This design comes from an exercise in tuning for small area on the open sky130 flow, not from production work.
At most, simulation tests tie the RTL to the original design; equivalence was not proved.
The series may have gaps, and a smaller design here may also do less where the tests do not look.
Function not checked in runs 15 to 18, 21 and 22: the RTL went through the layout flow alone.

Run 1, signal wires on met1:
Drawn at 2 px/micron.
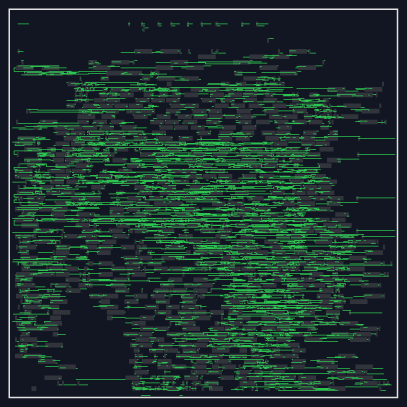
Run 1, signal wires on met2:
Drawn at 2 px/micron.
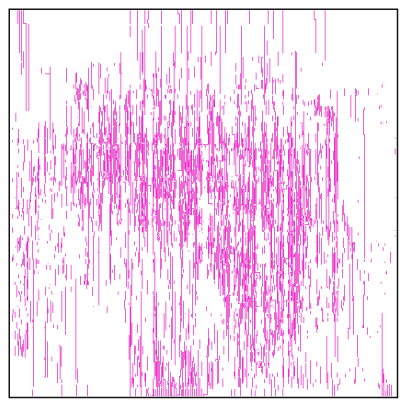
Run 1, signal wires on met3:
Drawn at 2 px/micron.
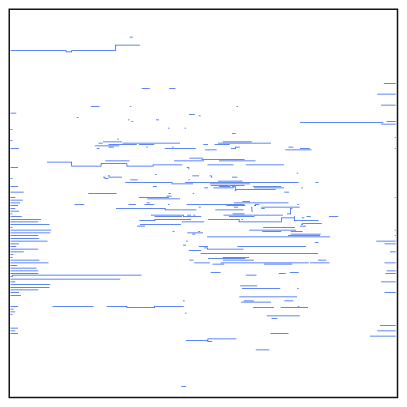
==> design.v <==
module DSP(A, B, C, D, clk, rst_n, P);
input  [17:0] A, B, D;
input  [47:0] C;
input clk, rst_n;
output reg [47:0] P;
reg [18:0] Sr, S1, S2;
reg [17:0] A0, A1;
reg [2:0] v;
reg [47:0] Q;
  wire [18:0] Ssum = {u53, u52, u51, u50, u49, u48, u47, u46, u45, s19, s17, s15, s13, s11, s9, s7, s5, s3, s1};
always @(posedge clk) begin
  Sr <= Ssum;
  S1 <= Sr;
  S2 <= S1;
  A0 <= A;
  A1 <= A0;
end
always @(posedge clk or negedge rst_n)
  if (!rst_n) v <= 3'b000;
  else        v <= {v[1:0], 1'b1};
wire [17:0] Am = A1 & {18{v[2]}};
  wire [18:0] pp0 = S2 & {19{Am[0]}};
  wire [18:0] pp1 = S2 & {19{Am[1]}};
  wire [18:0] pp2 = S2 & {19{Am[2]}};
  wire [18:0] pp3 = S2 & {19{Am[3]}};
  wire [18:0] pp4 = S2 & {19{Am[4]}};
  wire [18:0] pp5 = S2 & {19{Am[5]}};
  wire [18:0] pp6 = S2 & {19{Am[6]}};
  wire [18:0] pp7 = S2 & {19{Am[7]}};
  wire [18:0] pp8 = S2 & {19{Am[8]}};
  wire [18:0] pp9 = S2 & {19{Am[9]}};
  wire [18:0] pp10 = S2 & {19{Am[10]}};
  wire [18:0] pp11 = S2 & {19{Am[11]}};
  wire [18:0] pp12 = S2 & {19{Am[12]}};
  wire [18:0] pp13 = S2 & {19{Am[13]}};
  wire [18:0] pp14 = S2 & {19{Am[14]}};
  wire [18:0] pp15 = S2 & {19{Am[15]}};
  wire [18:0] pp16 = S2 & {19{Am[16]}};
  wire [18:0] pp17 = S2 & {19{Am[17]}};
  wire s1, c2;
  ha u_s1 (B[0], D[0], s1, c2);
  wire s3, c4;
  fa u_s3 (B[1], D[1], c2, s3, c4);
  wire s5, c6;
  fa u_s5 (B[2], D[2], c4, s5, c6);
  wire s7, c8;
  fa u_s7 (B[3], D[3], c6, s7, c8);
  wire s9, c10;
  fa u_s9 (B[4], D[4], c8, s9, c10);
  wire s11, c12;
  fa u_s11 (B[5], D[5], c10, s11, c12);
  wire s13, c14;
  fa u_s13 (B[6], D[6], c12, s13, c14);
  wire s15, c16;
  fa u_s15 (B[7], D[7], c14, s15, c16);
  wire s17, c18;
  fa u_s17 (B[8], D[8], c16, s17, c18);
  wire s19, c20;
  fa u_s19 (B[9], D[9], c18, s19, c20);
  wire s21, c22;
  ha u_s21 (B[10], D[10], s21, c22);
  wire s23, c24;
  fa u_s23 (B[11], D[11], c22, s23, c24);
  wire s25, c26;
  fa u_s25 (B[12], D[12], c24, s25, c26);
  wire s27, c28;
  fa u_s27 (B[13], D[13], c26, s27, c28);
  wire s29, c30;
  fa u_s29 (B[14], D[14], c28, s29, c30);
  wire s31, c32;
  fa u_s31 (B[15], D[15], c30, s31, c32);
  wire s33, c34;
  fa u_s33 (B[16], D[16], c32, s33, c34);
  wire s35, c36;
  fa u_s35 (B[17], D[17], c34, s35, c36);
  wire t37 = s21;
  wire t38 = t37 & s23;
  wire t39 = t38 & s25;
  wire t40 = t39 & s27;
  wire t41 = t40 & s29;
  wire t42 = t41 & s31;
  wire t43 = t42 & s33;
  wire t44 = t43 & s35;
  wire u45 = s21 ^ (c20 & 1'b1);
  wire u46 = s23 ^ (c20 & t37);
  wire u47 = s25 ^ (c20 & t38);
  wire u48 = s27 ^ (c20 & t39);
  wire u49 = s29 ^ (c20 & t40);
  wire u50 = s31 ^ (c20 & t41);
  wire u51 = s33 ^ (c20 & t42);
  wire u52 = s35 ^ (c20 & t43);
  wire u53 = c36 | (c20 & t44);
  wire s54, c55;
  ha u_s54 (pp0[12], pp10[2], s54, c55);
  wire s56, c57;
  fa u_s56 (pp0[13], pp10[3], pp11[2], s56, c57);
  wire s58, c59;
  ha u_s58 (pp12[1], pp13[0], s58, c59);
  wire s60, c61;
  fa u_s60 (pp0[14], pp10[4], pp11[3], s60, c61);
  wire s62, c63;
  fa u_s62 (pp12[2], pp13[1], pp14[0], s62, c63);
  wire s64, c65;
  ha u_s64 (pp1[13], pp2[12], s64, c65);
  wire s66, c67;
  fa u_s66 (pp0[15], pp10[5], pp11[4], s66, c67);
  wire s68, c69;
  fa u_s68 (pp12[3], pp13[2], pp14[1], s68, c69);
  wire s70, c71;
  fa u_s70 (pp15[0], pp1[14], pp2[13], s70, c71);
  wire s72, c73;
  ha u_s72 (pp3[12], pp4[11], s72, c73);
  wire s74, c75;
  fa u_s74 (pp0[16], pp10[6], pp11[5], s74, c75);
  wire s76, c77;
  fa u_s76 (pp12[4], pp13[3], pp14[2], s76, c77);
  wire s78, c79;
  fa u_s78 (pp15[1], pp16[0], pp1[15], s78, c79);
  wire s80, c81;
  fa u_s80 (pp2[14], pp3[13], pp4[12], s80, c81);
  wire s82, c83;
  ha u_s82 (pp5[11], pp6[10], s82, c83);
  wire s84, c85;
  fa u_s84 (pp0[17], pp10[7], pp11[6], s84, c85);
  wire s86, c87;
  fa u_s86 (pp12[5], pp13[4], pp14[3], s86, c87);
  wire s88, c89;
  fa u_s88 (pp15[2], pp16[1], pp17[0], s88, c89);
  wire s90, c91;
  fa u_s90 (pp1[16], pp2[15], pp3[14], s90, c91);
  wire s92, c93;
  fa u_s92 (pp4[13], pp5[12], pp6[11], s92, c93);
  wire s94, c95;
  ha u_s94 (pp7[10], pp8[9], s94, c95);
  wire s96, c97;
  fa u_s96 (pp0[18], pp10[8], pp11[7], s96, c97);
  wire s98, c99;
  fa u_s98 (pp12[6], pp13[5], pp14[4], s98, c99);
  wire s100, c101;
  fa u_s100 (pp15[3], pp16[2], pp17[1], s100, c101);
  wire s102, c103;
  fa u_s102 (pp1[17], pp2[16], pp3[15], s102, c103);
  wire s104, c105;
  fa u_s104 (pp4[14], pp5[13], pp6[12], s104, c105);
  wire s106, c107;
  fa u_s106 (pp7[11], pp8[10], pp9[9], s106, c107);
  wire s108, c109;
  fa u_s108 (pp10[9], pp11[8], pp12[7], s108, c109);
  wire s110, c111;
  fa u_s110 (pp13[6], pp14[5], pp15[4], s110, c111);
  wire s112, c113;
  fa u_s112 (pp16[3], pp17[2], pp1[18], s112, c113);
  wire s114, c115;
  fa u_s114 (pp2[17], pp3[16], pp4[15], s114, c115);
  wire s116, c117;
  fa u_s116 (pp5[14], pp6[13], pp7[12], s116, c117);
  wire s118, c119;
  ha u_s118 (pp8[11], pp9[10], s118, c119);
  wire s120, c121;
  fa u_s120 (pp10[10], pp11[9], pp12[8], s120, c121);
  wire s122, c123;
  fa u_s122 (pp13[7], pp14[6], pp15[5], s122, c123);
  wire s124, c125;
  fa u_s124 (pp16[4], pp17[3], pp2[18], s124, c125);
  wire s126, c127;
  fa u_s126 (pp3[17], pp4[16], pp5[15], s126, c127);
  wire s128, c129;
  fa u_s128 (pp6[14], pp7[13], pp8[12], s128, c129);
  wire s130, c131;
  fa u_s130 (pp10[11], pp11[10], pp12[9], s130, c131);
  wire s132, c133;
  fa u_s132 (pp13[8], pp14[7], pp15[6], s132, c133);
  wire s134, c135;
  fa u_s134 (pp16[5], pp17[4], pp3[18], s134, c135);
  wire s136, c137;
  fa u_s136 (pp4[17], pp5[16], pp6[15], s136, c137);
  wire s138, c139;
  fa u_s138 (pp10[12], pp11[11], pp12[10], s138, c139);
  wire s140, c141;
  fa u_s140 (pp13[9], pp14[8], pp15[7], s140, c141);
  wire s142, c143;
  fa u_s142 (pp16[6], pp17[5], pp4[18], s142, c143);
  wire s144, c145;
  fa u_s144 (pp10[13], pp11[12], pp12[11], s144, c145);
  wire s146, c147;
  fa u_s146 (pp13[10], pp14[9], pp15[8], s146, c147);
  wire s148, c149;
  fa u_s148 (pp10[14], pp11[13], pp12[12], s148, c149);
  wire s150, c151;
  ha u_s150 (pp0[8], pp1[7], s150, c151);
  wire s152, c153;
  fa u_s152 (pp0[9], pp1[8], pp2[7], s152, c153);
  wire s154, c155;
  ha u_s154 (pp3[6], pp4[5], s154, c155);
  wire s156, c157;
  fa u_s156 (pp0[10], pp10[0], pp1[9], s156, c157);
  wire s158, c159;
  fa u_s158 (pp2[8], pp3[7], pp4[6], s158, c159);
  wire s160, c161;
  ha u_s160 (pp5[5], pp6[4], s160, c161);
  wire s162, c163;
  fa u_s162 (pp0[11], pp10[1], pp11[0], s162, c163);
  wire s164, c165;
  fa u_s164 (pp1[10], pp2[9], pp3[8], s164, c165);
  wire s166, c167;
  fa u_s166 (pp4[7], pp5[6], pp6[5], s166, c167);
  wire s168, c169;
  ha u_s168 (pp7[4], pp8[3], s168, c169);
  wire s170, c171;
  fa u_s170 (pp11[1], pp12[0], pp1[11], s170, c171);
  wire s172, c173;
  fa u_s172 (pp2[10], pp3[9], pp4[8], s172, c173);
  wire s174, c175;
  fa u_s174 (pp5[7], pp6[6], pp7[5], s174, c175);
  wire s176, c177;
  fa u_s176 (pp8[4], pp9[3], s54, s176, c177);
  wire s178, c179;
  fa u_s178 (pp1[12], pp2[11], pp3[10], s178, c179);
  wire s180, c181;
  fa u_s180 (pp4[9], pp5[8], pp6[7], s180, c181);
  wire s182, c183;
  fa u_s182 (pp7[6], pp8[5], pp9[4], s182, c183);
  wire s184, c185;
  fa u_s184 (c55, s58, s56, s184, c185);
  wire s186, c187;
  fa u_s186 (pp3[11], pp4[10], pp5[9], s186, c187);
  wire s188, c189;
  fa u_s188 (pp6[8], pp7[7], pp8[6], s188, c189);
  wire s190, c191;
  fa u_s190 (pp9[5], c59, s64, s190, c191);
  wire s192, c193;
  fa u_s192 (c57, s60, s62, s192, c193);
  wire s194, c195;
  fa u_s194 (pp5[10], pp6[9], pp7[8], s194, c195);
  wire s196, c197;
  fa u_s196 (pp8[7], pp9[6], c65, s196, c197);
  wire s198, c199;
  fa u_s198 (s72, c61, c63, s198, c199);
  wire s200, c201;
  fa u_s200 (s66, s68, s70, s200, c201);
  wire s202, c203;
  fa u_s202 (pp7[9], pp8[8], pp9[7], s202, c203);
  wire s204, c205;
  fa u_s204 (c73, s82, c67, s204, c205);
  wire s206, c207;
  fa u_s206 (c69, c71, s74, s206, c207);
  wire s208, c209;
  fa u_s208 (s76, s78, s80, s208, c209);
  wire s210, c211;
  fa u_s210 (pp9[8], c83, s94, s210, c211);
  wire s212, c213;
  fa u_s212 (c75, c77, c79, s212, c213);
  wire s214, c215;
  fa u_s214 (c81, s84, s86, s214, c215);
  wire s216, c217;
  fa u_s216 (s88, s90, s92, s216, c217);
  wire s218, c219;
  fa u_s218 (c95, c85, c87, s218, c219);
  wire s220, c221;
  fa u_s220 (c89, c91, c93, s220, c221);
  wire s222, c223;
  fa u_s222 (s100, s102, s104, s222, c223);
  wire s224, c225;
  fa u_s224 (s106, s96, s98, s224, c225);
  wire s226, c227;
  fa u_s226 (s118, c101, c103, s226, c227);
  wire s228, c229;
  fa u_s228 (c105, c107, c97, s228, c229);
  wire s230, c231;
  fa u_s230 (c99, s108, s110, s230, c231);
  wire s232, c233;
  fa u_s232 (s112, s114, s116, s232, c233);
  wire s234, c235;
  fa u_s234 (pp9[11], c119, c109, s234, c235);
  wire s236, c237;
  fa u_s236 (c111, c113, c115, s236, c237);
  wire s238, c239;
  fa u_s238 (c117, s120, s122, s238, c239);
  wire s240, c241;
  fa u_s240 (s124, s126, s128, s240, c241);
  wire s242, c243;
  fa u_s242 (pp7[14], pp8[13], pp9[12], s242, c243);
  wire s244, c245;
  fa u_s244 (c121, c123, c125, s244, c245);
  wire s246, c247;
  fa u_s246 (c127, c129, s130, s246, c247);
  wire s248, c249;
  fa u_s248 (s132, s134, s136, s248, c249);
  wire s250, c251;
  fa u_s250 (pp5[17], pp6[16], pp7[15], s250, c251);
  wire s252, c253;
  fa u_s252 (pp8[14], pp9[13], c131, s252, c253);
  wire s254, c255;
  fa u_s254 (c133, c135, c137, s254, c255);
  wire s256, c257;
  fa u_s256 (s138, s140, s142, s256, c257);
  wire s258, c259;
  fa u_s258 (pp16[7], pp17[6], pp5[18], s258, c259);
  wire s260, c261;
  fa u_s260 (pp6[17], pp7[16], pp8[15], s260, c261);
  wire s262, c263;
  fa u_s262 (pp9[14], c139, c141, s262, c263);
  wire s264, c265;
  fa u_s264 (c143, s144, s146, s264, c265);
  wire s266, c267;
  fa u_s266 (pp13[11], pp14[10], pp15[9], s266, c267);
  wire s268, c269;
  fa u_s268 (pp16[8], pp17[7], pp6[18], s268, c269);
  wire s270, c271;
  fa u_s270 (pp7[17], pp8[16], pp9[15], s270, c271);
  wire s272, c273;
  fa u_s272 (c145, c147, s148, s272, c273);
  wire s274, c275;
  fa u_s274 (pp10[15], pp11[14], pp12[13], s274, c275);
  wire s276, c277;
  fa u_s276 (pp13[12], pp14[11], pp15[10], s276, c277);
  wire s278, c279;
  fa u_s278 (pp16[9], pp17[8], pp7[18], s278, c279);
  wire s280, c281;
  fa u_s280 (pp8[17], pp9[16], c149, s280, c281);
  wire s282, c283;
  fa u_s282 (pp10[16], pp11[15], pp12[14], s282, c283);
  wire s284, c285;
  fa u_s284 (pp13[13], pp14[12], pp15[11], s284, c285);
  wire s286, c287;
  fa u_s286 (pp16[10], pp17[9], pp8[18], s286, c287);
  wire s288, c289;
  fa u_s288 (pp10[17], pp11[16], pp12[15], s288, c289);
  wire s290, c291;
  fa u_s290 (pp13[14], pp14[13], pp15[12], s290, c291);
  wire s292, c293;
  fa u_s292 (pp10[18], pp11[17], pp12[16], s292, c293);
  wire s294, c295;
  ha u_s294 (pp0[5], pp1[4], s294, c295);
  wire s296, c297;
  fa u_s296 (pp0[6], pp1[5], pp2[4], s296, c297);
  wire s298, c299;
  ha u_s298 (pp3[3], pp4[2], s298, c299);
  wire s300, c301;
  fa u_s300 (pp0[7], pp1[6], pp2[5], s300, c301);
  wire s302, c303;
  fa u_s302 (pp3[4], pp4[3], pp5[2], s302, c303);
  wire s304, c305;
  ha u_s304 (pp6[1], pp7[0], s304, c305);
  wire s306, c307;
  fa u_s306 (pp2[6], pp3[5], pp4[4], s306, c307);
  wire s308, c309;
  fa u_s308 (pp5[3], pp6[2], pp7[1], s308, c309);
  wire s310, c311;
  fa u_s310 (pp8[0], s150, C[8], s310, c311);
  wire s312, c313;
  fa u_s312 (pp5[4], pp6[3], pp7[2], s312, c313);
  wire s314, c315;
  fa u_s314 (pp8[1], pp9[0], c151, s314, c315);
  wire s316, c317;
  fa u_s316 (s154, s152, C[9], s316, c317);
  wire s318, c319;
  fa u_s318 (pp7[3], pp8[2], pp9[1], s318, c319);
  wire s320, c321;
  fa u_s320 (c155, s160, c153, s320, c321);
  wire s322, c323;
  fa u_s322 (s156, s158, C[10], s322, c323);
  wire s324, c325;
  fa u_s324 (pp9[2], c161, s168, s324, c325);
  wire s326, c327;
  fa u_s326 (c157, c159, s162, s326, c327);
  wire s328, c329;
  fa u_s328 (s164, s166, C[11], s328, c329);
  wire s330, c331;
  fa u_s330 (c169, c163, c165, s330, c331);
  wire s332, c333;
  fa u_s332 (c167, s170, s172, s332, c333);
  wire s334, c335;
  fa u_s334 (s174, s176, C[12], s334, c335);
  wire s336, c337;
  fa u_s336 (c171, c173, c175, s336, c337);
  wire s338, c339;
  fa u_s338 (s178, s180, s182, s338, c339);
  wire s340, c341;
  fa u_s340 (c177, s184, C[13], s340, c341);
  wire s342, c343;
  fa u_s342 (c179, c181, c183, s342, c343);
  wire s344, c345;
  fa u_s344 (s186, s188, s190, s344, c345);
  wire s346, c347;
  fa u_s346 (c185, s192, C[14], s346, c347);
  wire s348, c349;
  fa u_s348 (c187, c189, s194, s348, c349);
  wire s350, c351;
  fa u_s350 (c191, s196, c193, s350, c351);
  wire s352, c353;
  fa u_s352 (s198, s200, C[15], s352, c353);
  wire s354, c355;
  fa u_s354 (c195, s202, c197, s354, c355);
  wire s356, c357;
  fa u_s356 (c199, c201, s204, s356, c357);
  wire s358, c359;
  fa u_s358 (s206, s208, C[16], s358, c359);
  wire s360, c361;
  fa u_s360 (c203, s210, c205, s360, c361);
  wire s362, c363;
  fa u_s362 (c207, c209, s212, s362, c363);
  wire s364, c365;
  fa u_s364 (s214, s216, C[17], s364, c365);
  wire s366, c367;
  fa u_s366 (c211, c213, c215, s366, c367);
  wire s368, c369;
  fa u_s368 (c217, s218, s220, s368, c369);
  wire s370, c371;
  fa u_s370 (s222, s224, C[18], s370, c371);
  wire s372, c373;
  fa u_s372 (c219, c221, c223, s372, c373);
  wire s374, c375;
  fa u_s374 (c225, s226, s228, s374, c375);
  wire s376, c377;
  fa u_s376 (s230, s232, C[19], s376, c377);
  wire s378, c379;
  fa u_s378 (c227, c229, c231, s378, c379);
  wire s380, c381;
  fa u_s380 (c233, s234, s236, s380, c381);
  wire s382, c383;
  fa u_s382 (s238, s240, C[20], s382, c383);
  wire s384, c385;
  fa u_s384 (s242, c235, c237, s384, c385);
  wire s386, c387;
  fa u_s386 (c239, c241, s244, s386, c387);
  wire s388, c389;
  fa u_s388 (s246, s248, C[21], s388, c389);
  wire s390, c391;
  fa u_s390 (c243, s250, c245, s390, c391);
  wire s392, c393;
  fa u_s392 (c247, c249, s252, s392, c393);
  wire s394, c395;
  fa u_s394 (s254, s256, C[22], s394, c395);
  wire s396, c397;
  fa u_s396 (c251, s258, s260, s396, c397);
  wire s398, c399;
  fa u_s398 (c253, c255, c257, s398, c399);
  wire s400, c401;
  fa u_s400 (s262, s264, C[23], s400, c401);
  wire s402, c403;
  fa u_s402 (c259, c261, s266, s402, c403);
  wire s404, c405;
  fa u_s404 (s268, s270, c263, s404, c405);
  wire s406, c407;
  fa u_s406 (c265, s272, C[24], s406, c407);
  wire s408, c409;
  fa u_s408 (c267, c269, c271, s408, c409);
  wire s410, c411;
  fa u_s410 (s274, s276, s278, s410, c411);
  wire s412, c413;
  fa u_s412 (c273, s280, C[25], s412, c413);
  wire s414, c415;
  fa u_s414 (pp9[17], c275, c277, s414, c415);
  wire s416, c417;
  fa u_s416 (c279, s282, s284, s416, c417);
  wire s418, c419;
  fa u_s418 (s286, c281, C[26], s418, c419);
  wire s420, c421;
  fa u_s420 (pp16[11], pp17[10], pp9[18], s420, c421);
  wire s422, c423;
  fa u_s422 (c283, c285, c287, s422, c423);
  wire s424, c425;
  fa u_s424 (s288, s290, C[27], s424, c425);
  wire s426, c427;
  fa u_s426 (pp13[15], pp14[14], pp15[13], s426, c427);
  wire s428, c429;
  fa u_s428 (pp16[12], pp17[11], c289, s428, c429);
  wire s430, c431;
  fa u_s430 (c291, s292, C[28], s430, c431);
  wire s432, c433;
  fa u_s432 (pp11[18], pp12[17], pp13[16], s432, c433);
  wire s434, c435;
  fa u_s434 (pp14[15], pp15[14], pp16[13], s434, c435);
  wire s436, c437;
  fa u_s436 (pp17[12], c293, C[29], s436, c437);
  wire s438, c439;
  fa u_s438 (pp12[18], pp13[17], pp14[16], s438, c439);
  wire s440, c441;
  fa u_s440 (pp15[15], pp16[14], pp17[13], s440, c441);
  wire s442, c443;
  fa u_s442 (pp13[18], pp14[17], pp15[16], s442, c443);
  wire s444, c445;
  ha u_s444 (pp0[3], pp1[2], s444, c445);
  wire s446, c447;
  fa u_s446 (pp0[4], pp1[3], pp2[2], s446, c447);
  wire s448, c449;
  ha u_s448 (pp3[1], pp4[0], s448, c449);
  wire s450, c451;
  fa u_s450 (pp2[3], pp3[2], pp4[1], s450, c451);
  wire s452, c453;
  fa u_s452 (pp5[0], s294, C[5], s452, c453);
  wire s454, c455;
  fa u_s454 (pp5[1], pp6[0], c295, s454, c455);
  wire s456, c457;
  fa u_s456 (s298, s296, C[6], s456, c457);
  wire s458, c459;
  fa u_s458 (c299, s304, c297, s458, c459);
  wire s460, c461;
  fa u_s460 (s300, s302, C[7], s460, c461);
  wire s462, c463;
  fa u_s462 (c305, c301, c303, s462, c463);
  wire s464, c465;
  fa u_s464 (s306, s308, s310, s464, c465);
  wire s466, c467;
  fa u_s466 (c307, c309, s312, s466, c467);
  wire s468, c469;
  fa u_s468 (s314, c311, s316, s468, c469);
  wire s470, c471;
  fa u_s470 (c313, s318, c315, s470, c471);
  wire s472, c473;
  fa u_s472 (s320, c317, s322, s472, c473);
  wire s474, c475;
  fa u_s474 (c319, s324, c321, s474, c475);
  wire s476, c477;
  fa u_s476 (s326, c323, s328, s476, c477);
  wire s478, c479;
  fa u_s478 (c325, c327, s330, s478, c479);
  wire s480, c481;
  fa u_s480 (s332, c329, s334, s480, c481);
  wire s482, c483;
  fa u_s482 (c331, c333, s336, s482, c483);
  wire s484, c485;
  fa u_s484 (s338, c335, s340, s484, c485);
  wire s486, c487;
  fa u_s486 (c337, c339, s342, s486, c487);
  wire s488, c489;
  fa u_s488 (s344, c341, s346, s488, c489);
  wire s490, c491;
  fa u_s490 (c343, s348, c345, s490, c491);
  wire s492, c493;
  fa u_s492 (s350, c347, s352, s492, c493);
  wire s494, c495;
  fa u_s494 (c349, s354, c351, s494, c495);
  wire s496, c497;
  fa u_s496 (s356, c353, s358, s496, c497);
  wire s498, c499;
  fa u_s498 (c355, c357, s360, s498, c499);
  wire s500, c501;
  fa u_s500 (s362, c359, s364, s500, c501);
  wire s502, c503;
  fa u_s502 (c361, c363, s366, s502, c503);
  wire s504, c505;
  fa u_s504 (s368, c365, s370, s504, c505);
  wire s506, c507;
  fa u_s506 (c367, c369, s372, s506, c507);
  wire s508, c509;
  fa u_s508 (s374, c371, s376, s508, c509);
  wire s510, c511;
  fa u_s510 (c373, c375, s378, s510, c511);
  wire s512, c513;
  fa u_s512 (s380, c377, s382, s512, c513);
  wire s514, c515;
  fa u_s514 (c379, c381, s384, s514, c515);
  wire s516, c517;
  fa u_s516 (s386, c383, s388, s516, c517);
  wire s518, c519;
  fa u_s518 (c385, c387, s390, s518, c519);
  wire s520, c521;
  fa u_s520 (s392, c389, s394, s520, c521);
  wire s522, c523;
  fa u_s522 (s396, c391, c393, s522, c523);
  wire s524, c525;
  fa u_s524 (s398, c395, s400, s524, c525);
  wire s526, c527;
  fa u_s526 (c397, s402, c399, s526, c527);
  wire s528, c529;
  fa u_s528 (s404, c401, s406, s528, c529);
  wire s530, c531;
  fa u_s530 (c403, s408, s410, s530, c531);
  wire s532, c533;
  fa u_s532 (c405, c407, s412, s532, c533);
  wire s534, c535;
  fa u_s534 (c409, c411, s414, s534, c535);
  wire s536, c537;
  fa u_s536 (s416, c413, s418, s536, c537);
  wire s538, c539;
  fa u_s538 (s420, c415, c417, s538, c539);
  wire s540, c541;
  fa u_s540 (s422, c419, s424, s540, c541);
  wire s542, c543;
  fa u_s542 (c421, s426, c423, s542, c543);
  wire s544, c545;
  fa u_s544 (s428, c425, s430, s544, c545);
  wire s546, c547;
  fa u_s546 (c427, s432, s434, s546, c547);
  wire s548, c549;
  fa u_s548 (c429, c431, s436, s548, c549);
  wire s550, c551;
  fa u_s550 (c433, c435, s438, s550, c551);
  wire s552, c553;
  fa u_s552 (s440, C[30], c437, s552, c553);
  wire s554, c555;
  fa u_s554 (pp16[15], pp17[14], c439, s554, c555);
  wire s556, c557;
  fa u_s556 (c441, s442, C[31], s556, c557);
  wire s558, c559;
  fa u_s558 (pp14[18], pp15[17], pp16[16], s558, c559);
  wire s560, c561;
  fa u_s560 (pp17[15], c443, C[32], s560, c561);
  wire s562, c563;
  fa u_s562 (pp15[18], pp16[17], pp17[16], s562, c563);
  wire s564, c565;
  ha u_s564 (pp0[2], pp1[1], s564, c565);
  wire s566, c567;
  fa u_s566 (pp2[1], pp3[0], s444, s566, c567);
  wire s568, c569;
  fa u_s568 (c445, s448, s446, s568, c569);
  wire s570, c571;
  fa u_s570 (c449, c447, s450, s570, c571);
  wire s572, c573;
  fa u_s572 (c451, s454, c453, s572, c573);
  wire s574, c575;
  fa u_s574 (c455, s458, c457, s574, c575);
  wire s576, c577;
  fa u_s576 (c459, s462, c461, s576, c577);
  wire s578, c579;
  fa u_s578 (c463, s466, c465, s578, c579);
  wire s580, c581;
  fa u_s580 (c467, s470, c469, s580, c581);
  wire s582, c583;
  fa u_s582 (c471, s474, c473, s582, c583);
  wire s584, c585;
  fa u_s584 (c475, s478, c477, s584, c585);
  wire s586, c587;
  fa u_s586 (c479, s482, c481, s586, c587);
  wire s588, c589;
  fa u_s588 (c483, s486, c485, s588, c589);
  wire s590, c591;
  fa u_s590 (c487, s490, c489, s590, c591);
  wire s592, c593;
  fa u_s592 (c491, s494, c493, s592, c593);
  wire s594, c595;
  fa u_s594 (c495, s498, c497, s594, c595);
  wire s596, c597;
  fa u_s596 (c499, s502, c501, s596, c597);
  wire s598, c599;
  fa u_s598 (c503, s506, c505, s598, c599);
  wire s600, c601;
  fa u_s600 (c507, s510, c509, s600, c601);
  wire s602, c603;
  fa u_s602 (s514, c511, c513, s602, c603);
  wire s604, c605;
  fa u_s604 (c515, s518, c517, s604, c605);
  wire s606, c607;
  fa u_s606 (c519, s522, c521, s606, c607);
  wire s608, c609;
  fa u_s608 (c523, s526, c525, s608, c609);
  wire s610, c611;
  fa u_s610 (s530, c527, c529, s610, c611);
  wire s612, c613;
  fa u_s612 (c531, s534, c533, s612, c613);
  wire s614, c615;
  fa u_s614 (c535, s538, c537, s614, c615);
  wire s616, c617;
  fa u_s616 (c539, s542, c541, s616, c617);
  wire s618, c619;
  fa u_s618 (s546, c543, c545, s618, c619);
  wire s620, c621;
  fa u_s620 (c547, s550, s552, s620, c621);
  wire s622, c623;
  fa u_s622 (c551, s554, s556, s622, c623);
  wire s624, c625;
  fa u_s624 (s558, c555, c557, s624, c625);
  wire s626, c627;
  fa u_s626 (c559, s562, C[33], s626, c627);
  wire s628, c629;
  fa u_s628 (pp16[18], pp17[17], c563, s628, c629);
  wire s630, c631;
  ha u_s630 (pp0[1], pp1[0], s630, c631);
  wire s632, c633;
  fa u_s632 (pp2[0], s564, C[2], s632, c633);
  wire s634, c635;
  fa u_s634 (c565, s566, C[3], s634, c635);
  wire s636, c637;
  fa u_s636 (c567, s568, C[4], s636, c637);
  wire s638, c639;
  fa u_s638 (c569, s570, s452, s638, c639);
  wire s640, c641;
  fa u_s640 (c571, s456, s572, s640, c641);
  wire s642, c643;
  fa u_s642 (s460, c573, s574, s642, c643);
  wire s644, c645;
  fa u_s644 (c575, s576, s464, s644, c645);
  wire s646, c647;
  fa u_s646 (c577, s468, s578, s646, c647);
  wire s648, c649;
  fa u_s648 (s472, c579, s580, s648, c649);
  wire s650, c651;
  fa u_s650 (s476, c581, s582, s650, c651);
  wire s652, c653;
  fa u_s652 (s480, c583, s584, s652, c653);
  wire s654, c655;
  fa u_s654 (s484, c585, s586, s654, c655);
  wire s656, c657;
  fa u_s656 (s488, c587, s588, s656, c657);
  wire s658, c659;
  fa u_s658 (s492, c589, s590, s658, c659);
  wire s660, c661;
  fa u_s660 (s496, c591, s592, s660, c661);
  wire s662, c663;
  fa u_s662 (s500, c593, s594, s662, c663);
  wire s664, c665;
  fa u_s664 (s504, c595, s596, s664, c665);
  wire s666, c667;
  fa u_s666 (s508, c597, s598, s666, c667);
  wire s668, c669;
  fa u_s668 (s512, c599, s600, s668, c669);
  wire s670, c671;
  fa u_s670 (s516, c601, s602, s670, c671);
  wire s672, c673;
  fa u_s672 (s520, c603, s604, s672, c673);
  wire s674, c675;
  fa u_s674 (s524, c605, s606, s674, c675);
  wire s676, c677;
  fa u_s676 (s528, c607, s608, s676, c677);
  wire s678, c679;
  fa u_s678 (s532, c609, s610, s678, c679);
  wire s680, c681;
  fa u_s680 (s536, c611, s612, s680, c681);
  wire s682, c683;
  fa u_s682 (s540, c613, s614, s682, c683);
  wire s684, c685;
  fa u_s684 (s544, c615, s616, s684, c685);
  wire s686, c687;
  fa u_s686 (s548, c617, s618, s686, c687);
  wire s688, c689;
  fa u_s688 (c549, c619, s620, s688, c689);
  wire s690, c691;
  fa u_s690 (c553, s622, c621, s690, c691);
  wire s692, c693;
  fa u_s692 (s560, s624, c623, s692, c693);
  wire s694, c695;
  fa u_s694 (c561, s626, c625, s694, c695);
  wire s696, c697;
  fa u_s696 (s628, C[34], c627, s696, c697);
  wire s698, c699;
  fa u_s698 (pp17[18], c629, C[35], s698, c699);
  wire s700, c701;
  ha u_s700 (pp0[0], C[0], s700, c701);
  wire s702, c703;
  fa u_s702 (s630, C[1], c701, s702, c703);
  wire s704, c705;
  fa u_s704 (c631, s632, c703, s704, c705);
  wire s706, c707;
  fa u_s706 (c633, s634, c705, s706, c707);
  wire s708, c709;
  fa u_s708 (c635, s636, c707, s708, c709);
  wire s710, c711;
  fa u_s710 (c637, s638, c709, s710, c711);
  wire s712, c713;
  fa u_s712 (c639, s640, c711, s712, c713);
  wire s714, c715;
  fa u_s714 (c641, s642, c713, s714, c715);
  wire s716, c717;
  ha u_s716 (c643, s644, s716, c717);
  wire s718, c719;
  ha u_s718 (c645, s646, s718, c719);
  wire s720, c721;
  ha u_s720 (c647, s648, s720, c721);
  wire s722, c723;
  ha u_s722 (c649, s650, s722, c723);
  wire s724, c725;
  ha u_s724 (c651, s652, s724, c725);
  wire s726, c727;
  ha u_s726 (c653, s654, s726, c727);
  wire s728, c729;
  ha u_s728 (c655, s656, s728, c729);
  wire s730, c731;
  ha u_s730 (c657, s658, s730, c731);
  wire s732, c733;
  ha u_s732 (c659, s660, s732, c733);
  wire s734, c735;
  ha u_s734 (c661, s662, s734, c735);
  wire s736, c737;
  ha u_s736 (c663, s664, s736, c737);
  wire s738, c739;
  ha u_s738 (c665, s666, s738, c739);
  wire s740, c741;
  ha u_s740 (c667, s668, s740, c741);
  wire s742, c743;
  ha u_s742 (c669, s670, s742, c743);
  wire s744, c745;
  ha u_s744 (c671, s672, s744, c745);
  wire s746, c747;
  ha u_s746 (c673, s674, s746, c747);
  wire s748, c749;
  ha u_s748 (c675, s676, s748, c749);
  wire s750, c751;
  ha u_s750 (c677, s678, s750, c751);
  wire s752, c753;
  ha u_s752 (c679, s680, s752, c753);
  wire s754, c755;
  ha u_s754 (c681, s682, s754, c755);
  wire s756, c757;
  ha u_s756 (c683, s684, s756, c757);
  wire s758, c759;
  ha u_s758 (c685, s686, s758, c759);
  wire s760, c761;
  ha u_s760 (c687, s688, s760, c761);
  wire s762, c763;
  ha u_s762 (c689, s690, s762, c763);
  wire s764, c765;
  ha u_s764 (s692, c691, s764, c765);
  wire s766, c767;
  ha u_s766 (c693, s694, s766, c767);
  wire s768, c769;
  ha u_s768 (s696, c695, s768, c769);
  wire s770, c771;
  ha u_s770 (s698, c697, s770, c771);
  wire s772, c773;
  ha u_s772 (C[36], c699, s772, c773);
  wire g774 = c717 | (s716 & c715);
  wire g775 = c719 | (s718 & g774);
  wire p776 = s718 & s716;
  wire g777 = c723 | (s722 & c721);
  wire p778 = s722 & s720;
  wire g779 = c727 | (s726 & c725);
  wire p780 = s726 & s724;
  wire g781 = c731 | (s730 & c729);
  wire p782 = s730 & s728;
  wire g783 = c735 | (s734 & c733);
  wire p784 = s734 & s732;
  wire g785 = c739 | (s738 & c737);
  wire p786 = s738 & s736;
  wire g787 = c743 | (s742 & c741);
  wire p788 = s742 & s740;
  wire g789 = c747 | (s746 & c745);
  wire p790 = s746 & s744;
  wire g791 = c751 | (s750 & c749);
  wire p792 = s750 & s748;
  wire g793 = c755 | (s754 & c753);
  wire p794 = s754 & s752;
  wire g795 = c759 | (s758 & c757);
  wire p796 = s758 & s756;
  wire g797 = c763 | (s762 & c761);
  wire p798 = s762 & s760;
  wire g799 = c767 | (s766 & c765);
  wire p800 = s766 & s764;
  wire g801 = c771 | (s770 & c769);
  wire p802 = s770 & s768;
  wire g803 = g777 | (p778 & g775);
  wire p804 = p778 & p776;
  wire g805 = g781 | (p782 & g779);
  wire p806 = p782 & p780;
  wire g807 = g785 | (p786 & g783);
  wire p808 = p786 & p784;
  wire g809 = g789 | (p790 & g787);
  wire p810 = p790 & p788;
  wire g811 = g793 | (p794 & g791);
  wire p812 = p794 & p792;
  wire g813 = g797 | (p798 & g795);
  wire p814 = p798 & p796;
  wire g815 = g801 | (p802 & g799);
  wire p816 = p802 & p800;
  wire g817 = g805 | (p806 & g803);
  wire p818 = p806 & p804;
  wire g819 = g809 | (p810 & g807);
  wire p820 = p810 & p808;
  wire g821 = g813 | (p814 & g811);
  wire p822 = p814 & p812;
  wire g823 = g819 | (p820 & g817);
  wire p824 = p820 & p818;
  wire g825 = g821 | (p822 & g823);
  wire p826 = p822 & p824;
  wire g827 = g807 | (p808 & g817);
  wire p828 = p808 & p818;
  wire g829 = g811 | (p812 & g823);
  wire p830 = p812 & p824;
  wire g831 = g815 | (p816 & g825);
  wire p832 = p816 & p826;
  wire g833 = g779 | (p780 & g803);
  wire p834 = p780 & p804;
  wire g835 = g783 | (p784 & g817);
  wire p836 = p784 & p818;
  wire g837 = g787 | (p788 & g827);
  wire p838 = p788 & p828;
  wire g839 = g791 | (p792 & g823);
  wire p840 = p792 & p824;
  wire g841 = g795 | (p796 & g829);
  wire p842 = p796 & p830;
  wire g843 = g799 | (p800 & g825);
  wire p844 = p800 & p826;
  wire g845 = c721 | (s720 & g775);
  wire p846 = s720 & p776;
  wire g847 = c725 | (s724 & g803);
  wire p848 = s724 & p804;
  wire g849 = c729 | (s728 & g833);
  wire p850 = s728 & p834;
  wire g851 = c733 | (s732 & g817);
  wire p852 = s732 & p818;
  wire g853 = c737 | (s736 & g835);
  wire p854 = s736 & p836;
  wire g855 = c741 | (s740 & g827);
  wire p856 = s740 & p828;
  wire g857 = c745 | (s744 & g837);
  wire p858 = s744 & p838;
  wire g859 = c749 | (s748 & g823);
  wire p860 = s748 & p824;
  wire g861 = c753 | (s752 & g839);
  wire p862 = s752 & p840;
  wire g863 = c757 | (s756 & g829);
  wire p864 = s756 & p830;
  wire g865 = c761 | (s760 & g841);
  wire p866 = s760 & p842;
  wire g867 = c765 | (s764 & g825);
  wire p868 = s764 & p826;
  wire g869 = c769 | (s768 & g843);
  wire p870 = s768 & p844;
  wire g871 = c773 | (s772 & g831);
  wire p872 = s772 & p832;
  wire r873 = s716 ^ c715;
  wire r874 = s718 ^ g774;
  wire r875 = s720 ^ g775;
  wire r876 = s722 ^ g845;
  wire r877 = s724 ^ g803;
  wire r878 = s726 ^ g847;
  wire r879 = s728 ^ g833;
  wire r880 = s730 ^ g849;
  wire r881 = s732 ^ g817;
  wire r882 = s734 ^ g851;
  wire r883 = s736 ^ g835;
  wire r884 = s738 ^ g853;
  wire r885 = s740 ^ g827;
  wire r886 = s742 ^ g855;
  wire r887 = s744 ^ g837;
  wire r888 = s746 ^ g857;
  wire r889 = s748 ^ g823;
  wire r890 = s750 ^ g859;
  wire r891 = s752 ^ g839;
  wire r892 = s754 ^ g861;
  wire r893 = s756 ^ g829;
  wire r894 = s758 ^ g863;
  wire r895 = s760 ^ g841;
  wire r896 = s762 ^ g865;
  wire r897 = s764 ^ g825;
  wire r898 = s766 ^ g867;
  wire r899 = s768 ^ g843;
  wire r900 = s770 ^ g869;
  wire r901 = s772 ^ g831;
  wire i902 = ~C[37];
  wire s903, c904;
  ha u_s903 (C[38], C[37], s903, c904);
  wire s905, c906;
  ha u_s905 (C[39], c904, s905, c906);
  wire s907, c908;
  ha u_s907 (C[40], c906, s907, c908);
  wire s909, c910;
  ha u_s909 (C[41], c908, s909, c910);
  wire s911, c912;
  ha u_s911 (C[42], c910, s911, c912);
  wire s913, c914;
  ha u_s913 (C[43], c912, s913, c914);
  wire s915, c916;
  ha u_s915 (C[44], c914, s915, c916);
  wire s917, c918;
  ha u_s917 (C[45], c916, s917, c918);
  wire s919, c920;
  ha u_s919 (C[46], c918, s919, c920);
  wire s921, c922;
  ha u_s921 (C[47], c920, s921, c922);
  wire r923 = g871 ? i902 : C[37];
  wire r924 = g871 ? s903 : C[38];
  wire r925 = g871 ? s905 : C[39];
  wire r926 = g871 ? s907 : C[40];
  wire r927 = g871 ? s909 : C[41];
  wire r928 = g871 ? s911 : C[42];
  wire r929 = g871 ? s913 : C[43];
  wire r930 = g871 ? s915 : C[44];
  wire r931 = g871 ? s917 : C[45];
  wire r932 = g871 ? s919 : C[46];
  wire r933 = g871 ? s921 : C[47];
  wire [47:0] SUM = {r933, r932, r931, r930, r929, r928, r927, r926, r925, r924, r923, r901, r900, r899, r898, r897, r896, r895, r894, r893, r892, r891, r890, r889, r888, r887, r886, r885, r884, r883, r882, r881, r880, r879, r878, r877, r876, r875, r874, r873, s714, s712, s710, s708, s706, s704, s702, s700};
always @(posedge clk or negedge rst_n)
  if (!rst_n) begin
    Q <= 48'd0;
    P <= 48'd0;
  end else begin
    Q <= SUM;
    P <= Q;
  end
endmodule
module fa(input a, input b, input c, output s, output co);
  assign s = a ^ b ^ c;
  assign co = (a & b) | (a & c) | (b & c);
endmodule
module ha(input a, input b, output s, output co);
  assign s = a ^ b;
  assign co = a & b;
endmodule
==> flow/run.sh <==
#!/bin/bash
# The standard layout (standard.sh, unchanged synthesis), with each
# port buffered by the smallest buffer cell instead of a delay cell.
set -euo pipefail
export BUFFER_PORTS_ARGS="-buffer_cell sky130_fd_sc_hd__buf_1"
bash standard.sh > standard.log 2>&1
==> standard.sh <==
#!/bin/bash
# synth_recipe.tcl (not shown) runs the flow's synth.tcl, then flattens the netlist and writes it again
# the make line also repeats each setting of config.mk as NAME=value (left out here)
make -C /OpenROAD-flow-scripts/flow DESIGN_CONFIG=/design/flow/config.mk WORK_HOME=/design/flow/orfs CLKGATE_MAP_FILE= SYNTH_SCRIPT=/design/flow/synth_recipe.tcl "${@:-finish}"
==> config.mk <==
export PLATFORM = sky130hd
export DESIGN_NAME = DSP
export DESIGN_NICKNAME = DSP
export VERILOG_FILES = /design/flow/design.v
export SDC_FILE = /design/flow/constraint.sdc
export NUM_CORES = 4
export LEC_CHECK = 0
export ABC_AREA = 1
export CAP_MARGIN = 20
export CORE_MARGIN = 2
export CORE_UTILIZATION = 40
export PLACE_DENSITY = 0.6
export SLEW_MARGIN = 20
export SYNTH_HIERARCHICAL = 1
export SYNTH_MINIMUM_KEEP_SIZE = 0
==> constraint.sdc <==
create_clock -name core_clock -period 7.0 [get_ports {clk}]
set_input_delay 1.4000 -clock core_clock [delete_from_list [all_inputs] [get_ports {clk}]]
set_output_delay 1.4000 -clock core_clock [all_outputs]
set_load 0.01 [all_outputs]
==> metrics.md, run 1 <==
| Metric | Value |
|---|---|
| Setup violators final | 0 |
| Most frequent CP cell | fa_1 |
| CTS H-Tree Depth | 4 |
| Initial antenna violation count | 2 |
| Longest individual stage delay on the worst path | 530 ps |
| Synthesized area | around 0.014 sq mm |
| Hold-critical path depth | 0 |
| EDFF count, synth | 0 |
| Area Growth Syn to Fin | 13.1% |
| Worst hold path endpoint | S2[1]$_DFF_P_ |
| Syn nets | ~1,700 |
| Total I/O pin count | 152 |
| Largest net degree at the start of global routing | slightly below 60 |
| RSZ-0062 raised after global routing | no |
| Critical Path Start Type | flop |
| Routed vias/inst | between 4 and 5 |
| Min-Delay Path Class | flop to flop |
| Async SR Flop Fraction | between 50 and 60% |
| Post-Syn Area per Cell | between 10 and 15 sq um |
| Met2 Routed Length | 16,900 microns |
| Post-Synthesis Cells | 1,164 |
| DRT antenna net count | 0 |
| DPL Wire Length | 25,800 microns |
| Share of cells above drive strength 1 | slightly above 8% |
| Status | complete, no violations |
| GR Layer Usage met1 | between 20% and 30% |
| CTS tree | yes |
| Hold Violations, Final | 0 |
| Final WS setup | 461 ps |
Notes on 'signal wires on met1' above:
- main direction: horizontal
- share of all routed wire: 39%
- nets with wire on the layer: 1,598

Notes on 'signal wires on met2' above:
- main direction: vertical
- nets with wire on the layer: 1,576
routing usage on met2: 33.0%
final WL: 33,500 microns
DR vias: 8,880

Notes on 'signal wires on met3' above:
- main direction: horizontal
- wire length on this layer: 2,410 microns
- share of all routed wire: 7.2%
met3 Track Usage GR: 4.86%

==> run 1: sequential cells by signal, indices dropped and copies added, names as in the netlist <==
name  cells
S1       19
Sr       19
v         3
A1       18
P        48
Q        48
A0       18
S2       19
==> run 1: area by class of cell <==
cell class / count / area share (%)
well taps: 461 / 3.56
diodes: 2 / 0.0309
repair buffers: 189 / 5.28
flip-flops and latches: 192 / 26.7
inverters: 41 / 0.949
clock inverters: 14 / 1.11
multi-input cells: 891 / 59.6
clock buffers: 18 / 2.71
==> run 1: critical path: cells and delay by family (launching register included) <==
| family | cells | cell delay, ps |
|---|---|---|
| adders and majority gates | 10 | 3580 |
| buffers and inverters | 3 | 520 |
| DFF | 1 | 370 |
| muxes | 1 | 350 |
| and+or+nand+nor | 15 | 1620 |
==> run 1: cell usage after synthesis, drive strengths merged (6+ instances only) <==
cell type  count  area, sq um
xor2           6         60.1
a21oi         13         68.8
fa           328         6570
ha            77          963
dfrtp         99         2480
clkinv        19         71.3
xnor2         13          114
buf           21          110
mux2          10          113
nand2         61          282
dfxtp         93         1860
clkbuf        19         71.3
nor2         367         1400
inv           22         82.6
==> run 1: cell usage in the layout (no fill, tap or decap), types with 4 or more instances in the layout <==
master / n
nand3_1: 4
buf_1: 150
a21oi_1: 12
buf_4: 38
clkbuf_16: 17
nor2_1: 364
dfrtp_1: 99
nand2_2: 18
fa_1: 328
xnor2_1: 13
inv_1: 22
inv_6: 5
mux2_2: 10
ha_1: 77
nand2_1: 42
clkinv_8: 5
xor2_1: 5
clkinv_1: 19
dfxtp_1: 93
==> run 1: through the flow <==
step / instances / hold slack (ps) / TNS [ps]
after floorplan: 1164 / 310 / 0
after global placement: 1774 / 310 / 0
after detailed placement: 1774 / 312 / -110
after CTS: 1806 / 327 / 0
after global routing: 1806 / 323 / 0
final: 1808 / 322 / 0
==> run 1: cells by family (layout without fill, tap and decap cells) <==
kind of cell / count (synthesis) / after routing / share of synthesized area, %
AND/OR/NAND/NOR: 437 / 437 / 12.1
adder cells (fa/ha/maj): 405 / 405 / 52.5
flip-flops: 192 / 192 / 30.2
buffers and inverters: 81 / 262 / 2.34
AO/OA/AOI/OAI: 19 / 19 / 0.811
XOR/XNOR: 19 / 19 / 1.21
multiplexers: 10 / 10 / 0.785
other: 1 / 3 / 0.0261
## Run 2: what changed since run 1
==> run.sh (new file) <==
#!/bin/bash
# synth_recipe.tcl (not shown) runs the flow's synth.tcl, then flattens the netlist and writes it again
# the make line also repeats each setting of config.mk as NAME=value (left out here)
make -C /OpenROAD-flow-scripts/flow DESIGN_CONFIG=/design/flow/config.mk WORK_HOME=/design/flow/orfs CLKGATE_MAP_FILE= SYNTH_SCRIPT=/design/flow/synth_recipe.tcl finish
removed: flow/run.sh
removed: standard.sh
Run 2, signal wires on met4:
Drawn at 2 px/micron.
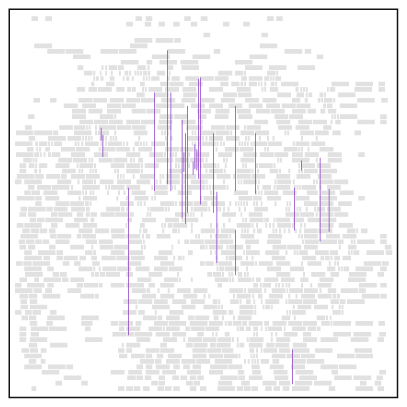
- wire length on this layer: 828 microns
- main direction: vertical

Run 2, signal wires on met3:
Drawn at 2 px/micron.
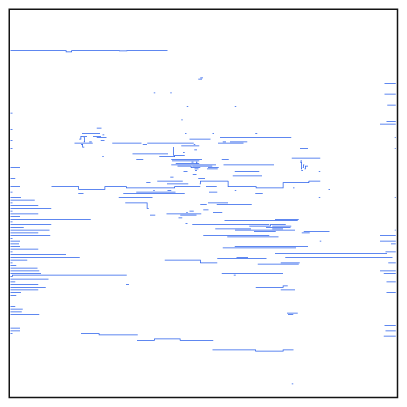
- wire length on this layer: 2,110 microns
- nets with wire on the layer: 147
- share of all routed wire: 6.3%

==> metrics.md, run 2 <==
| Metric | Value |
|---|---|
| Status | complete, no violations |
| Worst hold path endpoint | S1[17]$_DFF_P_ |
| DRT antenna net count | 0 |
| Clk slew on worst S/H paths | about 90 ps |
| Initial antenna violation count | 1 |
| Commonest non-fill, non-tap cell in the layout | nor2_1 |
| DR vias | approximately 8,900 |
| EDFF count, synth | 0 |
| Share of cells above drive strength 1 | 8.73% |
| Synth area leaders | fa_1 (46%), dfrtp_1 (17%), dfxtp_1 (13%), nor2_1 (9.5%), ha_1 (6.7%) |
| Post-synth top area share | approximately 46% |
| Hold-critical path depth | 0 |
| Final WL | ~34,000 microns |
| Largest net degree at the start of global routing | 52 |
| Top-count cell post-synth | nor2_1 |
| CTS H-Tree Depth | 4 |
| Routed vias/inst | 4.91 |
| DRC | 0 |
| Most instantiated cells after synthesis | nor2_1 (364), fa_1 (328), dfrtp_1 (99), dfxtp_1 (93), ha_1 (77) |
| Total I/O pin count | approximately 150 |
| Most frequent cells in the layout | nor2_1 (363), fa_1 (328), clkdlybuf4s50_1 (150) |
| Min-Delay Path Class | flop to flop |
| TNS Setup | 0 ps |
| CTS tree | yes |
| DPL Wire Length | 26,100 microns |
| Hold_ws | approximately 320 ps |
| Setup violators final | 0 |
| RSZ-0062 raised after global routing | no |
| Hold Violations, Final | 0 |
| Synthesized area | between 0.01 and 0.015 sq mm |
| Fin cells | approximately 1,800 |
| Async SR Flop Fraction | between 50% and 60% |
| Critical Path Start Type | input port |
| Post-Synthesis Cells | between 1,000 and 1,500 |
| Yosys top cell by area | fa_1 |
| Post-Syn Area per Cell | roughly 12 sq um |
| Final WS setup | 271 ps |
| Vias in the first global route | around 10,000 |
## run 2: cell count changes in the layout (fill, tap and decap cells not counted), sizes merged
| cell | before | now |
|---|---|---|
| buf | 188 | 46 |
| clkbuf | 19 | 17 |
| diode | 2 | 1 |
| clkinv | 24 | 22 |
| inv | 31 | 34 |
| clkdlybuf4s50 | 0 | 150 |
## run 2: worst max-delay path, stage by stage
cell	delay (ps)
clkdlybuf4s50_1	400
ha_1	190
fa_1	390
fa_1	390
fa_1	400
fa_1	390
fa_1	390
fa_1	400
fa_1	380
ha_1	200
or2_2	290
ha_1	170
inv_1	40
nand2_1	60
nand2_1	70
nand2_2	60
nand2_2	110
nand2_2	70
nand2_2	80
nand2_4	70
nand2_2	70
nand2_2	70
nand2_1	70
nand2_1	60
ha_1	220
nor2_4	120
buf_4	160
mux2_2	330
## run 2: layer usage
layer / vias up / global-route usage, % / part of all wire (%)
met4: 0 / 6.53 / 2.5
li1: 3905 / - / -
met1: 4630 / 23.5 / 40
met5: - / 0 / 0
met3: 55 / 4.57 / 6.3
met2: 310 / 33.1 / 52
## run 2: kinds of logic after synthesis
logic type | count (synthesis) | share of synthesized area [%]
and+or+nand+nor | 437 | 12.1
adders and majority gates | 405 | 52.5
DFF | 192 | 30.2
buffers and inverters | 81 | 2.34
AOI/OAI and AO/OA | 19 | 0.811
xor gates and xnor gates | 19 | 1.21
muxes | 10 | 0.785
other | 1 | 0.0261
## run 2: Yosys stat by module, one instance, submodules excluded
module,area (sq um),cells inside
ha,12.5,1
DSP,7030,776
fa,20.0,1
## run 2: final cells by class
type / instances / area (sq um) / area share (%)
sequential: 192 / 4340 / 25.2
clock inverter: 15 / 221 / 1.28
clock buffer: 17 / 425 / 2.47
timing repair buffer: 196 / 1850 / 10.7
antenna: 1 / 2.50 / 0.0145
tap: 461 / 577 / 3.34
multi-input combinational: 891 / 9680 / 56.1
inverter: 41 / 154 / 0.892
## Run 3: what changed since run 2
==> flow/run.sh (new file) <==
#!/bin/bash
set -euo pipefail
export BUFFER_PORTS_ARGS="-buffer_cell sky130_fd_sc_hd__buf_1"
export CTS_ARGS="-sink_clustering_enable -repair_clock_nets -dont_use_dummy_load -buf_list sky130_fd_sc_hd__clkbuf_8 -sink_clustering_size 30 -sink_clustering_max_diameter 80"
bash standard.sh > standard.log 2>&1
==> standard.sh (new file) <==
#!/bin/bash
# synth_recipe.tcl (not shown) runs the flow's synth.tcl, then flattens the netlist and writes it again
# the make line also repeats each setting of config.mk as NAME=value (left out here)
make -C /OpenROAD-flow-scripts/flow DESIGN_CONFIG=/design/flow/config.mk WORK_HOME=/design/flow/orfs CLKGATE_MAP_FILE= SYNTH_SCRIPT=/design/flow/synth_recipe.tcl "${@:-finish}"
--- a/config.mk
+++ b/config.mk
@@ -10,4 +10,5 @@
 export CORE_MARGIN = 2
 export CORE_UTILIZATION = 40
+export GPL_TIMING_DRIVEN = 0
 export PLACE_DENSITY = 0.6
 export SLEW_MARGIN = 20
removed: run.sh
Run 3, signal wires on met3:
Drawn at 2 px/micron.
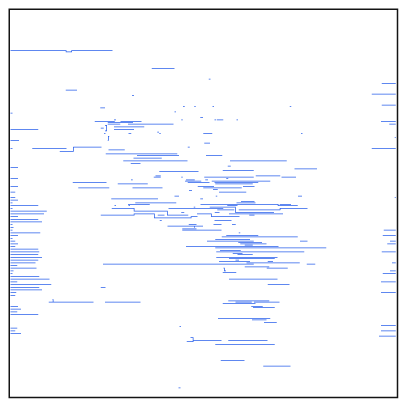
- longest straight run: 75.0 microns
- share of all routed wire: 7.3%

Run 3, top view of the die:
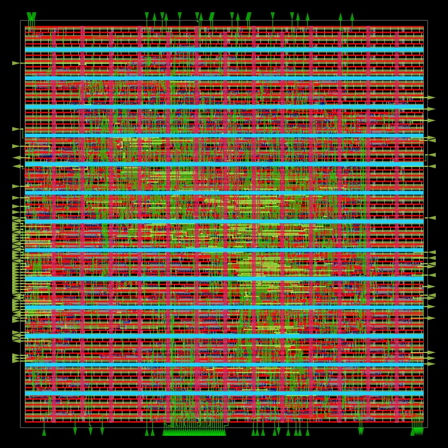
fin cells: 1,796
total I/O pin count: 152
final WL: 32,800 microns

==> metrics.md, run 3 <==
| Metric | Value |
|---|---|
| Post-Syn Area per Cell | 12.3 sq um |
| Longest individual stage delay on the worst path | about 500 ps |
| Hold_ws | about 310 ps |
| RSZ-0062 raised after global routing | no |
| Vias in the first global route | roughly 10,000 |
| Syn nets | ~1,700 |
| DPL Wire Length | between 20,000 and 30,000 microns |
| Largest net degree at the start of global routing | 33 |
| GR Layer Usage met1 | between 20% and 30% |
| Most instantiated cells after synthesis | nor2_1 (364), fa_1 (328), dfrtp_1 (99), dfxtp_1 (93), ha_1 (77) |
| Status | complete, no violations |
| Area Growth Syn to Fin | 10.2% |
| DR vias | between 8,000 and 9,000 |
| Clk slew on worst S/H paths | 110 ps |
| Routing usage on met2 | a little under a third |
| Routed vias/inst | approximately 5.0 |
| Setup violators final | 0 |
| Synthesized area | roughly 0.014 sq mm |
| Antenna cell count | 0 |
| DRC | 0 |
| Metal1 wirelength | about 13,000 microns |
| Cells after DPL | around 1,800 |
| CTS H-Tree Depth | 4 |
| Post-Synthesis Cells | about 1,200 |
| Top Family by Delay on Critical Path | adder cells |
| Hold Violations, Final | 0 |
| Slowest CP cell | fa_1 |
| Most frequent CP cell | fa_1 |
| Worst hold path endpoint | S2[4]$_DFF_P_ |
| Met3 Track Usage GR | between 4 and 5% |
| Min-Delay Path Class | flop to flop |
| Most frequent cells in the layout | nor2_1 (364), fa_1 (328), buf_1 (150) |
| GRT busiest layer | met2 |
| Commonest non-fill, non-tap cell in the layout | nor2_1 |
| Synth area leaders | fa_1 (46%), dfrtp_1 (17%), dfxtp_1 (13%), nor2_1 (9.5%), ha_1 (6.7%) |
| Met2 Routed Length | roughly 16,000 microns |
| Hold-critical path depth | 0 |
| Met3 WL post-DR | 2390 microns |
| Top-count cell post-synth | nor2_1 |
| CTS tree | yes |
| Async SR Flop Fraction | ~52% |
| EDFF count, synth | 0 |
| WP buf/inv | 3 |
| Share of cells above drive strength 1 | between 6 and 7% |
-- run 3: cell counts after synthesis --
No cell type changed its count.
-- run 3: layout make-up --
cell class,count,area (sq um),share of cell area (%)
timing repair buffer,154,628,3.97
clock buffer,17,234,1.48
multi-input combinational,891,9690,61.3
buffer,40,184,1.16
sequential,192,4340,27.4
tap,461,577,3.65
inverter,41,154,0.974
-- run 3: how the worst max path moves through the flow --
| stage | end | slack (ps) | depth (start not counted) |
|---|---|---|---|
| finish | Q[42]$_DFF_PN0_ | 320 | 30 |
| global route | Q[39]$_DFF_PN0_ | 20 | 30 |
| CTS | Q[42]$_DFF_PN0_ | 2 | 30 |
| detailed placement | Q[42]$_DFF_PN0_ | -180 | 28 |
| global placement | Q[38]$_DFF_PN0_ | -100 | 28 |
| floorplan | Q[38]$_DFF_PN0_ | 500 | 27 |
-- run 3: metrics by stage --
stage	area, sq um	setup WS (ps)	TNS (ps)
3_3_place_gp	15500	-102	-832
2_1_floorplan	14300	500	0
3_5_place_dp	15600	-183	-1550
5_1_grt	15800	24.7	0
6_report	15800	325	0
4_1_cts	15800	2.44	0
-- run 3: worst register-to-register path: cells and delay by family (launching register included) --
| family | cells | cell delay, ps |
|---|---|---|
| adders and majority gates | 11 | 3810 |
| buffers and inverters | 3 | 480 |
| DFF | 1 | 370 |
| muxes | 1 | 360 |
| and+or+nand+nor | 15 | 1550 |
-- run 3: Yosys stat by module, one instance, submodules excluded --
module | cells | flip-flops and latches
ha | 1 | 0
DSP | 776 | 192
fa | 1 | 0
-- run 3: logic make-up after synthesis --
| family | after synthesis | share of synthesized area, % |
|---|---|---|
| AOI/OAI and AO/OA | 19 | 0.811 |
| xor gates and xnor gates | 19 | 1.21 |
| adders and majority gates | 405 | 52.5 |
| buffers and inverters | 81 | 2.34 |
| DFF | 192 | 30.2 |
| muxes | 10 | 0.785 |
| other | 1 | 0.0261 |
| and+or+nand+nor | 437 | 12.1 |
## Run 4: what changed since run 3
==> flow/run.sh (replaced) <==
#!/bin/bash
set -euo pipefail
export BUFFER_PORTS_ARGS="-buffer_cell sky130_fd_sc_hd__buf_1"
export CTS_ARGS="-sink_clustering_enable -repair_clock_nets -dont_use_dummy_load -buf_list sky130_fd_sc_hd__clkbuf_8 -sink_buffer_max_cap_derate 0.03"
bash standard.sh > standard.log 2>&1
Run 4, signal wires on met1:
Drawn at 2 px/micron.
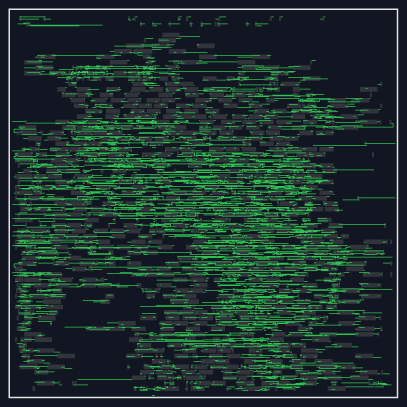
- share of all routed wire: 41%
- nets with wire on the layer: 1,633
- main direction: horizontal
GR Layer Usage met1: 24.2%
DR vias: 8,892

Run 4, signal wires on met4:
Drawn at 2 px/micron.
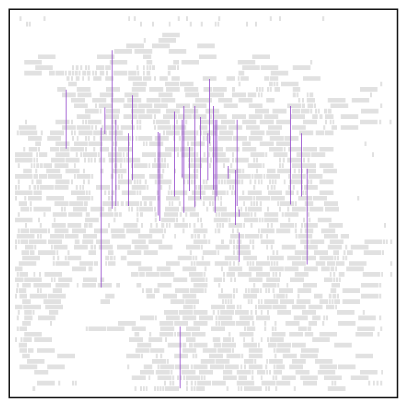
- wire length on this layer: 1,080 microns
- share of all routed wire: 3.3%
- main direction: vertical

==> metrics.md, run 4 <==
| Metric | Value |
|---|---|
| Share of cells above drive strength 1 | under 10% |
| Async SR Flop Fraction | roughly 52% |
| Synth area leaders | fa_1 (46%), dfrtp_1 (17%), dfxtp_1 (13%), nor2_1 (9.5%), ha_1 (6.7%) |
| Largest net degree at the start of global routing | 33 |
| Post-synth top area share | 45.8% |
| Hold_ws | between 300 and 400 ps |
| Post-placement cell area | between 0.015 and 0.02 sq mm |
| DRT antenna net count | 0 |
| Post-synthesis compound-gate area fraction | less than 1% |
| Syn nets | 1,673 |
| CTS H-Tree Depth | 4 |
| Antenna cell count | 0 |
| Most frequent cells in the layout | nor2_1 (364), fa_1 (328), buf_1 (150) |
| Total I/O pin count | ~150 |
| Slowest CP cell | fa_1 |
| Hold Violations, Final | 0 |
| Longest individual stage delay on the worst path | around 500 ps |
| Yosys top cell by area | fa_1 |
| Initial antenna violation count | 0 |
| DPL Wire Length | about 26,000 microns |
| Adder-Cell Fraction of Synth Area | between 50% and 60% |
| Final Cell Area | approximately 0.016 sq mm |
| RSZ-0062 raised after global routing | no |
| Critical Path Start Type | flop |
| CTS tree | yes |
| Post-Synthesis Cells | 1,164 |
| Most frequent CP cell | fa_1 |
| Min-Delay Path Class | flop to flop |
| Synthesized area | roughly 0.014 sq mm |
| Routed vias/inst | roughly 5.0 |
| Status | complete, no violations |
| Final WL | 32,800 microns |
| DRC | 0 |
| Xor/xnor share of the synthesized area | under 10% |
| Post-synthesis mux area share | 0.785% |
| Largest family of logic cells by synthesized area | adder cells |
| Area share of and/or/nand/nor cells after synthesis | between 10% and 20% |
-- run 4: cell counts in the layout (fill, tap and decap cells not counted) --
Identical to the previous run, type by type.
-- run 4: worst max-delay path: cells and delay by family (launching register included) --
kind / cells / cell delay (ps)
adder cells (fa/ha/maj): 11 / 3810
buffers and inverters: 3 / 480
flip-flops: 1 / 370
multiplexers: 1 / 360
AND/OR/NAND/NOR: 15 / 1540
-- run 4: routing by layer --
metal	track usage, %	share of wire [%]	vias up
met3	4.76	7.3	62
met4	6.98	3.3	0
met5	0	0	-
li1	-	-	3876
met1	24.2	41	4593
met2	30.8	49	361
-- run 4: per-stage QoR --
stage / setup TNS [ps] / util, % / std cells / setup WS (ps)
after CTS: 0 / 44.5 / 1796 / 2.44
after global routing: 0 / 44.6 / 1796 / 24.7
after floorplan: 0 / - / 1164 / 500
after detailed placement: -1550 / 43.8 / 1779 / -183
final: 0 / 44.6 / 1796 / 325
after global placement: -832 / 43.7 / 1776 / -102
-- run 4: layout make-up --
type	count	area, sq um	area share (%)
plain buffers	40	184	1.16
clock buffers	17	234	1.48
inverters	41	154	0.974
multi-input cells	891	9690	61.3
flip-flops and latches	192	4340	27.4
well taps	461	577	3.65
repair buffers	154	628	3.97
-- run 4: worst paths after layout --
| path | to | from | slack (ps) | cells after the start |
|---|---|---|---|---|
| worst max-delay path | Q[42]$_DFF_PN0_ | v[2]$_DFF_PN0_ | 320 | 30 |
| worst min-delay path | S2[4]$_DFF_P_ | S1[4]$_DFF_P_ | 310 | 0 |
| worst max register to register | Q[42]$_DFF_PN0_ | v[2]$_DFF_PN0_ | 320 | 30 |
| worst min register to register | S2[4]$_DFF_P_ | S1[4]$_DFF_P_ | 310 | 0 |
| max in group asynchronous | Q[17]$_DFF_PN0_ | rst_n | 5530 | 3 |
| min in group asynchronous | P[38]$_DFF_PN0_ | rst_n | 780 | 1 |
-- run 4: kinds of logic (layout without fill, tap and decap cells) --
family,count (synthesis),count (layout)
mux,10,10
other cells,1,1
simple gates,437,437
fa+ha+maj,405,405
buf+inv,81,252
xor+xnor,19,19
compound gates,19,19
flops,192,192
-- run 4: per-module statistics from Yosys, one instance, submodules excluded --
module  area, sq um  flip-flops and latches  cells inside  times used
fa             20.0                       0             1         328
ha             12.5                       0             1          60
DSP            7030                     192           776           1
## Run 5: what changed since run 4
==> flow/run.sh (replaced) <==
#!/bin/bash
set -euo pipefail
export BUFFER_PORTS_ARGS="-buffer_cell sky130_fd_sc_hd__buf_1"
export CTS_ARGS="-sink_clustering_enable -repair_clock_nets -dont_use_dummy_load -buf_list sky130_fd_sc_hd__clkbuf_16"
bash standard.sh > standard.log 2>&1
Run 5, signal wires on met3:
Drawn at 2 px/micron.
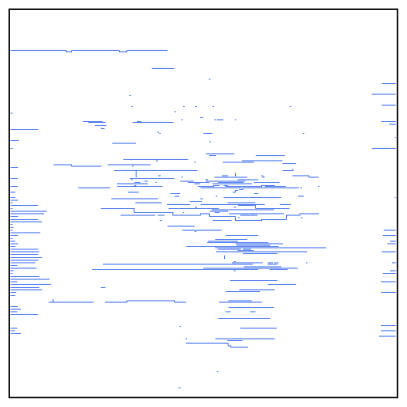
- share of all routed wire: 7.6%
- main direction: horizontal

Run 5, signal wires on met4:
Drawn at 2 px/micron.
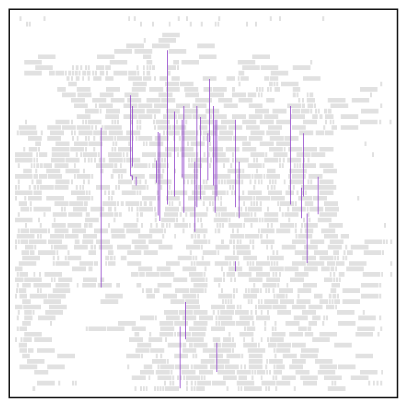
- longest straight run: 79.6 microns
- wire length on this layer: 1,030 microns
- main direction: vertical
DR vias: 8,932
final WL: 33,000 microns

==> metrics.md, run 5 <==
| Metric | Value |
|---|---|
| Post-synthesis mux area share | less than 1% |
| RSZ-0062 raised after global routing | no |
| Crit path depth | 30 |
| EDFF count, synth | 0 |
| CTS H-Tree Depth | 4 |
| Post-placement cell area | around 0.016 sq mm |
| Share of cells above drive strength 1 | roughly 6.4% |
| Worst Reg-to-Reg Cells | 30 |
| Commonest non-fill, non-tap cell in the layout | nor2_1 |
| Longest individual stage delay on the worst path | approximately 500 ps |
| Post-synth top area share | approximately 46% |
| Worst flop-to-flop path startpoint | v[2]$_DFF_PN0_ |
| Status | complete, no violations |
| CP endpoint | Q[42]$_DFF_PN0_ |
| TNS Setup | 0 ps |
| Largest net degree at the start of global routing | 33 |
| Clk slew on worst S/H paths | ~70 ps |
| Most instantiated cells after synthesis | nor2_1 (364), fa_1 (328), dfrtp_1 (99), dfxtp_1 (93), ha_1 (77) |
| Area Growth Syn to Fin | 11.5% |
| Hold Violations, Final | 0 |
| DPL Wire Length | approximately 26,000 microns |
| Top-count cell post-synth | nor2_1 |
| Routed vias/inst | roughly 5 |
| Area share of and/or/nand/nor cells after synthesis | about 12% |
| Antenna cell count | 0 |
| Initial antenna violation count | 0 |
| Total I/O pin count | about 150 |
| Largest family of logic cells by synthesized area | adder cells |
| Xor/xnor share of the synthesized area | under 10% |
| Top Family by Delay on Critical Path | adder cells |
| Yosys top cell by area | fa_1 |
| Post-synthesis compound-gate area fraction | less than 1% |
| Post-Syn Area per Cell | 12.3 sq um |
| FF-to-FF setup slack | around 340 ps |
-- run 5: Yosys stat by module, one instance, submodules excluded --
| module | flops+latches | times used |
|---|---|---|
| DSP | 192 | 1 |
| fa | 0 | 328 |
| ha | 0 | 60 |
-- run 5: cell type report --
class / count / area, sq um
buffer: 40 / 184
clock buffer: 17 / 425
fill: 3356 / 19500
inverter: 41 / 154
multi-input combinational: 891 / 9690
sequential: 192 / 4340
tap: 461 / 577
timing repair buffer: 154 / 628
-- run 5: logic make-up (layout without fill, tap and decap cells) --
group | after synthesis | count (layout)
mux | 10 | 10
buf+inv | 81 | 252
compound gates | 19 | 19
other cells | 1 | 1
xor+xnor | 19 | 19
flops | 192 | 192
fa+ha+maj | 405 | 405
simple gates | 437 | 437
-- run 5: layer usage --
| layer | vias up | global-route usage [%] | wire, microns |
|---|---|---|---|
| met2 | 360 | 31.3 | 16100 |
| met3 | 63 | 4.92 | 2510 |
| met4 | 0 | 6.73 | 1030 |
| met5 | - | 0 | 0 |
| met1 | 4630 | 24.2 | 13300 |
| li1 | 3879 | - | - |
-- run 5: how the worst min path moves through the flow --
| stage | start | to | depth (start not counted) |
|---|---|---|---|
| after floorplan | A0[0]$_DFF_P_ | A1[0]$_DFF_P_ | 0 |
| after global placement | S1[5]$_DFF_P_ | S2[5]$_DFF_P_ | 0 |
| after detailed placement | Sr[12]$_DFF_P_ | S1[12]$_DFF_P_ | 0 |
| after CTS | Sr[5]$_DFF_P_ | S1[5]$_DFF_P_ | 0 |
| after global routing | Sr[5]$_DFF_P_ | S1[5]$_DFF_P_ | 0 |
| final | A0[14]$_DFF_P_ | A1[14]$_DFF_P_ | 0 |
-- run 5: through the flow --
stage | hold slack (ps) | std cells | util (%) | setup slack (ps)
global route | 319 | 1796 | 45.1 | 37.1
CTS | 318 | 1796 | 45.0 | 4.32
floorplan | 310 | 1164 | - | 500
finish | 315 | 1796 | 45.1 | 336
global placement | 312 | 1776 | 43.7 | -102
detailed placement | 312 | 1779 | 43.8 | -183
## Run 6: what changed since run 5
==> flow/run.sh (replaced) <==
#!/bin/bash
set -euo pipefail
export BUFFER_PORTS_ARGS="-buffer_cell sky130_fd_sc_hd__buf_1"
export CTS_ARGS="-sink_clustering_enable -repair_clock_nets -dont_use_dummy_load -buf_list sky130_fd_sc_hd__clkbuf_8"
bash standard.sh > standard.log 2>&1
--- a/config.mk
+++ b/config.mk
@@ -10,5 +10,4 @@
 export CORE_MARGIN = 2
 export CORE_UTILIZATION = 40
-export GPL_TIMING_DRIVEN = 0
 export PLACE_DENSITY = 0.6
 export SLEW_MARGIN = 20
Run 6, signal wires on met2:
Drawn at 2 px/micron.
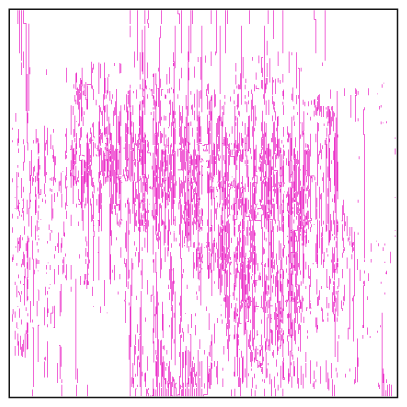
- nets with wire on the layer: 1,580
- wire length on this layer: 16,600 microns
- share of all routed wire: 50%
- longest straight run: 68.2 microns

Run 6, top view of the die:
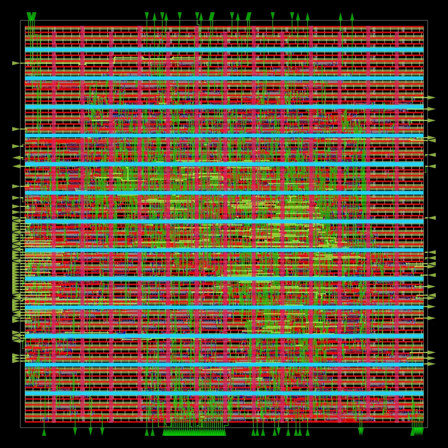
die height: 193 microns
Final Cell Area: 0.0158 sq mm
final WL: 33,100 microns

==> metrics.md, run 6 <==
| Metric | Value |
|---|---|
| Most frequent cells in the layout | nor2_1 (364), fa_1 (328), buf_1 (150) |
| Highest metal used | met4 |
| Synthesized area | ~0.014 sq mm |
| EDFF count, synth | 0 |
| DRC | 0 |
| Most frequent CP cell | fa_1 |
| TNS Setup | 0 ps |
| Vias in the first global route | around 10,000 |
| Post-Syn Area per Cell | roughly 12 sq um |
| CTS tree | yes |
| Cells after DPL | between 1,500 and 2,000 |
| Share of cells above drive strength 1 | between 7 and 8% |
| Fin cells | ~1,800 |
| Met3 WL post-DR | 2420 microns |
| Hold Violations, Final | 0 |
| DPL Wire Length | between 20,000 and 30,000 microns |
| Most instantiated cells after synthesis | nor2_1 (364), fa_1 (328), dfrtp_1 (99), dfxtp_1 (93), ha_1 (77) |
| Clk slew on worst S/H paths | between 100 and 150 ps |
| Filler instances | ~3,300 |
| Post-synth top area share | a little under half |
| Post-Synthesis Cells | ~1,200 |
| Initial antenna violation count | 2 |
| Largest net degree at the start of global routing | 58 |
| Metal1 wirelength | 12,900 microns |
| Longest individual stage delay on the worst path | 530 ps |
| CTS H-Tree Depth | 4 |
| Syn nets | roughly 1,700 |
| Top-count cell post-synth | nor2_1 |
| Post-placement cell area | approximately 0.016 sq mm |
| WP buf/inv | 3 |
| Critical Path Start Type | flop |
| Status | complete, no violations |
| Synth area leaders | fa_1 (46%), dfrtp_1 (17%), dfxtp_1 (13%), nor2_1 (9.5%), ha_1 (6.7%) |
| Commonest non-fill, non-tap cell in the layout | nor2_1 |
| Total I/O pin count | around 150 |
run 6: cell counts after synthesis:
Identical to the previous run, type by type.
run 6: kinds of logic (layout without fill, tap and decap cells):
kind of cell | after synthesis | in the layout | share of synthesized area (%)
and+or+nand+nor | 437 | 437 | 12.1
adders and majority gates | 405 | 405 | 52.5
DFF | 192 | 192 | 30.2
buffers and inverters | 81 | 247 | 2.34
AOI/OAI and AO/OA | 19 | 19 | 0.811
xor gates and xnor gates | 19 | 19 | 1.21
muxes | 10 | 10 | 0.785
other | 1 | 3 | 0.0261
run 6: cell type report:
class,instances,area (sq um),area share (%)
multi-input cells,891,9670,61.1
flip-flops and latches,192,4340,27.4
clock buffers,17,234,1.48
well taps,461,577,3.64
diodes,2,5.00,0.0316
repair buffers,189,856,5.40
inverters,41,154,0.972
run 6: worst paths after layout:
check / slack, ps / endpoint / startpoint / cells past startpoint
min in group asynchronous: 940 / Q[41]$_DFF_PN0_ / rst_n / 1
setup reg to reg: 450 / Q[38]$_DFF_PN0_ / v[2]$_DFF_PN0_ / 29
setup / recovery: 450 / Q[38]$_DFF_PN0_ / v[2]$_DFF_PN0_ / 29
hold / removal: 300 / S2[12]$_DFF_P_ / S1[12]$_DFF_P_ / 0
max in group asynchronous: 4830 / v[2]$_DFF_PN0_ / rst_n / 2
hold reg to reg: 300 / S2[12]$_DFF_P_ / S1[12]$_DFF_P_ / 0
run 6: metrics by stage:
| step | setup WS, ps | utilization, % | hold slack (ps) |
|---|---|---|---|
| 5_1_grt | 99.3 | 44.6 | 304 |
| 3_3_place_gp | 36.4 | 44.0 | 310 |
| 2_1_floorplan | 500 | - | 310 |
| 3_5_place_dp | -13.9 | 44.0 | 312 |
| 4_1_cts | 413 | 44.6 | 307 |
| 6_report | 445 | 44.6 | 301 |
run 6: routing by layer:
layer	GRT usage (%)	up-vias
met4	8.09	0
met5	0	-
li1	-	3867
met2	32.6	363
met1	23.5	4561
met3	4.60	68
## Run 7: what changed since run 6
--- a/config.mk
+++ b/config.mk
@@ -10,4 +10,5 @@
 export CORE_MARGIN = 2
 export CORE_UTILIZATION = 40
+export GPL_TIMING_DRIVEN = 0
 export PLACE_DENSITY = 0.6
 export SLEW_MARGIN = 20
Run 7, signal wires on met2:
Drawn at 2 px/micron.
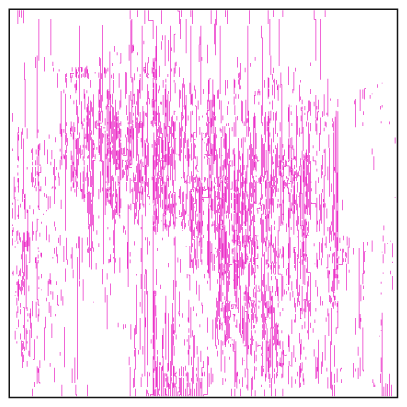
- share of all routed wire: 49%
- wire length on this layer: 16,000 microns
- longest straight run: 79.6 microns
- main direction: vertical
- nets with wire on the layer: 1,598
DR vias: 8,892
routing usage on met2: 30.8%

==> metrics.md, run 7 <==
| Metric | Value |
|---|---|
| Commonest non-fill, non-tap cell in the layout | nor2_1 |
| Total I/O pin count | 152 |
| Most frequent CP cell | fa_1 |
| Post-Syn Area per Cell | 12.3 sq um |
| Largest family of logic cells by synthesized area | adder cells |
| Largest net degree at the start of global routing | 33 |
| Top-count cell post-synth | nor2_1 |
| Longest individual stage delay on the worst path | 500 ps |
| CTS H-Tree Depth | 4 |
| Share of cells above drive strength 1 | 6.37% |
| Most frequent cells in the layout | nor2_1 (364), fa_1 (328), buf_1 (150) |
| Worst hold path endpoint | S2[4]$_DFF_P_ |
| FF-to-FF setup slack | about 320 ps |
| Setup violators final | 0 |
| Hold Violations, Final | 0 |
| Hold_ws | about 310 ps |
| Initial antenna violation count | 0 |
| Remaining global-route overflow | 0 |
| DRC | 0 |
| Xor/xnor share of the synthesized area | between 1 and 1.5% |
| Final WL | 32,800 microns |
| Antenna cell count | 0 |
| EDFF count, synth | 0 |
| Crit path max fanout | 10 |
| Hold-critical path depth | 0 |
| CTS tree | yes |
| Synth area leaders | fa_1 (46%), dfrtp_1 (17%), dfxtp_1 (13%), nor2_1 (9.5%), ha_1 (6.7%) |
| DRT antenna net count | 0 |
| Tot GR Track Use | 18.8% |
| DPL Wire Length | 25,700 microns |
| Adder-Cell Fraction of Synth Area | between 50 and 60% |
| Critical Path Start Type | flop |
| Area share of and/or/nand/nor cells after synthesis | between 10% and 20% |
| Syn nets | roughly 1,700 |
| Post-synthesis compound-gate area fraction | less than 1% |
| TNS Setup | 0 ps |
| Status | complete, no violations |
| Global-route wire length before repair | between 50,000 and 60,000 microns |
| Die height | between 150 and 200 microns |
| Routed vias/inst | 4.95 |
| Most instantiated cells after synthesis | nor2_1 (364), fa_1 (328), dfrtp_1 (99), dfxtp_1 (93), ha_1 (77) |
| Post-Synthesis Cells | approximately 1,200 |
| Clk slew on worst S/H paths | about 110 ps |
| Synthesized area | 0.0143 sq mm |
| Min-delay src | S1[4]$_DFF_P_ |
| Vias in the first global route | 10,000 |
| Worst Reg-to-Reg Cells | 30 |
| Async SR Flop Fraction | between 50% and 60% |
| Post-synth top area share | 45.8% |
| Reg-to-Reg End | Q[42]$_DFF_PN0_ |
| Area Growth Syn to Fin | 10.2% |
-- run 7: worst max-delay path by stage --
stage,startpoint,to,slack (ps),depth (start not counted)
finish,v[2]$_DFF_PN0_,Q[42]$_DFF_PN0_,320,30
global route,v[2]$_DFF_PN0_,Q[39]$_DFF_PN0_,20,30
CTS,v[2]$_DFF_PN0_,Q[42]$_DFF_PN0_,2,30
detailed placement,C[0],Q[42]$_DFF_PN0_,-180,28
global placement,C[0],Q[38]$_DFF_PN0_,-100,28
floorplan,C[0],Q[38]$_DFF_PN0_,500,27
-- run 7: layer usage --
layer	up-vias	global-route usage, %	part of all wire, %
li1	3876	-	-
met1	4593	24.2	41
met2	361	30.8	49
met3	62	4.76	7.3
met4	0	6.98	3.3
met5	-	0	0
-- run 7: critical path, delay by kind of cell (launching register included) --
family / cells / cell delay, ps
and+or+nand+nor: 15 / 1540
DFF: 1 / 370
muxes: 1 / 360
buffers and inverters: 3 / 480
adders and majority gates: 11 / 3810
-- run 7: what timing repair did --
action,4_1_cts,5_1_grt
hold buffers,0,0
endpoints found under the setup margin,0,10
gates resized for setup,0,7
-- run 7: kinds of logic (layout without fill, tap and decap cells) --
logic type | Yosys count | in the layout
compound gates | 19 | 19
xor+xnor | 19 | 19
fa+ha+maj | 405 | 405
buf+inv | 81 | 252
flops | 192 | 192
mux | 10 | 10
other cells | 1 | 1
simple gates | 437 | 437
-- run 7: metrics by stage --
step                      instance area (sq um)  worst slack [ps]  instances  util, %
after floorplan                           14300               500       1164        -
after global placement                    15500              -102       1776     43.7
after detailed placement                  15600              -183       1779     43.8
after CTS                                 15800              2.44       1796     44.5
after global routing                      15800              24.7       1796     44.6
final                                     15800               325       1796     44.6
-- run 7: area by class of cell --
cell class,instances,area [sq um]
fillers,3388,19700
multi-input cells,891,9690
flip-flops and latches,192,4340
repair buffers,154,628
well taps,461,577
clock buffers,17,234
plain buffers,40,184
inverters,41,154
-- run 7: per-module statistics from Yosys (local to each module, per instance) --
module,cell area [sq um],copies in the design,cells inside
ha,12.5,60,1
DSP,7030,1,776
fa,20.0,328,1
## Run 8: what changed since run 7
--- a/config.mk
+++ b/config.mk
@@ -7,10 +7,9 @@
 export LEC_CHECK = 0
 export ABC_AREA = 1
-export CAP_MARGIN = 20
+export CAP_MARGIN = 0
 export CORE_MARGIN = 2
 export CORE_UTILIZATION = 40
-export GPL_TIMING_DRIVEN = 0
 export PLACE_DENSITY = 0.6
-export SLEW_MARGIN = 20
+export SLEW_MARGIN = 0
 export SYNTH_HIERARCHICAL = 1
 export SYNTH_MINIMUM_KEEP_SIZE = 0
Run 8, signal wires on met1:
Drawn at 2 px/micron.
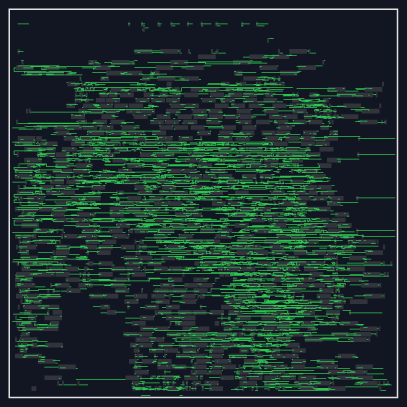
- nets with wire on the layer: 1,571
- share of all routed wire: 39%
- longest straight run: 55.7 microns
GR Layer Usage met1: 23.5%
DR vias: 8,859

Run 8, signal wires on met4:
Drawn at 2 px/micron.
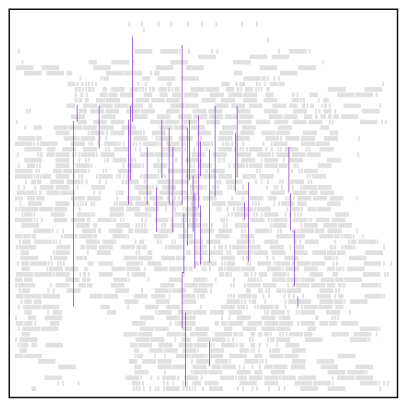
- nets with wire on the layer: 29
- main direction: vertical

==> metrics.md, run 8 <==
| Metric | Value |
|---|---|
| Syn nets | ~1,700 |
| Min-Delay Path Class | flop to flop |
| Worst hold path endpoint | S2[12]$_DFF_P_ |
| EDFF count, synth | 0 |
| Most frequent cells in the layout | nor2_1 (364), fa_1 (328), buf_1 (150) |
| RSZ-0062 raised after global routing | no |
| Filler instances | 3,320 |
| Share of cells above drive strength 1 | about 7.1% |
| Setup violators final | 0 |
| FF-to-FF setup slack | roughly 450 ps |
| Most instantiated cells after synthesis | nor2_1 (364), fa_1 (328), dfrtp_1 (99), dfxtp_1 (93), ha_1 (77) |
| Min-delay src | S1[12]$_DFF_P_ |
| Synth cell types | 31 |
| Commonest non-fill, non-tap cell in the layout | nor2_1 |
| Most frequent CP cell | fa_1 |
| Initial antenna violation count | 2 |
| TNS Setup | 0 ps |
| Post-Syn Area per Cell | 12.3 sq um |
| CTS sink count | roughly 190 |
| Vias in the first global route | a little over 10,000 |
| Die height | 193 microns |
| Final WS setup | ~450 ps |
| Synthesized area | ~0.014 sq mm |
| Reg-to-Reg End | Q[38]$_DFF_PN0_ |
| Post-CTS Resized | 0 |
| Area Growth Syn to Fin | 10.4% |
| Top-count cell post-synth | nor2_1 |
| Final Cell Area | 0.0158 sq mm |
| Worst slack, placed | -13.9 ps |
| CTS H-Tree Depth | 4 |
| Post-placement cell area | roughly 0.016 sq mm |
| WP buf/inv | 3 |
| Critical Path Start Type | flop |
| Worst Reg-to-Reg Cells | 29 |
| Remaining global-route overflow | 0 |
| Yosys top cell by area | fa_1 |
| Post-synth top area share | between 40% and 50% |
| # hold bufs at CTS | 0 |
| Hold Violations, Final | 0 |
| Longest individual stage delay on the worst path | around 530 ps |
| Tot GR Track Use | 19.2% |
| DRC | 0 |
| Post-Synthesis Cells | 1,164 |
| Total I/O pin count | roughly 150 |
| Largest net degree at the start of global routing | between 50 and 60 |
| Async SR Flop Fraction | between 50 and 60% |
| Core area | about 0.035 sq mm |
| Routed vias/inst | between 4 and 5 |
| Global-route wire length before repair | between 50,000 and 60,000 microns |
| Top Family by Delay on Critical Path | adder cells |
| Clk slew on worst S/H paths | between 100 and 150 ps |
| Hold-critical path depth | 0 |
| Finished Core Util | between 40% and 50% |
| DRT antenna net count | 0 |
| Worst flop-to-flop path startpoint | v[2]$_DFF_PN0_ |
| Status | complete, no violations |
| CTS tree | yes |
## run 8: stage by stage
| stage | hold WS [ps] | cells |
|---|---|---|
| 4_1_cts | 307 | 1791 |
| 3_5_place_dp | 312 | 1774 |
| 6_report | 301 | 1793 |
| 3_3_place_gp | 310 | 1774 |
| 2_1_floorplan | 310 | 1164 |
| 5_1_grt | 304 | 1791 |
## run 8: routing by layer
metal  track usage, %  part of all wire (%)
met1             23.5                    39
met3             4.60                   7.3
met2             32.6                    50
met4             8.09                   3.4
met5                0                     0
## run 8: worst max-delay path by stage
stage	startpoint	to	slack (ps)	depth (start not counted)
after CTS	v[2]$_DFF_PN0_	Q[38]$_DFF_PN0_	410	29
after detailed placement	C[0]	Q[40]$_DFF_PN0_	-10	28
after floorplan	C[0]	Q[38]$_DFF_PN0_	500	27
final	v[2]$_DFF_PN0_	Q[38]$_DFF_PN0_	450	29
after global routing	v[2]$_DFF_PN0_	Q[38]$_DFF_PN0_	100	29
after global placement	C[0]	Q[39]$_DFF_PN0_	40	28
## run 8: cells by family after synthesis
kind of cell             share of synthesized area (%)
multiplexers                                     0.785
flip-flops                                        30.2
buffers and inverters                             2.34
AO/OA/AOI/OAI                                    0.811
adder cells (fa/ha/maj)                           52.5
XOR/XNOR                                          1.21
AND/OR/NAND/NOR                                   12.1
other                                           0.0261
## run 8: Yosys stat by module (local to each module, per instance)
module  area, sq um  cells  copies in the design  flip-flops and latches
ha             12.5      1                    60                       0
DSP            7030    776                     1                     192
fa             20.0      1                   328                       0
## run 8: layout make-up
cell class / count / area (sq um) / area share, %
timing repair buffer: 189 / 856 / 5.40
inverter: 41 / 154 / 0.972
clock buffer: 17 / 234 / 1.48
antenna: 2 / 5.00 / 0.0316
sequential: 192 / 4340 / 27.4
multi-input combinational: 891 / 9670 / 61.1
tap: 461 / 577 / 3.64
## Run 9: what changed since run 8
--- a/flow/run.sh
+++ b/flow/run.sh
@@ -1,3 +1,6 @@
 #!/bin/bash
+# The standard layout (standard.sh, unchanged synthesis) with:
+#  - each port buffered by the smallest buffer cell instead of a delay cell,
+#  - clock tree built from clkbuf_8 cells, without dummy loads.
 set -euo pipefail
 export BUFFER_PORTS_ARGS="-buffer_cell sky130_fd_sc_hd__buf_1"
--- a/config.mk
+++ b/config.mk
@@ -7,9 +7,10 @@
 export LEC_CHECK = 0
 export ABC_AREA = 1
-export CAP_MARGIN = 0
+export CAP_MARGIN = 20
 export CORE_MARGIN = 2
 export CORE_UTILIZATION = 40
+export GPL_TIMING_DRIVEN = 0
 export PLACE_DENSITY = 0.6
-export SLEW_MARGIN = 0
+export SLEW_MARGIN = 20
 export SYNTH_HIERARCHICAL = 1
 export SYNTH_MINIMUM_KEEP_SIZE = 0
==> metrics.md, run 9 <==
| Metric | Value |
|---|---|
| CTS tree | yes |
| Top Family by Delay on Critical Path | adder cells |
| Remaining global-route overflow | 0 |
| Slowest CP cell | fa_1 |
| Yosys top cell by area | fa_1 |
| Fin cells | 1,796 |
| Cells after DPL | around 1,800 |
| Largest net degree at the start of global routing | 33 |
| DPL Wire Length | approximately 26,000 microns |
| Die height | ~190 microns |
| DRC | 0 |
| Top-count cell post-synth | nor2_1 |
| Synthesized area | 0.0143 sq mm |
| Longest individual stage delay on the worst path | 500 ps |
| Initial antenna violation count | 0 |
| FF-to-FF setup slack | 320 ps |
| Final WL | around 33,000 microns |
| Most frequent cells in the layout | nor2_1 (364), fa_1 (328), buf_1 (150) |
| Synth cell types | 31 |
| Min-Delay Path Class | flop to flop |
| Antenna cell count | 0 |
| DRT antenna net count | 0 |
| Hold Violations, Final | 0 |
| Setup violators final | 0 |
| DR vias | 8,892 |
| Most frequent CP cell | fa_1 |
| Crit path max fanout | 10 |
| Most instantiated cells after synthesis | nor2_1 (364), fa_1 (328), dfrtp_1 (99), dfxtp_1 (93), ha_1 (77) |
| Finished Core Util | 44.6% |
| CTS H-Tree Depth | 4 |
| CTS sink count | 192 |
| TNS Setup | 0 ps |
| Post-CTS Resized | 0 |
| Total I/O pin count | approximately 150 |
| EDFF count, synth | 0 |
| Core area | around 0.035 sq mm |
| WP buf/inv | 3 |
| Post-synth top area share | 45.8% |
| Share of cells above drive strength 1 | about 6.4% |
| Synth area leaders | fa_1 (46%), dfrtp_1 (17%), dfxtp_1 (13%), nor2_1 (9.5%), ha_1 (6.7%) |
| Commonest non-fill, non-tap cell in the layout | nor2_1 |
| Clk slew on worst S/H paths | about 110 ps |
| RSZ-0062 raised after global routing | no |
| Status | complete, no violations |
| Post-Syn Area per Cell | 12.3 sq um |
| Syn nets | about 1,700 |
| Post-Synthesis Cells | 1,164 |
| Area Growth Syn to Fin | 10.2% |
| Global-route wire length before repair | 53,800 microns |
## run 9: cell counts after synthesis
Identical to the previous run, type by type.
## run 9: cells by family after synthesis
family | count (synthesis) | synth area share (%)
XOR/XNOR | 19 | 1.21
AO/OA/AOI/OAI | 19 | 0.811
adder cells (fa/ha/maj) | 405 | 52.5
buffers and inverters | 81 | 2.34
AND/OR/NAND/NOR | 437 | 12.1
other | 1 | 0.0261
multiplexers | 10 | 0.785
flip-flops | 192 | 30.2
## run 9: final timing paths
path	depth (start not counted)	start	end
max in group asynchronous	3	rst_n	Q[17]$_DFF_PN0_
min in group asynchronous	1	rst_n	P[38]$_DFF_PN0_
max reg2reg	30	v[2]$_DFF_PN0_	Q[42]$_DFF_PN0_
min	0	S1[4]$_DFF_P_	S2[4]$_DFF_P_
min reg2reg	0	S1[4]$_DFF_P_	S2[4]$_DFF_P_
max	30	v[2]$_DFF_PN0_	Q[42]$_DFF_PN0_
## run 9: metal layers
layer	part of all wire, %	vias to the layer above	global-route usage (%)
met1	41	4593	24.2
met4	3.3	0	6.98
met2	49	361	30.8
met5	0	-	0
li1	-	3876	-
met3	7.3	62	4.76
## run 9: final cells by class
cell class | count | area, sq um
flip-flops and latches | 192 | 4340
multi-input cells | 891 | 9690
clock buffers | 17 | 234
well taps | 461 | 577
repair buffers | 154 | 628
fillers | 3388 | 19700
plain buffers | 40 | 184
inverters | 41 | 154
## run 9: stage by stage
stage	hold slack [ps]	instance area, sq um	worst slack (ps)
2_1_floorplan	310	14300	500
3_3_place_gp	312	15500	-102
3_5_place_dp	312	15600	-183
4_1_cts	310	15800	2.44
5_1_grt	309	15800	24.7
6_report	313	15800	325
## run 9: Yosys stat by module, one instance, submodules excluded
module	cells inside	area [sq um]
fa	1	20.0
DSP	776	7030
ha	1	12.5
## run 9: worst register-to-register path, delay by kind of cell (launching register included)
family	cells	cell delay (ps)
adders and majority gates	11	3810
and+or+nand+nor	15	1550
buffers and inverters	3	480
muxes	1	360
DFF	1	370
==> run 10: a larger rewrite; changed files in full <==
==> design.v <==
module DSP(A, B, C, D, clk, rst_n, P);
input  [17:0] A, B, D;
input  [47:0] C;
input clk, rst_n;
output reg [47:0] P;
reg [18:0] Sr, S1, S2;
reg [17:0] A0, A1;
reg [2:0] v;     
reg [47:0] Q;
reg [20:0] T2;
  wire [18:0] Ssum = {u52, u50, u48, u46, u44, u42, u40, u38, u37, s19, s17, s15, s13, s11, s9, s7, s5, s3, s1};
  wire [20:0] T3 = {u104, u102, u100, u98, u96, u94, u92, u91, s75, s73, s71, s69, s67, s65, s63, s61, s59, s57, s55, s53, S1[0]};
always @(posedge clk) begin
  Sr <= Ssum;
  S1 <= Sr;
  S2 <= S1;
  T2 <= T3;
  A0 <= A;
  A1 <= A0;
end
always @(posedge clk or negedge rst_n)
  if (!rst_n) v <= 3'b000;
  else        v <= {v[1:0], 1'b1};
  wire [20:0] s1x = {2'b00, S2};
  wire [20:0] s2x = {1'b0, S2, 1'b0};
  wire e1_0 = v[2] & ~A1[1] & A1[0];
  wire e2_0 = v[2] & A1[1] & ~A1[0];
  wire e3_0 = v[2] & A1[1] & A1[0];
  wire [20:0] pp0 = (({21{e1_0}} & s1x) | ({21{e2_0}} & s2x) | ({21{e3_0}} & T2));
  wire e1_1 = v[2] & ~A1[3] & A1[2];
  wire e2_1 = v[2] & A1[3] & ~A1[2];
  wire e3_1 = v[2] & A1[3] & A1[2];
  wire [20:0] pp1 = (({21{e1_1}} & s1x) | ({21{e2_1}} & s2x) | ({21{e3_1}} & T2));
  wire e1_2 = v[2] & ~A1[5] & A1[4];
  wire e2_2 = v[2] & A1[5] & ~A1[4];
  wire e3_2 = v[2] & A1[5] & A1[4];
  wire [20:0] pp2 = (({21{e1_2}} & s1x) | ({21{e2_2}} & s2x) | ({21{e3_2}} & T2));
  wire e1_3 = v[2] & ~A1[7] & A1[6];
  wire e2_3 = v[2] & A1[7] & ~A1[6];
  wire e3_3 = v[2] & A1[7] & A1[6];
  wire [20:0] pp3 = (({21{e1_3}} & s1x) | ({21{e2_3}} & s2x) | ({21{e3_3}} & T2));
  wire e1_4 = v[2] & ~A1[9] & A1[8];
  wire e2_4 = v[2] & A1[9] & ~A1[8];
  wire e3_4 = v[2] & A1[9] & A1[8];
  wire [20:0] pp4 = (({21{e1_4}} & s1x) | ({21{e2_4}} & s2x) | ({21{e3_4}} & T2));
  wire e1_5 = v[2] & ~A1[11] & A1[10];
  wire e2_5 = v[2] & A1[11] & ~A1[10];
  wire e3_5 = v[2] & A1[11] & A1[10];
  wire [20:0] pp5 = (({21{e1_5}} & s1x) | ({21{e2_5}} & s2x) | ({21{e3_5}} & T2));
  wire e1_6 = v[2] & ~A1[13] & A1[12];
  wire e2_6 = v[2] & A1[13] & ~A1[12];
  wire e3_6 = v[2] & A1[13] & A1[12];
  wire [20:0] pp6 = (({21{e1_6}} & s1x) | ({21{e2_6}} & s2x) | ({21{e3_6}} & T2));
  wire e1_7 = v[2] & ~A1[15] & A1[14];
  wire e2_7 = v[2] & A1[15] & ~A1[14];
  wire e3_7 = v[2] & A1[15] & A1[14];
  wire [20:0] pp7 = (({21{e1_7}} & s1x) | ({21{e2_7}} & s2x) | ({21{e3_7}} & T2));
  wire e1_8 = v[2] & ~A1[17] & A1[16];
  wire e2_8 = v[2] & A1[17] & ~A1[16];
  wire e3_8 = v[2] & A1[17] & A1[16];
  wire [20:0] pp8 = (({21{e1_8}} & s1x) | ({21{e2_8}} & s2x) | ({21{e3_8}} & T2));
  wire s1, c2;
  ha u_s1 (B[0], D[0], s1, c2);
  wire s3, c4;
  fa u_s3 (B[1], D[1], c2, s3, c4);
  wire s5, c6;
  fa u_s5 (B[2], D[2], c4, s5, c6);
  wire s7, c8;
  fa u_s7 (B[3], D[3], c6, s7, c8);
  wire s9, c10;
  fa u_s9 (B[4], D[4], c8, s9, c10);
  wire s11, c12;
  fa u_s11 (B[5], D[5], c10, s11, c12);
  wire s13, c14;
  fa u_s13 (B[6], D[6], c12, s13, c14);
  wire s15, c16;
  fa u_s15 (B[7], D[7], c14, s15, c16);
  wire s17, c18;
  fa u_s17 (B[8], D[8], c16, s17, c18);
  wire s19, c20;
  fa u_s19 (B[9], D[9], c18, s19, c20);
  wire s21, c22;
  ha u_s21 (B[10], D[10], s21, c22);
  wire s23, c24;
  fa u_s23 (B[11], D[11], c22, s23, c24);
  wire s25, c26;
  fa u_s25 (B[12], D[12], c24, s25, c26);
  wire s27, c28;
  fa u_s27 (B[13], D[13], c26, s27, c28);
  wire s29, c30;
  fa u_s29 (B[14], D[14], c28, s29, c30);
  wire s31, c32;
  fa u_s31 (B[15], D[15], c30, s31, c32);
  wire s33, c34;
  fa u_s33 (B[16], D[16], c32, s33, c34);
  wire s35, c36;
  fa u_s35 (B[17], D[17], c34, s35, c36);
  wire u37 = s21 ^ c20;
  wire u38 = s23 ^ (c20 & s21);
  wire t39 = s21 & s23;
  wire u40 = s25 ^ (c20 & t39);
  wire t41 = t39 & s25;
  wire u42 = s27 ^ (c20 & t41);
  wire t43 = t41 & s27;
  wire u44 = s29 ^ (c20 & t43);
  wire t45 = t43 & s29;
  wire u46 = s31 ^ (c20 & t45);
  wire t47 = t45 & s31;
  wire u48 = s33 ^ (c20 & t47);
  wire t49 = t47 & s33;
  wire u50 = s35 ^ (c20 & t49);
  wire t51 = t49 & s35;
  wire u52 = c36 | (c20 & t51);
  wire s53, c54;
  ha u_s53 (S1[0], S1[1], s53, c54);
  wire s55, c56;
  fa u_s55 (S1[1], S1[2], c54, s55, c56);
  wire s57, c58;
  fa u_s57 (S1[2], S1[3], c56, s57, c58);
  wire s59, c60;
  fa u_s59 (S1[3], S1[4], c58, s59, c60);
  wire s61, c62;
  fa u_s61 (S1[4], S1[5], c60, s61, c62);
  wire s63, c64;
  fa u_s63 (S1[5], S1[6], c62, s63, c64);
  wire s65, c66;
  fa u_s65 (S1[6], S1[7], c64, s65, c66);
  wire s67, c68;
  fa u_s67 (S1[7], S1[8], c66, s67, c68);
  wire s69, c70;
  fa u_s69 (S1[8], S1[9], c68, s69, c70);
  wire s71, c72;
  fa u_s71 (S1[9], S1[10], c70, s71, c72);
  wire s73, c74;
  fa u_s73 (S1[10], S1[11], c72, s73, c74);
  wire s75, c76;
  fa u_s75 (S1[11], S1[12], c74, s75, c76);
  wire s77, c78;
  ha u_s77 (S1[12], S1[13], s77, c78);
  wire s79, c80;
  fa u_s79 (S1[13], S1[14], c78, s79, c80);
  wire s81, c82;
  fa u_s81 (S1[14], S1[15], c80, s81, c82);
  wire s83, c84;
  fa u_s83 (S1[15], S1[16], c82, s83, c84);
  wire s85, c86;
  fa u_s85 (S1[16], S1[17], c84, s85, c86);
  wire s87, c88;
  fa u_s87 (S1[17], S1[18], c86, s87, c88);
  wire s89, c90;
  ha u_s89 (S1[18], c88, s89, c90);
  wire u91 = s77 ^ c76;
  wire u92 = s79 ^ (c76 & s77);
  wire t93 = s77 & s79;
  wire u94 = s81 ^ (c76 & t93);
  wire t95 = t93 & s81;
  wire u96 = s83 ^ (c76 & t95);
  wire t97 = t95 & s83;
  wire u98 = s85 ^ (c76 & t97);
  wire t99 = t97 & s85;
  wire u100 = s87 ^ (c76 & t99);
  wire t101 = t99 & s87;
  wire u102 = s89 ^ (c76 & t101);
  wire t103 = t101 & s89;
  wire u104 = c90 | (c76 & t103);
  wire s105, c106;
  ha u_s105 (pp0[16], pp1[14], s105, c106);
  wire s107, c108;
  fa u_s107 (pp0[17], pp1[15], pp2[13], s107, c108);
  wire s109, c110;
  fa u_s109 (pp0[18], pp1[16], pp2[14], s109, c110);
  wire s111, c112;
  fa u_s111 (pp0[19], pp1[17], pp2[15], s111, c112);
  wire s113, c114;
  fa u_s113 (pp0[20], pp1[18], pp2[16], s113, c114);
  wire s115, c116;
  ha u_s115 (pp1[19], pp2[17], s115, c116);
  wire s117, c118;
  ha u_s117 (pp1[20], pp2[18], s117, c118);
  wire s119, c120;
  ha u_s119 (pp0[10], pp1[8], s119, c120);
  wire s121, c122;
  fa u_s121 (pp0[11], pp1[9], pp2[7], s121, c122);
  wire s123, c124;
  fa u_s123 (pp0[12], pp1[10], pp2[8], s123, c124);
  wire s125, c126;
  ha u_s125 (pp3[6], pp4[4], s125, c126);
  wire s127, c128;
  fa u_s127 (pp0[13], pp1[11], pp2[9], s127, c128);
  wire s129, c130;
  fa u_s129 (pp3[7], pp4[5], pp5[3], s129, c130);
  wire s131, c132;
  fa u_s131 (pp0[14], pp1[12], pp2[10], s131, c132);
  wire s133, c134;
  fa u_s133 (pp3[8], pp4[6], pp5[4], s133, c134);
  wire s135, c136;
  ha u_s135 (pp6[2], pp7[0], s135, c136);
  wire s137, c138;
  fa u_s137 (pp0[15], pp1[13], pp2[11], s137, c138);
  wire s139, c140;
  fa u_s139 (pp3[9], pp4[7], pp5[5], s139, c140);
  wire s141, c142;
  fa u_s141 (pp6[3], pp7[1], C[15], s141, c142);
  wire s143, c144;
  fa u_s143 (pp2[12], pp3[10], pp4[8], s143, c144);
  wire s145, c146;
  fa u_s145 (pp5[6], pp6[4], pp7[2], s145, c146);
  wire s147, c148;
  fa u_s147 (pp8[0], s105, C[16], s147, c148);
  wire s149, c150;
  fa u_s149 (pp3[11], pp4[9], pp5[7], s149, c150);
  wire s151, c152;
  fa u_s151 (pp6[5], pp7[3], pp8[1], s151, c152);
  wire s153, c154;
  fa u_s153 (c106, s107, C[17], s153, c154);
  wire s155, c156;
  fa u_s155 (pp3[12], pp4[10], pp5[8], s155, c156);
  wire s157, c158;
  fa u_s157 (pp6[6], pp7[4], pp8[2], s157, c158);
  wire s159, c160;
  fa u_s159 (c108, s109, C[18], s159, c160);
  wire s161, c162;
  fa u_s161 (pp3[13], pp4[11], pp5[9], s161, c162);
  wire s163, c164;
  fa u_s163 (pp6[7], pp7[5], pp8[3], s163, c164);
  wire s165, c166;
  fa u_s165 (c110, s111, C[19], s165, c166);
  wire s167, c168;
  fa u_s167 (pp3[14], pp4[12], pp5[10], s167, c168);
  wire s169, c170;
  fa u_s169 (pp6[8], pp7[6], pp8[4], s169, c170);
  wire s171, c172;
  fa u_s171 (c112, s113, C[20], s171, c172);
  wire s173, c174;
  fa u_s173 (pp3[15], pp4[13], pp5[11], s173, c174);
  wire s175, c176;
  fa u_s175 (pp6[9], pp7[7], pp8[5], s175, c176);
  wire s177, c178;
  fa u_s177 (s115, c114, C[21], s177, c178);
  wire s179, c180;
  fa u_s179 (pp3[16], pp4[14], pp5[12], s179, c180);
  wire s181, c182;
  fa u_s181 (pp6[10], pp7[8], pp8[6], s181, c182);
  wire s183, c184;
  fa u_s183 (c116, s117, C[22], s183, c184);
  wire s185, c186;
  fa u_s185 (pp2[19], pp3[17], pp4[15], s185, c186);
  wire s187, c188;
  fa u_s187 (pp5[13], pp6[11], pp7[9], s187, c188);
  wire s189, c190;
  fa u_s189 (pp8[7], c118, C[23], s189, c190);
  wire s191, c192;
  fa u_s191 (pp2[20], pp3[18], pp4[16], s191, c192);
  wire s193, c194;
  fa u_s193 (pp5[14], pp6[12], pp7[10], s193, c194);
  wire s195, c196;
  ha u_s195 (pp8[8], C[24], s195, c196);
  wire s197, c198;
  fa u_s197 (pp3[19], pp4[17], pp5[15], s197, c198);
  wire s199, c200;
  fa u_s199 (pp6[13], pp7[11], pp8[9], s199, c200);
  wire s201, c202;
  fa u_s201 (pp3[20], pp4[18], pp5[16], s201, c202);
  wire s203, c204;
  ha u_s203 (pp6[14], pp7[12], s203, c204);
  wire s205, c206;
  fa u_s205 (pp4[19], pp5[17], pp6[15], s205, c206);
  wire s207, c208;
  ha u_s207 (pp4[20], pp5[18], s207, c208);
  wire s209, c210;
  ha u_s209 (pp0[6], pp1[4], s209, c210);
  wire s211, c212;
  fa u_s211 (pp0[7], pp1[5], pp2[3], s211, c212);
  wire s213, c214;
  fa u_s213 (pp0[8], pp1[6], pp2[4], s213, c214);
  wire s215, c216;
  ha u_s215 (pp3[2], pp4[0], s215, c216);
  wire s217, c218;
  fa u_s217 (pp0[9], pp1[7], pp2[5], s217, c218);
  wire s219, c220;
  fa u_s219 (pp3[3], pp4[1], C[9], s219, c220);
  wire s221, c222;
  fa u_s221 (pp2[6], pp3[4], pp4[2], s221, c222);
  wire s223, c224;
  fa u_s223 (pp5[0], s119, C[10], s223, c224);
  wire s225, c226;
  fa u_s225 (pp3[5], pp4[3], pp5[1], s225, c226);
  wire s227, c228;
  fa u_s227 (c120, s121, C[11], s227, c228);
  wire s229, c230;
  fa u_s229 (pp5[2], pp6[0], s125, s229, c230);
  wire s231, c232;
  fa u_s231 (c122, s123, C[12], s231, c232);
  wire s233, c234;
  fa u_s233 (pp6[1], c126, c124, s233, c234);
  wire s235, c236;
  fa u_s235 (s127, s129, C[13], s235, c236);
  wire s237, c238;
  fa u_s237 (s135, c128, c130, s237, c238);
  wire s239, c240;
  fa u_s239 (s131, s133, C[14], s239, c240);
  wire s241, c242;
  fa u_s241 (c136, c132, c134, s241, c242);
  wire s243, c244;
  fa u_s243 (s137, s139, s141, s243, c244);
  wire s245, c246;
  fa u_s245 (c138, c140, s143, s245, c246);
  wire s247, c248;
  fa u_s247 (s145, c142, s147, s247, c248);
  wire s249, c250;
  fa u_s249 (c144, c146, s149, s249, c250);
  wire s251, c252;
  fa u_s251 (s151, c148, s153, s251, c252);
  wire s253, c254;
  fa u_s253 (c150, c152, s155, s253, c254);
  wire s255, c256;
  fa u_s255 (s157, c154, s159, s255, c256);
  wire s257, c258;
  fa u_s257 (c156, c158, s161, s257, c258);
  wire s259, c260;
  fa u_s259 (s163, c160, s165, s259, c260);
  wire s261, c262;
  fa u_s261 (c162, c164, s167, s261, c262);
  wire s263, c264;
  fa u_s263 (s169, c166, s171, s263, c264);
  wire s265, c266;
  fa u_s265 (c168, c170, s173, s265, c266);
  wire s267, c268;
  fa u_s267 (s175, c172, s177, s267, c268);
  wire s269, c270;
  fa u_s269 (c174, c176, s179, s269, c270);
  wire s271, c272;
  fa u_s271 (s181, c178, s183, s271, c272);
  wire s273, c274;
  fa u_s273 (c180, c182, s185, s273, c274);
  wire s275, c276;
  fa u_s275 (s187, c184, s189, s275, c276);
  wire s277, c278;
  fa u_s277 (c186, c188, s191, s277, c278);
  wire s279, c280;
  fa u_s279 (s193, s195, c190, s279, c280);
  wire s281, c282;
  fa u_s281 (c192, c194, s197, s281, c282);
  wire s283, c284;
  fa u_s283 (s199, C[25], c196, s283, c284);
  wire s285, c286;
  fa u_s285 (pp8[10], s203, c198, s285, c286);
  wire s287, c288;
  fa u_s287 (c200, s201, C[26], s287, c288);
  wire s289, c290;
  fa u_s289 (pp7[13], pp8[11], c204, s289, c290);
  wire s291, c292;
  fa u_s291 (c202, s205, C[27], s291, c292);
  wire s293, c294;
  fa u_s293 (pp6[16], pp7[14], pp8[12], s293, c294);
  wire s295, c296;
  fa u_s295 (s207, c206, C[28], s295, c296);
  wire s297, c298;
  fa u_s297 (pp5[19], pp6[17], pp7[15], s297, c298);
  wire s299, c300;
  fa u_s299 (pp8[13], c208, C[29], s299, c300);
  wire s301, c302;
  fa u_s301 (pp5[20], pp6[18], pp7[16], s301, c302);
  wire s303, c304;
  ha u_s303 (pp8[14], C[30], s303, c304);
  wire s305, c306;
  fa u_s305 (pp6[19], pp7[17], pp8[15], s305, c306);
  wire s307, c308;
  ha u_s307 (pp6[20], pp7[18], s307, c308);
  wire s309, c310;
  ha u_s309 (pp0[4], pp1[2], s309, c310);
  wire s311, c312;
  fa u_s311 (pp0[5], pp1[3], pp2[1], s311, c312);
  wire s313, c314;
  fa u_s313 (pp2[2], pp3[0], s209, s313, c314);
  wire s315, c316;
  fa u_s315 (pp3[1], c210, s211, s315, c316);
  wire s317, c318;
  fa u_s317 (s215, c212, s213, s317, c318);
  wire s319, c320;
  fa u_s319 (c216, c214, s217, s319, c320);
  wire s321, c322;
  fa u_s321 (c218, s221, c220, s321, c322);
  wire s323, c324;
  fa u_s323 (c222, s225, c224, s323, c324);
  wire s325, c326;
  fa u_s325 (c226, s229, c228, s325, c326);
  wire s327, c328;
  fa u_s327 (c230, s233, c232, s327, c328);
  wire s329, c330;
  fa u_s329 (c234, s237, c236, s329, c330);
  wire s331, c332;
  fa u_s331 (c238, s241, c240, s331, c332);
  wire s333, c334;
  fa u_s333 (c242, s245, c244, s333, c334);
  wire s335, c336;
  fa u_s335 (c246, s249, c248, s335, c336);
  wire s337, c338;
  fa u_s337 (c250, s253, c252, s337, c338);
  wire s339, c340;
  fa u_s339 (c254, s257, c256, s339, c340);
  wire s341, c342;
  fa u_s341 (c258, s261, c260, s341, c342);
  wire s343, c344;
  fa u_s343 (c262, s265, c264, s343, c344);
  wire s345, c346;
  fa u_s345 (c266, s269, c268, s345, c346);
  wire s347, c348;
  fa u_s347 (c270, s273, c272, s347, c348);
  wire s349, c350;
  fa u_s349 (c274, s277, s279, s349, c350);
  wire s351, c352;
  fa u_s351 (c278, s281, s283, s351, c352);
  wire s353, c354;
  fa u_s353 (c282, s285, s287, s353, c354);
  wire s355, c356;
  fa u_s355 (s289, c286, c288, s355, c356);
  wire s357, c358;
  fa u_s357 (s293, c290, c292, s357, c358);
  wire s359, c360;
  fa u_s359 (c294, s297, c296, s359, c360);
  wire s361, c362;
  fa u_s361 (c298, s301, s303, s361, c362);
  wire s363, c364;
  fa u_s363 (c302, s305, C[31], s363, c364);
  wire s365, c366;
  fa u_s365 (pp8[16], s307, c306, s365, c366);
  wire s367, c368;
  fa u_s367 (pp7[19], pp8[17], c308, s367, c368);
  wire s369, c370;
  ha u_s369 (pp7[20], pp8[18], s369, c370);
  wire s371, c372;
  ha u_s371 (pp0[2], pp1[0], s371, c372);
  wire s373, c374;
  fa u_s373 (pp0[3], pp1[1], C[3], s373, c374);
  wire s375, c376;
  fa u_s375 (pp2[0], s309, C[4], s375, c376);
  wire s377, c378;
  fa u_s377 (c310, s311, C[5], s377, c378);
  wire s379, c380;
  fa u_s379 (c312, s313, C[6], s379, c380);
  wire s381, c382;
  fa u_s381 (c314, s315, C[7], s381, c382);
  wire s383, c384;
  fa u_s383 (c316, s317, C[8], s383, c384);
  wire s385, c386;
  fa u_s385 (c318, s319, s219, s385, c386);
  wire s387, c388;
  fa u_s387 (c320, s223, s321, s387, c388);
  wire s389, c390;
  fa u_s389 (s227, c322, s323, s389, c390);
  wire s391, c392;
  fa u_s391 (s231, c324, s325, s391, c392);
  wire s393, c394;
  fa u_s393 (s235, c326, s327, s393, c394);
  wire s395, c396;
  fa u_s395 (s239, c328, s329, s395, c396);
  wire s397, c398;
  fa u_s397 (c330, s331, s243, s397, c398);
  wire s399, c400;
  fa u_s399 (c332, s247, s333, s399, c400);
  wire s401, c402;
  fa u_s401 (s251, c334, s335, s401, c402);
  wire s403, c404;
  fa u_s403 (s255, c336, s337, s403, c404);
  wire s405, c406;
  fa u_s405 (s259, c338, s339, s405, c406);
  wire s407, c408;
  fa u_s407 (s263, c340, s341, s407, c408);
  wire s409, c410;
  fa u_s409 (s267, c342, s343, s409, c410);
  wire s411, c412;
  fa u_s411 (s271, c344, s345, s411, c412);
  wire s413, c414;
  fa u_s413 (s275, c346, s347, s413, c414);
  wire s415, c416;
  fa u_s415 (c276, c348, s349, s415, c416);
  wire s417, c418;
  fa u_s417 (c280, s351, c350, s417, c418);
  wire s419, c420;
  fa u_s419 (c284, s353, c352, s419, c420);
  wire s421, c422;
  fa u_s421 (s291, s355, c354, s421, c422);
  wire s423, c424;
  fa u_s423 (s295, c356, s357, s423, c424);
  wire s425, c426;
  fa u_s425 (s299, c358, s359, s425, c426);
  wire s427, c428;
  fa u_s427 (c300, s361, c360, s427, c428);
  wire s429, c430;
  fa u_s429 (c304, s363, c362, s429, c430);
  wire s431, c432;
  fa u_s431 (s365, C[32], c364, s431, c432);
  wire s433, c434;
  fa u_s433 (s367, c366, C[33], s433, c434);
  wire s435, c436;
  fa u_s435 (s369, c368, C[34], s435, c436);
  wire s437, c438;
  fa u_s437 (pp8[19], c370, C[35], s437, c438);
  wire s439, c440;
  ha u_s439 (pp8[20], C[36], s439, c440);
  wire s441, c442;
  ha u_s441 (pp0[0], C[0], s441, c442);
  wire s443, c444;
  fa u_s443 (pp0[1], C[1], c442, s443, c444);
  wire s445, c446;
  fa u_s445 (s371, C[2], c444, s445, c446);
  wire s447, c448;
  fa u_s447 (c372, s373, c446, s447, c448);
  wire s449, c450;
  fa u_s449 (c374, s375, c448, s449, c450);
  wire s451, c452;
  fa u_s451 (c376, s377, c450, s451, c452);
  wire s453, c454;
  fa u_s453 (c378, s379, c452, s453, c454);
  wire s455, c456;
  fa u_s455 (c380, s381, c454, s455, c456);
  wire s457, c458;
  ha u_s457 (c382, s383, s457, c458);
  wire s459, c460;
  ha u_s459 (c384, s385, s459, c460);
  wire s461, c462;
  ha u_s461 (c386, s387, s461, c462);
  wire s463, c464;
  ha u_s463 (c388, s389, s463, c464);
  wire s465, c466;
  ha u_s465 (c390, s391, s465, c466);
  wire s467, c468;
  ha u_s467 (c392, s393, s467, c468);
  wire s469, c470;
  ha u_s469 (c394, s395, s469, c470);
  wire s471, c472;
  ha u_s471 (c396, s397, s471, c472);
  wire s473, c474;
  ha u_s473 (c398, s399, s473, c474);
  wire s475, c476;
  ha u_s475 (c400, s401, s475, c476);
  wire s477, c478;
  ha u_s477 (c402, s403, s477, c478);
  wire s479, c480;
  ha u_s479 (c404, s405, s479, c480);
  wire s481, c482;
  ha u_s481 (c406, s407, s481, c482);
  wire s483, c484;
  ha u_s483 (c408, s409, s483, c484);
  wire s485, c486;
  ha u_s485 (c410, s411, s485, c486);
  wire s487, c488;
  ha u_s487 (c412, s413, s487, c488);
  wire s489, c490;
  ha u_s489 (c414, s415, s489, c490);
  wire s491, c492;
  ha u_s491 (c416, s417, s491, c492);
  wire s493, c494;
  ha u_s493 (s419, c418, s493, c494);
  wire s495, c496;
  ha u_s495 (s421, c420, s495, c496);
  wire s497, c498;
  ha u_s497 (c422, s423, s497, c498);
  wire s499, c500;
  ha u_s499 (c424, s425, s499, c500);
  wire s501, c502;
  ha u_s501 (c426, s427, s501, c502);
  wire s503, c504;
  ha u_s503 (s429, c428, s503, c504);
  wire s505, c506;
  ha u_s505 (s431, c430, s505, c506);
  wire s507, c508;
  ha u_s507 (s433, c432, s507, c508);
  wire s509, c510;
  ha u_s509 (c434, s435, s509, c510);
  wire s511, c512;
  ha u_s511 (c436, s437, s511, c512);
  wire s513, c514;
  ha u_s513 (s439, c438, s513, c514);
  wire g515 = c458 | (s457 & c456);
  wire g516 = c460 | (s459 & g515);
  wire p517 = s459 & s457;
  wire g518 = c464 | (s463 & c462);
  wire p519 = s463 & s461;
  wire g520 = c468 | (s467 & c466);
  wire p521 = s467 & s465;
  wire g522 = c472 | (s471 & c470);
  wire p523 = s471 & s469;
  wire g524 = c476 | (s475 & c474);
  wire p525 = s475 & s473;
  wire g526 = c480 | (s479 & c478);
  wire p527 = s479 & s477;
  wire g528 = c484 | (s483 & c482);
  wire p529 = s483 & s481;
  wire g530 = c488 | (s487 & c486);
  wire p531 = s487 & s485;
  wire g532 = c492 | (s491 & c490);
  wire p533 = s491 & s489;
  wire g534 = c496 | (s495 & c494);
  wire p535 = s495 & s493;
  wire g536 = c500 | (s499 & c498);
  wire p537 = s499 & s497;
  wire g538 = c504 | (s503 & c502);
  wire p539 = s503 & s501;
  wire g540 = c508 | (s507 & c506);
  wire p541 = s507 & s505;
  wire g542 = c512 | (s511 & c510);
  wire p543 = s511 & s509;
  wire g544 = g518 | (p519 & g516);
  wire p545 = p519 & p517;
  wire g546 = g522 | (p523 & g520);
  wire p547 = p523 & p521;
  wire g548 = g526 | (p527 & g524);
  wire p549 = p527 & p525;
  wire g550 = g530 | (p531 & g528);
  wire p551 = p531 & p529;
  wire g552 = g534 | (p535 & g532);
  wire p553 = p535 & p533;
  wire g554 = g538 | (p539 & g536);
  wire p555 = p539 & p537;
  wire g556 = g542 | (p543 & g540);
  wire p557 = p543 & p541;
  wire g558 = g546 | (p547 & g544);
  wire p559 = p547 & p545;
  wire g560 = g550 | (p551 & g548);
  wire p561 = p551 & p549;
  wire g562 = g554 | (p555 & g552);
  wire p563 = p555 & p553;
  wire g564 = g560 | (p561 & g558);
  wire p565 = p561 & p559;
  wire g566 = g562 | (p563 & g564);
  wire p567 = p563 & p565;
  wire g568 = g548 | (p549 & g558);
  wire p569 = p549 & p559;
  wire g570 = g552 | (p553 & g564);
  wire p571 = p553 & p565;
  wire g572 = g556 | (p557 & g566);
  wire p573 = p557 & p567;
  wire g574 = g520 | (p521 & g544);
  wire p575 = p521 & p545;
  wire g576 = g524 | (p525 & g558);
  wire p577 = p525 & p559;
  wire g578 = g528 | (p529 & g568);
  wire p579 = p529 & p569;
  wire g580 = g532 | (p533 & g564);
  wire p581 = p533 & p565;
  wire g582 = g536 | (p537 & g570);
  wire p583 = p537 & p571;
  wire g584 = g540 | (p541 & g566);
  wire p585 = p541 & p567;
  wire g586 = c462 | (s461 & g516);
  wire p587 = s461 & p517;
  wire g588 = c466 | (s465 & g544);
  wire p589 = s465 & p545;
  wire g590 = c470 | (s469 & g574);
  wire p591 = s469 & p575;
  wire g592 = c474 | (s473 & g558);
  wire p593 = s473 & p559;
  wire g594 = c478 | (s477 & g576);
  wire p595 = s477 & p577;
  wire g596 = c482 | (s481 & g568);
  wire p597 = s481 & p569;
  wire g598 = c486 | (s485 & g578);
  wire p599 = s485 & p579;
  wire g600 = c490 | (s489 & g564);
  wire p601 = s489 & p565;
  wire g602 = c494 | (s493 & g580);
  wire p603 = s493 & p581;
  wire g604 = c498 | (s497 & g570);
  wire p605 = s497 & p571;
  wire g606 = c502 | (s501 & g582);
  wire p607 = s501 & p583;
  wire g608 = c506 | (s505 & g566);
  wire p609 = s505 & p567;
  wire g610 = c510 | (s509 & g584);
  wire p611 = s509 & p585;
  wire g612 = c514 | (s513 & g572);
  wire p613 = s513 & p573;
  wire r614 = s457 ^ c456;
  wire r615 = s459 ^ g515;
  wire r616 = s461 ^ g516;
  wire r617 = s463 ^ g586;
  wire r618 = s465 ^ g544;
  wire r619 = s467 ^ g588;
  wire r620 = s469 ^ g574;
  wire r621 = s471 ^ g590;
  wire r622 = s473 ^ g558;
  wire r623 = s475 ^ g592;
  wire r624 = s477 ^ g576;
  wire r625 = s479 ^ g594;
  wire r626 = s481 ^ g568;
  wire r627 = s483 ^ g596;
  wire r628 = s485 ^ g578;
  wire r629 = s487 ^ g598;
  wire r630 = s489 ^ g564;
  wire r631 = s491 ^ g600;
  wire r632 = s493 ^ g580;
  wire r633 = s495 ^ g602;
  wire r634 = s497 ^ g570;
  wire r635 = s499 ^ g604;
  wire r636 = s501 ^ g582;
  wire r637 = s503 ^ g606;
  wire r638 = s505 ^ g566;
  wire r639 = s507 ^ g608;
  wire r640 = s509 ^ g584;
  wire r641 = s511 ^ g610;
  wire r642 = s513 ^ g572;
  wire k643 = g612 ^ c440;
  wire r644 = C[37] ^ k643;
  wire r645 = C[38] ^ (k643 & C[37]);
  wire t646 = C[37] & C[38];
  wire r647 = C[39] ^ (k643 & t646);
  wire t648 = t646 & C[39];
  wire r649 = C[40] ^ (k643 & t648);
  wire t650 = t648 & C[40];
  wire r651 = C[41] ^ (k643 & t650);
  wire t652 = t650 & C[41];
  wire r653 = C[42] ^ (k643 & t652);
  wire t654 = t652 & C[42];
  wire r655 = C[43] ^ (k643 & t654);
  wire t656 = t654 & C[43];
  wire r657 = C[44] ^ (k643 & t656);
  wire t658 = t656 & C[44];
  wire r659 = C[45] ^ (k643 & t658);
  wire t660 = t658 & C[45];
  wire r661 = C[46] ^ (k643 & t660);
  wire t662 = t660 & C[46];
  wire r663 = C[47] ^ (k643 & t662);
  wire t664 = t662 & C[47];
  wire [47:0] SUM = {r663, r661, r659, r657, r655, r653, r651, r649, r647, r645, r644, r642, r641, r640, r639, r638, r637, r636, r635, r634, r633, r632, r631, r630, r629, r628, r627, r626, r625, r624, r623, r622, r621, r620, r619, r618, r617, r616, r615, r614, s455, s453, s451, s449, s447, s445, s443, s441};
always @(posedge clk or negedge rst_n)
  if (!rst_n) begin
    Q <= 48'd0;
    P <= 48'd0;
  end else begin
    Q <= SUM;
    P <= Q;
  end
endmodule
module fa(input a, input b, input c, output s, output co);
  assign s = a ^ b ^ c;
  assign co = (a & b) | (a & c) | (b & c);
endmodule
module ha(input a, input b, output s, output co);
  assign s = a ^ b;
  assign co = a & b;
endmodule
Run 10, signal wires on met2:
Drawn at 2 px/micron.
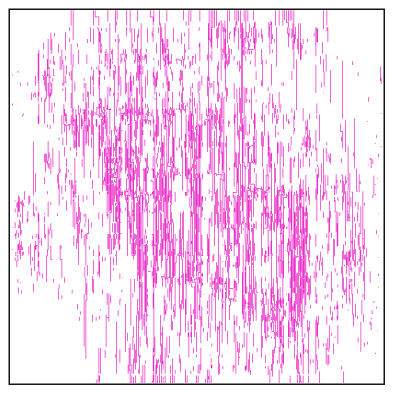
- share of all routed wire: 47%
- nets with wire on the layer: 1,404
- longest straight run: 65.5 microns
- wire length on this layer: 16,600 microns
- main direction: vertical

Run 10, top view of the die:
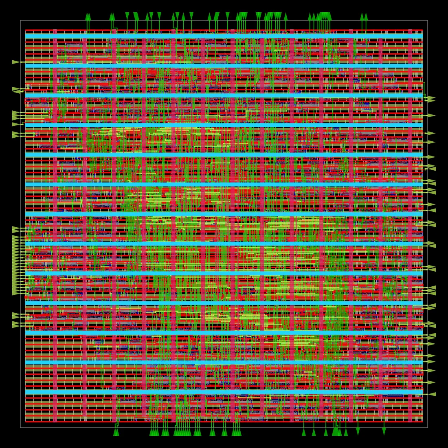
Finished Core Util: 46.2%
Final Cell Area: 0.0151 sq mm
fin cells: 1,783
Die ar.: 0.0349 sq mm

==> metrics.md, run 10 <==
| Metric | Value |
|---|---|
| CTS H-Tree Depth | 2 |
| Met2 Routed Length | approximately 17,000 microns |
| Core area | about 0.033 sq mm |
| DRT antenna net count | 0 |
| Min-Delay Path Class | flop to flop |
| Status | complete, no violations |
| Antenna cell count | 0 |
| Routed vias/inst | roughly 5.4 |
| Share of cells above drive strength 1 | 9.84% |
| EDFF count, synth | 0 |
| Slowest CP cell | fa_2 |
| CTS sink count | roughly 210 |
| Post-Synthesis Cells | 1,151 |
| Setup violators final | 0 |
| Initial antenna violation count | 0 |
| Total I/O pin count | ~150 |
| Global-route wire length before repair | approximately 57,000 microns |
| Filler instances | 3,094 |
| Synthesized area | roughly 0.013 sq mm |
| Hold_ws | around 320 ps |
| RSZ-0062 raised after global routing | no |
| Commonest non-fill, non-tap cell in the layout | nand2_1 |
| Post-Syn Area per Cell | between 10 and 15 sq um |
| Hold Violations, Final | 0 |
| Largest net degree at the start of global routing | 34 |
| Top-count cell post-synth | nand2_1 |
| Final WL | around 35,000 microns |
| Yosys top cell by area | fa_1 |
| Area Growth Syn to Fin | 13.1% |
| Post-synth top area share | 28.5% |
| Synth area leaders | fa_1 (28%), dfrtp_1 (19%), dfxtp_1 (17%), o221ai_1 (11%), ha_1 (6.7%) |
| TNS Setup | 0 ps |
| Worst slack, placed | -544 ps |
| Met3 WL post-DR | slightly above 3000 microns |
| Most frequent cells in the layout | nand2_1 (217), fa_1 (185), o221ai_1 (161) |
| Vias in the first global route | slightly above 10,000 |
| Relative slew margins | 55.8% |
| Synth cell types | 37 |
| Metal1 wirelength | 14,700 microns |
| Critical Path Start Type | flop |
| DRC | 0 |
| Syn nets | 1,516 |
| DR vias | 9,558 |
| Most instantiated cells after synthesis | nand2_1 (218), fa_1 (190), o221ai_1 (162), dfxtp_1 (113), dfrtp_1 (99) |
| Die height | 187 microns |
| CTS tree | yes |
| Longest individual stage delay on the worst path | just over 400 ps |
| Async SR Flop Fraction | 46.7% |
| Most frequent CP cell | nand2_1 |
| Remaining global-route overflow | 0 |
| DPL Wire Length | 27,800 microns |
| Cells after DPL | 1,747 |
| Tot GR Track Use | 20.8% |
## run 10: cell types whose count changed after synthesis, moves of 9 or more
cell,delta
nor2_1,-309
nand2_1,+176
o221ai_1,+162
fa_1,-138
clkinv_1,+21
dfxtp_1,+20
buf_2,+16
nand3_1,+12
mux2_2,-10
nand2_2,-10
o22ai_1,+9
xor2_1,+9
## run 10: cells by family after synthesis
logic type | share of synthesized area, %
buffers and inverters | 4.21
adder cells (fa/ha/maj) | 35.1
flip-flops | 35.5
other | 0.0281
XOR/XNOR | 1.77
AND/OR/NAND/NOR | 11.4
AO/OA/AOI/OAI | 12.0
## run 10: worst paths after layout
check | cells past startpoint | slack, ps | from | to
max in group asynchronous | 4 | 5210 | rst_n | P[39]$_DFF_PN0_
max | 35 | 390 | v[2]$_DFF_PN0_ | Q[38]$_DFF_PN0_
min reg2reg | 0 | 320 | A0[13]$_DFF_P_ | A1[13]$_DFF_P_
max reg2reg | 35 | 390 | v[2]$_DFF_PN0_ | Q[38]$_DFF_PN0_
min | 0 | 320 | A0[13]$_DFF_P_ | A1[13]$_DFF_P_
min in group asynchronous | 1 | 810 | rst_n | P[3]$_DFF_PN0_
## run 10: repair_timing
action,CTS,global route
hold buffers,0,0
buffers inserted,0,2
gates resized for setup,4,16
endpoints found under the setup margin,11,11
pin swaps,1,2
cloned,0,0
## run 10: layout make-up
type	instances	area, sq um	share of cell area, %
multi-input combinational	811	8110	53.7
sequential	212	4740	31.4
timing repair buffer	156	648	4.29
tap	442	553	3.66
clock buffer	35	482	3.19
buffer	57	303	2.00
inverter	70	265	1.76
## run 10: routing by layer
layer | vias to the layer above | track usage [%]
met5 | - | 0
met4 | 0 | 6.38
met2 | 403 | 34.0
met3 | 58 | 5.91
li1 | 4364 | -
met1 | 4733 | 26.8
## run 10: modules after synthesis, one instance, submodules excluded
| module | cells inside | copies in the design |
|---|---|---|
| ha | 1 | 52 |
| DSP | 909 | 1 |
| fa | 1 | 190 |
## run 10: worst max-delay path: cells and delay by family, from the launching register on
kind | cells | cell delay [ps]
AO/OA/AOI/OAI | 1 | 110
XOR/XNOR | 2 | 460
AND/OR/NAND/NOR | 16 | 1470
adder cells (fa/ha/maj) | 11 | 3370
buffers and inverters | 5 | 670
flip-flops | 1 | 350
## Run 11: what changed since run 10
--- a/flow/run.sh
+++ b/flow/run.sh
@@ -5,4 +5,4 @@
 set -euo pipefail
 export BUFFER_PORTS_ARGS="-buffer_cell sky130_fd_sc_hd__buf_1"
-export CTS_ARGS="-sink_clustering_enable -repair_clock_nets -dont_use_dummy_load -buf_list sky130_fd_sc_hd__clkbuf_8"
+export CTS_ARGS="-sink_clustering_enable -repair_clock_nets -dont_use_dummy_load -buf_list sky130_fd_sc_hd__clkbuf_16 -sink_clustering_size 30 -sink_clustering_max_diameter 100"
 bash standard.sh > standard.log 2>&1
Run 11, signal wires on met2:
Drawn at 2 px/micron.
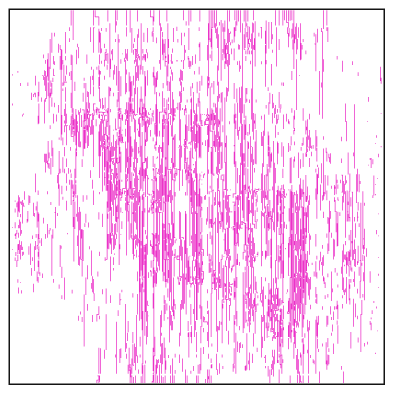
- longest straight run: 108 microns
- main direction: vertical
- share of all routed wire: 47%
- wire length on this layer: 16,600 microns
- nets with wire on the layer: 1,379

Run 11, signal wires on met4:
Drawn at 2 px/micron.
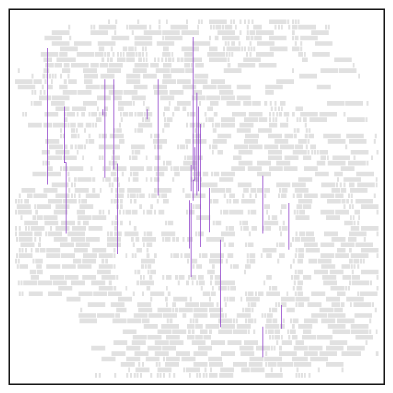
- longest straight run: 68.0 microns
- share of all routed wire: 2.3%
- main direction: vertical
- nets with wire on the layer: 19
final WL: 35,100 microns
DR vias: 9,467

==> metrics.md, run 11 <==
| Metric | Value |
|---|---|
| Status | complete, no violations |
| Die ar. | around 0.035 sq mm |
| Core area | 0.0327 sq mm |
| Routed vias/inst | 5.38 |
| Area Growth Syn to Fin | 11.7% |
| Commonest non-fill, non-tap cell in the layout | nand2_1 |
| Initial antenna violation count | 0 |
| Top Family by Delay on Critical Path | adder cells |
| Syn nets | about 1,500 |
| Relative slew margins | 55.2% |
| Share of cells above drive strength 1 | a little over 8% |
| DPL Wire Length | about 28,000 microns |
| Longest individual stage delay on the worst path | 410 ps |
| Post-synth top area share | 28.5% |
| Worst setup startpoint | v[2]$_DFF_PN0_ |
| Reg-to-Reg End | Q[47]$_DFF_PN0_ |
| Setup violators final | 0 |
| RSZ-0062 raised after global routing | no |
| Synth area leaders | fa_1 (28%), dfrtp_1 (19%), dfxtp_1 (17%), o221ai_1 (11%), ha_1 (6.7%) |
| Crit path depth | 39 |
| Remaining global-route overflow | 0 |
| Min-Delay Path Class | flop to flop |
| Finished Core Util | between 40% and 50% |
| Die height | approximately 190 microns |
| DRC | 0 |
| Post-Synthesis Cells | approximately 1,200 |
| # hold bufs at CTS | 0 |
| Largest net degree at the start of global routing | 34 |
| Hold Violations, Final | 0 |
| Worst flop-to-flop path startpoint | v[2]$_DFF_PN0_ |
| Most instantiated cells after synthesis | nand2_1 (218), fa_1 (190), o221ai_1 (162), dfxtp_1 (113), dfrtp_1 (99) |
| Total I/O pin count | 152 |
| CP endpoint | Q[47]$_DFF_PN0_ |
| Yosys top cell by area | fa_1 |
| Crit path max fanout | 10 |
| Vias in the first global route | 10,000 |
| Synthesized area | approximately 0.013 sq mm |
| Worst Reg-to-Reg Cells | 39 |
| Most frequent cells in the layout | nand2_1 (217), fa_1 (186), o221ai_1 (161) |
| Clk slew on worst S/H paths | 100 ps |
| Antenna cell count | 0 |
| Filler instances | around 3,100 |
| CTS tree | yes |
| Tot GR Track Use | approximately a fifth |
==> run 11: layer usage <==
| layer | GRT usage (%) | wire length, microns | vias up |
|---|---|---|---|
| met3 | 5.12 | 2880 | 50 |
| met1 | 26.9 | 14800 | 4729 |
| met4 | 4.98 | 800 | 0 |
| met5 | 0 | 0 | - |
| li1 | - | - | 4312 |
| met2 | 33.9 | 16600 | 376 |
==> run 11: cell type report <==
class / instances / area (sq um) / share of cell area (%)
Clock buffer: 11 / 275 / 1.85
Timing Repair Buffer: 157 / 668 / 4.48
Sequential cell: 212 / 4740 / 31.8
Inverter: 70 / 272 / 1.82
Multi-Input combinational cell: 811 / 8110 / 54.4
Tap cell: 442 / 553 / 3.71
Buffer: 56 / 299 / 2.00
==> run 11: what timing repair did <==
action	4_1_cts	5_1_grt
pin swaps	1	2
endpoints found under the setup margin	11	11
resized for setup	2	19
setup buffers	1	2
==> run 11: cell families (layout without fill, tap and decap cells) <==
group	after synthesis	after routing	synth area share (%)
AOI/OAI and AO/OA	192	192	12.0
xor gates and xnor gates	27	27	1.77
adders and majority gates	261	261	35.1
buffers and inverters	128	294	4.21
DFF	212	212	35.5
other	1	1	0.0281
and+or+nand+nor	330	330	11.4
==> run 11: per-stage QoR <==
| step | hold WS [ps] | setup slack, ps | cells | cell area (sq um) |
|---|---|---|---|---|
| detailed placement | 312 | -544 | 1747 | 14500 |
| finish | 315 | 399 | 1759 | 14900 |
| global placement | 312 | -505 | 1744 | 14500 |
| CTS | 320 | 10.0 | 1759 | 14900 |
| global route | 326 | 17.8 | 1759 | 14900 |
| floorplan | 310 | 348 | 1151 | 13400 |
==> run 11: worst min-delay path by stage <==
stage                        startpoint       endpoint  cells past startpoint
after floorplan           A0[0]$_DFF_P_  A1[0]$_DFF_P_                      0
after global placement    Sr[1]$_DFF_P_  S1[1]$_DFF_P_                      0
after detailed placement  A0[6]$_DFF_P_  A1[6]$_DFF_P_                      0
after CTS                 Sr[7]$_DFF_P_  S1[7]$_DFF_P_                      0
after global routing      Sr[7]$_DFF_P_  S1[7]$_DFF_P_                      0
final                     Sr[7]$_DFF_P_  S1[7]$_DFF_P_                      0
## Run 12: what changed since run 11
==> flow/run.sh (replaced) <==
#!/bin/bash
# The standard layout (standard.sh, unchanged synthesis) with:
#  - each port buffered by the smallest buffer cell instead of a delay cell,
#  - clock tree built from clkbuf_8 cells, without dummy loads.
set -euo pipefail
export BUFFER_PORTS_ARGS="-buffer_cell sky130_fd_sc_hd__buf_1"
export CTS_ARGS="-sink_clustering_enable -repair_clock_nets -dont_use_dummy_load -buf_list sky130_fd_sc_hd__clkbuf_8 -sink_clustering_size 18 -sink_clustering_max_diameter 60"
bash standard.sh > standard.log 2>&1
Run 12, signal wires on met2:
Drawn at 2 px/micron.
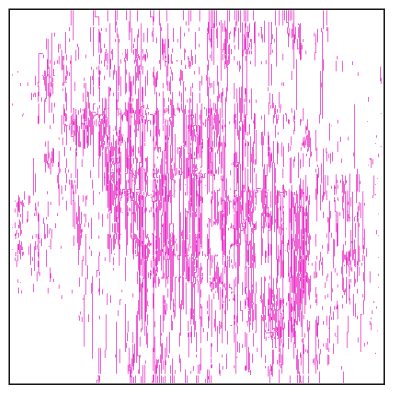
- wire length on this layer: 16,700 microns
- main direction: vertical
- nets with wire on the layer: 1,387
- longest straight run: 65.3 microns
- share of all routed wire: 47%
final WL: 35,100 microns
routing usage on met2: 34.2%

Run 12, signal wires on met3:
Drawn at 2 px/micron.
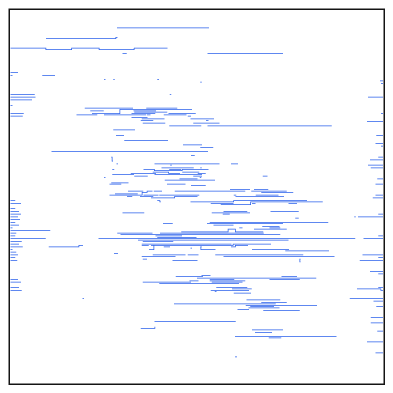
- share of all routed wire: 9.0%
- nets with wire on the layer: 179
- longest straight run: 128 microns
- wire length on this layer: 3,160 microns
- main direction: horizontal
met3 Track Usage GR: 5.55%
DR vias: 9,481

==> metrics.md, run 12 <==
| Metric | Value |
|---|---|
| DPL Wire Length | 27,800 microns |
| CTS H-Tree Depth | 1 |
| Global-route wire length before repair | around 56,000 microns |
| CTS sink count | 212 |
| Most frequent CP cell | nand2_1 |
| Die ar. | about 0.035 sq mm |
| Most instantiated cells after synthesis | nand2_1 (218), fa_1 (190), o221ai_1 (162), dfxtp_1 (113), dfrtp_1 (99) |
| FF-to-FF setup slack | around 380 ps |
| Top-count cell post-synth | nand2_1 |
| Core area | about 0.033 sq mm |
| Most frequent cells in the layout | nand2_1 (217), fa_1 (185), o221ai_1 (161) |
| Share of cells above drive strength 1 | about 8.7% |
| Hold Violations, Final | 0 |
| TNS Setup | 0 ps |
| Status | complete, no violations |
| RSZ-0062 raised after global routing | no |
| Synthesized area | 0.0134 sq mm |
| Vias in the first global route | roughly 10,000 |
| Post-synth top area share | between 20% and 30% |
| Synth area leaders | fa_1 (28%), dfrtp_1 (19%), dfxtp_1 (17%), o221ai_1 (11%), ha_1 (6.7%) |
| Synth cell types | 37 |
| DRT antenna net count | 0 |
| Remaining global-route overflow | 0 |
| Tot GR Track Use | between 20% and 30% |
| Longest individual stage delay on the worst path | roughly 400 ps |
| Yosys top cell by area | fa_1 |
| EDFF count, synth | 0 |
run 12: per-stage QoR:
stage | std cells | area (sq um) | utilization, % | setup WS, ps
global placement | 1744 | 14500 | 44.3 | -505
floorplan | 1151 | 13400 | - | 348
CTS | 1766 | 14800 | 45.3 | 10.8
global route | 1767 | 14900 | 45.4 | 0.151
finish | 1768 | 14900 | 45.5 | 379
detailed placement | 1747 | 14500 | 44.5 | -544
run 12: what timing repair did:
| item | CTS | global route |
|---|---|---|
| resized for setup | 4 | 13 |
| pin swaps | 1 | 1 |
| endpoints found under the setup margin | 11 | 11 |
| buffers inserted | 1 | 2 |
run 12: how the worst max path moves through the flow:
stage	from	to	slack, ps	cells after the start
2_1_floorplan	C[0]	Q[38]$_DFF_PN0_	350	29
3_3_place_gp	C[0]	Q[38]$_DFF_PN0_	-510	30
3_5_place_dp	C[0]	Q[38]$_DFF_PN0_	-540	30
4_1_cts	S2[1]$_DFF_P_	Q[47]$_DFF_PN0_	10	35
5_1_grt	v[2]$_DFF_PN0_	Q[47]$_DFF_PN0_	0.2	39
6_report	v[2]$_DFF_PN0_	Q[38]$_DFF_PN0_	380	35
run 12: critical path, delay by kind of cell, from the launching register on:
family,cells,cell delay [ps]
adders and majority gates,11,3350
DFF,1,360
buffers and inverters,5,700
AOI/OAI and AO/OA,1,110
xor gates and xnor gates,2,430
and+or+nand+nor,16,1450
run 12: cells by family (layout without fill, tap and decap cells):
kind of cell / after synthesis / in the layout / synth area share [%]
adder cells (fa/ha/maj): 261 / 261 / 35.1
AND/OR/NAND/NOR: 330 / 330 / 11.4
flip-flops: 212 / 212 / 35.5
buffers and inverters: 128 / 302 / 4.21
XOR/XNOR: 27 / 27 / 1.77
AO/OA/AOI/OAI: 192 / 192 / 12.0
other: 1 / 2 / 0.0281
run 12: cell type report:
cell class / count / area (sq um) / share of cell area [%]
buffer: 57 / 303 / 2.04
sequential: 212 / 4740 / 31.9
tap: 442 / 553 / 3.72
clock buffer: 18 / 248 / 1.67
inverter: 70 / 265 / 1.78
timing repair buffer: 157 / 656 / 4.41
antenna: 1 / 2.50 / 0.0168
multi-input combinational: 811 / 8100 / 54.5
run 12: layer usage:
layer	vias up	wire length (microns)	global-route usage, %
met5	-	0	0
met4	0	614	4.12
met3	48	3160	5.55
met2	390	16700	34.2
met1	4717	14700	26.9
li1	4326	-	-
## Run 13: what changed since run 12
--- a/flow/run.sh
+++ b/flow/run.sh
@@ -2,5 +2,6 @@
 # The standard layout (standard.sh, unchanged synthesis) with:
 #  - each port buffered by the smallest buffer cell instead of a delay cell,
-#  - clock tree built from clkbuf_8 cells, without dummy loads.
+#  - clock tree built from clkbuf_8 cells in clusters of up to 18 sinks,
+#    without dummy loads.
 set -euo pipefail
 export BUFFER_PORTS_ARGS="-buffer_cell sky130_fd_sc_hd__buf_1"
Run 13, signal wires on met1:
Drawn at 2 px/micron.
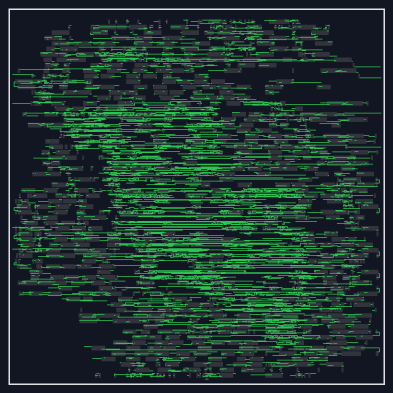
- share of all routed wire: 42%
- wire length on this layer: 14,700 microns
- main direction: horizontal
- nets with wire on the layer: 1,508
- longest straight run: 83.3 microns

Run 13, top view of the die:
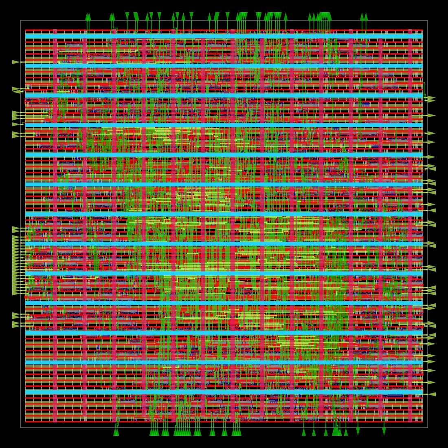
# rows: 66
die height: 187 microns
fin cells: 1,768
Die X: 187 microns
Finished Core Util: 45.5%

==> metrics.md, run 13 <==
| Metric | Value |
|---|---|
| Relative slew margins | 55.4% |
| Post-Syn Area per Cell | 11.6 sq um |
| Total I/O pin count | 152 |
| Multi-input gate area | 0.00810 sq mm |
| Post-Synthesis Cells | between 1,000 and 1,500 |
| Longest individual stage delay on the worst path | ~410 ps |
| Core area | approximately 0.033 sq mm |
| Min-delay src | Sr[7]$_DFF_P_ |
| Hold_ws | 320 ps |
| Final WL | approximately 35,000 microns |
| Initial antenna violation count | 1 |
| Worst slack, placed | -544 ps |
| FF/Latch Area | around 0.0047 sq mm |
| Clk slew on worst S/H paths | 100 ps |
| EDFF count, synth | 0 |
| Tot GR Track Use | 20.5% |
| Syn nets | about 1,500 |
| Critical Path Start Type | flop |
| Largest net degree at the start of global routing | 34 |
| Commonest non-fill, non-tap cell in the layout | nand2_1 |
| FF-to-FF setup slack | 380 ps |
| TNS Setup | 0 ps |
| Top Family by Delay on Critical Path | adder cells |
| CTS sink count | roughly 210 |
| Status | complete, no violations |
| Area Growth Syn to Fin | 11.3% |
| Share of cells above drive strength 1 | 8.68% |
| Cells after DPL | 1,747 |
| Reg-to-Reg End | Q[38]$_DFF_PN0_ |
| DRC | 0 |
| # hold bufs at CTS | 0 |
| Crit path max fanout | 10 |
| DRT antenna net count | 0 |
| Synthesized area | between 0.01 and 0.015 sq mm |
| Post-synth top area share | 28.5% |
| Top-count cell post-synth | nand2_1 |
-- run 13: cell counts in the layout (fill, tap and decap cells not counted) --
Identical to the previous run, type by type.
-- run 13: logic make-up (layout without fill, tap and decap cells) --
family / after synthesis / in the layout / synth area share [%]
AOI/OAI and AO/OA: 192 / 192 / 12.0
other: 1 / 2 / 0.0281
and+or+nand+nor: 330 / 330 / 11.4
adders and majority gates: 261 / 261 / 35.1
DFF: 212 / 212 / 35.5
xor gates and xnor gates: 27 / 27 / 1.77
buffers and inverters: 128 / 302 / 4.21
-- run 13: per-layer routing --
layer  track usage [%]  routed length, microns
met1              26.9                   14700
met2              34.2                   16700
met3              5.55                    3160
met4              4.12                     614
met5                 0                       0
-- run 13: worst reg2reg max path, delay by kind of cell, from the launching register on --
family / cells / cell delay (ps)
buffers and inverters: 5 / 700
DFF: 1 / 360
adders and majority gates: 11 / 3350
AOI/OAI and AO/OA: 1 / 110
and+or+nand+nor: 16 / 1500
xor gates and xnor gates: 2 / 430
-- run 13: layout make-up --
| class | instances | area share (%) |
|---|---|---|
| buffer | 57 | 2.04 |
| multi-input combinational | 811 | 54.5 |
| timing repair buffer | 157 | 4.41 |
| sequential | 212 | 31.9 |
| inverter | 70 | 1.78 |
| tap | 442 | 3.72 |
| clock buffer | 18 | 1.67 |
| antenna | 1 | 0.0168 |
-- run 13: worst max-delay path by stage --
stage                            endpoint  slack, ps
after floorplan           Q[38]$_DFF_PN0_        350
after global placement    Q[38]$_DFF_PN0_       -510
after detailed placement  Q[38]$_DFF_PN0_       -540
after CTS                 Q[47]$_DFF_PN0_         10
after global routing      Q[47]$_DFF_PN0_        0.2
final                     Q[38]$_DFF_PN0_        380
-- run 13: per-module statistics from Yosys (local to each module, per instance) --
module,times used,cells inside
DSP,1,909
fa,190,1
ha,52,1
-- run 13: what timing repair did --
item / in CTS / in global routing
buffers inserted: 1 / 2
pin swaps: 1 / 1
setup endpoints to repair: 11 / 11
gates resized for setup: 4 / 13
## Run 14: what changed since run 13
--- a/config.mk
+++ b/config.mk
@@ -9,7 +9,7 @@
 export CAP_MARGIN = 20
 export CORE_MARGIN = 2
-export CORE_UTILIZATION = 40
+export CORE_UTILIZATION = 55
 export GPL_TIMING_DRIVEN = 0
-export PLACE_DENSITY = 0.6
+export PLACE_DENSITY = 0.75
 export SLEW_MARGIN = 20
 export SYNTH_HIERARCHICAL = 1
Run 14, signal wires on met4:
Drawn at 2 px/micron.
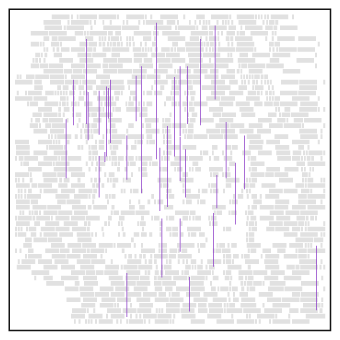
- wire length on this layer: 964 microns
- share of all routed wire: 2.9%
- longest straight run: 68.0 microns
- main direction: vertical

Run 14, signal wires on met2:
Drawn at 3 px/micron.
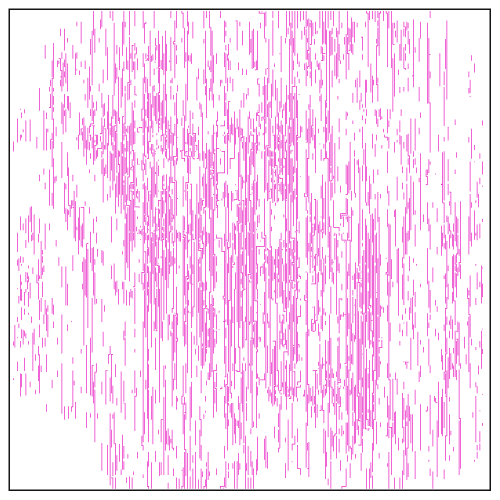
- main direction: vertical
- share of all routed wire: 47%
- wire length on this layer: 15,600 microns
- longest straight run: 53.7 microns

==> metrics.md, run 14 <==
| Metric | Value |
|---|---|
| Status | complete, no violations |
| CTS H-Tree Depth | 1 |
| Yosys top cell by area | fa_1 |
| EDFF count, synth | 0 |
| CTS tree | yes |
| Post-synth top area share | 28.5% |
| CTS sink count | 212 |
| Post-synthesis compound-gate area fraction | between 10% and 20% |
| Post-Syn Area per Cell | ~12 sq um |
| Commonest non-fill, non-tap cell in the layout | nand2_1 |
| DPL Wire Length | approximately 26,000 microns |
| Cells after DPL | around 1,600 |
| Share of cells above drive strength 1 | 8.55% |
| Routing usage on met2 | approximately 44% |
| Syn nets | between 1,500 and 2,000 |
| Met3 Track Usage GR | roughly 4.5% |
| Die X | 160 microns |
| Xor/xnor share of the synthesized area | 1.77% |
| Post-Synthesis Cells | 1,151 |
| Filler instances | 2,030 |
| Longest individual stage delay on the worst path | 420 ps |
| Top-count cell post-synth | nand2_1 |
| Slowest CP cell | fa_2 |
| Initial antenna violation count | 0 |
| Most frequent CP cell | nand2_1 |
| Synthesized area | around 0.013 sq mm |
| RSZ-0062 raised after global routing | no |
| # hold bufs at CTS | 0 |
| Worst flop-to-flop path startpoint | v[2]$_DFF_PN0_ |
| Setup violators final | 0 |
| Fin cells | approximately 1,600 |
| Most instantiated cells after synthesis | nand2_1 (218), fa_1 (190), o221ai_1 (162), dfxtp_1 (113), dfrtp_1 (99) |
| Worst hold path endpoint | S1[9]$_DFF_P_ |
| DR vias | 9,596 |
## run 14: cell counts after synthesis
No cell type changed its count.
## run 14: stage by stage
step	util, %	instance area [sq um]
2_1_floorplan	-	13400
3_3_place_gp	59.4	14300
3_5_place_dp	59.7	14400
4_1_cts	60.8	14600
5_1_grt	61.0	14700
6_report	61.0	14700
## run 14: cell families after synthesis
family          after synthesis
simple gates                330
fa+ha+maj                   261
flops                       212
compound gates              192
buf+inv                     128
xor+xnor                     27
other cells                   1
## run 14: layer usage
metal  up-vias  wire (microns)
met5         -               0
met4         0             964
met3        73            2670
met2       445           15600
met1      4764           13800
li1       4314               -
## run 14: worst max path at each step
stage                        start         endpoint  slack (ps)  depth (start not counted)
CTS                 v[2]$_DFF_PN0_  Q[38]$_DFF_PN0_          30                         33
global route        v[2]$_DFF_PN0_  Q[38]$_DFF_PN0_          30                         33
global placement              C[0]  Q[38]$_DFF_PN0_        -510                         30
detailed placement            C[0]  Q[38]$_DFF_PN0_        -640                         30
finish              v[2]$_DFF_PN0_  Q[38]$_DFF_PN0_         390                         33
floorplan                     C[0]  Q[38]$_DFF_PN0_         350                         29
## run 14: per-module statistics from Yosys (local to each module, per instance)
module / area, sq um / flip-flops and latches / copies in the design / cells inside
DSP: 8900 / 212 / 1 / 909
fa: 20.0 / 0 / 190 / 1
ha: 12.5 / 0 / 52 / 1
## run 14: timing repair
action | in CTS | in global routing
gates resized for setup | 6 | 12
pin swaps | 1 | 2
gates cloned | 0 | 0
setup endpoints to repair | 11 | 11
buffers inserted | 0 | 3
## run 14: cell type report
cell class / instances / area [sq um] / area share, %
buffer: 55 / 300 / 2.04
clock buffer: 17 / 234 / 1.59
tap: 324 / 405 / 2.76
multi-input combinational: 811 / 8110 / 55.1
timing repair buffer: 157 / 658 / 4.47
sequential: 212 / 4740 / 32.2
inverter: 70 / 269 / 1.83
## run 14: worst max-delay path: cells and delay by family (launching register included)
family | cells | cell delay (ps)
adder cells (fa/ha/maj) | 11 | 3440
AND/OR/NAND/NOR | 14 | 1420
buffers and inverters | 5 | 630
XOR/XNOR | 2 | 460
flip-flops | 1 | 370
AO/OA/AOI/OAI | 1 | 150
## Run 15: what changed since run 14
--- a/design.v
+++ b/design.v
@@ -513,7 +513,7 @@
   fa u_s451 (c376, s377, c450, s451, c452);
   wire s453, c454;
-  fa u_s453 (c378, s379, c452, s453, c454);
+  ha u_s453 (c378, s379, s453, c454);
   wire s455, c456;
-  fa u_s455 (c380, s381, c454, s455, c456);
+  ha u_s455 (c380, s381, s455, c456);
   wire s457, c458;
   ha u_s457 (c382, s383, s457, c458);
@@ -574,155 +574,163 @@
   wire s513, c514;
   ha u_s513 (s439, c438, s513, c514);
-  wire g515 = c458 | (s457 & c456);
-  wire g516 = c460 | (s459 & g515);
-  wire p517 = s459 & s457;
-  wire g518 = c464 | (s463 & c462);
-  wire p519 = s463 & s461;
-  wire g520 = c468 | (s467 & c466);
-  wire p521 = s467 & s465;
-  wire g522 = c472 | (s471 & c470);
-  wire p523 = s471 & s469;
-  wire g524 = c476 | (s475 & c474);
-  wire p525 = s475 & s473;
-  wire g526 = c480 | (s479 & c478);
-  wire p527 = s479 & s477;
-  wire g528 = c484 | (s483 & c482);
-  wire p529 = s483 & s481;
-  wire g530 = c488 | (s487 & c486);
-  wire p531 = s487 & s485;
-  wire g532 = c492 | (s491 & c490);
-  wire p533 = s491 & s489;
-  wire g534 = c496 | (s495 & c494);
-  wire p535 = s495 & s493;
-  wire g536 = c500 | (s499 & c498);
-  wire p537 = s499 & s497;
-  wire g538 = c504 | (s503 & c502);
-  wire p539 = s503 & s501;
-  wire g540 = c508 | (s507 & c506);
-  wire p541 = s507 & s505;
-  wire g542 = c512 | (s511 & c510);
-  wire p543 = s511 & s509;
-  wire g544 = g518 | (p519 & g516);
-  wire p545 = p519 & p517;
-  wire g546 = g522 | (p523 & g520);
-  wire p547 = p523 & p521;
-  wire g548 = g526 | (p527 & g524);
-  wire p549 = p527 & p525;
-  wire g550 = g530 | (p531 & g528);
-  wire p551 = p531 & p529;
-  wire g552 = g534 | (p535 & g532);
-  wire p553 = p535 & p533;
-  wire g554 = g538 | (p539 & g536);
-  wire p555 = p539 & p537;
-  wire g556 = g542 | (p543 & g540);
-  wire p557 = p543 & p541;
-  wire g558 = g546 | (p547 & g544);
-  wire p559 = p547 & p545;
-  wire g560 = g550 | (p551 & g548);
-  wire p561 = p551 & p549;
-  wire g562 = g554 | (p555 & g552);
-  wire p563 = p555 & p553;
-  wire g564 = g560 | (p561 & g558);
-  wire p565 = p561 & p559;
-  wire g566 = g562 | (p563 & g564);
-  wire p567 = p563 & p565;
-  wire g568 = g548 | (p549 & g558);
-  wire p569 = p549 & p559;
-  wire g570 = g552 | (p553 & g564);
-  wire p571 = p553 & p565;
-  wire g572 = g556 | (p557 & g566);
-  wire p573 = p557 & p567;
-  wire g574 = g520 | (p521 & g544);
-  wire p575 = p521 & p545;
-  wire g576 = g524 | (p525 & g558);
-  wire p577 = p525 & p559;
-  wire g578 = g528 | (p529 & g568);
-  wire p579 = p529 & p569;
-  wire g580 = g532 | (p533 & g564);
-  wire p581 = p533 & p565;
-  wire g582 = g536 | (p537 & g570);
-  wire p583 = p537 & p571;
-  wire g584 = g540 | (p541 & g566);
-  wire p585 = p541 & p567;
-  wire g586 = c462 | (s461 & g516);
-  wire p587 = s461 & p517;
-  wire g588 = c466 | (s465 & g544);
-  wire p589 = s465 & p545;
-  wire g590 = c470 | (s469 & g574);
-  wire p591 = s469 & p575;
-  wire g592 = c474 | (s473 & g558);
-  wire p593 = s473 & p559;
-  wire g594 = c478 | (s477 & g576);
-  wire p595 = s477 & p577;
-  wire g596 = c482 | (s481 & g568);
-  wire p597 = s481 & p569;
-  wire g598 = c486 | (s485 & g578);
-  wire p599 = s485 & p579;
-  wire g600 = c490 | (s489 & g564);
-  wire p601 = s489 & p565;
-  wire g602 = c494 | (s493 & g580);
-  wire p603 = s493 & p581;
-  wire g604 = c498 | (s497 & g570);
-  wire p605 = s497 & p571;
-  wire g606 = c502 | (s501 & g582);
-  wire p607 = s501 & p583;
-  wire g608 = c506 | (s505 & g566);
-  wire p609 = s505 & p567;
-  wire g610 = c510 | (s509 & g584);
-  wire p611 = s509 & p585;
-  wire g612 = c514 | (s513 & g572);
-  wire p613 = s513 & p573;
-  wire r614 = s457 ^ c456;
-  wire r615 = s459 ^ g515;
-  wire r616 = s461 ^ g516;
-  wire r617 = s463 ^ g586;
-  wire r618 = s465 ^ g544;
-  wire r619 = s467 ^ g588;
-  wire r620 = s469 ^ g574;
-  wire r621 = s471 ^ g590;
-  wire r622 = s473 ^ g558;
-  wire r623 = s475 ^ g592;
-  wire r624 = s477 ^ g576;
-  wire r625 = s479 ^ g594;
-  wire r626 = s481 ^ g568;
-  wire r627 = s483 ^ g596;
-  wire r628 = s485 ^ g578;
-  wire r629 = s487 ^ g598;
-  wire r630 = s489 ^ g564;
-  wire r631 = s491 ^ g600;
-  wire r632 = s493 ^ g580;
-  wire r633 = s495 ^ g602;
-  wire r634 = s497 ^ g570;
-  wire r635 = s499 ^ g604;
-  wire r636 = s501 ^ g582;
-  wire r637 = s503 ^ g606;
-  wire r638 = s505 ^ g566;
-  wire r639 = s507 ^ g608;
-  wire r640 = s509 ^ g584;
-  wire r641 = s511 ^ g610;
-  wire r642 = s513 ^ g572;
-  wire k643 = g612 ^ c440;
-  wire r644 = C[37] ^ k643;
-  wire r645 = C[38] ^ (k643 & C[37]);
-  wire t646 = C[37] & C[38];
-  wire r647 = C[39] ^ (k643 & t646);
-  wire t648 = t646 & C[39];
-  wire r649 = C[40] ^ (k643 & t648);
-  wire t650 = t648 & C[40];
-  wire r651 = C[41] ^ (k643 & t650);
-  wire t652 = t650 & C[41];
-  wire r653 = C[42] ^ (k643 & t652);
-  wire t654 = t652 & C[42];
-  wire r655 = C[43] ^ (k643 & t654);
-  wire t656 = t654 & C[43];
-  wire r657 = C[44] ^ (k643 & t656);
-  wire t658 = t656 & C[44];
-  wire r659 = C[45] ^ (k643 & t658);
-  wire t660 = t658 & C[45];
-  wire r661 = C[46] ^ (k643 & t660);
-  wire t662 = t660 & C[46];
-  wire r663 = C[47] ^ (k643 & t662);
-  wire t664 = t662 & C[47];
-  wire [47:0] SUM = {r663, r661, r659, r657, r655, r653, r651, r649, r647, r645, r644, r642, r641, r640, r639, r638, r637, r636, r635, r634, r633, r632, r631, r630, r629, r628, r627, r626, r625, r624, r623, r622, r621, r620, r619, r618, r617, r616, r615, r614, s455, s453, s451, s449, s447, s445, s443, s441};
+  wire g515 = c454 | (s453 & c452);
+  wire g516 = c456 | (s455 & g515);
+  wire p517 = s455 & s453;
+  wire g518 = c460 | (s459 & c458);
+  wire p519 = s459 & s457;
+  wire g520 = c464 | (s463 & c462);
+  wire p521 = s463 & s461;
+  wire g522 = c468 | (s467 & c466);
+  wire p523 = s467 & s465;
+  wire g524 = c472 | (s471 & c470);
+  wire p525 = s471 & s469;
+  wire g526 = c476 | (s475 & c474);
+  wire p527 = s475 & s473;
+  wire g528 = c480 | (s479 & c478);
+  wire p529 = s479 & s477;
+  wire g530 = c484 | (s483 & c482);
+  wire p531 = s483 & s481;
+  wire g532 = c488 | (s487 & c486);
+  wire p533 = s487 & s485;
+  wire g534 = c492 | (s491 & c490);
+  wire p535 = s491 & s489;
+  wire g536 = c496 | (s495 & c494);
+  wire p537 = s495 & s493;
+  wire g538 = c500 | (s499 & c498);
+  wire p539 = s499 & s497;
+  wire g540 = c504 | (s503 & c502);
+  wire p541 = s503 & s501;
+  wire g542 = c508 | (s507 & c506);
+  wire p543 = s507 & s505;
+  wire g544 = c512 | (s511 & c510);
+  wire p545 = s511 & s509;
+  wire g546 = g518 | (p519 & g516);
+  wire p547 = p519 & p517;
+  wire g548 = g522 | (p523 & g520);
+  wire p549 = p523 & p521;
+  wire g550 = g526 | (p527 & g524);
+  wire p551 = p527 & p525;
+  wire g552 = g530 | (p531 & g528);
+  wire p553 = p531 & p529;
+  wire g554 = g534 | (p535 & g532);
+  wire p555 = p535 & p533;
+  wire g556 = g538 | (p539 & g536);
+  wire p557 = p539 & p537;
+  wire g558 = g542 | (p543 & g540);
+  wire p559 = p543 & p541;
+  wire g560 = g548 | (p549 & g546);
+  wire p561 = p549 & p547;
+  wire g562 = g552 | (p553 & g550);
+  wire p563 = p553 & p551;
+  wire g564 = g556 | (p557 & g554);
+  wire p565 = p557 & p555;
+  wire g566 = g562 | (p563 & g560);
+  wire p567 = p563 & p561;
+  wire g568 = g564 | (p565 & g566);
+  wire p569 = p565 & p567;
+  wire g570 = g550 | (p551 & g560);
+  wire p571 = p551 & p561;
+  wire g572 = g554 | (p555 & g566);
+  wire p573 = p555 & p567;
+  wire g574 = g558 | (p559 & g568);
+  wire p575 = p559 & p569;
+  wire g576 = g520 | (p521 & g546);
+  wire p577 = p521 & p547;
+  wire g578 = g524 | (p525 & g560);
+  wire p579 = p525 & p561;
+  wire g580 = g528 | (p529 & g570);
+  wire p581 = p529 & p571;
+  wire g582 = g532 | (p533 & g566);
+  wire p583 = p533 & p567;
+  wire g584 = g536 | (p537 & g572);
+  wire p585 = p537 & p573;
+  wire g586 = g540 | (p541 & g568);
+  wire p587 = p541 & p569;
+  wire g588 = g544 | (p545 & g574);
+  wire p589 = p545 & p575;
+  wire g590 = c458 | (s457 & g516);
+  wire p591 = s457 & p517;
+  wire g592 = c462 | (s461 & g546);
+  wire p593 = s461 & p547;
+  wire g594 = c466 | (s465 & g576);
+  wire p595 = s465 & p577;
+  wire g596 = c470 | (s469 & g560);
+  wire p597 = s469 & p561;
+  wire g598 = c474 | (s473 & g578);
+  wire p599 = s473 & p579;
+  wire g600 = c478 | (s477 & g570);
+  wire p601 = s477 & p571;
+  wire g602 = c482 | (s481 & g580);
+  wire p603 = s481 & p581;
+  wire g604 = c486 | (s485 & g566);
+  wire p605 = s485 & p567;
+  wire g606 = c490 | (s489 & g582);
+  wire p607 = s489 & p583;
+  wire g608 = c494 | (s493 & g572);
+  wire p609 = s493 & p573;
+  wire g610 = c498 | (s497 & g584);
+  wire p611 = s497 & p585;
+  wire g612 = c502 | (s501 & g568);
+  wire p613 = s501 & p569;
+  wire g614 = c506 | (s505 & g586);
+  wire p615 = s505 & p587;
+  wire g616 = c510 | (s509 & g574);
+  wire p617 = s509 & p575;
+  wire g618 = c514 | (s513 & g588);
+  wire p619 = s513 & p589;
+  wire r620 = s453 ^ c452;
+  wire r621 = s455 ^ g515;
+  wire r622 = s457 ^ g516;
+  wire r623 = s459 ^ g590;
+  wire r624 = s461 ^ g546;
+  wire r625 = s463 ^ g592;
+  wire r626 = s465 ^ g576;
+  wire r627 = s467 ^ g594;
+  wire r628 = s469 ^ g560;
+  wire r629 = s471 ^ g596;
+  wire r630 = s473 ^ g578;
+  wire r631 = s475 ^ g598;
+  wire r632 = s477 ^ g570;
+  wire r633 = s479 ^ g600;
+  wire r634 = s481 ^ g580;
+  wire r635 = s483 ^ g602;
+  wire r636 = s485 ^ g566;
+  wire r637 = s487 ^ g604;
+  wire r638 = s489 ^ g582;
+  wire r639 = s491 ^ g606;
+  wire r640 = s493 ^ g572;
+  wire r641 = s495 ^ g608;
+  wire r642 = s497 ^ g584;
+  wire r643 = s499 ^ g610;
+  wire r644 = s501 ^ g568;
+  wire r645 = s503 ^ g612;
+  wire r646 = s505 ^ g586;
+  wire r647 = s507 ^ g614;
+  wire r648 = s509 ^ g574;
+  wire r649 = s511 ^ g616;
+  wire r650 = s513 ^ g588;
+  wire k651 = g618 ^ c440;
+  wire r652 = C[37] ^ k651;
+  wire r653 = C[38] ^ (k651 & C[37]);
+  wire t654 = C[37] & C[38];
+  wire r655 = C[39] ^ (k651 & t654);
+  wire t656 = t654 & C[39];
+  wire r657 = C[40] ^ (k651 & t656);
+  wire t658 = t656 & C[40];
+  wire r659 = C[41] ^ (k651 & t658);
+  wire t660 = t658 & C[41];
+  wire r661 = C[42] ^ (k651 & t660);
+  wire t662 = t660 & C[42];
+  wire r663 = C[43] ^ (k651 & t662);
+  wire t664 = t662 & C[43];
+  wire r665 = C[44] ^ (k651 & t664);
+  wire t666 = t664 & C[44];
+  wire r667 = C[45] ^ (k651 & t666);
+  wire t668 = t666 & C[45];
+  wire r669 = C[46] ^ (k651 & t668);
+  wire t670 = t668 & C[46];
+  wire r671 = C[47] ^ (k651 & t670);
+  wire t672 = t670 & C[47];
+  wire [47:0] SUM = {r671, r669, r667, r665, r663, r661, r659, r657, r655, r653, r652, r650, r649, r648, r647, r646, r645, r644, r643, r642, r641, r640, r639, r638, r637, r636, r635, r634, r633, r632, r631, r630, r629, r628, r627, r626, r625, r624, r623, r622, r621, r620, s451, s449, s447, s445, s443, s441};
 always @(posedge clk or negedge rst_n)
   if (!rst_n) begin
==> flow/run.sh (replaced) <==
#!/bin/bash
# The standard layout (standard.sh, unchanged synthesis) with:
#  - each port buffered by the smallest buffer cell instead of a delay cell,
#  - clock tree built from clkbuf_8 cells, without dummy loads.
set -euo pipefail
export BUFFER_PORTS_ARGS="-buffer_cell sky130_fd_sc_hd__buf_1"
export CTS_ARGS="-sink_clustering_enable -repair_clock_nets -dont_use_dummy_load -buf_list sky130_fd_sc_hd__clkbuf_8"
bash standard.sh > standard.log 2>&1
--- a/config.mk
+++ b/config.mk
@@ -9,7 +9,7 @@
 export CAP_MARGIN = 20
 export CORE_MARGIN = 2
-export CORE_UTILIZATION = 55
+export CORE_UTILIZATION = 40
 export GPL_TIMING_DRIVEN = 0
-export PLACE_DENSITY = 0.75
+export PLACE_DENSITY = 0.6
 export SLEW_MARGIN = 20
 export SYNTH_HIERARCHICAL = 1
Run 15, signal wires on met1:
Drawn at 2 px/micron.
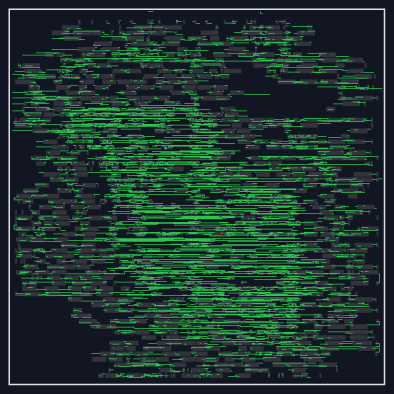
- wire length on this layer: 15,100 microns
- longest straight run: 69.5 microns
GR Layer Usage met1: 27.6%
final WL: 35,200 microns
DR vias: 9,577

Run 15, signal wires on met3:
Drawn at 2 px/micron.
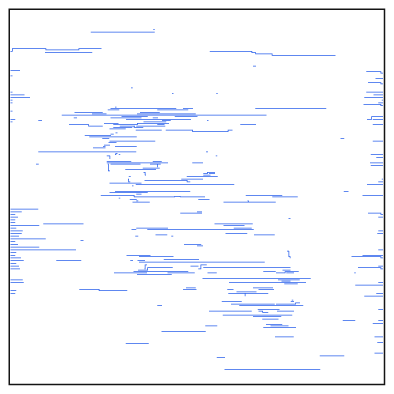
- nets with wire on the layer: 183
- main direction: horizontal
- wire length on this layer: 2,670 microns
- share of all routed wire: 7.6%
met3 Track Usage GR: 4.32%

==> metrics.md, run 15 <==
| Metric | Value |
|---|---|
| Tot GR Track Use | approximately 21% |
| DRT antenna net count | 0 |
| Vias in the first global route | a little over 10,000 |
| Post-placement cell area | 0.0146 sq mm |
| Longest individual stage delay on the worst path | 500 ps |
| Relative slew margins | a little under three fifths |
| CTS tree | yes |
| Setup violators final | 0 |
| # hold bufs at CTS | 0 |
| Synth area leaders | fa_1 (28%), dfrtp_1 (19%), dfxtp_1 (17%), o221ai_1 (11%), ha_1 (6.9%) |
| Remaining global-route overflow | 0 |
| Post-Syn Area per Cell | between 10 and 15 sq um |
| Initial antenna violation count | 0 |
| Metal1 wirelength | between 15,000 and 20,000 microns |
| Top Family by Delay on Critical Path | adder cells |
| DRC | 0 |
| Multi-input gate area | between 0.008 and 0.009 sq mm |
| Most frequent CP cell | nand2_1 |
| Share of cells above drive strength 1 | under 10% |
| Met3 WL post-DR | approximately 2700 microns |
| Post-synth top area share | 28.1% |
| Hold Violations, Final | 0 |
| Synth cell types | 41 |
| EDFF count, synth | 0 |
| Hold_ws | 320 ps |
| Routing usage on met2 | around 34% |
| Die height | between 150 and 200 microns |
| FF/Latch Area | around 0.0047 sq mm |
| Die ar. | around 0.035 sq mm |
| Clk slew on worst S/H paths | ~50 ps |
| Yosys top cell by area | fa_1 |
| Antenna cell count | 0 |
| Total I/O pin count | between 150 and 200 |
| Async SR Flop Fraction | a little under half |
| GRT busiest layer | met2 |
| DPL Wire Length | ~28,000 microns |
| # rows | 66 |
| Status | complete, no violations |
| Most frequent cells in the layout | nand2_1 (199), fa_1 (188), o221ai_1 (162) |
| Global-route wire length before repair | about 56,000 microns |
| WP buf/inv | 6 |
| Highest metal used | met4 |
| Core area | about 0.033 sq mm |
| Largest net degree at the start of global routing | 34 |
| Final Cell Area | 0.0152 sq mm |
| Met2 Routed Length | 16,600 microns |
| TNS Setup | 0 ps |
| Top-count cell post-synth | nand2_1 |
| Commonest non-fill, non-tap cell in the layout | nand2_1 |
| Post-Synthesis Cells | around 1,200 |
| Min-Delay Path Class | flop to flop |
## run 15: logic make-up after synthesis
family          share of synthesized area [%]
compound gates                           12.2
xor+xnor                                 1.96
fa+ha+maj                                35.0
buf+inv                                  4.11
flops                                    35.4
other cells                            0.0280
simple gates                             11.2
## run 15: through the flow
| step | utilization [%] | worst slack, ps | std cells |
|---|---|---|---|
| after global placement | 44.3 | 71.2 | 1743 |
| after global routing | 46.3 | -4.80 | 1785 |
| after CTS | 46.1 | 183 | 1782 |
| final | 46.3 | 444 | 1785 |
| after detailed placement | 44.6 | -15.6 | 1746 |
| after floorplan | - | 1040 | 1150 |
## run 15: cell type report
| type | instances | area share [%] |
|---|---|---|
| inverter | 73 | 1.91 |
| clock buffer | 36 | 3.27 |
| buffer | 54 | 1.73 |
| timing repair buffer | 161 | 4.54 |
| multi-input combinational | 807 | 53.6 |
| sequential | 212 | 31.3 |
| tap | 442 | 3.65 |
## run 15: final timing paths
| kind | from | endpoint | slack [ps] | cells past startpoint |
|---|---|---|---|---|
| setup / recovery | v[2]$_DFF_PN0_ | Q[43]$_DFF_PN0_ | 440 | 32 |
| hold / removal | A0[16]$_DFF_P_ | A1[16]$_DFF_P_ | 320 | 0 |
| setup reg to reg | v[2]$_DFF_PN0_ | Q[43]$_DFF_PN0_ | 440 | 32 |
| hold reg to reg | A0[16]$_DFF_P_ | A1[16]$_DFF_P_ | 320 | 0 |
| max in group asynchronous | rst_n | Q[34]$_DFF_PN0_ | 5200 | 4 |
| min in group asynchronous | rst_n | Q[5]$_DFF_PN0_ | 830 | 1 |
## run 15: what timing repair did
item                                    CTS  global route
endpoints found under the setup margin    1             8
cloned                                    0             0
setup buffers                             0             7
pin swaps                                 0             3
gates resized for setup                   1            11
## run 15: Yosys stat by module, one instance, submodules excluded
module	copies in the design	area, sq um	cells	flip-flops and latches
DSP	1	8940	908	212
fa	188	20.0	1	0
ha	54	12.5	1	0
## run 15: worst reg2reg max path: cells and delay by family, from the launching register on
kind,cells,cell delay (ps)
adder cells (fa/ha/maj),7,2810
AND/OR/NAND/NOR,15,1540
buffers and inverters,6,990
AO/OA/AOI/OAI,2,520
flip-flops,1,320
XOR/XNOR,2,280
==> run 16: a larger rewrite; changed files in full <==
removed: flow/run.sh
removed: standard.sh
==> design.v <==
module DSP(A, B, C, D, clk, rst_n, P);
input  [17:0] A, B, D;
input  [47:0] C;
input clk, rst_n;
output reg  [47:0] P;
reg  [17:0] A_reg_stg1, A_reg_stg2, B_reg, D_reg;
reg  [18:0] adder_out_stg1, adder_out_stg2;
reg  [47:0] C_reg;
reg  [36:0] mult_out;
always @(posedge clk or negedge rst_n) begin
	if (!rst_n) begin
		 A_reg_stg1 <= 0;
		 A_reg_stg2 <= 0;
		 B_reg <= 0;
                 C_reg <= 0; 
		 D_reg <= 0;
		 adder_out_stg1 <= 0; 
                 adder_out_stg2 <= 0;
		 mult_out <= 0;
		 P <= 0;
	end
	else begin
		A_reg_stg1 <= A;
		A_reg_stg2 <= A_reg_stg1;
		B_reg <= B;
		C_reg <= C;
		D_reg <= D; 
                adder_out_stg1 <= D_reg + B_reg;
		adder_out_stg2 <= adder_out_stg1; 
                mult_out <= A_reg_stg2 * adder_out_stg2;
		P <= mult_out + C_reg;
		end
end
endmodule
==> run.sh <==
#!/bin/bash
# synth_recipe.tcl (not shown) runs the flow's synth.tcl, then flattens the netlist and writes it again
# the make line also repeats each setting of config.mk as NAME=value (left out here)
make -C /OpenROAD-flow-scripts/flow DESIGN_CONFIG=/design/flow/config.mk WORK_HOME=/design/flow/orfs CLKGATE_MAP_FILE= SYNTH_SCRIPT=/design/flow/synth_recipe.tcl finish
==> config.mk <==
export PLATFORM = sky130hd
export DESIGN_NAME = DSP
export DESIGN_NICKNAME = DSP
export VERILOG_FILES = /design/flow/design.v
export SDC_FILE = /design/flow/constraint.sdc
export NUM_CORES = 4
export LEC_CHECK = 0
export CAP_MARGIN = 20
export CORE_MARGIN = 2
export CORE_UTILIZATION = 40
export PLACE_DENSITY = 0.6
export SLEW_MARGIN = 20
Run 16, signal wires on met4:
Drawn at 1.5 px/micron.
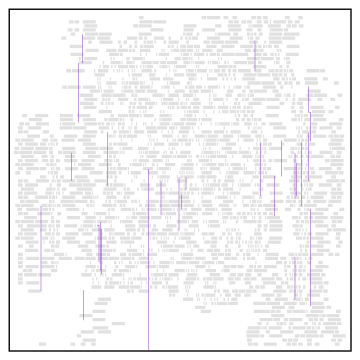
- longest straight run: 120 microns
- main direction: vertical
- share of all routed wire: 1.8%
- wire length on this layer: 834 microns

Run 16, top view of the die:
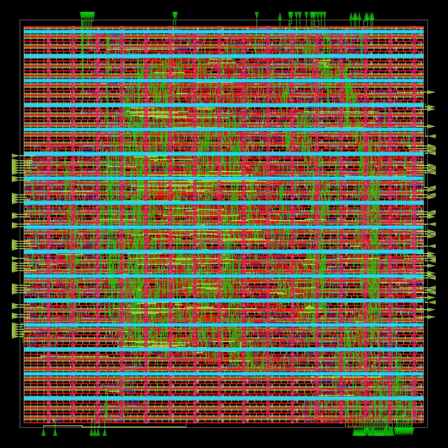
# rows: 81
final WL: 45,500 microns

==> metrics.md, run 16 <==
| Metric | Value |
|---|---|
| Status | complete, no violations |
| Worst-path cell chain | and2_1 > fa_1 > inv_1 > fa_1 > fa_1 > fa_1 > inv_1 > fa_1 > inv_1 > fa_1 > inv_1 > ha_1 > and3_1 > and3_1 > a21o_1 > a2111oi_2 > o21bai_1 > a21oi_2 > o21ai_1 > buf_4 > a221oi_1 > a211oi_1 > xnor2_1 |
| DPL Wire Length | 36,300 microns |
| DRT antenna net count | 0 |
| Most frequent CP cell | fa_1 |
| Multi-input gate area | roughly 0.012 sq mm |
| Remaining global-route overflow | 0 |
| Final Cell Area | 0.0232 sq mm |
| EDFF count, synth | 0 |
| Top-count cell post-synth | inv_1 |
| Relative slew margins | between 30% and 40% |
| Antenna cell count | 0 |
| # hold bufs at CTS | 0 |
| Most instantiated cells after synthesis | inv_1 (342), fa_1 (274), nand2_1 (246), dfrtp_1 (243), ha_1 (166) |
| Vias in the first global route | 14,100 |
| Core area | a little under 0.05 sq mm |
| Synth cell types | 49 |
| Die X | 227 microns |
| CTS tree | yes |
| Yosys top cell by area | dfrtp_1 |
| DR vias | roughly 13,000 |
| Hold Violations, Final | 0 |
| FF/Latch Area | about 0.0061 sq mm |
| Die height | 227 microns |
| Filler instances | ~4,500 |
| Async SR Flop Fraction | 100% |
| Initial antenna violation count | 0 |
| Largest net degree at the start of global routing | around 130 |
| RSZ-0062 raised after global routing | no |
| Number of setup buffers added after CTS | 0 |
| DRC | 0 |
| Tot GR Track Use | about 18% |
| Clk slew on worst S/H paths | ~60 ps |
| Routed vias/inst | a little under 5 |
| Setup violators final | 0 |
| Share of cells above drive strength 1 | under 10% |
==> run 16: logic make-up after synthesis <==
family	synth area share [%]
AOI/OAI and AO/OA	7.86
DFF	30.6
and+or+nand+nor	12.0
xor gates and xnor gates	3.84
buffers and inverters	7.60
adders and majority gates	38.1
==> run 16: worst paths after layout <==
check | from | end | slack [ps] | depth (start not counted)
max in group asynchronous | rst_n | P[8]$_DFF_PN0_ | 4960 | 2
max reg2reg | A_reg_stg2[6]$_DFF_PN0_ | mult_out[36]$_DFF_PN0_ | 300 | 23
min in group asynchronous | rst_n | A_reg_stg1[14]$_DFF_PN0_ | 890 | 1
min reg2reg | A_reg_stg1[2]$_DFF_PN0_ | A_reg_stg2[2]$_DFF_PN0_ | 350 | 0
max | A_reg_stg2[6]$_DFF_PN0_ | mult_out[36]$_DFF_PN0_ | 300 | 23
min | A_reg_stg1[2]$_DFF_PN0_ | A_reg_stg2[2]$_DFF_PN0_ | 350 | 0
==> run 16: per-stage QoR <==
stage | setup WS (ps) | hold slack (ps) | instances
6_report | 301 | 347 | 2745
5_1_grt | 12.3 | 354 | 2745
4_1_cts | 123 | 348 | 2745
3_5_place_dp | 140 | 335 | 2693
3_3_place_gp | 223 | 332 | 2693
2_1_floorplan | 458 | 331 | 1908
==> run 16: layer usage <==
metal  vias up  share of wire, %  wire (microns)  GRT usage, %
met5         -                 0               0             0
met4         0               1.8             834          4.01
met3        63               5.8            2660          2.97
met2       349                47           21300          30.2
met1      6556                46           20800          25.7
li1       6213                 -               -             -
==> run 16: layout make-up <==
class	instances	area share [%]
multi-input combinational	1263	52.9
clock inverter	13	0.787
tap	664	3.58
clock buffer	39	3.42
timing repair buffer	181	7.56
sequential	243	26.2
inverter	342	5.53
==> run 16: worst max-delay path, delay by kind of cell, from the launching register on <==
kind                       cells  cell delay (ps)
buffers and inverters          5              380
and+or+nand+nor                3              650
AOI/OAI and AO/OA              7             1530
xor gates and xnor gates       1              130
DFF                            1              510
adders and majority gates      7             3390
## Run 17: files that changed since run 16, shown whole
removed: run.sh
==> design.v <==
module DSP(A, B, C, D, clk, rst_n, P);
input  [17:0] A, B, D;
input  [47:0] C;
input clk, rst_n;
output reg [47:0] P;
reg [18:0] Sr, S1, S2;
reg [17:0] A0, A1;
reg [2:0] v;     
reg [47:0] Q;
reg [20:0] T2;
  wire [18:0] Ssum = {u48, u46, u44, u42, u40, u38, u37, s23, s21, s19, s17, s15, s13, s11, s9, s7, s5, s3, s1};
  wire [20:0] T3 = {u94, u92, u90, u88, u87, s77, s75, s73, s71, s69, s67, s65, s63, s61, s59, s57, s55, s53, s51, s49, S1[0]};
always @(posedge clk) begin
  Sr <= Ssum;
  S1 <= Sr;
  S2 <= S1;
  T2 <= T3;
  A0 <= A;
  A1 <= A0;
end
always @(posedge clk or negedge rst_n)
  if (!rst_n) v <= 3'b000;
  else        v <= {v[1:0], 1'b1};
  wire [20:0] s1x = {2'b00, S2};
  wire [20:0] s2x = {1'b0, S2, 1'b0};
  wire e1_0 = v[2] & ~A1[1] & A1[0];
  wire e2_0 = v[2] & A1[1] & ~A1[0];
  wire e3_0 = v[2] & A1[1] & A1[0];
  wire [20:0] pp0 = (({21{e1_0}} & s1x) | ({21{e2_0}} & s2x) | ({21{e3_0}} & T2));
  wire e1_1 = v[2] & ~A1[3] & A1[2];
  wire e2_1 = v[2] & A1[3] & ~A1[2];
  wire e3_1 = v[2] & A1[3] & A1[2];
  wire [20:0] pp1 = (({21{e1_1}} & s1x) | ({21{e2_1}} & s2x) | ({21{e3_1}} & T2));
  wire e1_2 = v[2] & ~A1[5] & A1[4];
  wire e2_2 = v[2] & A1[5] & ~A1[4];
  wire e3_2 = v[2] & A1[5] & A1[4];
  wire [20:0] pp2 = (({21{e1_2}} & s1x) | ({21{e2_2}} & s2x) | ({21{e3_2}} & T2));
  wire e1_3 = v[2] & ~A1[7] & A1[6];
  wire e2_3 = v[2] & A1[7] & ~A1[6];
  wire e3_3 = v[2] & A1[7] & A1[6];
  wire [20:0] pp3 = (({21{e1_3}} & s1x) | ({21{e2_3}} & s2x) | ({21{e3_3}} & T2));
  wire e1_4 = v[2] & ~A1[9] & A1[8];
  wire e2_4 = v[2] & A1[9] & ~A1[8];
  wire e3_4 = v[2] & A1[9] & A1[8];
  wire [20:0] pp4 = (({21{e1_4}} & s1x) | ({21{e2_4}} & s2x) | ({21{e3_4}} & T2));
  wire e1_5 = v[2] & ~A1[11] & A1[10];
  wire e2_5 = v[2] & A1[11] & ~A1[10];
  wire e3_5 = v[2] & A1[11] & A1[10];
  wire [20:0] pp5 = (({21{e1_5}} & s1x) | ({21{e2_5}} & s2x) | ({21{e3_5}} & T2));
  wire e1_6 = v[2] & ~A1[13] & A1[12];
  wire e2_6 = v[2] & A1[13] & ~A1[12];
  wire e3_6 = v[2] & A1[13] & A1[12];
  wire [20:0] pp6 = (({21{e1_6}} & s1x) | ({21{e2_6}} & s2x) | ({21{e3_6}} & T2));
  wire e1_7 = v[2] & ~A1[15] & A1[14];
  wire e2_7 = v[2] & A1[15] & ~A1[14];
  wire e3_7 = v[2] & A1[15] & A1[14];
  wire [20:0] pp7 = (({21{e1_7}} & s1x) | ({21{e2_7}} & s2x) | ({21{e3_7}} & T2));
  wire e1_8 = v[2] & ~A1[17] & A1[16];
  wire e2_8 = v[2] & A1[17] & ~A1[16];
  wire e3_8 = v[2] & A1[17] & A1[16];
  wire [20:0] pp8 = (({21{e1_8}} & s1x) | ({21{e2_8}} & s2x) | ({21{e3_8}} & T2));
  wire s1, c2;
  ha u_s1 (B[0], D[0], s1, c2);
  wire s3, c4;
  fa u_s3 (B[1], D[1], c2, s3, c4);
  wire s5, c6;
  fa u_s5 (B[2], D[2], c4, s5, c6);
  wire s7, c8;
  fa u_s7 (B[3], D[3], c6, s7, c8);
  wire s9, c10;
  fa u_s9 (B[4], D[4], c8, s9, c10);
  wire s11, c12;
  fa u_s11 (B[5], D[5], c10, s11, c12);
  wire s13, c14;
  fa u_s13 (B[6], D[6], c12, s13, c14);
  wire s15, c16;
  fa u_s15 (B[7], D[7], c14, s15, c16);
  wire s17, c18;
  fa u_s17 (B[8], D[8], c16, s17, c18);
  wire s19, c20;
  fa u_s19 (B[9], D[9], c18, s19, c20);
  wire s21, c22;
  fa u_s21 (B[10], D[10], c20, s21, c22);
  wire s23, c24;
  fa u_s23 (B[11], D[11], c22, s23, c24);
  wire s25, c26;
  ha u_s25 (B[12], D[12], s25, c26);
  wire s27, c28;
  fa u_s27 (B[13], D[13], c26, s27, c28);
  wire s29, c30;
  fa u_s29 (B[14], D[14], c28, s29, c30);
  wire s31, c32;
  fa u_s31 (B[15], D[15], c30, s31, c32);
  wire s33, c34;
  fa u_s33 (B[16], D[16], c32, s33, c34);
  wire s35, c36;
  fa u_s35 (B[17], D[17], c34, s35, c36);
  wire u37 = s25 ^ c24;
  wire u38 = s27 ^ (c24 & s25);
  wire t39 = s25 & s27;
  wire u40 = s29 ^ (c24 & t39);
  wire t41 = t39 & s29;
  wire u42 = s31 ^ (c24 & t41);
  wire t43 = t41 & s31;
  wire u44 = s33 ^ (c24 & t43);
  wire t45 = t43 & s33;
  wire u46 = s35 ^ (c24 & t45);
  wire t47 = t45 & s35;
  wire u48 = c36 | (c24 & t47);
  wire s49, c50;
  ha u_s49 (S1[0], S1[1], s49, c50);
  wire s51, c52;
  fa u_s51 (S1[1], S1[2], c50, s51, c52);
  wire s53, c54;
  fa u_s53 (S1[2], S1[3], c52, s53, c54);
  wire s55, c56;
  fa u_s55 (S1[3], S1[4], c54, s55, c56);
  wire s57, c58;
  fa u_s57 (S1[4], S1[5], c56, s57, c58);
  wire s59, c60;
  fa u_s59 (S1[5], S1[6], c58, s59, c60);
  wire s61, c62;
  fa u_s61 (S1[6], S1[7], c60, s61, c62);
  wire s63, c64;
  fa u_s63 (S1[7], S1[8], c62, s63, c64);
  wire s65, c66;
  fa u_s65 (S1[8], S1[9], c64, s65, c66);
  wire s67, c68;
  fa u_s67 (S1[9], S1[10], c66, s67, c68);
  wire s69, c70;
  fa u_s69 (S1[10], S1[11], c68, s69, c70);
  wire s71, c72;
  fa u_s71 (S1[11], S1[12], c70, s71, c72);
  wire s73, c74;
  fa u_s73 (S1[12], S1[13], c72, s73, c74);
  wire s75, c76;
  fa u_s75 (S1[13], S1[14], c74, s75, c76);
  wire s77, c78;
  fa u_s77 (S1[14], S1[15], c76, s77, c78);
  wire s79, c80;
  ha u_s79 (S1[15], S1[16], s79, c80);
  wire s81, c82;
  fa u_s81 (S1[16], S1[17], c80, s81, c82);
  wire s83, c84;
  fa u_s83 (S1[17], S1[18], c82, s83, c84);
  wire s85, c86;
  ha u_s85 (S1[18], c84, s85, c86);
  wire u87 = s79 ^ c78;
  wire u88 = s81 ^ (c78 & s79);
  wire t89 = s79 & s81;
  wire u90 = s83 ^ (c78 & t89);
  wire t91 = t89 & s83;
  wire u92 = s85 ^ (c78 & t91);
  wire t93 = t91 & s85;
  wire u94 = c86 | (c78 & t93);
  wire s95, c96;
  fa u_s95 (pp0[2], pp1[0], C[2], s95, c96);
  wire s97, c98;
  fa u_s97 (pp0[3], pp1[1], C[3], s97, c98);
  wire s99, c100;
  fa u_s99 (pp0[4], pp1[2], pp2[0], s99, c100);
  wire s101, c102;
  fa u_s101 (pp0[5], pp1[3], pp2[1], s101, c102);
  wire s103, c104;
  fa u_s103 (pp0[6], pp1[4], pp2[2], s103, c104);
  wire s105, c106;
  fa u_s105 (pp0[7], pp1[5], pp2[3], s105, c106);
  wire s107, c108;
  fa u_s107 (pp0[8], pp1[6], pp2[4], s107, c108);
  wire s109, c110;
  fa u_s109 (pp3[2], pp4[0], C[8], s109, c110);
  wire s111, c112;
  fa u_s111 (pp0[9], pp1[7], pp2[5], s111, c112);
  wire s113, c114;
  fa u_s113 (pp3[3], pp4[1], C[9], s113, c114);
  wire s115, c116;
  fa u_s115 (pp0[10], pp1[8], pp2[6], s115, c116);
  wire s117, c118;
  fa u_s117 (pp3[4], pp4[2], pp5[0], s117, c118);
  wire s119, c120;
  fa u_s119 (pp0[11], pp1[9], pp2[7], s119, c120);
  wire s121, c122;
  fa u_s121 (pp3[5], pp4[3], pp5[1], s121, c122);
  wire s123, c124;
  fa u_s123 (pp0[12], pp1[10], pp2[8], s123, c124);
  wire s125, c126;
  fa u_s125 (pp3[6], pp4[4], pp5[2], s125, c126);
  wire s127, c128;
  fa u_s127 (pp0[13], pp1[11], pp2[9], s127, c128);
  wire s129, c130;
  fa u_s129 (pp3[7], pp4[5], pp5[3], s129, c130);
  wire s131, c132;
  fa u_s131 (pp0[14], pp1[12], pp2[10], s131, c132);
  wire s133, c134;
  fa u_s133 (pp3[8], pp4[6], pp5[4], s133, c134);
  wire s135, c136;
  fa u_s135 (pp6[2], pp7[0], C[14], s135, c136);
  wire s137, c138;
  fa u_s137 (pp0[15], pp1[13], pp2[11], s137, c138);
  wire s139, c140;
  fa u_s139 (pp3[9], pp4[7], pp5[5], s139, c140);
  wire s141, c142;
  fa u_s141 (pp6[3], pp7[1], C[15], s141, c142);
  wire s143, c144;
  fa u_s143 (pp0[16], pp1[14], pp2[12], s143, c144);
  wire s145, c146;
  fa u_s145 (pp3[10], pp4[8], pp5[6], s145, c146);
  wire s147, c148;
  fa u_s147 (pp6[4], pp7[2], pp8[0], s147, c148);
  wire s149, c150;
  fa u_s149 (pp0[17], pp1[15], pp2[13], s149, c150);
  wire s151, c152;
  fa u_s151 (pp3[11], pp4[9], pp5[7], s151, c152);
  wire s153, c154;
  fa u_s153 (pp6[5], pp7[3], pp8[1], s153, c154);
  wire s155, c156;
  fa u_s155 (pp0[18], pp1[16], pp2[14], s155, c156);
  wire s157, c158;
  fa u_s157 (pp3[12], pp4[10], pp5[8], s157, c158);
  wire s159, c160;
  fa u_s159 (pp6[6], pp7[4], pp8[2], s159, c160);
  wire s161, c162;
  fa u_s161 (pp0[19], pp1[17], pp2[15], s161, c162);
  wire s163, c164;
  fa u_s163 (pp3[13], pp4[11], pp5[9], s163, c164);
  wire s165, c166;
  fa u_s165 (pp6[7], pp7[5], pp8[3], s165, c166);
  wire s167, c168;
  fa u_s167 (pp0[20], pp1[18], pp2[16], s167, c168);
  wire s169, c170;
  fa u_s169 (pp3[14], pp4[12], pp5[10], s169, c170);
  wire s171, c172;
  fa u_s171 (pp6[8], pp7[6], pp8[4], s171, c172);
  wire s173, c174;
  fa u_s173 (pp1[19], pp2[17], pp3[15], s173, c174);
  wire s175, c176;
  fa u_s175 (pp4[13], pp5[11], pp6[9], s175, c176);
  wire s177, c178;
  fa u_s177 (pp7[7], pp8[5], C[21], s177, c178);
  wire s179, c180;
  fa u_s179 (pp1[20], pp2[18], pp3[16], s179, c180);
  wire s181, c182;
  fa u_s181 (pp4[14], pp5[12], pp6[10], s181, c182);
  wire s183, c184;
  fa u_s183 (pp7[8], pp8[6], C[22], s183, c184);
  wire s185, c186;
  fa u_s185 (pp2[19], pp3[17], pp4[15], s185, c186);
  wire s187, c188;
  fa u_s187 (pp5[13], pp6[11], pp7[9], s187, c188);
  wire s189, c190;
  fa u_s189 (pp2[20], pp3[18], pp4[16], s189, c190);
  wire s191, c192;
  fa u_s191 (pp5[14], pp6[12], pp7[10], s191, c192);
  wire s193, c194;
  fa u_s193 (pp3[19], pp4[17], pp5[15], s193, c194);
  wire s195, c196;
  fa u_s195 (pp6[13], pp7[11], pp8[9], s195, c196);
  wire s197, c198;
  fa u_s197 (pp3[20], pp4[18], pp5[16], s197, c198);
  wire s199, c200;
  fa u_s199 (pp6[14], pp7[12], pp8[10], s199, c200);
  wire s201, c202;
  fa u_s201 (pp4[19], pp5[17], pp6[15], s201, c202);
  wire s203, c204;
  fa u_s203 (pp7[13], pp8[11], C[27], s203, c204);
  wire s205, c206;
  fa u_s205 (pp4[20], pp5[18], pp6[16], s205, c206);
  wire s207, c208;
  fa u_s207 (pp7[14], pp8[12], C[28], s207, c208);
  wire s209, c210;
  fa u_s209 (pp5[19], pp6[17], pp7[15], s209, c210);
  wire s211, c212;
  fa u_s211 (pp5[20], pp6[18], pp7[16], s211, c212);
  wire s213, c214;
  fa u_s213 (pp6[19], pp7[17], pp8[15], s213, c214);
  wire s215, c216;
  fa u_s215 (pp6[20], pp7[18], pp8[16], s215, c216);
  wire s217, c218;
  fa u_s217 (pp7[19], pp8[17], C[33], s217, c218);
  wire s219, c220;
  fa u_s219 (pp7[20], pp8[18], C[34], s219, c220);
  wire s221, c222;
  fa u_s221 (s99, C[4], c98, s221, c222);
  wire s223, c224;
  fa u_s223 (c100, s101, C[5], s223, c224);
  wire s225, c226;
  fa u_s225 (pp3[0], c102, s103, s225, c226);
  wire s227, c228;
  fa u_s227 (pp3[1], c104, s105, s227, c228);
  wire s229, c230;
  fa u_s229 (c106, s107, s109, s229, c230);
  wire s231, c232;
  fa u_s231 (c108, s111, c110, s231, c232);
  wire s233, c234;
  fa u_s233 (c112, s115, s117, s233, c234);
  wire s235, c236;
  fa u_s235 (c116, c118, s119, s235, c236);
  wire s237, c238;
  fa u_s237 (pp6[0], c120, c122, s237, c238);
  wire s239, c240;
  fa u_s239 (s123, s125, C[12], s239, c240);
  wire s241, c242;
  fa u_s241 (pp6[1], c124, c126, s241, c242);
  wire s243, c244;
  fa u_s243 (s127, s129, C[13], s243, c244);
  wire s245, c246;
  fa u_s245 (c128, c130, s131, s245, c246);
  wire s247, c248;
  fa u_s247 (c132, c134, s137, s247, c248);
  wire s249, c250;
  fa u_s249 (s139, c136, s141, s249, c250);
  wire s251, c252;
  fa u_s251 (c138, c140, s143, s251, c252);
  wire s253, c254;
  fa u_s253 (s145, s147, C[16], s253, c254);
  wire s255, c256;
  fa u_s255 (c144, c146, c148, s255, c256);
  wire s257, c258;
  fa u_s257 (s149, s151, s153, s257, c258);
  wire s259, c260;
  fa u_s259 (c150, c152, c154, s259, c260);
  wire s261, c262;
  fa u_s261 (s155, s157, s159, s261, c262);
  wire s263, c264;
  fa u_s263 (c156, c158, c160, s263, c264);
  wire s265, c266;
  fa u_s265 (s161, s163, s165, s265, c266);
  wire s267, c268;
  fa u_s267 (c162, c164, c166, s267, c268);
  wire s269, c270;
  fa u_s269 (s167, s169, s171, s269, c270);
  wire s271, c272;
  fa u_s271 (c168, c170, c172, s271, c272);
  wire s273, c274;
  fa u_s273 (s173, s175, s177, s273, c274);
  wire s275, c276;
  fa u_s275 (c174, c176, s179, s275, c276);
  wire s277, c278;
  fa u_s277 (s181, c178, s183, s277, c278);
  wire s279, c280;
  fa u_s279 (pp8[7], c180, c182, s279, c280);
  wire s281, c282;
  fa u_s281 (s185, s187, C[23], s281, c282);
  wire s283, c284;
  fa u_s283 (pp8[8], c186, c188, s283, c284);
  wire s285, c286;
  fa u_s285 (s189, s191, C[24], s285, c286);
  wire s287, c288;
  fa u_s287 (c190, c192, s193, s287, c288);
  wire s289, c290;
  fa u_s289 (c194, c196, s197, s289, c290);
  wire s291, c292;
  fa u_s291 (c198, c200, s201, s291, c292);
  wire s293, c294;
  fa u_s293 (c202, s205, c204, s293, c294);
  wire s295, c296;
  fa u_s295 (pp8[13], c206, s209, s295, c296);
  wire s297, c298;
  fa u_s297 (pp8[14], c210, s211, s297, c298);
  wire s299, c300;
  fa u_s299 (c212, s213, C[31], s299, c300);
  wire s301, c302;
  fa u_s301 (c214, s215, C[32], s301, c302);
  wire s303, c304;
  fa u_s303 (pp8[19], C[35], c220, s303, c304);
  wire s305, c306;
  fa u_s305 (s225, C[6], c224, s305, c306);
  wire s307, c308;
  fa u_s307 (c226, s227, C[7], s307, c308);
  wire s309, c310;
  fa u_s309 (s113, s231, c230, s309, c310);
  wire s311, c312;
  fa u_s311 (s233, C[10], c114, s311, c312);
  wire s313, c314;
  fa u_s313 (s121, c234, s235, s313, c314);
  wire s315, c316;
  fa u_s315 (c236, s237, s239, s315, c316);
  wire s317, c318;
  fa u_s317 (c238, s241, c240, s317, c318);
  wire s319, c320;
  fa u_s319 (s133, c242, s245, s319, c320);
  wire s321, c322;
  fa u_s321 (c246, s247, s249, s321, c322);
  wire s323, c324;
  fa u_s323 (c248, s251, c142, s323, c324);
  wire s325, c326;
  fa u_s325 (c252, s255, s257, s325, c326);
  wire s327, c328;
  fa u_s327 (c256, c258, s259, s327, c328);
  wire s329, c330;
  fa u_s329 (c260, c262, s263, s329, c330);
  wire s331, c332;
  fa u_s331 (c264, c266, s267, s331, c332);
  wire s333, c334;
  fa u_s333 (c268, c270, s271, s333, c334);
  wire s335, c336;
  fa u_s335 (c272, s275, c274, s335, c336);
  wire s337, c338;
  fa u_s337 (c276, s279, c184, s337, c338);
  wire s339, c340;
  fa u_s339 (c280, s283, c282, s339, c340);
  wire s341, c342;
  fa u_s341 (s195, c284, s287, s341, c342);
  wire s343, c344;
  fa u_s343 (s199, c288, s289, s343, c344);
  wire s345, c346;
  fa u_s345 (c290, s291, s203, s345, c346);
  wire s347, c348;
  fa u_s347 (c292, s207, s293, s347, c348);
  wire s349, c350;
  fa u_s349 (s295, C[29], c208, s349, c350);
  wire s351, c352;
  fa u_s351 (c296, s297, C[30], s351, c352);
  wire s353, c354;
  fa u_s353 (c216, c302, s217, s353, c354);
  wire s355, c356;
  fa u_s355 (pp8[20], C[36], c304, s355, c356);
  wire s357, c358;
  fa u_s357 (c228, c308, s229, s357, c358);
  wire s359, c360;
  fa u_s359 (c232, s311, c310, s359, c360);
  wire s361, c362;
  fa u_s361 (C[11], s313, c312, s361, c362);
  wire s363, c364;
  fa u_s363 (s243, s317, c316, s363, c364);
  wire s365, c366;
  fa u_s365 (s319, c244, s135, s365, c366);
  wire s367, c368;
  fa u_s367 (s253, s323, c250, s367, c368);
  wire s369, c370;
  fa u_s369 (C[17], s325, c254, s369, c370);
  wire s371, c372;
  fa u_s371 (s261, C[18], c326, s371, c372);
  wire s373, c374;
  fa u_s373 (s265, C[19], c328, s373, c374);
  wire s375, c376;
  fa u_s375 (s269, C[20], c330, s375, c376);
  wire s377, c378;
  fa u_s377 (c332, s333, s273, s377, c378);
  wire s379, c380;
  fa u_s379 (c334, s277, s335, s379, c380);
  wire s381, c382;
  fa u_s381 (s281, s337, c278, s381, c382);
  wire s383, c384;
  fa u_s383 (s285, c338, s339, s383, c384);
  wire s385, c386;
  fa u_s385 (C[25], s341, c286, s385, c386);
  wire s387, c388;
  fa u_s387 (C[26], c342, s343, s387, c388);
  wire s389, c390;
  fa u_s389 (c294, s349, c348, s389, c390);
  wire s391, c392;
  fa u_s391 (c298, c352, s299, s391, c392);
  wire s393, c394;
  fa u_s393 (c218, s219, c354, s393, c394);
  wire s395, c396;
  fa u_s395 (c314, s315, c362, s395, c396);
  wire s397, c398;
  fa u_s397 (c318, s365, c364, s397, c398);
  wire s399, c400;
  fa u_s399 (c320, c366, s321, s399, c400);
  wire s401, c402;
  fa u_s401 (c324, s369, c368, s401, c402);
  wire s403, c404;
  fa u_s403 (s327, s371, c370, s403, c404);
  wire s405, c406;
  fa u_s405 (s329, s373, c372, s405, c406);
  wire s407, c408;
  fa u_s407 (s331, c374, s375, s407, c408);
  wire s409, c410;
  fa u_s409 (c336, s381, c380, s409, c410);
  wire s411, c412;
  fa u_s411 (c340, s385, c384, s411, c412);
  wire s413, c414;
  fa u_s413 (c344, c388, s345, s413, c414);
  wire s415, c416;
  fa u_s415 (s351, c350, c390, s415, c416);
  wire s417, c418;
  fa u_s417 (c300, s301, c392, s417, c418);
  wire s419, c420;
  fa u_s419 (c322, s367, c400, s419, c420);
  wire s421, c422;
  fa u_s421 (c376, c408, s377, s421, c422);
  wire s423, c424;
  fa u_s423 (c382, s383, c410, s423, c424);
  wire s425, c426;
  fa u_s425 (c386, s387, c412, s425, c426);
  wire s427, c428;
  fa u_s427 (c346, c414, s347, s427, c428);
  wire s429, c430;
  fa u_s429 (c378, c422, s379, s429, c430);
  wire s431, c432;
  ha u_s431 (pp0[0], C[0], s431, c432);
  wire s433, c434;
  fa u_s433 (pp0[1], C[1], c432, s433, c434);
  wire s435, c436;
  ha u_s435 (s95, c434, s435, c436);
  wire s437, c438;
  fa u_s437 (c96, s97, c436, s437, c438);
  wire s439, c440;
  ha u_s439 (s221, c438, s439, c440);
  wire s441, c442;
  fa u_s441 (s223, c222, c440, s441, c442);
  wire s443, c444;
  ha u_s443 (s305, c442, s443, c444);
  wire s445, c446;
  fa u_s445 (s307, c306, c444, s445, c446);
  wire s447, c448;
  ha u_s447 (s357, c446, s447, c448);
  wire s449, c450;
  fa u_s449 (c358, s309, c448, s449, c450);
  wire s451, c452;
  ha u_s451 (s359, c450, s451, c452);
  wire s453, c454;
  fa u_s453 (s361, c360, c452, s453, c454);
  wire s455, c456;
  ha u_s455 (s363, c396, s455, c456);
  wire s457, c458;
  ha u_s457 (c398, s399, s457, c458);
  wire s459, c460;
  ha u_s459 (s401, c420, s459, c460);
  wire s461, c462;
  ha u_s461 (s403, c402, s461, c462);
  wire s463, c464;
  ha u_s463 (s405, c404, s463, c464);
  wire s465, c466;
  ha u_s465 (c406, s407, s465, c466);
  wire s467, c468;
  ha u_s467 (c430, s409, s467, c468);
  wire s469, c470;
  ha u_s469 (s411, c424, s469, c470);
  wire s471, c472;
  ha u_s471 (s413, c426, s471, c472);
  wire s473, c474;
  ha u_s473 (c428, s389, s473, c474);
  wire s475, c476;
  ha u_s475 (s391, c416, s475, c476);
  wire s477, c478;
  ha u_s477 (s353, c418, s477, c478);
  wire s479, c480;
  ha u_s479 (s303, c394, s479, c480);
  wire g481 = 1'b0 | (s395 & c454);
  wire g482 = c456 | (s455 & g481);
  wire p483 = s455 & s395;
  wire g484 = c458 | (s457 & 1'b0);
  wire p485 = s457 & s397;
  wire g486 = c460 | (s459 & 1'b0);
  wire p487 = s459 & s419;
  wire g488 = c464 | (s463 & c462);
  wire p489 = s463 & s461;
  wire g490 = 1'b0 | (s421 & c466);
  wire p491 = s421 & s465;
  wire g492 = c468 | (s467 & 1'b0);
  wire p493 = s467 & s429;
  wire g494 = c470 | (s469 & 1'b0);
  wire p495 = s469 & s423;
  wire g496 = c472 | (s471 & 1'b0);
  wire p497 = s471 & s425;
  wire g498 = c474 | (s473 & 1'b0);
  wire p499 = s473 & s427;
  wire g500 = c476 | (s475 & 1'b0);
  wire p501 = s475 & s415;
  wire g502 = c478 | (s477 & 1'b0);
  wire p503 = s477 & s417;
  wire g504 = c480 | (s479 & 1'b0);
  wire p505 = s479 & s393;
  wire g506 = g484 | (p485 & g482);
  wire p507 = p485 & p483;
  wire g508 = g488 | (p489 & g486);
  wire p509 = p489 & p487;
  wire g510 = g492 | (p493 & g490);
  wire p511 = p493 & p491;
  wire g512 = g496 | (p497 & g494);
  wire p513 = p497 & p495;
  wire g514 = g500 | (p501 & g498);
  wire p515 = p501 & p499;
  wire g516 = g504 | (p505 & g502);
  wire p517 = p505 & p503;
  wire g518 = g508 | (p509 & g506);
  wire p519 = p509 & p507;
  wire g520 = g512 | (p513 & g510);
  wire p521 = p513 & p511;
  wire g522 = g516 | (p517 & g514);
  wire p523 = p517 & p515;
  wire g524 = g520 | (p521 & g518);
  wire p525 = p521 & p519;
  wire g526 = g522 | (p523 & g524);
  wire p527 = p523 & p525;
  wire g528 = g510 | (p511 & g518);
  wire p529 = p511 & p519;
  wire g530 = g514 | (p515 & g524);
  wire p531 = p515 & p525;
  wire g532 = g486 | (p487 & g506);
  wire p533 = p487 & p507;
  wire g534 = g490 | (p491 & g518);
  wire p535 = p491 & p519;
  wire g536 = g494 | (p495 & g528);
  wire p537 = p495 & p529;
  wire g538 = g498 | (p499 & g524);
  wire p539 = p499 & p525;
  wire g540 = g502 | (p503 & g530);
  wire p541 = p503 & p531;
  wire g542 = 1'b0 | (s397 & g482);
  wire p543 = s397 & p483;
  wire g544 = 1'b0 | (s419 & g506);
  wire p545 = s419 & p507;
  wire g546 = c462 | (s461 & g532);
  wire p547 = s461 & p533;
  wire g548 = c466 | (s465 & g518);
  wire p549 = s465 & p519;
  wire g550 = 1'b0 | (s429 & g534);
  wire p551 = s429 & p535;
  wire g552 = 1'b0 | (s423 & g528);
  wire p553 = s423 & p529;
  wire g554 = 1'b0 | (s425 & g536);
  wire p555 = s425 & p537;
  wire g556 = 1'b0 | (s427 & g524);
  wire p557 = s427 & p525;
  wire g558 = 1'b0 | (s415 & g538);
  wire p559 = s415 & p539;
  wire g560 = 1'b0 | (s417 & g530);
  wire p561 = s417 & p531;
  wire g562 = 1'b0 | (s393 & g540);
  wire p563 = s393 & p541;
  wire g564 = 1'b0 | (s355 & g526);
  wire p565 = s355 & p527;
  wire r566 = s395 ^ c454;
  wire r567 = s455 ^ g481;
  wire r568 = s397 ^ g482;
  wire r569 = s457 ^ g542;
  wire r570 = s419 ^ g506;
  wire r571 = s459 ^ g544;
  wire r572 = s461 ^ g532;
  wire r573 = s463 ^ g546;
  wire r574 = s465 ^ g518;
  wire r575 = s421 ^ g548;
  wire r576 = s429 ^ g534;
  wire r577 = s467 ^ g550;
  wire r578 = s423 ^ g528;
  wire r579 = s469 ^ g552;
  wire r580 = s425 ^ g536;
  wire r581 = s471 ^ g554;
  wire r582 = s427 ^ g524;
  wire r583 = s473 ^ g556;
  wire r584 = s415 ^ g538;
  wire r585 = s475 ^ g558;
  wire r586 = s417 ^ g530;
  wire r587 = s477 ^ g560;
  wire r588 = s393 ^ g540;
  wire r589 = s479 ^ g562;
  wire r590 = s355 ^ g526;
  wire k591 = g564 ^ c356;
  wire r592 = C[37] ^ k591;
  wire r593 = C[38] ^ (k591 & C[37]);
  wire t594 = C[37] & C[38];
  wire r595 = C[39] ^ (k591 & t594);
  wire t596 = t594 & C[39];
  wire r597 = C[40] ^ (k591 & t596);
  wire t598 = t596 & C[40];
  wire r599 = C[41] ^ (k591 & t598);
  wire t600 = t598 & C[41];
  wire r601 = C[42] ^ (k591 & t600);
  wire t602 = t600 & C[42];
  wire r603 = C[43] ^ (k591 & t602);
  wire t604 = t602 & C[43];
  wire r605 = C[44] ^ (k591 & t604);
  wire t606 = t604 & C[44];
  wire r607 = C[45] ^ (k591 & t606);
  wire t608 = t606 & C[45];
  wire r609 = C[46] ^ (k591 & t608);
  wire t610 = t608 & C[46];
  wire r611 = C[47] ^ (k591 & t610);
  wire t612 = t610 & C[47];
  wire [47:0] SUM = {r611, r609, r607, r605, r603, r601, r599, r597, r595, r593, r592, r590, r589, r588, r587, r586, r585, r584, r583, r582, r581, r580, r579, r578, r577, r576, r575, r574, r573, r572, r571, r570, r569, r568, r567, r566, s453, s451, s449, s447, s445, s443, s441, s439, s437, s435, s433, s431};
always @(posedge clk or negedge rst_n)
  if (!rst_n) begin
    Q <= 48'd0;
    P <= 48'd0;
  end else begin
    Q <= SUM;
    P <= Q;
  end
endmodule
module fa(input a, input b, input c, output s, output co);
  assign s = a ^ b ^ c;
  assign co = (a & b) | (a & c) | (b & c);
endmodule
module ha(input a, input b, output s, output co);
  assign s = a ^ b;
  assign co = a & b;
endmodule
==> flow/run.sh <==
#!/bin/bash
# The standard layout (standard.sh, unchanged synthesis) with:
#  - each port buffered by the smallest buffer cell instead of a delay cell,
#  - clock tree built from clkbuf_8 cells in clusters of up to 18 sinks,
#    without dummy loads.
set -euo pipefail
export BUFFER_PORTS_ARGS="-buffer_cell sky130_fd_sc_hd__buf_1"
export CTS_ARGS="-sink_clustering_enable -repair_clock_nets -dont_use_dummy_load -buf_list sky130_fd_sc_hd__clkbuf_8 -sink_clustering_size 18 -sink_clustering_max_diameter 60"
bash standard.sh > standard.log 2>&1
==> standard.sh <==
#!/bin/bash
# synth_recipe.tcl (not shown) runs the flow's synth.tcl, then flattens the netlist and writes it again
# the make line also repeats each setting of config.mk as NAME=value (left out here)
make -C /OpenROAD-flow-scripts/flow DESIGN_CONFIG=/design/flow/config.mk WORK_HOME=/design/flow/orfs CLKGATE_MAP_FILE= SYNTH_SCRIPT=/design/flow/synth_recipe.tcl "${@:-finish}"
==> config.mk <==
export PLATFORM = sky130hd
export DESIGN_NAME = DSP
export DESIGN_NICKNAME = DSP
export VERILOG_FILES = /design/flow/design.v
export SDC_FILE = /design/flow/constraint.sdc
export NUM_CORES = 4
export LEC_CHECK = 0
export ABC_AREA = 1
export CAP_MARGIN = 20
export CORE_MARGIN = 2
export CORE_UTILIZATION = 40
export GPL_TIMING_DRIVEN = 0
export PLACE_DENSITY = 0.6
export SLEW_MARGIN = 20
export SYNTH_HIERARCHICAL = 1
export SYNTH_MINIMUM_KEEP_SIZE = 0
Run 17, top view of the die:
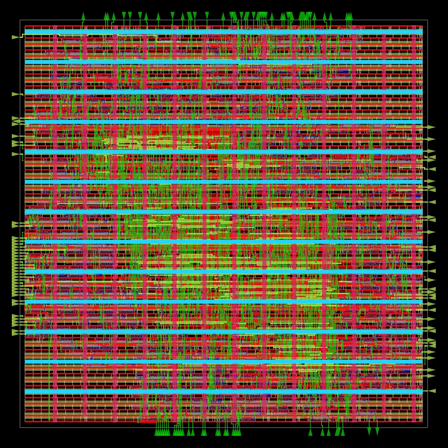
Finished Core Util: 46.2%
fin cells: 1,692
Final Cell Area: 0.0150 sq mm
Die ar.: 0.0342 sq mm
Die X: 185 microns

Run 17, signal wires on met2:
Drawn at 2 px/micron.
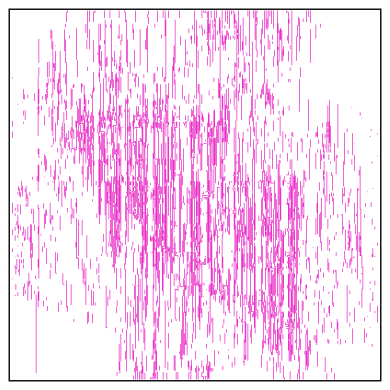
- wire length on this layer: 16,000 microns
- share of all routed wire: 46%

==> metrics.md, run 17 <==
| Metric | Value |
|---|---|
| Crit path max fanout | 3 |
| DRC | 0 |
| Yosys top cell by area | fa_1 |
| Relative slew margins | between 60% and 70% |
| Remaining global-route overflow | 0 |
| Top-count cell post-synth | fa_1 |
| Most instantiated cells after synthesis | fa_1 (206), nand2_1 (198), o221ai_1 (162), dfxtp_1 (113), dfrtp_1 (99) |
| Global-route wire length before repair | around 55,000 microns |
| Post-Syn Area per Cell | about 12 sq um |
| Critical Path Start Type | flop |
| Antenna cell count | 0 |
| Syn nets | 1,418 |
| DR vias | roughly 9,000 |
| DPL Wire Length | 27,000 microns |
| Synth cell types | 35 |
| Final WL | between 30,000 and 40,000 microns |
| Starting density of the core | 40.5% |
| Worst slack, placed | -528 ps |
| Total I/O pin count | 152 |
| Post-synthesis mux area share | 0% |
| Tot GR Track Use | a little over a fifth |
| Commonest non-fill, non-tap cell in the layout | fa_1 |
| Async SR Flop Fraction | between 40% and 50% |
| Min-Delay Path Class | flop to flop |
| # rows | 66 |
| Max Slew Vio Count | 0 |
| Area share of and/or/nand/nor cells after synthesis | 9.98% |
| Synth area leaders | fa_1 (31%), dfrtp_1 (19%), dfxtp_1 (17%), o221ai_1 (11%), nand2_1 (5.7%) |
| Vias in the first global route | 9,627 |
| Routed vias/inst | between 5 and 6 |
| Share of cells above drive strength 1 | a little over an eighth |
| Final WS setup | about 350 ps |
| # hold bufs at CTS | 0 |
| Area Growth Syn to Fin | 14.2% |
| Filler instances | about 3,100 |
| FF/Latch Area | roughly 0.0047 sq mm |
| Clock latency on the worst-skew pair | between 500 and 600 ps |
| Post-Synthesis Cells | roughly 1,100 |
| Hold Violations, Final | 0 |
| Clk slew on worst S/H paths | 100 ps |
| Multi-input gate area | approximately 0.008 sq mm |
| Max Clock Freq | roughly 150 MHz |
| Largest family of logic cells by synthesized area | adder cells |
| EDFF count, synth | 0 |
| DRT antenna net count | 0 |
| CTS sink count | 212 |
| Largest net degree at the start of global routing | 33 |
| Adder-Cell Fraction of Synth Area | about 35% |
| Status | complete, no violations |
| Core area | about 0.032 sq mm |
| Most frequent cells in the layout | fa_1 (201), nand2_1 (191), o221ai_1 (152) |
| Synthesized area | between 0.01 and 0.015 sq mm |
| CTS tree | yes |
| Post-synthesis compound-gate area fraction | about an eighth |
| Initial antenna violation count | 0 |
| CTS H-Tree Depth | 1 |
| Post-placement cell area | approximately 0.014 sq mm |
-- run 17: final timing paths --
check                      depth (start not counted)              end  slack, ps            from
min in group asynchronous                          1   P[4]$_DFF_PN0_        710           rst_n
max reg2reg                                       17   T2[17]$_DFF_P_        350   S1[1]$_DFF_P_
max in group asynchronous                          4  P[33]$_DFF_PN0_       5280           rst_n
min reg2reg                                        0   S1[17]$_DFF_P_        330  Sr[17]$_DFF_P_
max                                               17   T2[17]$_DFF_P_        350   S1[1]$_DFF_P_
min                                                0   S1[17]$_DFF_P_        330  Sr[17]$_DFF_P_
-- run 17: cell type report --
class | count | share of cell area [%]
Buffer | 50 | 2.66
Sequential cell | 212 | 31.7
Clock buffer | 18 | 1.66
Multi-Input combinational cell | 739 | 53.4
Timing Repair Buffer | 173 | 5.25
Inverter | 58 | 1.58
Tap cell | 442 | 3.70
-- run 17: repair_timing --
item / CTS / global route
pin swaps: 4 / 20
buffers inserted: 7 / 10
endpoints found under the setup margin: 11 / 11
gates resized for setup: 13 / 61
gates cloned: 0 / 2
-- run 17: worst max-delay path, stage by stage, from the launching register on --
cell	delay, ps
dfxtp_1	350
ha_1	210
fa_1	390
fa_1	390
fa_1	390
fa_1	400
fa_1	400
fa_1	400
fa_1	410
fa_1	400
fa_1	390
fa_1	390
fa_1	390
fa_1	400
fa_1	390
fa_1	430
ha_1	230
xor2_1	140
-- run 17: routing by layer --
metal	up-vias	GRT usage, %	routed length (microns)
li1	4067	-	-
met1	4521	28.8	14700
met2	376	33.5	16000
met3	52	4.72	3180
met4	0	5.56	796
met5	-	0.593	0
-- run 17: per-stage QoR --
| step | setup TNS, ps | cells | hold WS (ps) |
|---|---|---|---|
| finish | 0 | 1692 | 328 |
| floorplan | 0 | 1067 | 310 |
| global placement | -3770 | 1660 | 311 |
| CTS | 0 | 1683 | 329 |
| detailed placement | -4140 | 1663 | 312 |
| global route | -40.7 | 1692 | 332 |
==> run 18: too many edits to list; what changed since run 17 <==
design.v: 691 -> 730 lines; modules unchanged: 2
  DSP: edited, 683 -> 722 lines
Run 18, signal wires on met1:
Drawn at 2 px/micron.
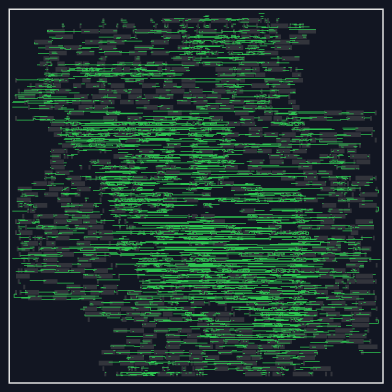
- share of all routed wire: 42%
- main direction: horizontal
- wire length on this layer: 14,700 microns
DR vias: 9,713
final WL: 35,300 microns
GR Layer Usage met1: 28.1%

Run 18, top view of the die:
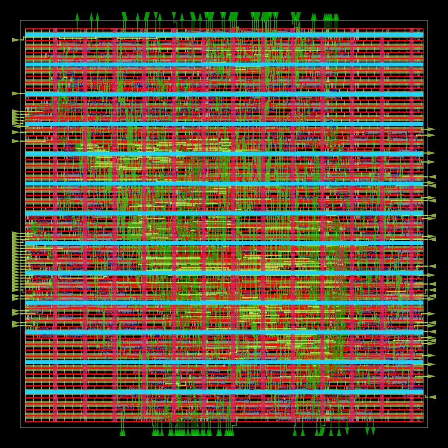
# rows: 66
fin cells: 1,771

==> metrics.md, run 18 <==
| Metric | Value |
|---|---|
| Status | complete, no violations |
| Die X | 186 microns |
| Synth cell types | 38 |
| TNS Setup | 0 ps |
| Die height | 186 microns |
| DRT antenna net count | 0 |
| Max Slew Vio Count | 0 |
| Routed vias/inst | between 5 and 6 |
| Largest net degree at the start of global routing | 34 |
| Hold Violations, Final | 0 |
| Total I/O pin count | roughly 150 |
| Critical Path Start Type | flop |
| Number of setup buffers added after CTS | 2 |
| Most instantiated cells after synthesis | nand2_1 (216), fa_1 (191), o221ai_1 (162), dfxtp_1 (113), dfrtp_1 (99) |
| Core area | ~0.033 sq mm |
| # hold bufs at CTS | 0 |
| Most frequent CP cell | nand2_4 |
| Top-count cell post-synth | nand2_1 |
| Filler instances | slightly above 3,000 |
| DRC | 0 |
| Vias in the first global route | a little over 10,000 |
| DPL Wire Length | ~28,000 microns |
| Final WS setup | roughly 330 ps |
| Remaining global-route overflow | 0 |
| Post-CTS Resized | 5 |
| Synthesized area | roughly 0.013 sq mm |
| Starting density of the core | between 40 and 50% |
| Finished Core Util | between 40% and 50% |
| Post-placement cell area | between 0.01 and 0.015 sq mm |
| Syn nets | ~1,500 |
| Min-Delay Path Class | flop to flop |
| Post-Synthesis Cells | around 1,100 |
| Setup violators final | 0 |
| Post-Syn Area per Cell | approximately 12 sq um |
| Area Growth Syn to Fin | 11.9% |
| Global-route wire length before repair | approximately 56,000 microns |
| Worst slack, placed | -289 ps |
| Commonest non-fill, non-tap cell in the layout | nand2_1 |
| Slowest CP cell | clkinv_1 |
| CTS H-Tree Depth | 1 |
| Antenna cell count | 0 |
| Synth area leaders | fa_1 (29%), dfrtp_1 (19%), dfxtp_1 (17%), o221ai_1 (11%), ha_1 (6.5%) |
| EDFF count, synth | 0 |
| Crit path max fanout | 10 |
| CTS tree | yes |
| FF-to-FF setup slack | roughly 330 ps |
| Longest individual stage delay on the worst path | ~480 ps |
| Final Cell Area | about 0.015 sq mm |
| Initial antenna violation count | 0 |
| Clk slew on worst S/H paths | roughly 110 ps |
## run 18: cell count changes after synthesis, sizes merged, moves of 7 or more
cell | before | now
clkbuf | 9 | 44
ha | 41 | 69
nand4 | 2 | 12
inv | 19 | 31
buf | 49 | 16
xor2 | 21 | 8
nand3 | 18 | 26
a21oi | 2 | 12
fa | 206 | 191
xnor2 | 7 | 14
nand2 | 204 | 229
## run 18: final timing paths
check	start	endpoint	depth (start not counted)
min in group asynchronous	rst_n	P[2]$_DFF_PN0_	1
max in group asynchronous	rst_n	Q[43]$_DFF_PN0_	4
setup reg to reg	S2[3]$_DFF_P_	Q[38]$_DFF_PN0_	29
setup / recovery	S2[3]$_DFF_P_	Q[38]$_DFF_PN0_	29
hold reg to reg	Q[40]$_DFF_PN0_	P[40]$_DFF_PN0_	0
hold / removal	Q[40]$_DFF_PN0_	P[40]$_DFF_PN0_	0
## run 18: area by class of cell
type / count / area (sq um) / share of cell area (%)
buffer: 57 / 253 / 1.70
tap: 442 / 553 / 3.73
sequential: 212 / 4740 / 31.9
inverter: 71 / 272 / 1.83
timing repair buffer: 164 / 711 / 4.79
clock buffer: 19 / 262 / 1.76
multi-input combinational: 806 / 8050 / 54.2
## run 18: logic make-up (layout without fill, tap and decap cells)
logic type | count (synthesis) | count (layout) | synth area share [%]
AO/OA/AOI/OAI | 193 | 193 | 12.4
XOR/XNOR | 22 | 22 | 1.45
AND/OR/NAND/NOR | 330 | 330 | 11.2
buffers and inverters | 131 | 311 | 3.90
adder cells (fa/ha/maj) | 260 | 260 | 35.3
flip-flops | 212 | 212 | 35.7
other | 1 | 1 | 0.0283
## run 18: worst max-delay path: cells and delay by family (launching register included)
family          cells  cell delay (ps)
compound gates      1              350
buf+inv             4             1150
simple gates       13             1310
xor+xnor            1              160
fa+ha+maj          10             3320
flops               1              300
## run 18: per-layer routing
layer  GRT usage (%)  part of all wire [%]  vias to the layer above
met2            34.4                    46                      440
met3            4.99                   8.6                       70
met1            28.1                    42                     4850
met4            6.93                   3.1                        0
li1                -                     -                     4353
met5               0                     0                        -
## Run 19: what changed since run 18
--- a/design.v
+++ b/design.v
@@ -507,5 +507,5 @@
   fa u_s445 (c370, s371, c444, s445, c446);
   wire s447, c448;
-  fa u_s447 (c372, s373, c446, s447, c448);
+  ha u_s447 (c372, s373, s447, c448);
   wire s449, c450;
   ha u_s449 (c374, s375, s449, c450);
@@ -564,33 +564,33 @@
   wire s503, c504;
   ha u_s503 (s429, c428, s503, c504);
-  wire g505 = c450 | (s449 & c448);
-  wire g506 = c452 | (s451 & g505);
-  wire p507 = s451 & s449;
-  wire g508 = c456 | (s455 & c454);
-  wire p509 = s455 & s453;
-  wire g510 = c460 | (s459 & c458);
-  wire p511 = s459 & s457;
-  wire g512 = c464 | (s463 & c462);
-  wire p513 = s463 & s461;
-  wire g514 = c468 | (s467 & c466);
-  wire p515 = s467 & s465;
-  wire g516 = c472 | (s471 & c470);
-  wire p517 = s471 & s469;
-  wire g518 = c476 | (s475 & c474);
-  wire p519 = s475 & s473;
-  wire g520 = c480 | (s479 & c478);
-  wire p521 = s479 & s477;
-  wire g522 = c484 | (s483 & c482);
-  wire p523 = s483 & s481;
-  wire g524 = c488 | (s487 & c486);
-  wire p525 = s487 & s485;
-  wire g526 = c492 | (s491 & c490);
-  wire p527 = s491 & s489;
-  wire g528 = c496 | (s495 & c494);
-  wire p529 = s495 & s493;
-  wire g530 = c500 | (s499 & c498);
-  wire p531 = s499 & s497;
-  wire g532 = c504 | (s503 & c502);
-  wire p533 = s503 & s501;
+  wire g505 = c448 | (s447 & c446);
+  wire g506 = c450 | (s449 & g505);
+  wire p507 = s449 & s447;
+  wire g508 = c454 | (s453 & c452);
+  wire p509 = s453 & s451;
+  wire g510 = c458 | (s457 & c456);
+  wire p511 = s457 & s455;
+  wire g512 = c462 | (s461 & c460);
+  wire p513 = s461 & s459;
+  wire g514 = c466 | (s465 & c464);
+  wire p515 = s465 & s463;
+  wire g516 = c470 | (s469 & c468);
+  wire p517 = s469 & s467;
+  wire g518 = c474 | (s473 & c472);
+  wire p519 = s473 & s471;
+  wire g520 = c478 | (s477 & c476);
+  wire p521 = s477 & s475;
+  wire g522 = c482 | (s481 & c480);
+  wire p523 = s481 & s479;
+  wire g524 = c486 | (s485 & c484);
+  wire p525 = s485 & s483;
+  wire g526 = c490 | (s489 & c488);
+  wire p527 = s489 & s487;
+  wire g528 = c494 | (s493 & c492);
+  wire p529 = s493 & s491;
+  wire g530 = c498 | (s497 & c496);
+  wire p531 = s497 & s495;
+  wire g532 = c502 | (s501 & c500);
+  wire p533 = s501 & s499;
   wire g534 = g508 | (p509 & g506);
   wire p535 = p509 & p507;
@@ -635,81 +635,84 @@
   wire g574 = g530 | (p531 & g556);
   wire p575 = p531 & p557;
-  wire g576 = c454 | (s453 & g506);
-  wire p577 = s453 & p507;
-  wire g578 = c458 | (s457 & g534);
-  wire p579 = s457 & p535;
-  wire g580 = c462 | (s461 & g564);
-  wire p581 = s461 & p565;
-  wire g582 = c466 | (s465 & g548);
-  wire p583 = s465 & p549;
-  wire g584 = c470 | (s469 & g566);
-  wire p585 = s469 & p567;
-  wire g586 = c474 | (s473 & g558);
-  wire p587 = s473 & p559;
-  wire g588 = c478 | (s477 & g568);
-  wire p589 = s477 & p569;
-  wire g590 = c482 | (s481 & g554);
-  wire p591 = s481 & p555;
-  wire g592 = c486 | (s485 & g570);
-  wire p593 = s485 & p571;
-  wire g594 = c490 | (s489 & g560);
-  wire p595 = s489 & p561;
-  wire g596 = c494 | (s493 & g572);
-  wire p597 = s493 & p573;
-  wire g598 = c498 | (s497 & g556);
-  wire p599 = s497 & p557;
-  wire g600 = c502 | (s501 & g574);
-  wire p601 = s501 & p575;
-  wire r602 = s449 ^ c448;
-  wire r603 = s451 ^ g505;
-  wire r604 = s453 ^ g506;
-  wire r605 = s455 ^ g576;
-  wire r606 = s457 ^ g534;
-  wire r607 = s459 ^ g578;
-  wire r608 = s461 ^ g564;
-  wire r609 = s463 ^ g580;
-  wire r610 = s465 ^ g548;
-  wire r611 = s467 ^ g582;
-  wire r612 = s469 ^ g566;
-  wire r613 = s471 ^ g584;
-  wire r614 = s473 ^ g558;
-  wire r615 = s475 ^ g586;
-  wire r616 = s477 ^ g568;
-  wire r617 = s479 ^ g588;
-  wire r618 = s481 ^ g554;
-  wire r619 = s483 ^ g590;
-  wire r620 = s485 ^ g570;
-  wire r621 = s487 ^ g592;
-  wire r622 = s489 ^ g560;
-  wire r623 = s491 ^ g594;
-  wire r624 = s493 ^ g572;
-  wire r625 = s495 ^ g596;
-  wire r626 = s497 ^ g556;
-  wire r627 = s499 ^ g598;
-  wire r628 = s501 ^ g574;
-  wire r629 = s503 ^ g600;
-  wire k630 = g562 ^ c430;
-  wire r631 = C[37] ^ k630;
-  wire r632 = C[38] ^ (k630 & C[37]);
-  wire t633 = C[37] & C[38];
-  wire r634 = C[39] ^ (k630 & t633);
-  wire t635 = t633 & C[39];
-  wire r636 = C[40] ^ (k630 & t635);
-  wire t637 = t635 & C[40];
-  wire r638 = C[41] ^ (k630 & t637);
-  wire t639 = t637 & C[41];
-  wire r640 = C[42] ^ (k630 & t639);
-  wire t641 = t639 & C[42];
-  wire r642 = C[43] ^ (k630 & t641);
-  wire t643 = t641 & C[43];
-  wire r644 = C[44] ^ (k630 & t643);
-  wire t645 = t643 & C[44];
-  wire r646 = C[45] ^ (k630 & t645);
-  wire t647 = t645 & C[45];
-  wire r648 = C[46] ^ (k630 & t647);
-  wire t649 = t647 & C[46];
-  wire r650 = C[47] ^ (k630 & t649);
-  wire t651 = t649 & C[47];
-  wire [47:0] SUM = {r650, r648, r646, r644, r642, r640, r638, r636, r634, r632, r631, r629, r628, r627, r626, r625, r624, r623, r622, r621, r620, r619, r618, r617, r616, r615, r614, r613, r612, r611, r610, r609, r608, r607, r606, r605, r604, r603, r602, s447, s445, s443, s441, s439, s437, s435, s433, s431};
+  wire g576 = c452 | (s451 & g506);
+  wire p577 = s451 & p507;
+  wire g578 = c456 | (s455 & g534);
+  wire p579 = s455 & p535;
+  wire g580 = c460 | (s459 & g564);
+  wire p581 = s459 & p565;
+  wire g582 = c464 | (s463 & g548);
+  wire p583 = s463 & p549;
+  wire g584 = c468 | (s467 & g566);
+  wire p585 = s467 & p567;
+  wire g586 = c472 | (s471 & g558);
+  wire p587 = s471 & p559;
+  wire g588 = c476 | (s475 & g568);
+  wire p589 = s475 & p569;
+  wire g590 = c480 | (s479 & g554);
+  wire p591 = s479 & p555;
+  wire g592 = c484 | (s483 & g570);
+  wire p593 = s483 & p571;
+  wire g594 = c488 | (s487 & g560);
+  wire p595 = s487 & p561;
+  wire g596 = c492 | (s491 & g572);
+  wire p597 = s491 & p573;
+  wire g598 = c496 | (s495 & g556);
+  wire p599 = s495 & p557;
+  wire g600 = c500 | (s499 & g574);
+  wire p601 = s499 & p575;
+  wire g602 = c504 | (s503 & g562);
+  wire p603 = s503 & p563;
+  wire r604 = s447 ^ c446;
+  wire r605 = s449 ^ g505;
+  wire r606 = s451 ^ g506;
+  wire r607 = s453 ^ g576;
+  wire r608 = s455 ^ g534;
+  wire r609 = s457 ^ g578;
+  wire r610 = s459 ^ g564;
+  wire r611 = s461 ^ g580;
+  wire r612 = s463 ^ g548;
+  wire r613 = s465 ^ g582;
+  wire r614 = s467 ^ g566;
+  wire r615 = s469 ^ g584;
+  wire r616 = s471 ^ g558;
+  wire r617 = s473 ^ g586;
+  wire r618 = s475 ^ g568;
+  wire r619 = s477 ^ g588;
+  wire r620 = s479 ^ g554;
+  wire r621 = s481 ^ g590;
+  wire r622 = s483 ^ g570;
+  wire r623 = s485 ^ g592;
+  wire r624 = s487 ^ g560;
+  wire r625 = s489 ^ g594;
+  wire r626 = s491 ^ g572;
+  wire r627 = s493 ^ g596;
+  wire r628 = s495 ^ g556;
+  wire r629 = s497 ^ g598;
+  wire r630 = s499 ^ g574;
+  wire r631 = s501 ^ g600;
+  wire r632 = s503 ^ g562;
+  wire k633 = g602 ^ c430;
+  wire r634 = C[37] ^ k633;
+  wire r635 = C[38] ^ (k633 & C[37]);
+  wire t636 = C[37] & C[38];
+  wire r637 = C[39] ^ (k633 & t636);
+  wire t638 = t636 & C[39];
+  wire r639 = C[40] ^ (k633 & t638);
+  wire t640 = t638 & C[40];
+  wire r641 = C[41] ^ (k633 & t640);
+  wire t642 = t640 & C[41];
+  wire r643 = C[42] ^ (k633 & t642);
+  wire t644 = t642 & C[42];
+  wire r645 = C[43] ^ (k633 & t644);
+  wire t646 = t644 & C[43];
+  wire r647 = C[44] ^ (k633 & t646);
+  wire t648 = t646 & C[44];
+  wire r649 = C[45] ^ (k633 & t648);
+  wire t650 = t648 & C[45];
+  wire r651 = C[46] ^ (k633 & t650);
+  wire t652 = t650 & C[46];
+  wire r653 = C[47] ^ (k633 & t652);
+  wire t654 = t652 & C[47];
+  wire [47:0] SUM = {r653, r651, r649, r647, r645, r643, r641, r639, r637, r635, r634, r632, r631, r630, r629, r628, r627, r626, r625, r624, r623, r622, r621, r620, r619, r618, r617, r616, r615, r614, r613, r612, r611, r610, r609, r608, r607, r606, r605, r604, s445, s443, s441, s439, s437, s435, s433, s431};
 always @(posedge clk or negedge rst_n)
   if (!rst_n) begin
==> flow/run.sh (replaced) <==
#!/bin/bash
# The standard layout (standard.sh, unchanged synthesis) with:
#  - each port buffered by the smallest buffer cell instead of a delay cell,
#  - clock tree built from clkbuf_8 cells in clusters of up to 22 sinks,
#    without dummy loads.
set -euo pipefail
export BUFFER_PORTS_ARGS="-buffer_cell sky130_fd_sc_hd__buf_1"
export CTS_ARGS="-sink_clustering_enable -repair_clock_nets -dont_use_dummy_load -buf_list sky130_fd_sc_hd__clkbuf_8 -sink_clustering_size 22 -sink_clustering_max_diameter 60"
bash standard.sh > standard.log 2>&1
Run 19, signal wires on met4:
Drawn at 2 px/micron.
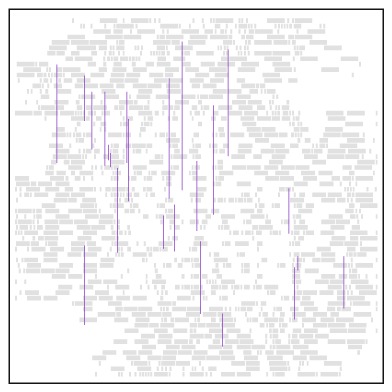
- longest straight run: 74.1 microns
- main direction: vertical
- nets with wire on the layer: 19
- share of all routed wire: 2.2%

Run 19, signal wires on met2:
Drawn at 2 px/micron.
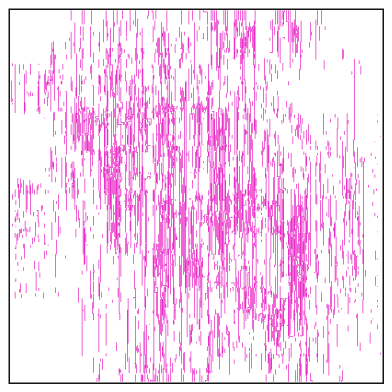
- wire length on this layer: 16,700 microns
- share of all routed wire: 47%
- longest straight run: 68.8 microns
- main direction: vertical
DR vias: 9,434
final WL: 35,100 microns
routing usage on met2: 34.9%

==> metrics.md, run 19 <==
| Metric | Value |
|---|---|
| Die ar. | 0.0347 sq mm |
| Worst setup startpoint | v[2]$_DFF_PN0_ |
| Share of cells above drive strength 1 | ~7.7% |
| Top Family by Delay on Critical Path | adder cells |
| Post-synth top area share | around 29% |
| Hold_ws | approximately 290 ps |
| Synth area leaders | fa_1 (29%), dfrtp_1 (19%), dfxtp_1 (17%), o221ai_1 (11%), ha_1 (6.7%) |
| Routed vias/inst | 5.39 |
| Antenna cell count | 0 |
| Crit path max fanout | 10 |
| DRT antenna net count | 0 |
| EDFF count, synth | 0 |
| CTS tree | yes |
| CTS sink count | 212 |
| Synthesized area | between 0.01 and 0.015 sq mm |
| Worst slack, placed | -365 ps |
| Commonest non-fill, non-tap cell in the layout | nand2_1 |
| Async SR Flop Fraction | a little under half |
| Worst flop-to-flop path startpoint | v[2]$_DFF_PN0_ |
| Synth cell types | 36 |
| DPL Wire Length | 27,600 microns |
| Die height | roughly 190 microns |
| CTS H-Tree Depth | 1 |
| Total I/O pin count | between 150 and 200 |
| Syn nets | roughly 1,500 |
| Vias in the first global route | approximately 9,900 |
| Post-Syn Area per Cell | roughly 12 sq um |
| Min-delay src | A0[8]$_DFF_P_ |
| # rows | 66 |
| Min-Delay Path Class | flop to flop |
| Max Clock Freq | 152 MHz |
| Hold Violations, Final | 0 |
| Yosys top cell by area | fa_1 |
| Starting density of the core | between 40% and 50% |
| WP buf/inv | 5 |
| Initial antenna violation count | 0 |
| Status | complete, no violations |
| Relative slew margins | between 50% and 60% |
| Slowest CP cell | fa_2 |
| Critical Path Start Type | flop |
| Final WS setup | about 410 ps |
| Remaining global-route overflow | 0 |
## run 19: cell count changes in the layout (fill, tap and decap cells not counted), moves of 4 or more
cell	change
nand3b_1	-8
nand4_1	-10
nand3_1	-6
nor2_2	+4
nand3b_4	+8
nand2_2	+6
nand2_4	-10
a21oi_1	+6
nor2_1	+6
clkbuf_1	-19
a21oi_2	-4
buf_1	-6
buf_2	+16
## run 19: logic make-up after synthesis
family	synth area share, %
flops	35.7
compound gates	12.0
buf+inv	4.23
other cells	0.0282
xor+xnor	1.77
simple gates	11.0
fa+ha+maj	35.3
## run 19: through the flow
step	utilization [%]	area, sq um	setup TNS, ps	cells
3_5_place_dp	44.3	14500	-2370	1731
5_1_grt	45.3	14800	0	1750
6_report	45.3	14800	0	1750
2_1_floorplan	-	13300	0	1135
3_3_place_gp	44.1	14400	-2010	1728
4_1_cts	45.1	14700	0	1749
## run 19: routing by layer
layer | vias up | track usage, % | wire [microns] | part of all wire, %
met5 | - | 0 | 0 | 0
met2 | 368 | 34.9 | 16700 | 47
li1 | 4280 | - | - | -
met4 | 0 | 5.23 | 757 | 2.2
met1 | 4734 | 28.7 | 15300 | 44
met3 | 52 | 3.43 | 2380 | 6.8
## run 19: final timing paths
kind,end,slack (ps),cells after the start
min in group asynchronous,P[4]$_DFF_PN0_,800,1
min reg2reg,A1[8]$_DFF_P_,290,0
max reg2reg,Q[38]$_DFF_PN0_,410,33
max,Q[38]$_DFF_PN0_,410,33
min,A1[8]$_DFF_P_,290,0
max in group asynchronous,P[34]$_DFF_PN0_,5200,4
## run 19: final cells by class
type / instances / area (sq um)
inverter: 67 / 260
buffer: 55 / 307
timing repair buffer: 158 / 658
clock buffer: 18 / 248
fill: 3119 / 17800
sequential: 212 / 4740
tap: 442 / 553
multi-input combinational: 798 / 8010
## run 19: what timing repair did
action / in CTS / in global routing
endpoints found under the hold margin: 0 / 0
resized for setup: 2 / 14
setup endpoints to repair: 3 / 11
setup buffers: 0 / 4
pin swaps: 1 / 2
## run 19: Yosys stat by module (local to each module, per instance)
module	cell area [sq um]	copies in the design	cells
fa	20.0	190	1
DSP	8820	1	893
ha	12.5	52	1
## Run 20: what changed since run 19
==> flow/run.sh (replaced) <==
#!/bin/bash
# The standard layout (standard.sh, unchanged synthesis) with:
#  - each port buffered by the smallest buffer cell instead of a delay cell,
#  - clock tree built from clkbuf_8 cells in clusters of up to 18 sinks,
#    without dummy loads.
set -euo pipefail
export BUFFER_PORTS_ARGS="-buffer_cell sky130_fd_sc_hd__buf_1"
export CTS_ARGS="-sink_clustering_enable -repair_clock_nets -dont_use_dummy_load -buf_list sky130_fd_sc_hd__clkbuf_8 -sink_clustering_size 18 -sink_clustering_max_diameter 60"
bash standard.sh > standard.log 2>&1
Run 20, signal wires on met1:
Drawn at 2 px/micron.
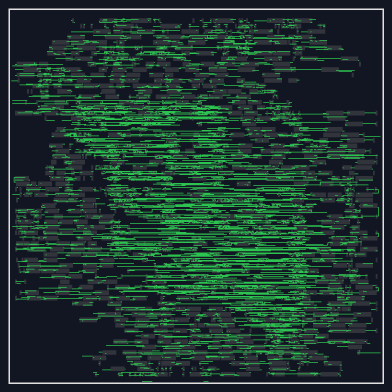
- longest straight run: 52.0 microns
- main direction: horizontal
- nets with wire on the layer: 1,484

Run 20, signal wires on met4:
Drawn at 2 px/micron.
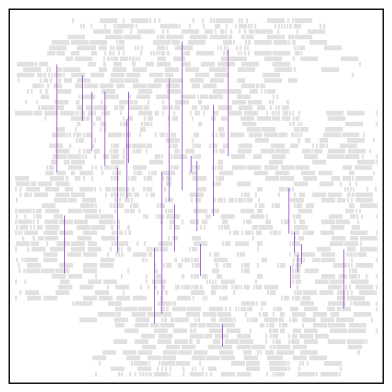
- share of all routed wire: 2.3%
- main direction: vertical
- longest straight run: 74.1 microns
- wire length on this layer: 822 microns
- nets with wire on the layer: 18
final WL: 35,200 microns
DR vias: 9,433

==> metrics.md, run 20 <==
| Metric | Value |
|---|---|
| Longest individual stage delay on the worst path | roughly 430 ps |
| Largest family of logic cells by synthesized area | adder cells |
| Initial antenna violation count | 0 |
| DPL Wire Length | 27,600 microns |
| Routed vias/inst | roughly 5.4 |
| Starting density of the core | 40.7% |
| Commonest non-fill, non-tap cell in the layout | nand2_1 |
| CTS tree | yes |
| # rows | 66 |
| Global-route wire length before repair | around 56,000 microns |
| Die ar. | approximately 0.035 sq mm |
| Setup violators final | 0 |
| Antenna cell count | 0 |
| Async SR Flop Fraction | between 40% and 50% |
| Min-Delay Path Class | flop to flop |
| DRC | 0 |
| DRT antenna net count | 0 |
| Post-Synthesis Cells | ~1,100 |
| Worst Reg-to-Reg Cells | 33 |
| Remaining global-route overflow | 0 |
| Post-synthesis mux area share | 0% |
| Final WS setup | 419 ps |
| Most frequent cells in the layout | nand2_1 (216), fa_1 (189), o221ai_1 (162) |
| Yosys top cell by area | fa_1 |
| Top-count cell post-synth | nand2_1 |
| Worst slack, placed | -365 ps |
| Status | complete, no violations |
==> run 20: area by class of cell <==
type	instances	area, sq um	area share (%)
buffer	55	307	2.07
tap	442	553	3.74
multi-input combinational	798	8010	54.2
clock buffer	19	262	1.77
inverter	67	260	1.76
timing repair buffer	158	658	4.45
sequential	212	4740	32.0
==> run 20: modules after synthesis (local to each module, per instance) <==
module | cells | area, sq um | flip-flops and latches | copies in the design
DSP | 893 | 8820 | 212 | 1
fa | 1 | 20.0 | 0 | 190
ha | 1 | 12.5 | 0 | 52
==> run 20: routing by layer <==
layer  share of wire (%)  wire [microns]  vias to the layer above  track usage (%)
met4                 2.3             822                        0             5.51
met1                  43           15300                     4739             28.7
met3                 7.0            2470                       53             3.52
met2                  47           16600                      362             35.0
li1                    -               -                     4279                -
met5                   0               0                        -                0
==> run 20: what timing repair did <==
item	CTS	global route
gates resized for setup	1	15
pin swaps	0	3
endpoints found under the setup margin	1	11
buffers inserted	0	4
==> run 20: worst max path at each step <==
stage,depth (start not counted),start,end
floorplan,29,C[0],Q[38]$_DFF_PN0_
global placement,30,C[0],Q[38]$_DFF_PN0_
detailed placement,30,C[0],Q[38]$_DFF_PN0_
CTS,33,v[2]$_DFF_PN0_,Q[38]$_DFF_PN0_
global route,33,v[2]$_DFF_PN0_,Q[38]$_DFF_PN0_
finish,33,v[2]$_DFF_PN0_,Q[38]$_DFF_PN0_
==> run 20: cells by family after synthesis <==
logic type,count (synthesis)
buffers and inverters,125
AND/OR/NAND/NOR,320
flip-flops,212
other,1
adder cells (fa/ha/maj),261
XOR/XNOR,26
AO/OA/AOI/OAI,190
==> run 20: metrics by stage <==
stage               area [sq um]  setup TNS, ps  cells  util [%]
finish                     14800              0   1751      45.3
global route               14800              0   1751      45.3
CTS                        14700              0   1750      45.1
detailed placement         14500          -2370   1731      44.3
global placement           14400          -2010   1728      44.1
floorplan                  13300              0   1135         -
==> run 20: worst max-delay path, delay by kind of cell, from the launching register on <==
kind,cells,cell delay (ps)
adders and majority gates,11,3580
and+or+nand+nor,14,1360
buffers and inverters,5,650
xor gates and xnor gates,2,430
DFF,1,360
AOI/OAI and AO/OA,1,170
==> run 21: too many edits to list; what changed since run 20 <==
design.v: 733 -> 723 lines; modules unchanged: 2
  DSP: edited, 725 -> 715 lines
Run 21, signal wires on met1:
Drawn at 2 px/micron.
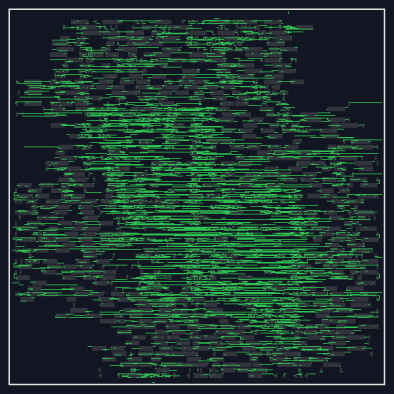
- share of all routed wire: 43%
- wire length on this layer: 15,000 microns
- nets with wire on the layer: 1,495
- longest straight run: 64.9 microns
DR vias: 9,355
final WL: 34,600 microns
GR Layer Usage met1: 28.0%

Run 21, top view of the die:
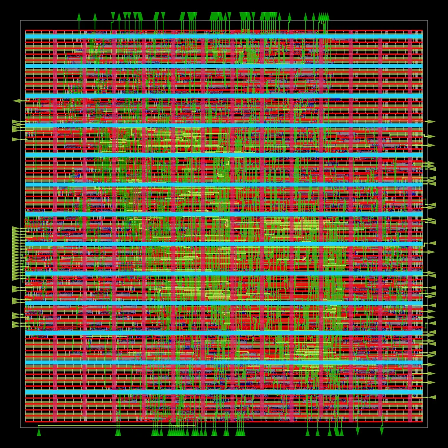
Die ar.: 0.0349 sq mm
die height: 187 microns
Final Cell Area: 0.0150 sq mm

==> metrics.md, run 21 <==
| Metric | Value |
|---|---|
| Status | complete, no violations |
| RSZ-0062 raised after global routing | no |
| TNS Setup | 0 ps |
| Filler instances | 3,099 |
| Max Clock Freq | approximately 150 MHz |
| Max Slew Vio Count | 0 |
| Metal1 wirelength | 15,000 microns |
| Routed vias/inst | 5.37 |
| Worst hold path endpoint | S1[17]$_DFF_P_ |
| Vias in the first global route | a little under 10,000 |
| Clock latency on the worst-skew pair | 580 ps |
| Crit path max fanout | 8 |
| Reg-to-Reg End | Q[42]$_DFF_PN0_ |
| DPL Wire Length | 27,300 microns |
| Top Family by Delay on Critical Path | adder cells |
| CTS sink count | 212 |
| Longest individual stage delay on the worst path | ~390 ps |
| Remaining global-route overflow | 0 |
| Min-delay src | Sr[17]$_DFF_P_ |
| Highest metal used | met4 |
| Starting density of the core | 40.9% |
| Synth area leaders | fa_1 (29%), dfrtp_1 (19%), dfxtp_1 (17%), o221ai_1 (11%), ha_1 (6.4%) |
| Post-CTS Resized | 9 |
| Min-Delay Path Class | flop to flop |
| Number of setup buffers added after CTS | 0 |
| EDFF count, synth | 0 |
| Async SR Flop Fraction | between 40% and 50% |
| Relative slew margins | around three fifths |
| Fin cells | around 1,700 |
| Most frequent cells in the layout | nand2_1 (203), fa_1 (183), o221ai_1 (161) |
| FF-to-FF setup slack | 300 ps |
| Die X | ~190 microns |
| Yosys top cell by area | fa_1 |
| Area Growth Syn to Fin | 11.9% |
| Total I/O pin count | around 150 |
| Post-placement cell area | between 0.01 and 0.015 sq mm |
| Clk slew on worst S/H paths | 100 ps |
| Worst flop-to-flop path startpoint | S2[3]$_DFF_P_ |
| Most frequent CP cell | fa_2 |
| # hold bufs at CTS | 0 |
| Top-count cell post-synth | nand2_1 |
| Worst Reg-to-Reg Cells | 33 |
| GRT busiest layer | met2 |
| Commonest non-fill, non-tap cell in the layout | nand2_1 |
| Share of cells above drive strength 1 | about 11% |
| Initial antenna violation count | 0 |
| Met3 Track Usage GR | approximately 3.4% |
| Hold-critical path depth | 0 |
| CTS H-Tree Depth | 1 |
| Largest net degree at the start of global routing | 34 |
| WP buf/inv | 2 |
[run 21: cell types whose count changed in the layout (fill, tap and decap cells not counted), moves of 5 or more]
| cell | previous run | this run |
|---|---|---|
| nand2_1 | 216 | 203 |
| buf_4 | 12 | 7 |
| buf_6 | 4 | 12 |
| buf_2 | 19 | 36 |
| fa_1 | 189 | 183 |
| ha_1 | 71 | 65 |
| fa_2 | 1 | 9 |
| nor2_1 | 47 | 42 |
| clkbuf_1 | 22 | 6 |
[run 21: how the worst max path moves through the flow]
stage	start	to	slack, ps
2_1_floorplan	C[0]	Q[44]$_DFF_PN0_	20
3_3_place_gp	C[0]	Q[44]$_DFF_PN0_	-490
3_5_place_dp	C[0]	Q[44]$_DFF_PN0_	-520
4_1_cts	v[2]$_DFF_PN0_	Q[44]$_DFF_PN0_	10
5_1_grt	C[0]	Q[38]$_DFF_PN0_	0.9
6_report	C[0]	Q[42]$_DFF_PN0_	270
[run 21: through the flow]
step / hold WS [ps] / setup WS, ps / util (%)
floorplan: 310 / 21.6 / -
global placement: 311 / -488 / 44.4
detailed placement: 312 / -523 / 44.6
CTS: 278 / 9.92 / 45.5
global route: 281 / 0.862 / 45.8
finish: 263 / 266 / 45.8
[run 21: layout make-up]
class | count | area [sq um] | area share, %
Multi-Input combinational cell | 786 | 8100 | 54.1
Sequential cell | 212 | 4740 | 31.7
Timing Repair Buffer | 160 | 673 | 4.50
Tap cell | 442 | 553 | 3.69
Buffer | 56 | 380 | 2.54
Inverter | 68 | 263 | 1.75
Clock buffer | 19 | 262 | 1.75
[run 21: logic make-up after synthesis]
kind of cell             synth area share (%)
AO/OA/AOI/OAI                            11.8
flip-flops                               35.4
adder cells (fa/ha/maj)                  35.1
other                                  0.0280
buffers and inverters                    4.64
XOR/XNOR                                 1.82
AND/OR/NAND/NOR                          11.2
[run 21: per-module statistics from Yosys (local to each module, per instance)]
module	cells inside	area (sq um)
ha	1	12.5
DSP	882	8910
fa	1	20.0
==> run 22: too many edits to list; what changed since run 21 <==
design.v: 723 -> 1006 lines; modules unchanged: 0
  DSP: edited, 715 -> 1006 lines
  removed: fa, ha
==> run.sh (new file) <==
#!/bin/bash
# synth_recipe.tcl (not shown) runs the flow's synth.tcl, then flattens the netlist and writes it again
# the make line also repeats each setting of config.mk as NAME=value (left out here)
make -C /OpenROAD-flow-scripts/flow DESIGN_CONFIG=/design/flow/config.mk WORK_HOME=/design/flow/orfs CLKGATE_MAP_FILE= SYNTH_SCRIPT=/design/flow/synth_recipe.tcl finish
--- a/config.mk
+++ b/config.mk
@@ -10,7 +10,4 @@
 export CORE_MARGIN = 2
 export CORE_UTILIZATION = 40
-export GPL_TIMING_DRIVEN = 0
 export PLACE_DENSITY = 0.6
 export SLEW_MARGIN = 20
-export SYNTH_HIERARCHICAL = 1
-export SYNTH_MINIMUM_KEEP_SIZE = 0
removed: flow/run.sh
removed: standard.sh
Run 22, signal wires on met3:
Drawn at 1.5 px/micron.
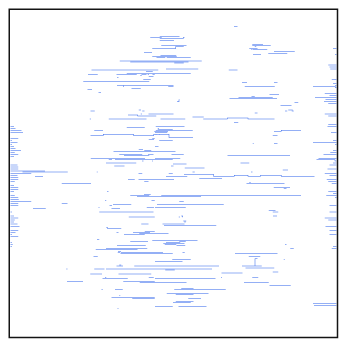
- wire length on this layer: 3,330 microns
- share of all routed wire: 6.3%
- main direction: horizontal
DR vias: 14,200
met3 Track Usage GR: 3.86%
final WL: 53,200 microns

Run 22, top view of the die:
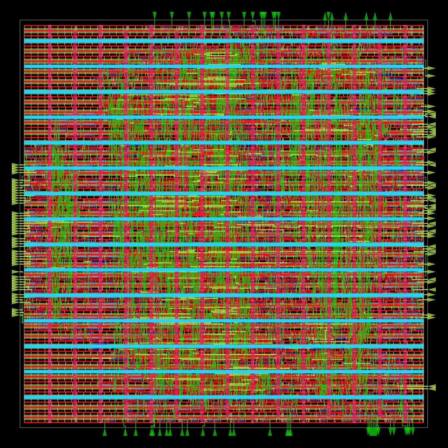
Die ar.: 0.0475 sq mm
Die X: 218 microns
die height: 218 microns
Final Cell Area: 0.0213 sq mm
Finished Core Util: 47.0%

==> metrics.md, run 22 <==
| Metric | Value |
|---|---|
| Post-placement cell area | 0.0206 sq mm |
| Post-Synthesis Cells | around 2,200 |
| Core area | ~0.045 sq mm |
| Vias in the first global route | 15,200 |
| Routing usage on met2 | roughly two fifths |
| Commonest non-fill, non-tap cell in the layout | inv_1 |
| Synthesized area | around 0.018 sq mm |
| Post-Syn Area per Cell | between 8 and 9 sq um |
| Filler instances | ~4,500 |
| Number of setup buffers added after CTS | 0 |
| # rows | a little under 80 |
| RSZ-0062 raised after global routing | no |
| Synth area leaders | fa_1 (33%), dfrtp_1 (14%), inv_1 (11%), nand2_1 (11%), dfxtp_1 (10%) |
| Routed vias/inst | between 4 and 5 |
| Status | complete, no violations |
| Min-Delay Path Class | flop to flop |
| Area Growth Syn to Fin | 16.2% |
| Most instantiated cells after synthesis | inv_1 (539), nand2_1 (517), nor2_1 (305), fa_1 (304), dfrtp_1 (99) |
| Global-route wire length before repair | ~84,000 microns |
| Crit path max fanout | 18 |
| # hold bufs at CTS | 0 |
| WP buf/inv | 5 |
| Starting density of the core | 40.4% |
| Top-count cell post-synth | inv_1 |
| CTS H-Tree Depth | 4 |
| CTS sink count | about 190 |
==> run 22: cell count changes in the layout (fill, tap and decap cells not counted), sizes merged, moves of 11 or more <==
cell	delta
xnor2	-11
dfxtp	-20
nor2	+276
nand2	+316
buf	-177
clkdlybuf4s50	+150
xor2	+23
a21oi	+29
clkinv	-32
fa	+112
inv	+534
nand3	+48
o221ai	-162
==> run 22: final timing paths <==
path | from | end | slack [ps] | cells after the start
setup / recovery | v[2]$_DFF_PN0_ | Q[36]$_DFF_PN0_ | 730 | 22
hold / removal | S1[13]$_DFF_P_ | S2[13]$_DFF_P_ | 310 | 0
hold reg to reg | S1[13]$_DFF_P_ | S2[13]$_DFF_P_ | 310 | 0
setup reg to reg | v[2]$_DFF_PN0_ | Q[36]$_DFF_PN0_ | 730 | 22
min in group asynchronous | rst_n | Q[7]$_DFF_PN0_ | 830 | 1
max in group asynchronous | rst_n | P[36]$_DFF_PN0_ | 4920 | 2
==> run 22: metal layers <==
metal	vias up	part of all wire [%]
met1	6873	42
met3	99	6.3
met5	-	0
met4	0	3.7
li1	6732	-
met2	494	48
==> run 22: cell families after synthesis <==
logic type                 synth area share, %
AOI/OAI and AO/OA                         2.07
xor gates and xnor gates                  1.87
adders and majority gates                 38.5
buffers and inverters                     12.3
DFF                                       23.7
other                                   0.0205
and+or+nand+nor                           21.6
==> run 22: area by class of cell <==
class                   count  area [sq um]  area share (%)
flip-flops and latches    192          4340            20.4
clock buffers              21           493            2.32
well taps                 600           751            3.53
repair buffers            183          1750            8.22
inverters                 558          2090            9.85
multi-input cells        1447         11700            55.1
clock inverters            11           131           0.618
==> run 22: metrics by stage <==
step                util (%)  setup WS, ps  hold WS [ps]  cells
global placement        45.6           736           310   2980
CTS                     47.0           719           317   3012
global route            47.0           431           329   3012
detailed placement      45.6           736           312   2980
floorplan                  -          1570           310   2236
finish                  47.0           731           313   3012

## Gallery

Signal wires on met2.
Drawn at 2 px/micron.
panel A
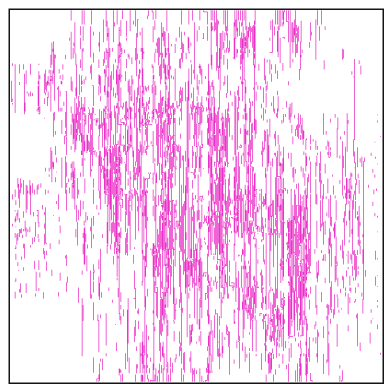
panel B
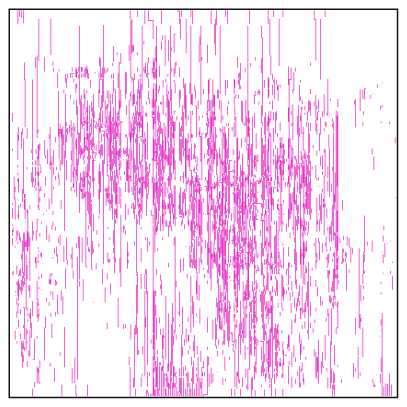
panel C
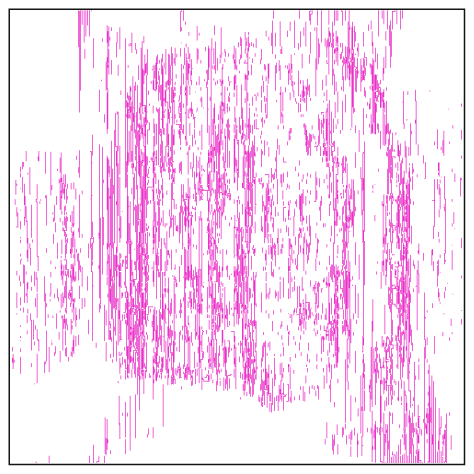
panel D
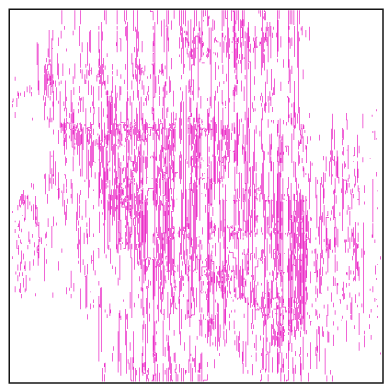
panel E
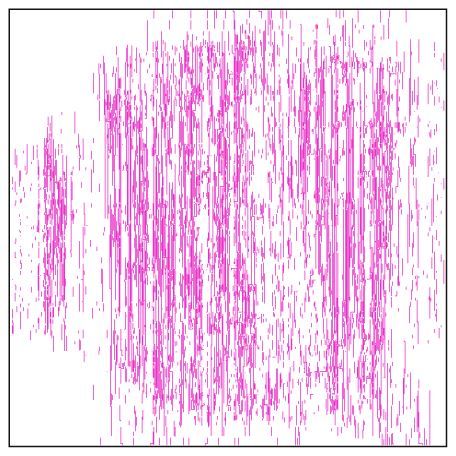
panel D: run 18
panel C: run 16
panel B: run 5
panel A: run 20
panel E: run 22

Key to panel B:
- share of all routed wire: 49%
- longest straight run: 79.6 microns


==> notes/layouts.md <==
Pictures saved along the way, in no particular order.

Signal wires on met3.
picture 1
Drawn at 2 px/micron.
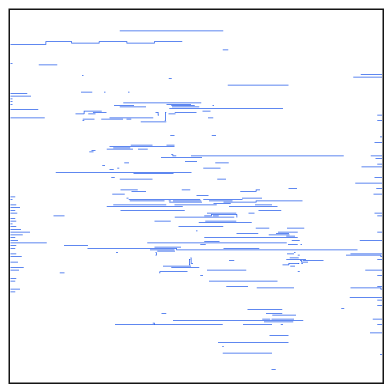
picture 2
Drawn at 2 px/micron.
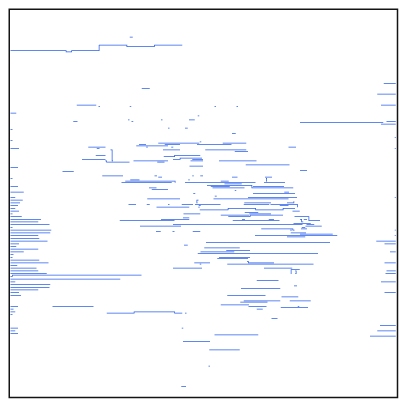
picture 3
Drawn at 2 px/micron.
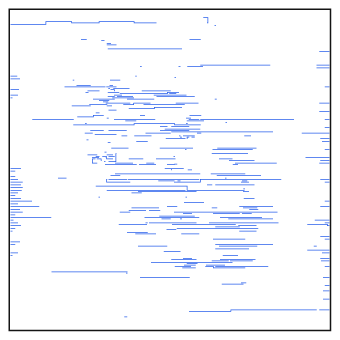
picture 4
Drawn at 1.5 px/micron.
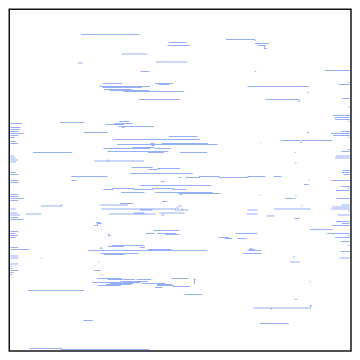
The one with the smallest die is picture 3.
The one with the largest die is picture 4.
run 20 -> picture 1
run 16 -> picture 4
run 6 -> picture 2
run 14 -> picture 3

Key to picture 3:
- wire length on this layer: 2,670 microns
- main direction: horizontal

-- port drivers added, routing unchanged --
The flow's constraints put no driver on any port. The routed layouts listed below were extracted and timed again, unchanged, in two steps.
Step 1: set_driving_cell puts a clkbuf_16 on clk and a buf_2 on each other input, an assumption about the parent block.
Step 2 also shifts input and output timing later by t, the mid clock arrival at the registers, as if the neighbouring blocks saw the same clock.
Three values: no drivers, after step 1, after step 2; two values: the first two.
run	t, ns	setup WS [ns]	latest minus earliest clock arrival (ns)	slew at the worst register clock pin (ns)
run 1	0.502	0.461 / 0.461 / 0.019	0.012 / 0.011	0.08 / 0.08
run 2	0.507	0.271 / 0.296 / -0.211	0.012 / 0.012	0.09 / 0.09
run 3	0.529	0.325 / 0.325 / -0.122	0.033 / 0.034	0.11 / 0.11
run 4	0.529	0.325 / 0.325 / -0.122	0.033 / 0.034	0.11 / 0.11
run 5	0.489	0.336 / 0.336 / -0.117	0.023 / 0.023	0.08 / 0.08
run 6	0.520	0.445 / 0.445 / 0.005	0.041 / 0.041	0.11 / 0.11
run 7	0.529	0.325 / 0.325 / -0.122	0.033 / 0.034	0.11 / 0.11
run 8	0.520	0.445 / 0.445 / 0.005	0.041 / 0.041	0.11 / 0.11
run 9	0.529	0.325 / 0.325 / -0.122	0.033 / 0.034	0.11 / 0.11
run 10	0.554	0.388 / 0.388 / 0.019	0.053 / 0.052	0.06 / 0.06
run 11	0.519	0.399 / 0.399 / 0.013	0.026 / 0.026	0.11 / 0.11
run 12	0.581	0.379 / 0.379 / 0.029	0.079 / 0.079	0.10 / 0.10
run 13	0.581	0.379 / 0.379 / 0.029	0.079 / 0.079	0.10 / 0.10
run 14	0.544	0.387 / 0.387 / -0.090	0.050 / 0.050	0.10 / 0.10
run 15	0.560	0.444 / 0.444 / 0.340	0.035 / 0.036	0.06 / 0.06
run 16	0.605	0.301 / 0.301 / 0.301	0.014 / 0.013	0.06 / 0.06
run 17	0.572	0.348 / 0.348 / -0.029	0.064 / 0.064	0.10 / 0.10
run 18	0.570	0.329 / 0.329 / -0.160	0.059 / 0.059	0.11 / 0.11
run 19	0.577	0.413 / 0.413 / -0.051	0.069 / 0.068	0.12 / 0.12
run 20	0.593	0.419 / 0.419 / -0.063	0.046 / 0.045	0.10 / 0.10
run 21	0.596	0.266 / 0.294 / -0.301	0.073 / 0.073	0.10 / 0.10
run 22	0.521	0.731 / 0.731 / 0.731	0.022 / 0.022	0.09 / 0.09
Met with ideal ports but missed after step 2: setup timing in 12 of these runs. The setup slack of run 21, which loses most, moves by +0.028 ns with the drivers and by -0.567 ns with both steps.
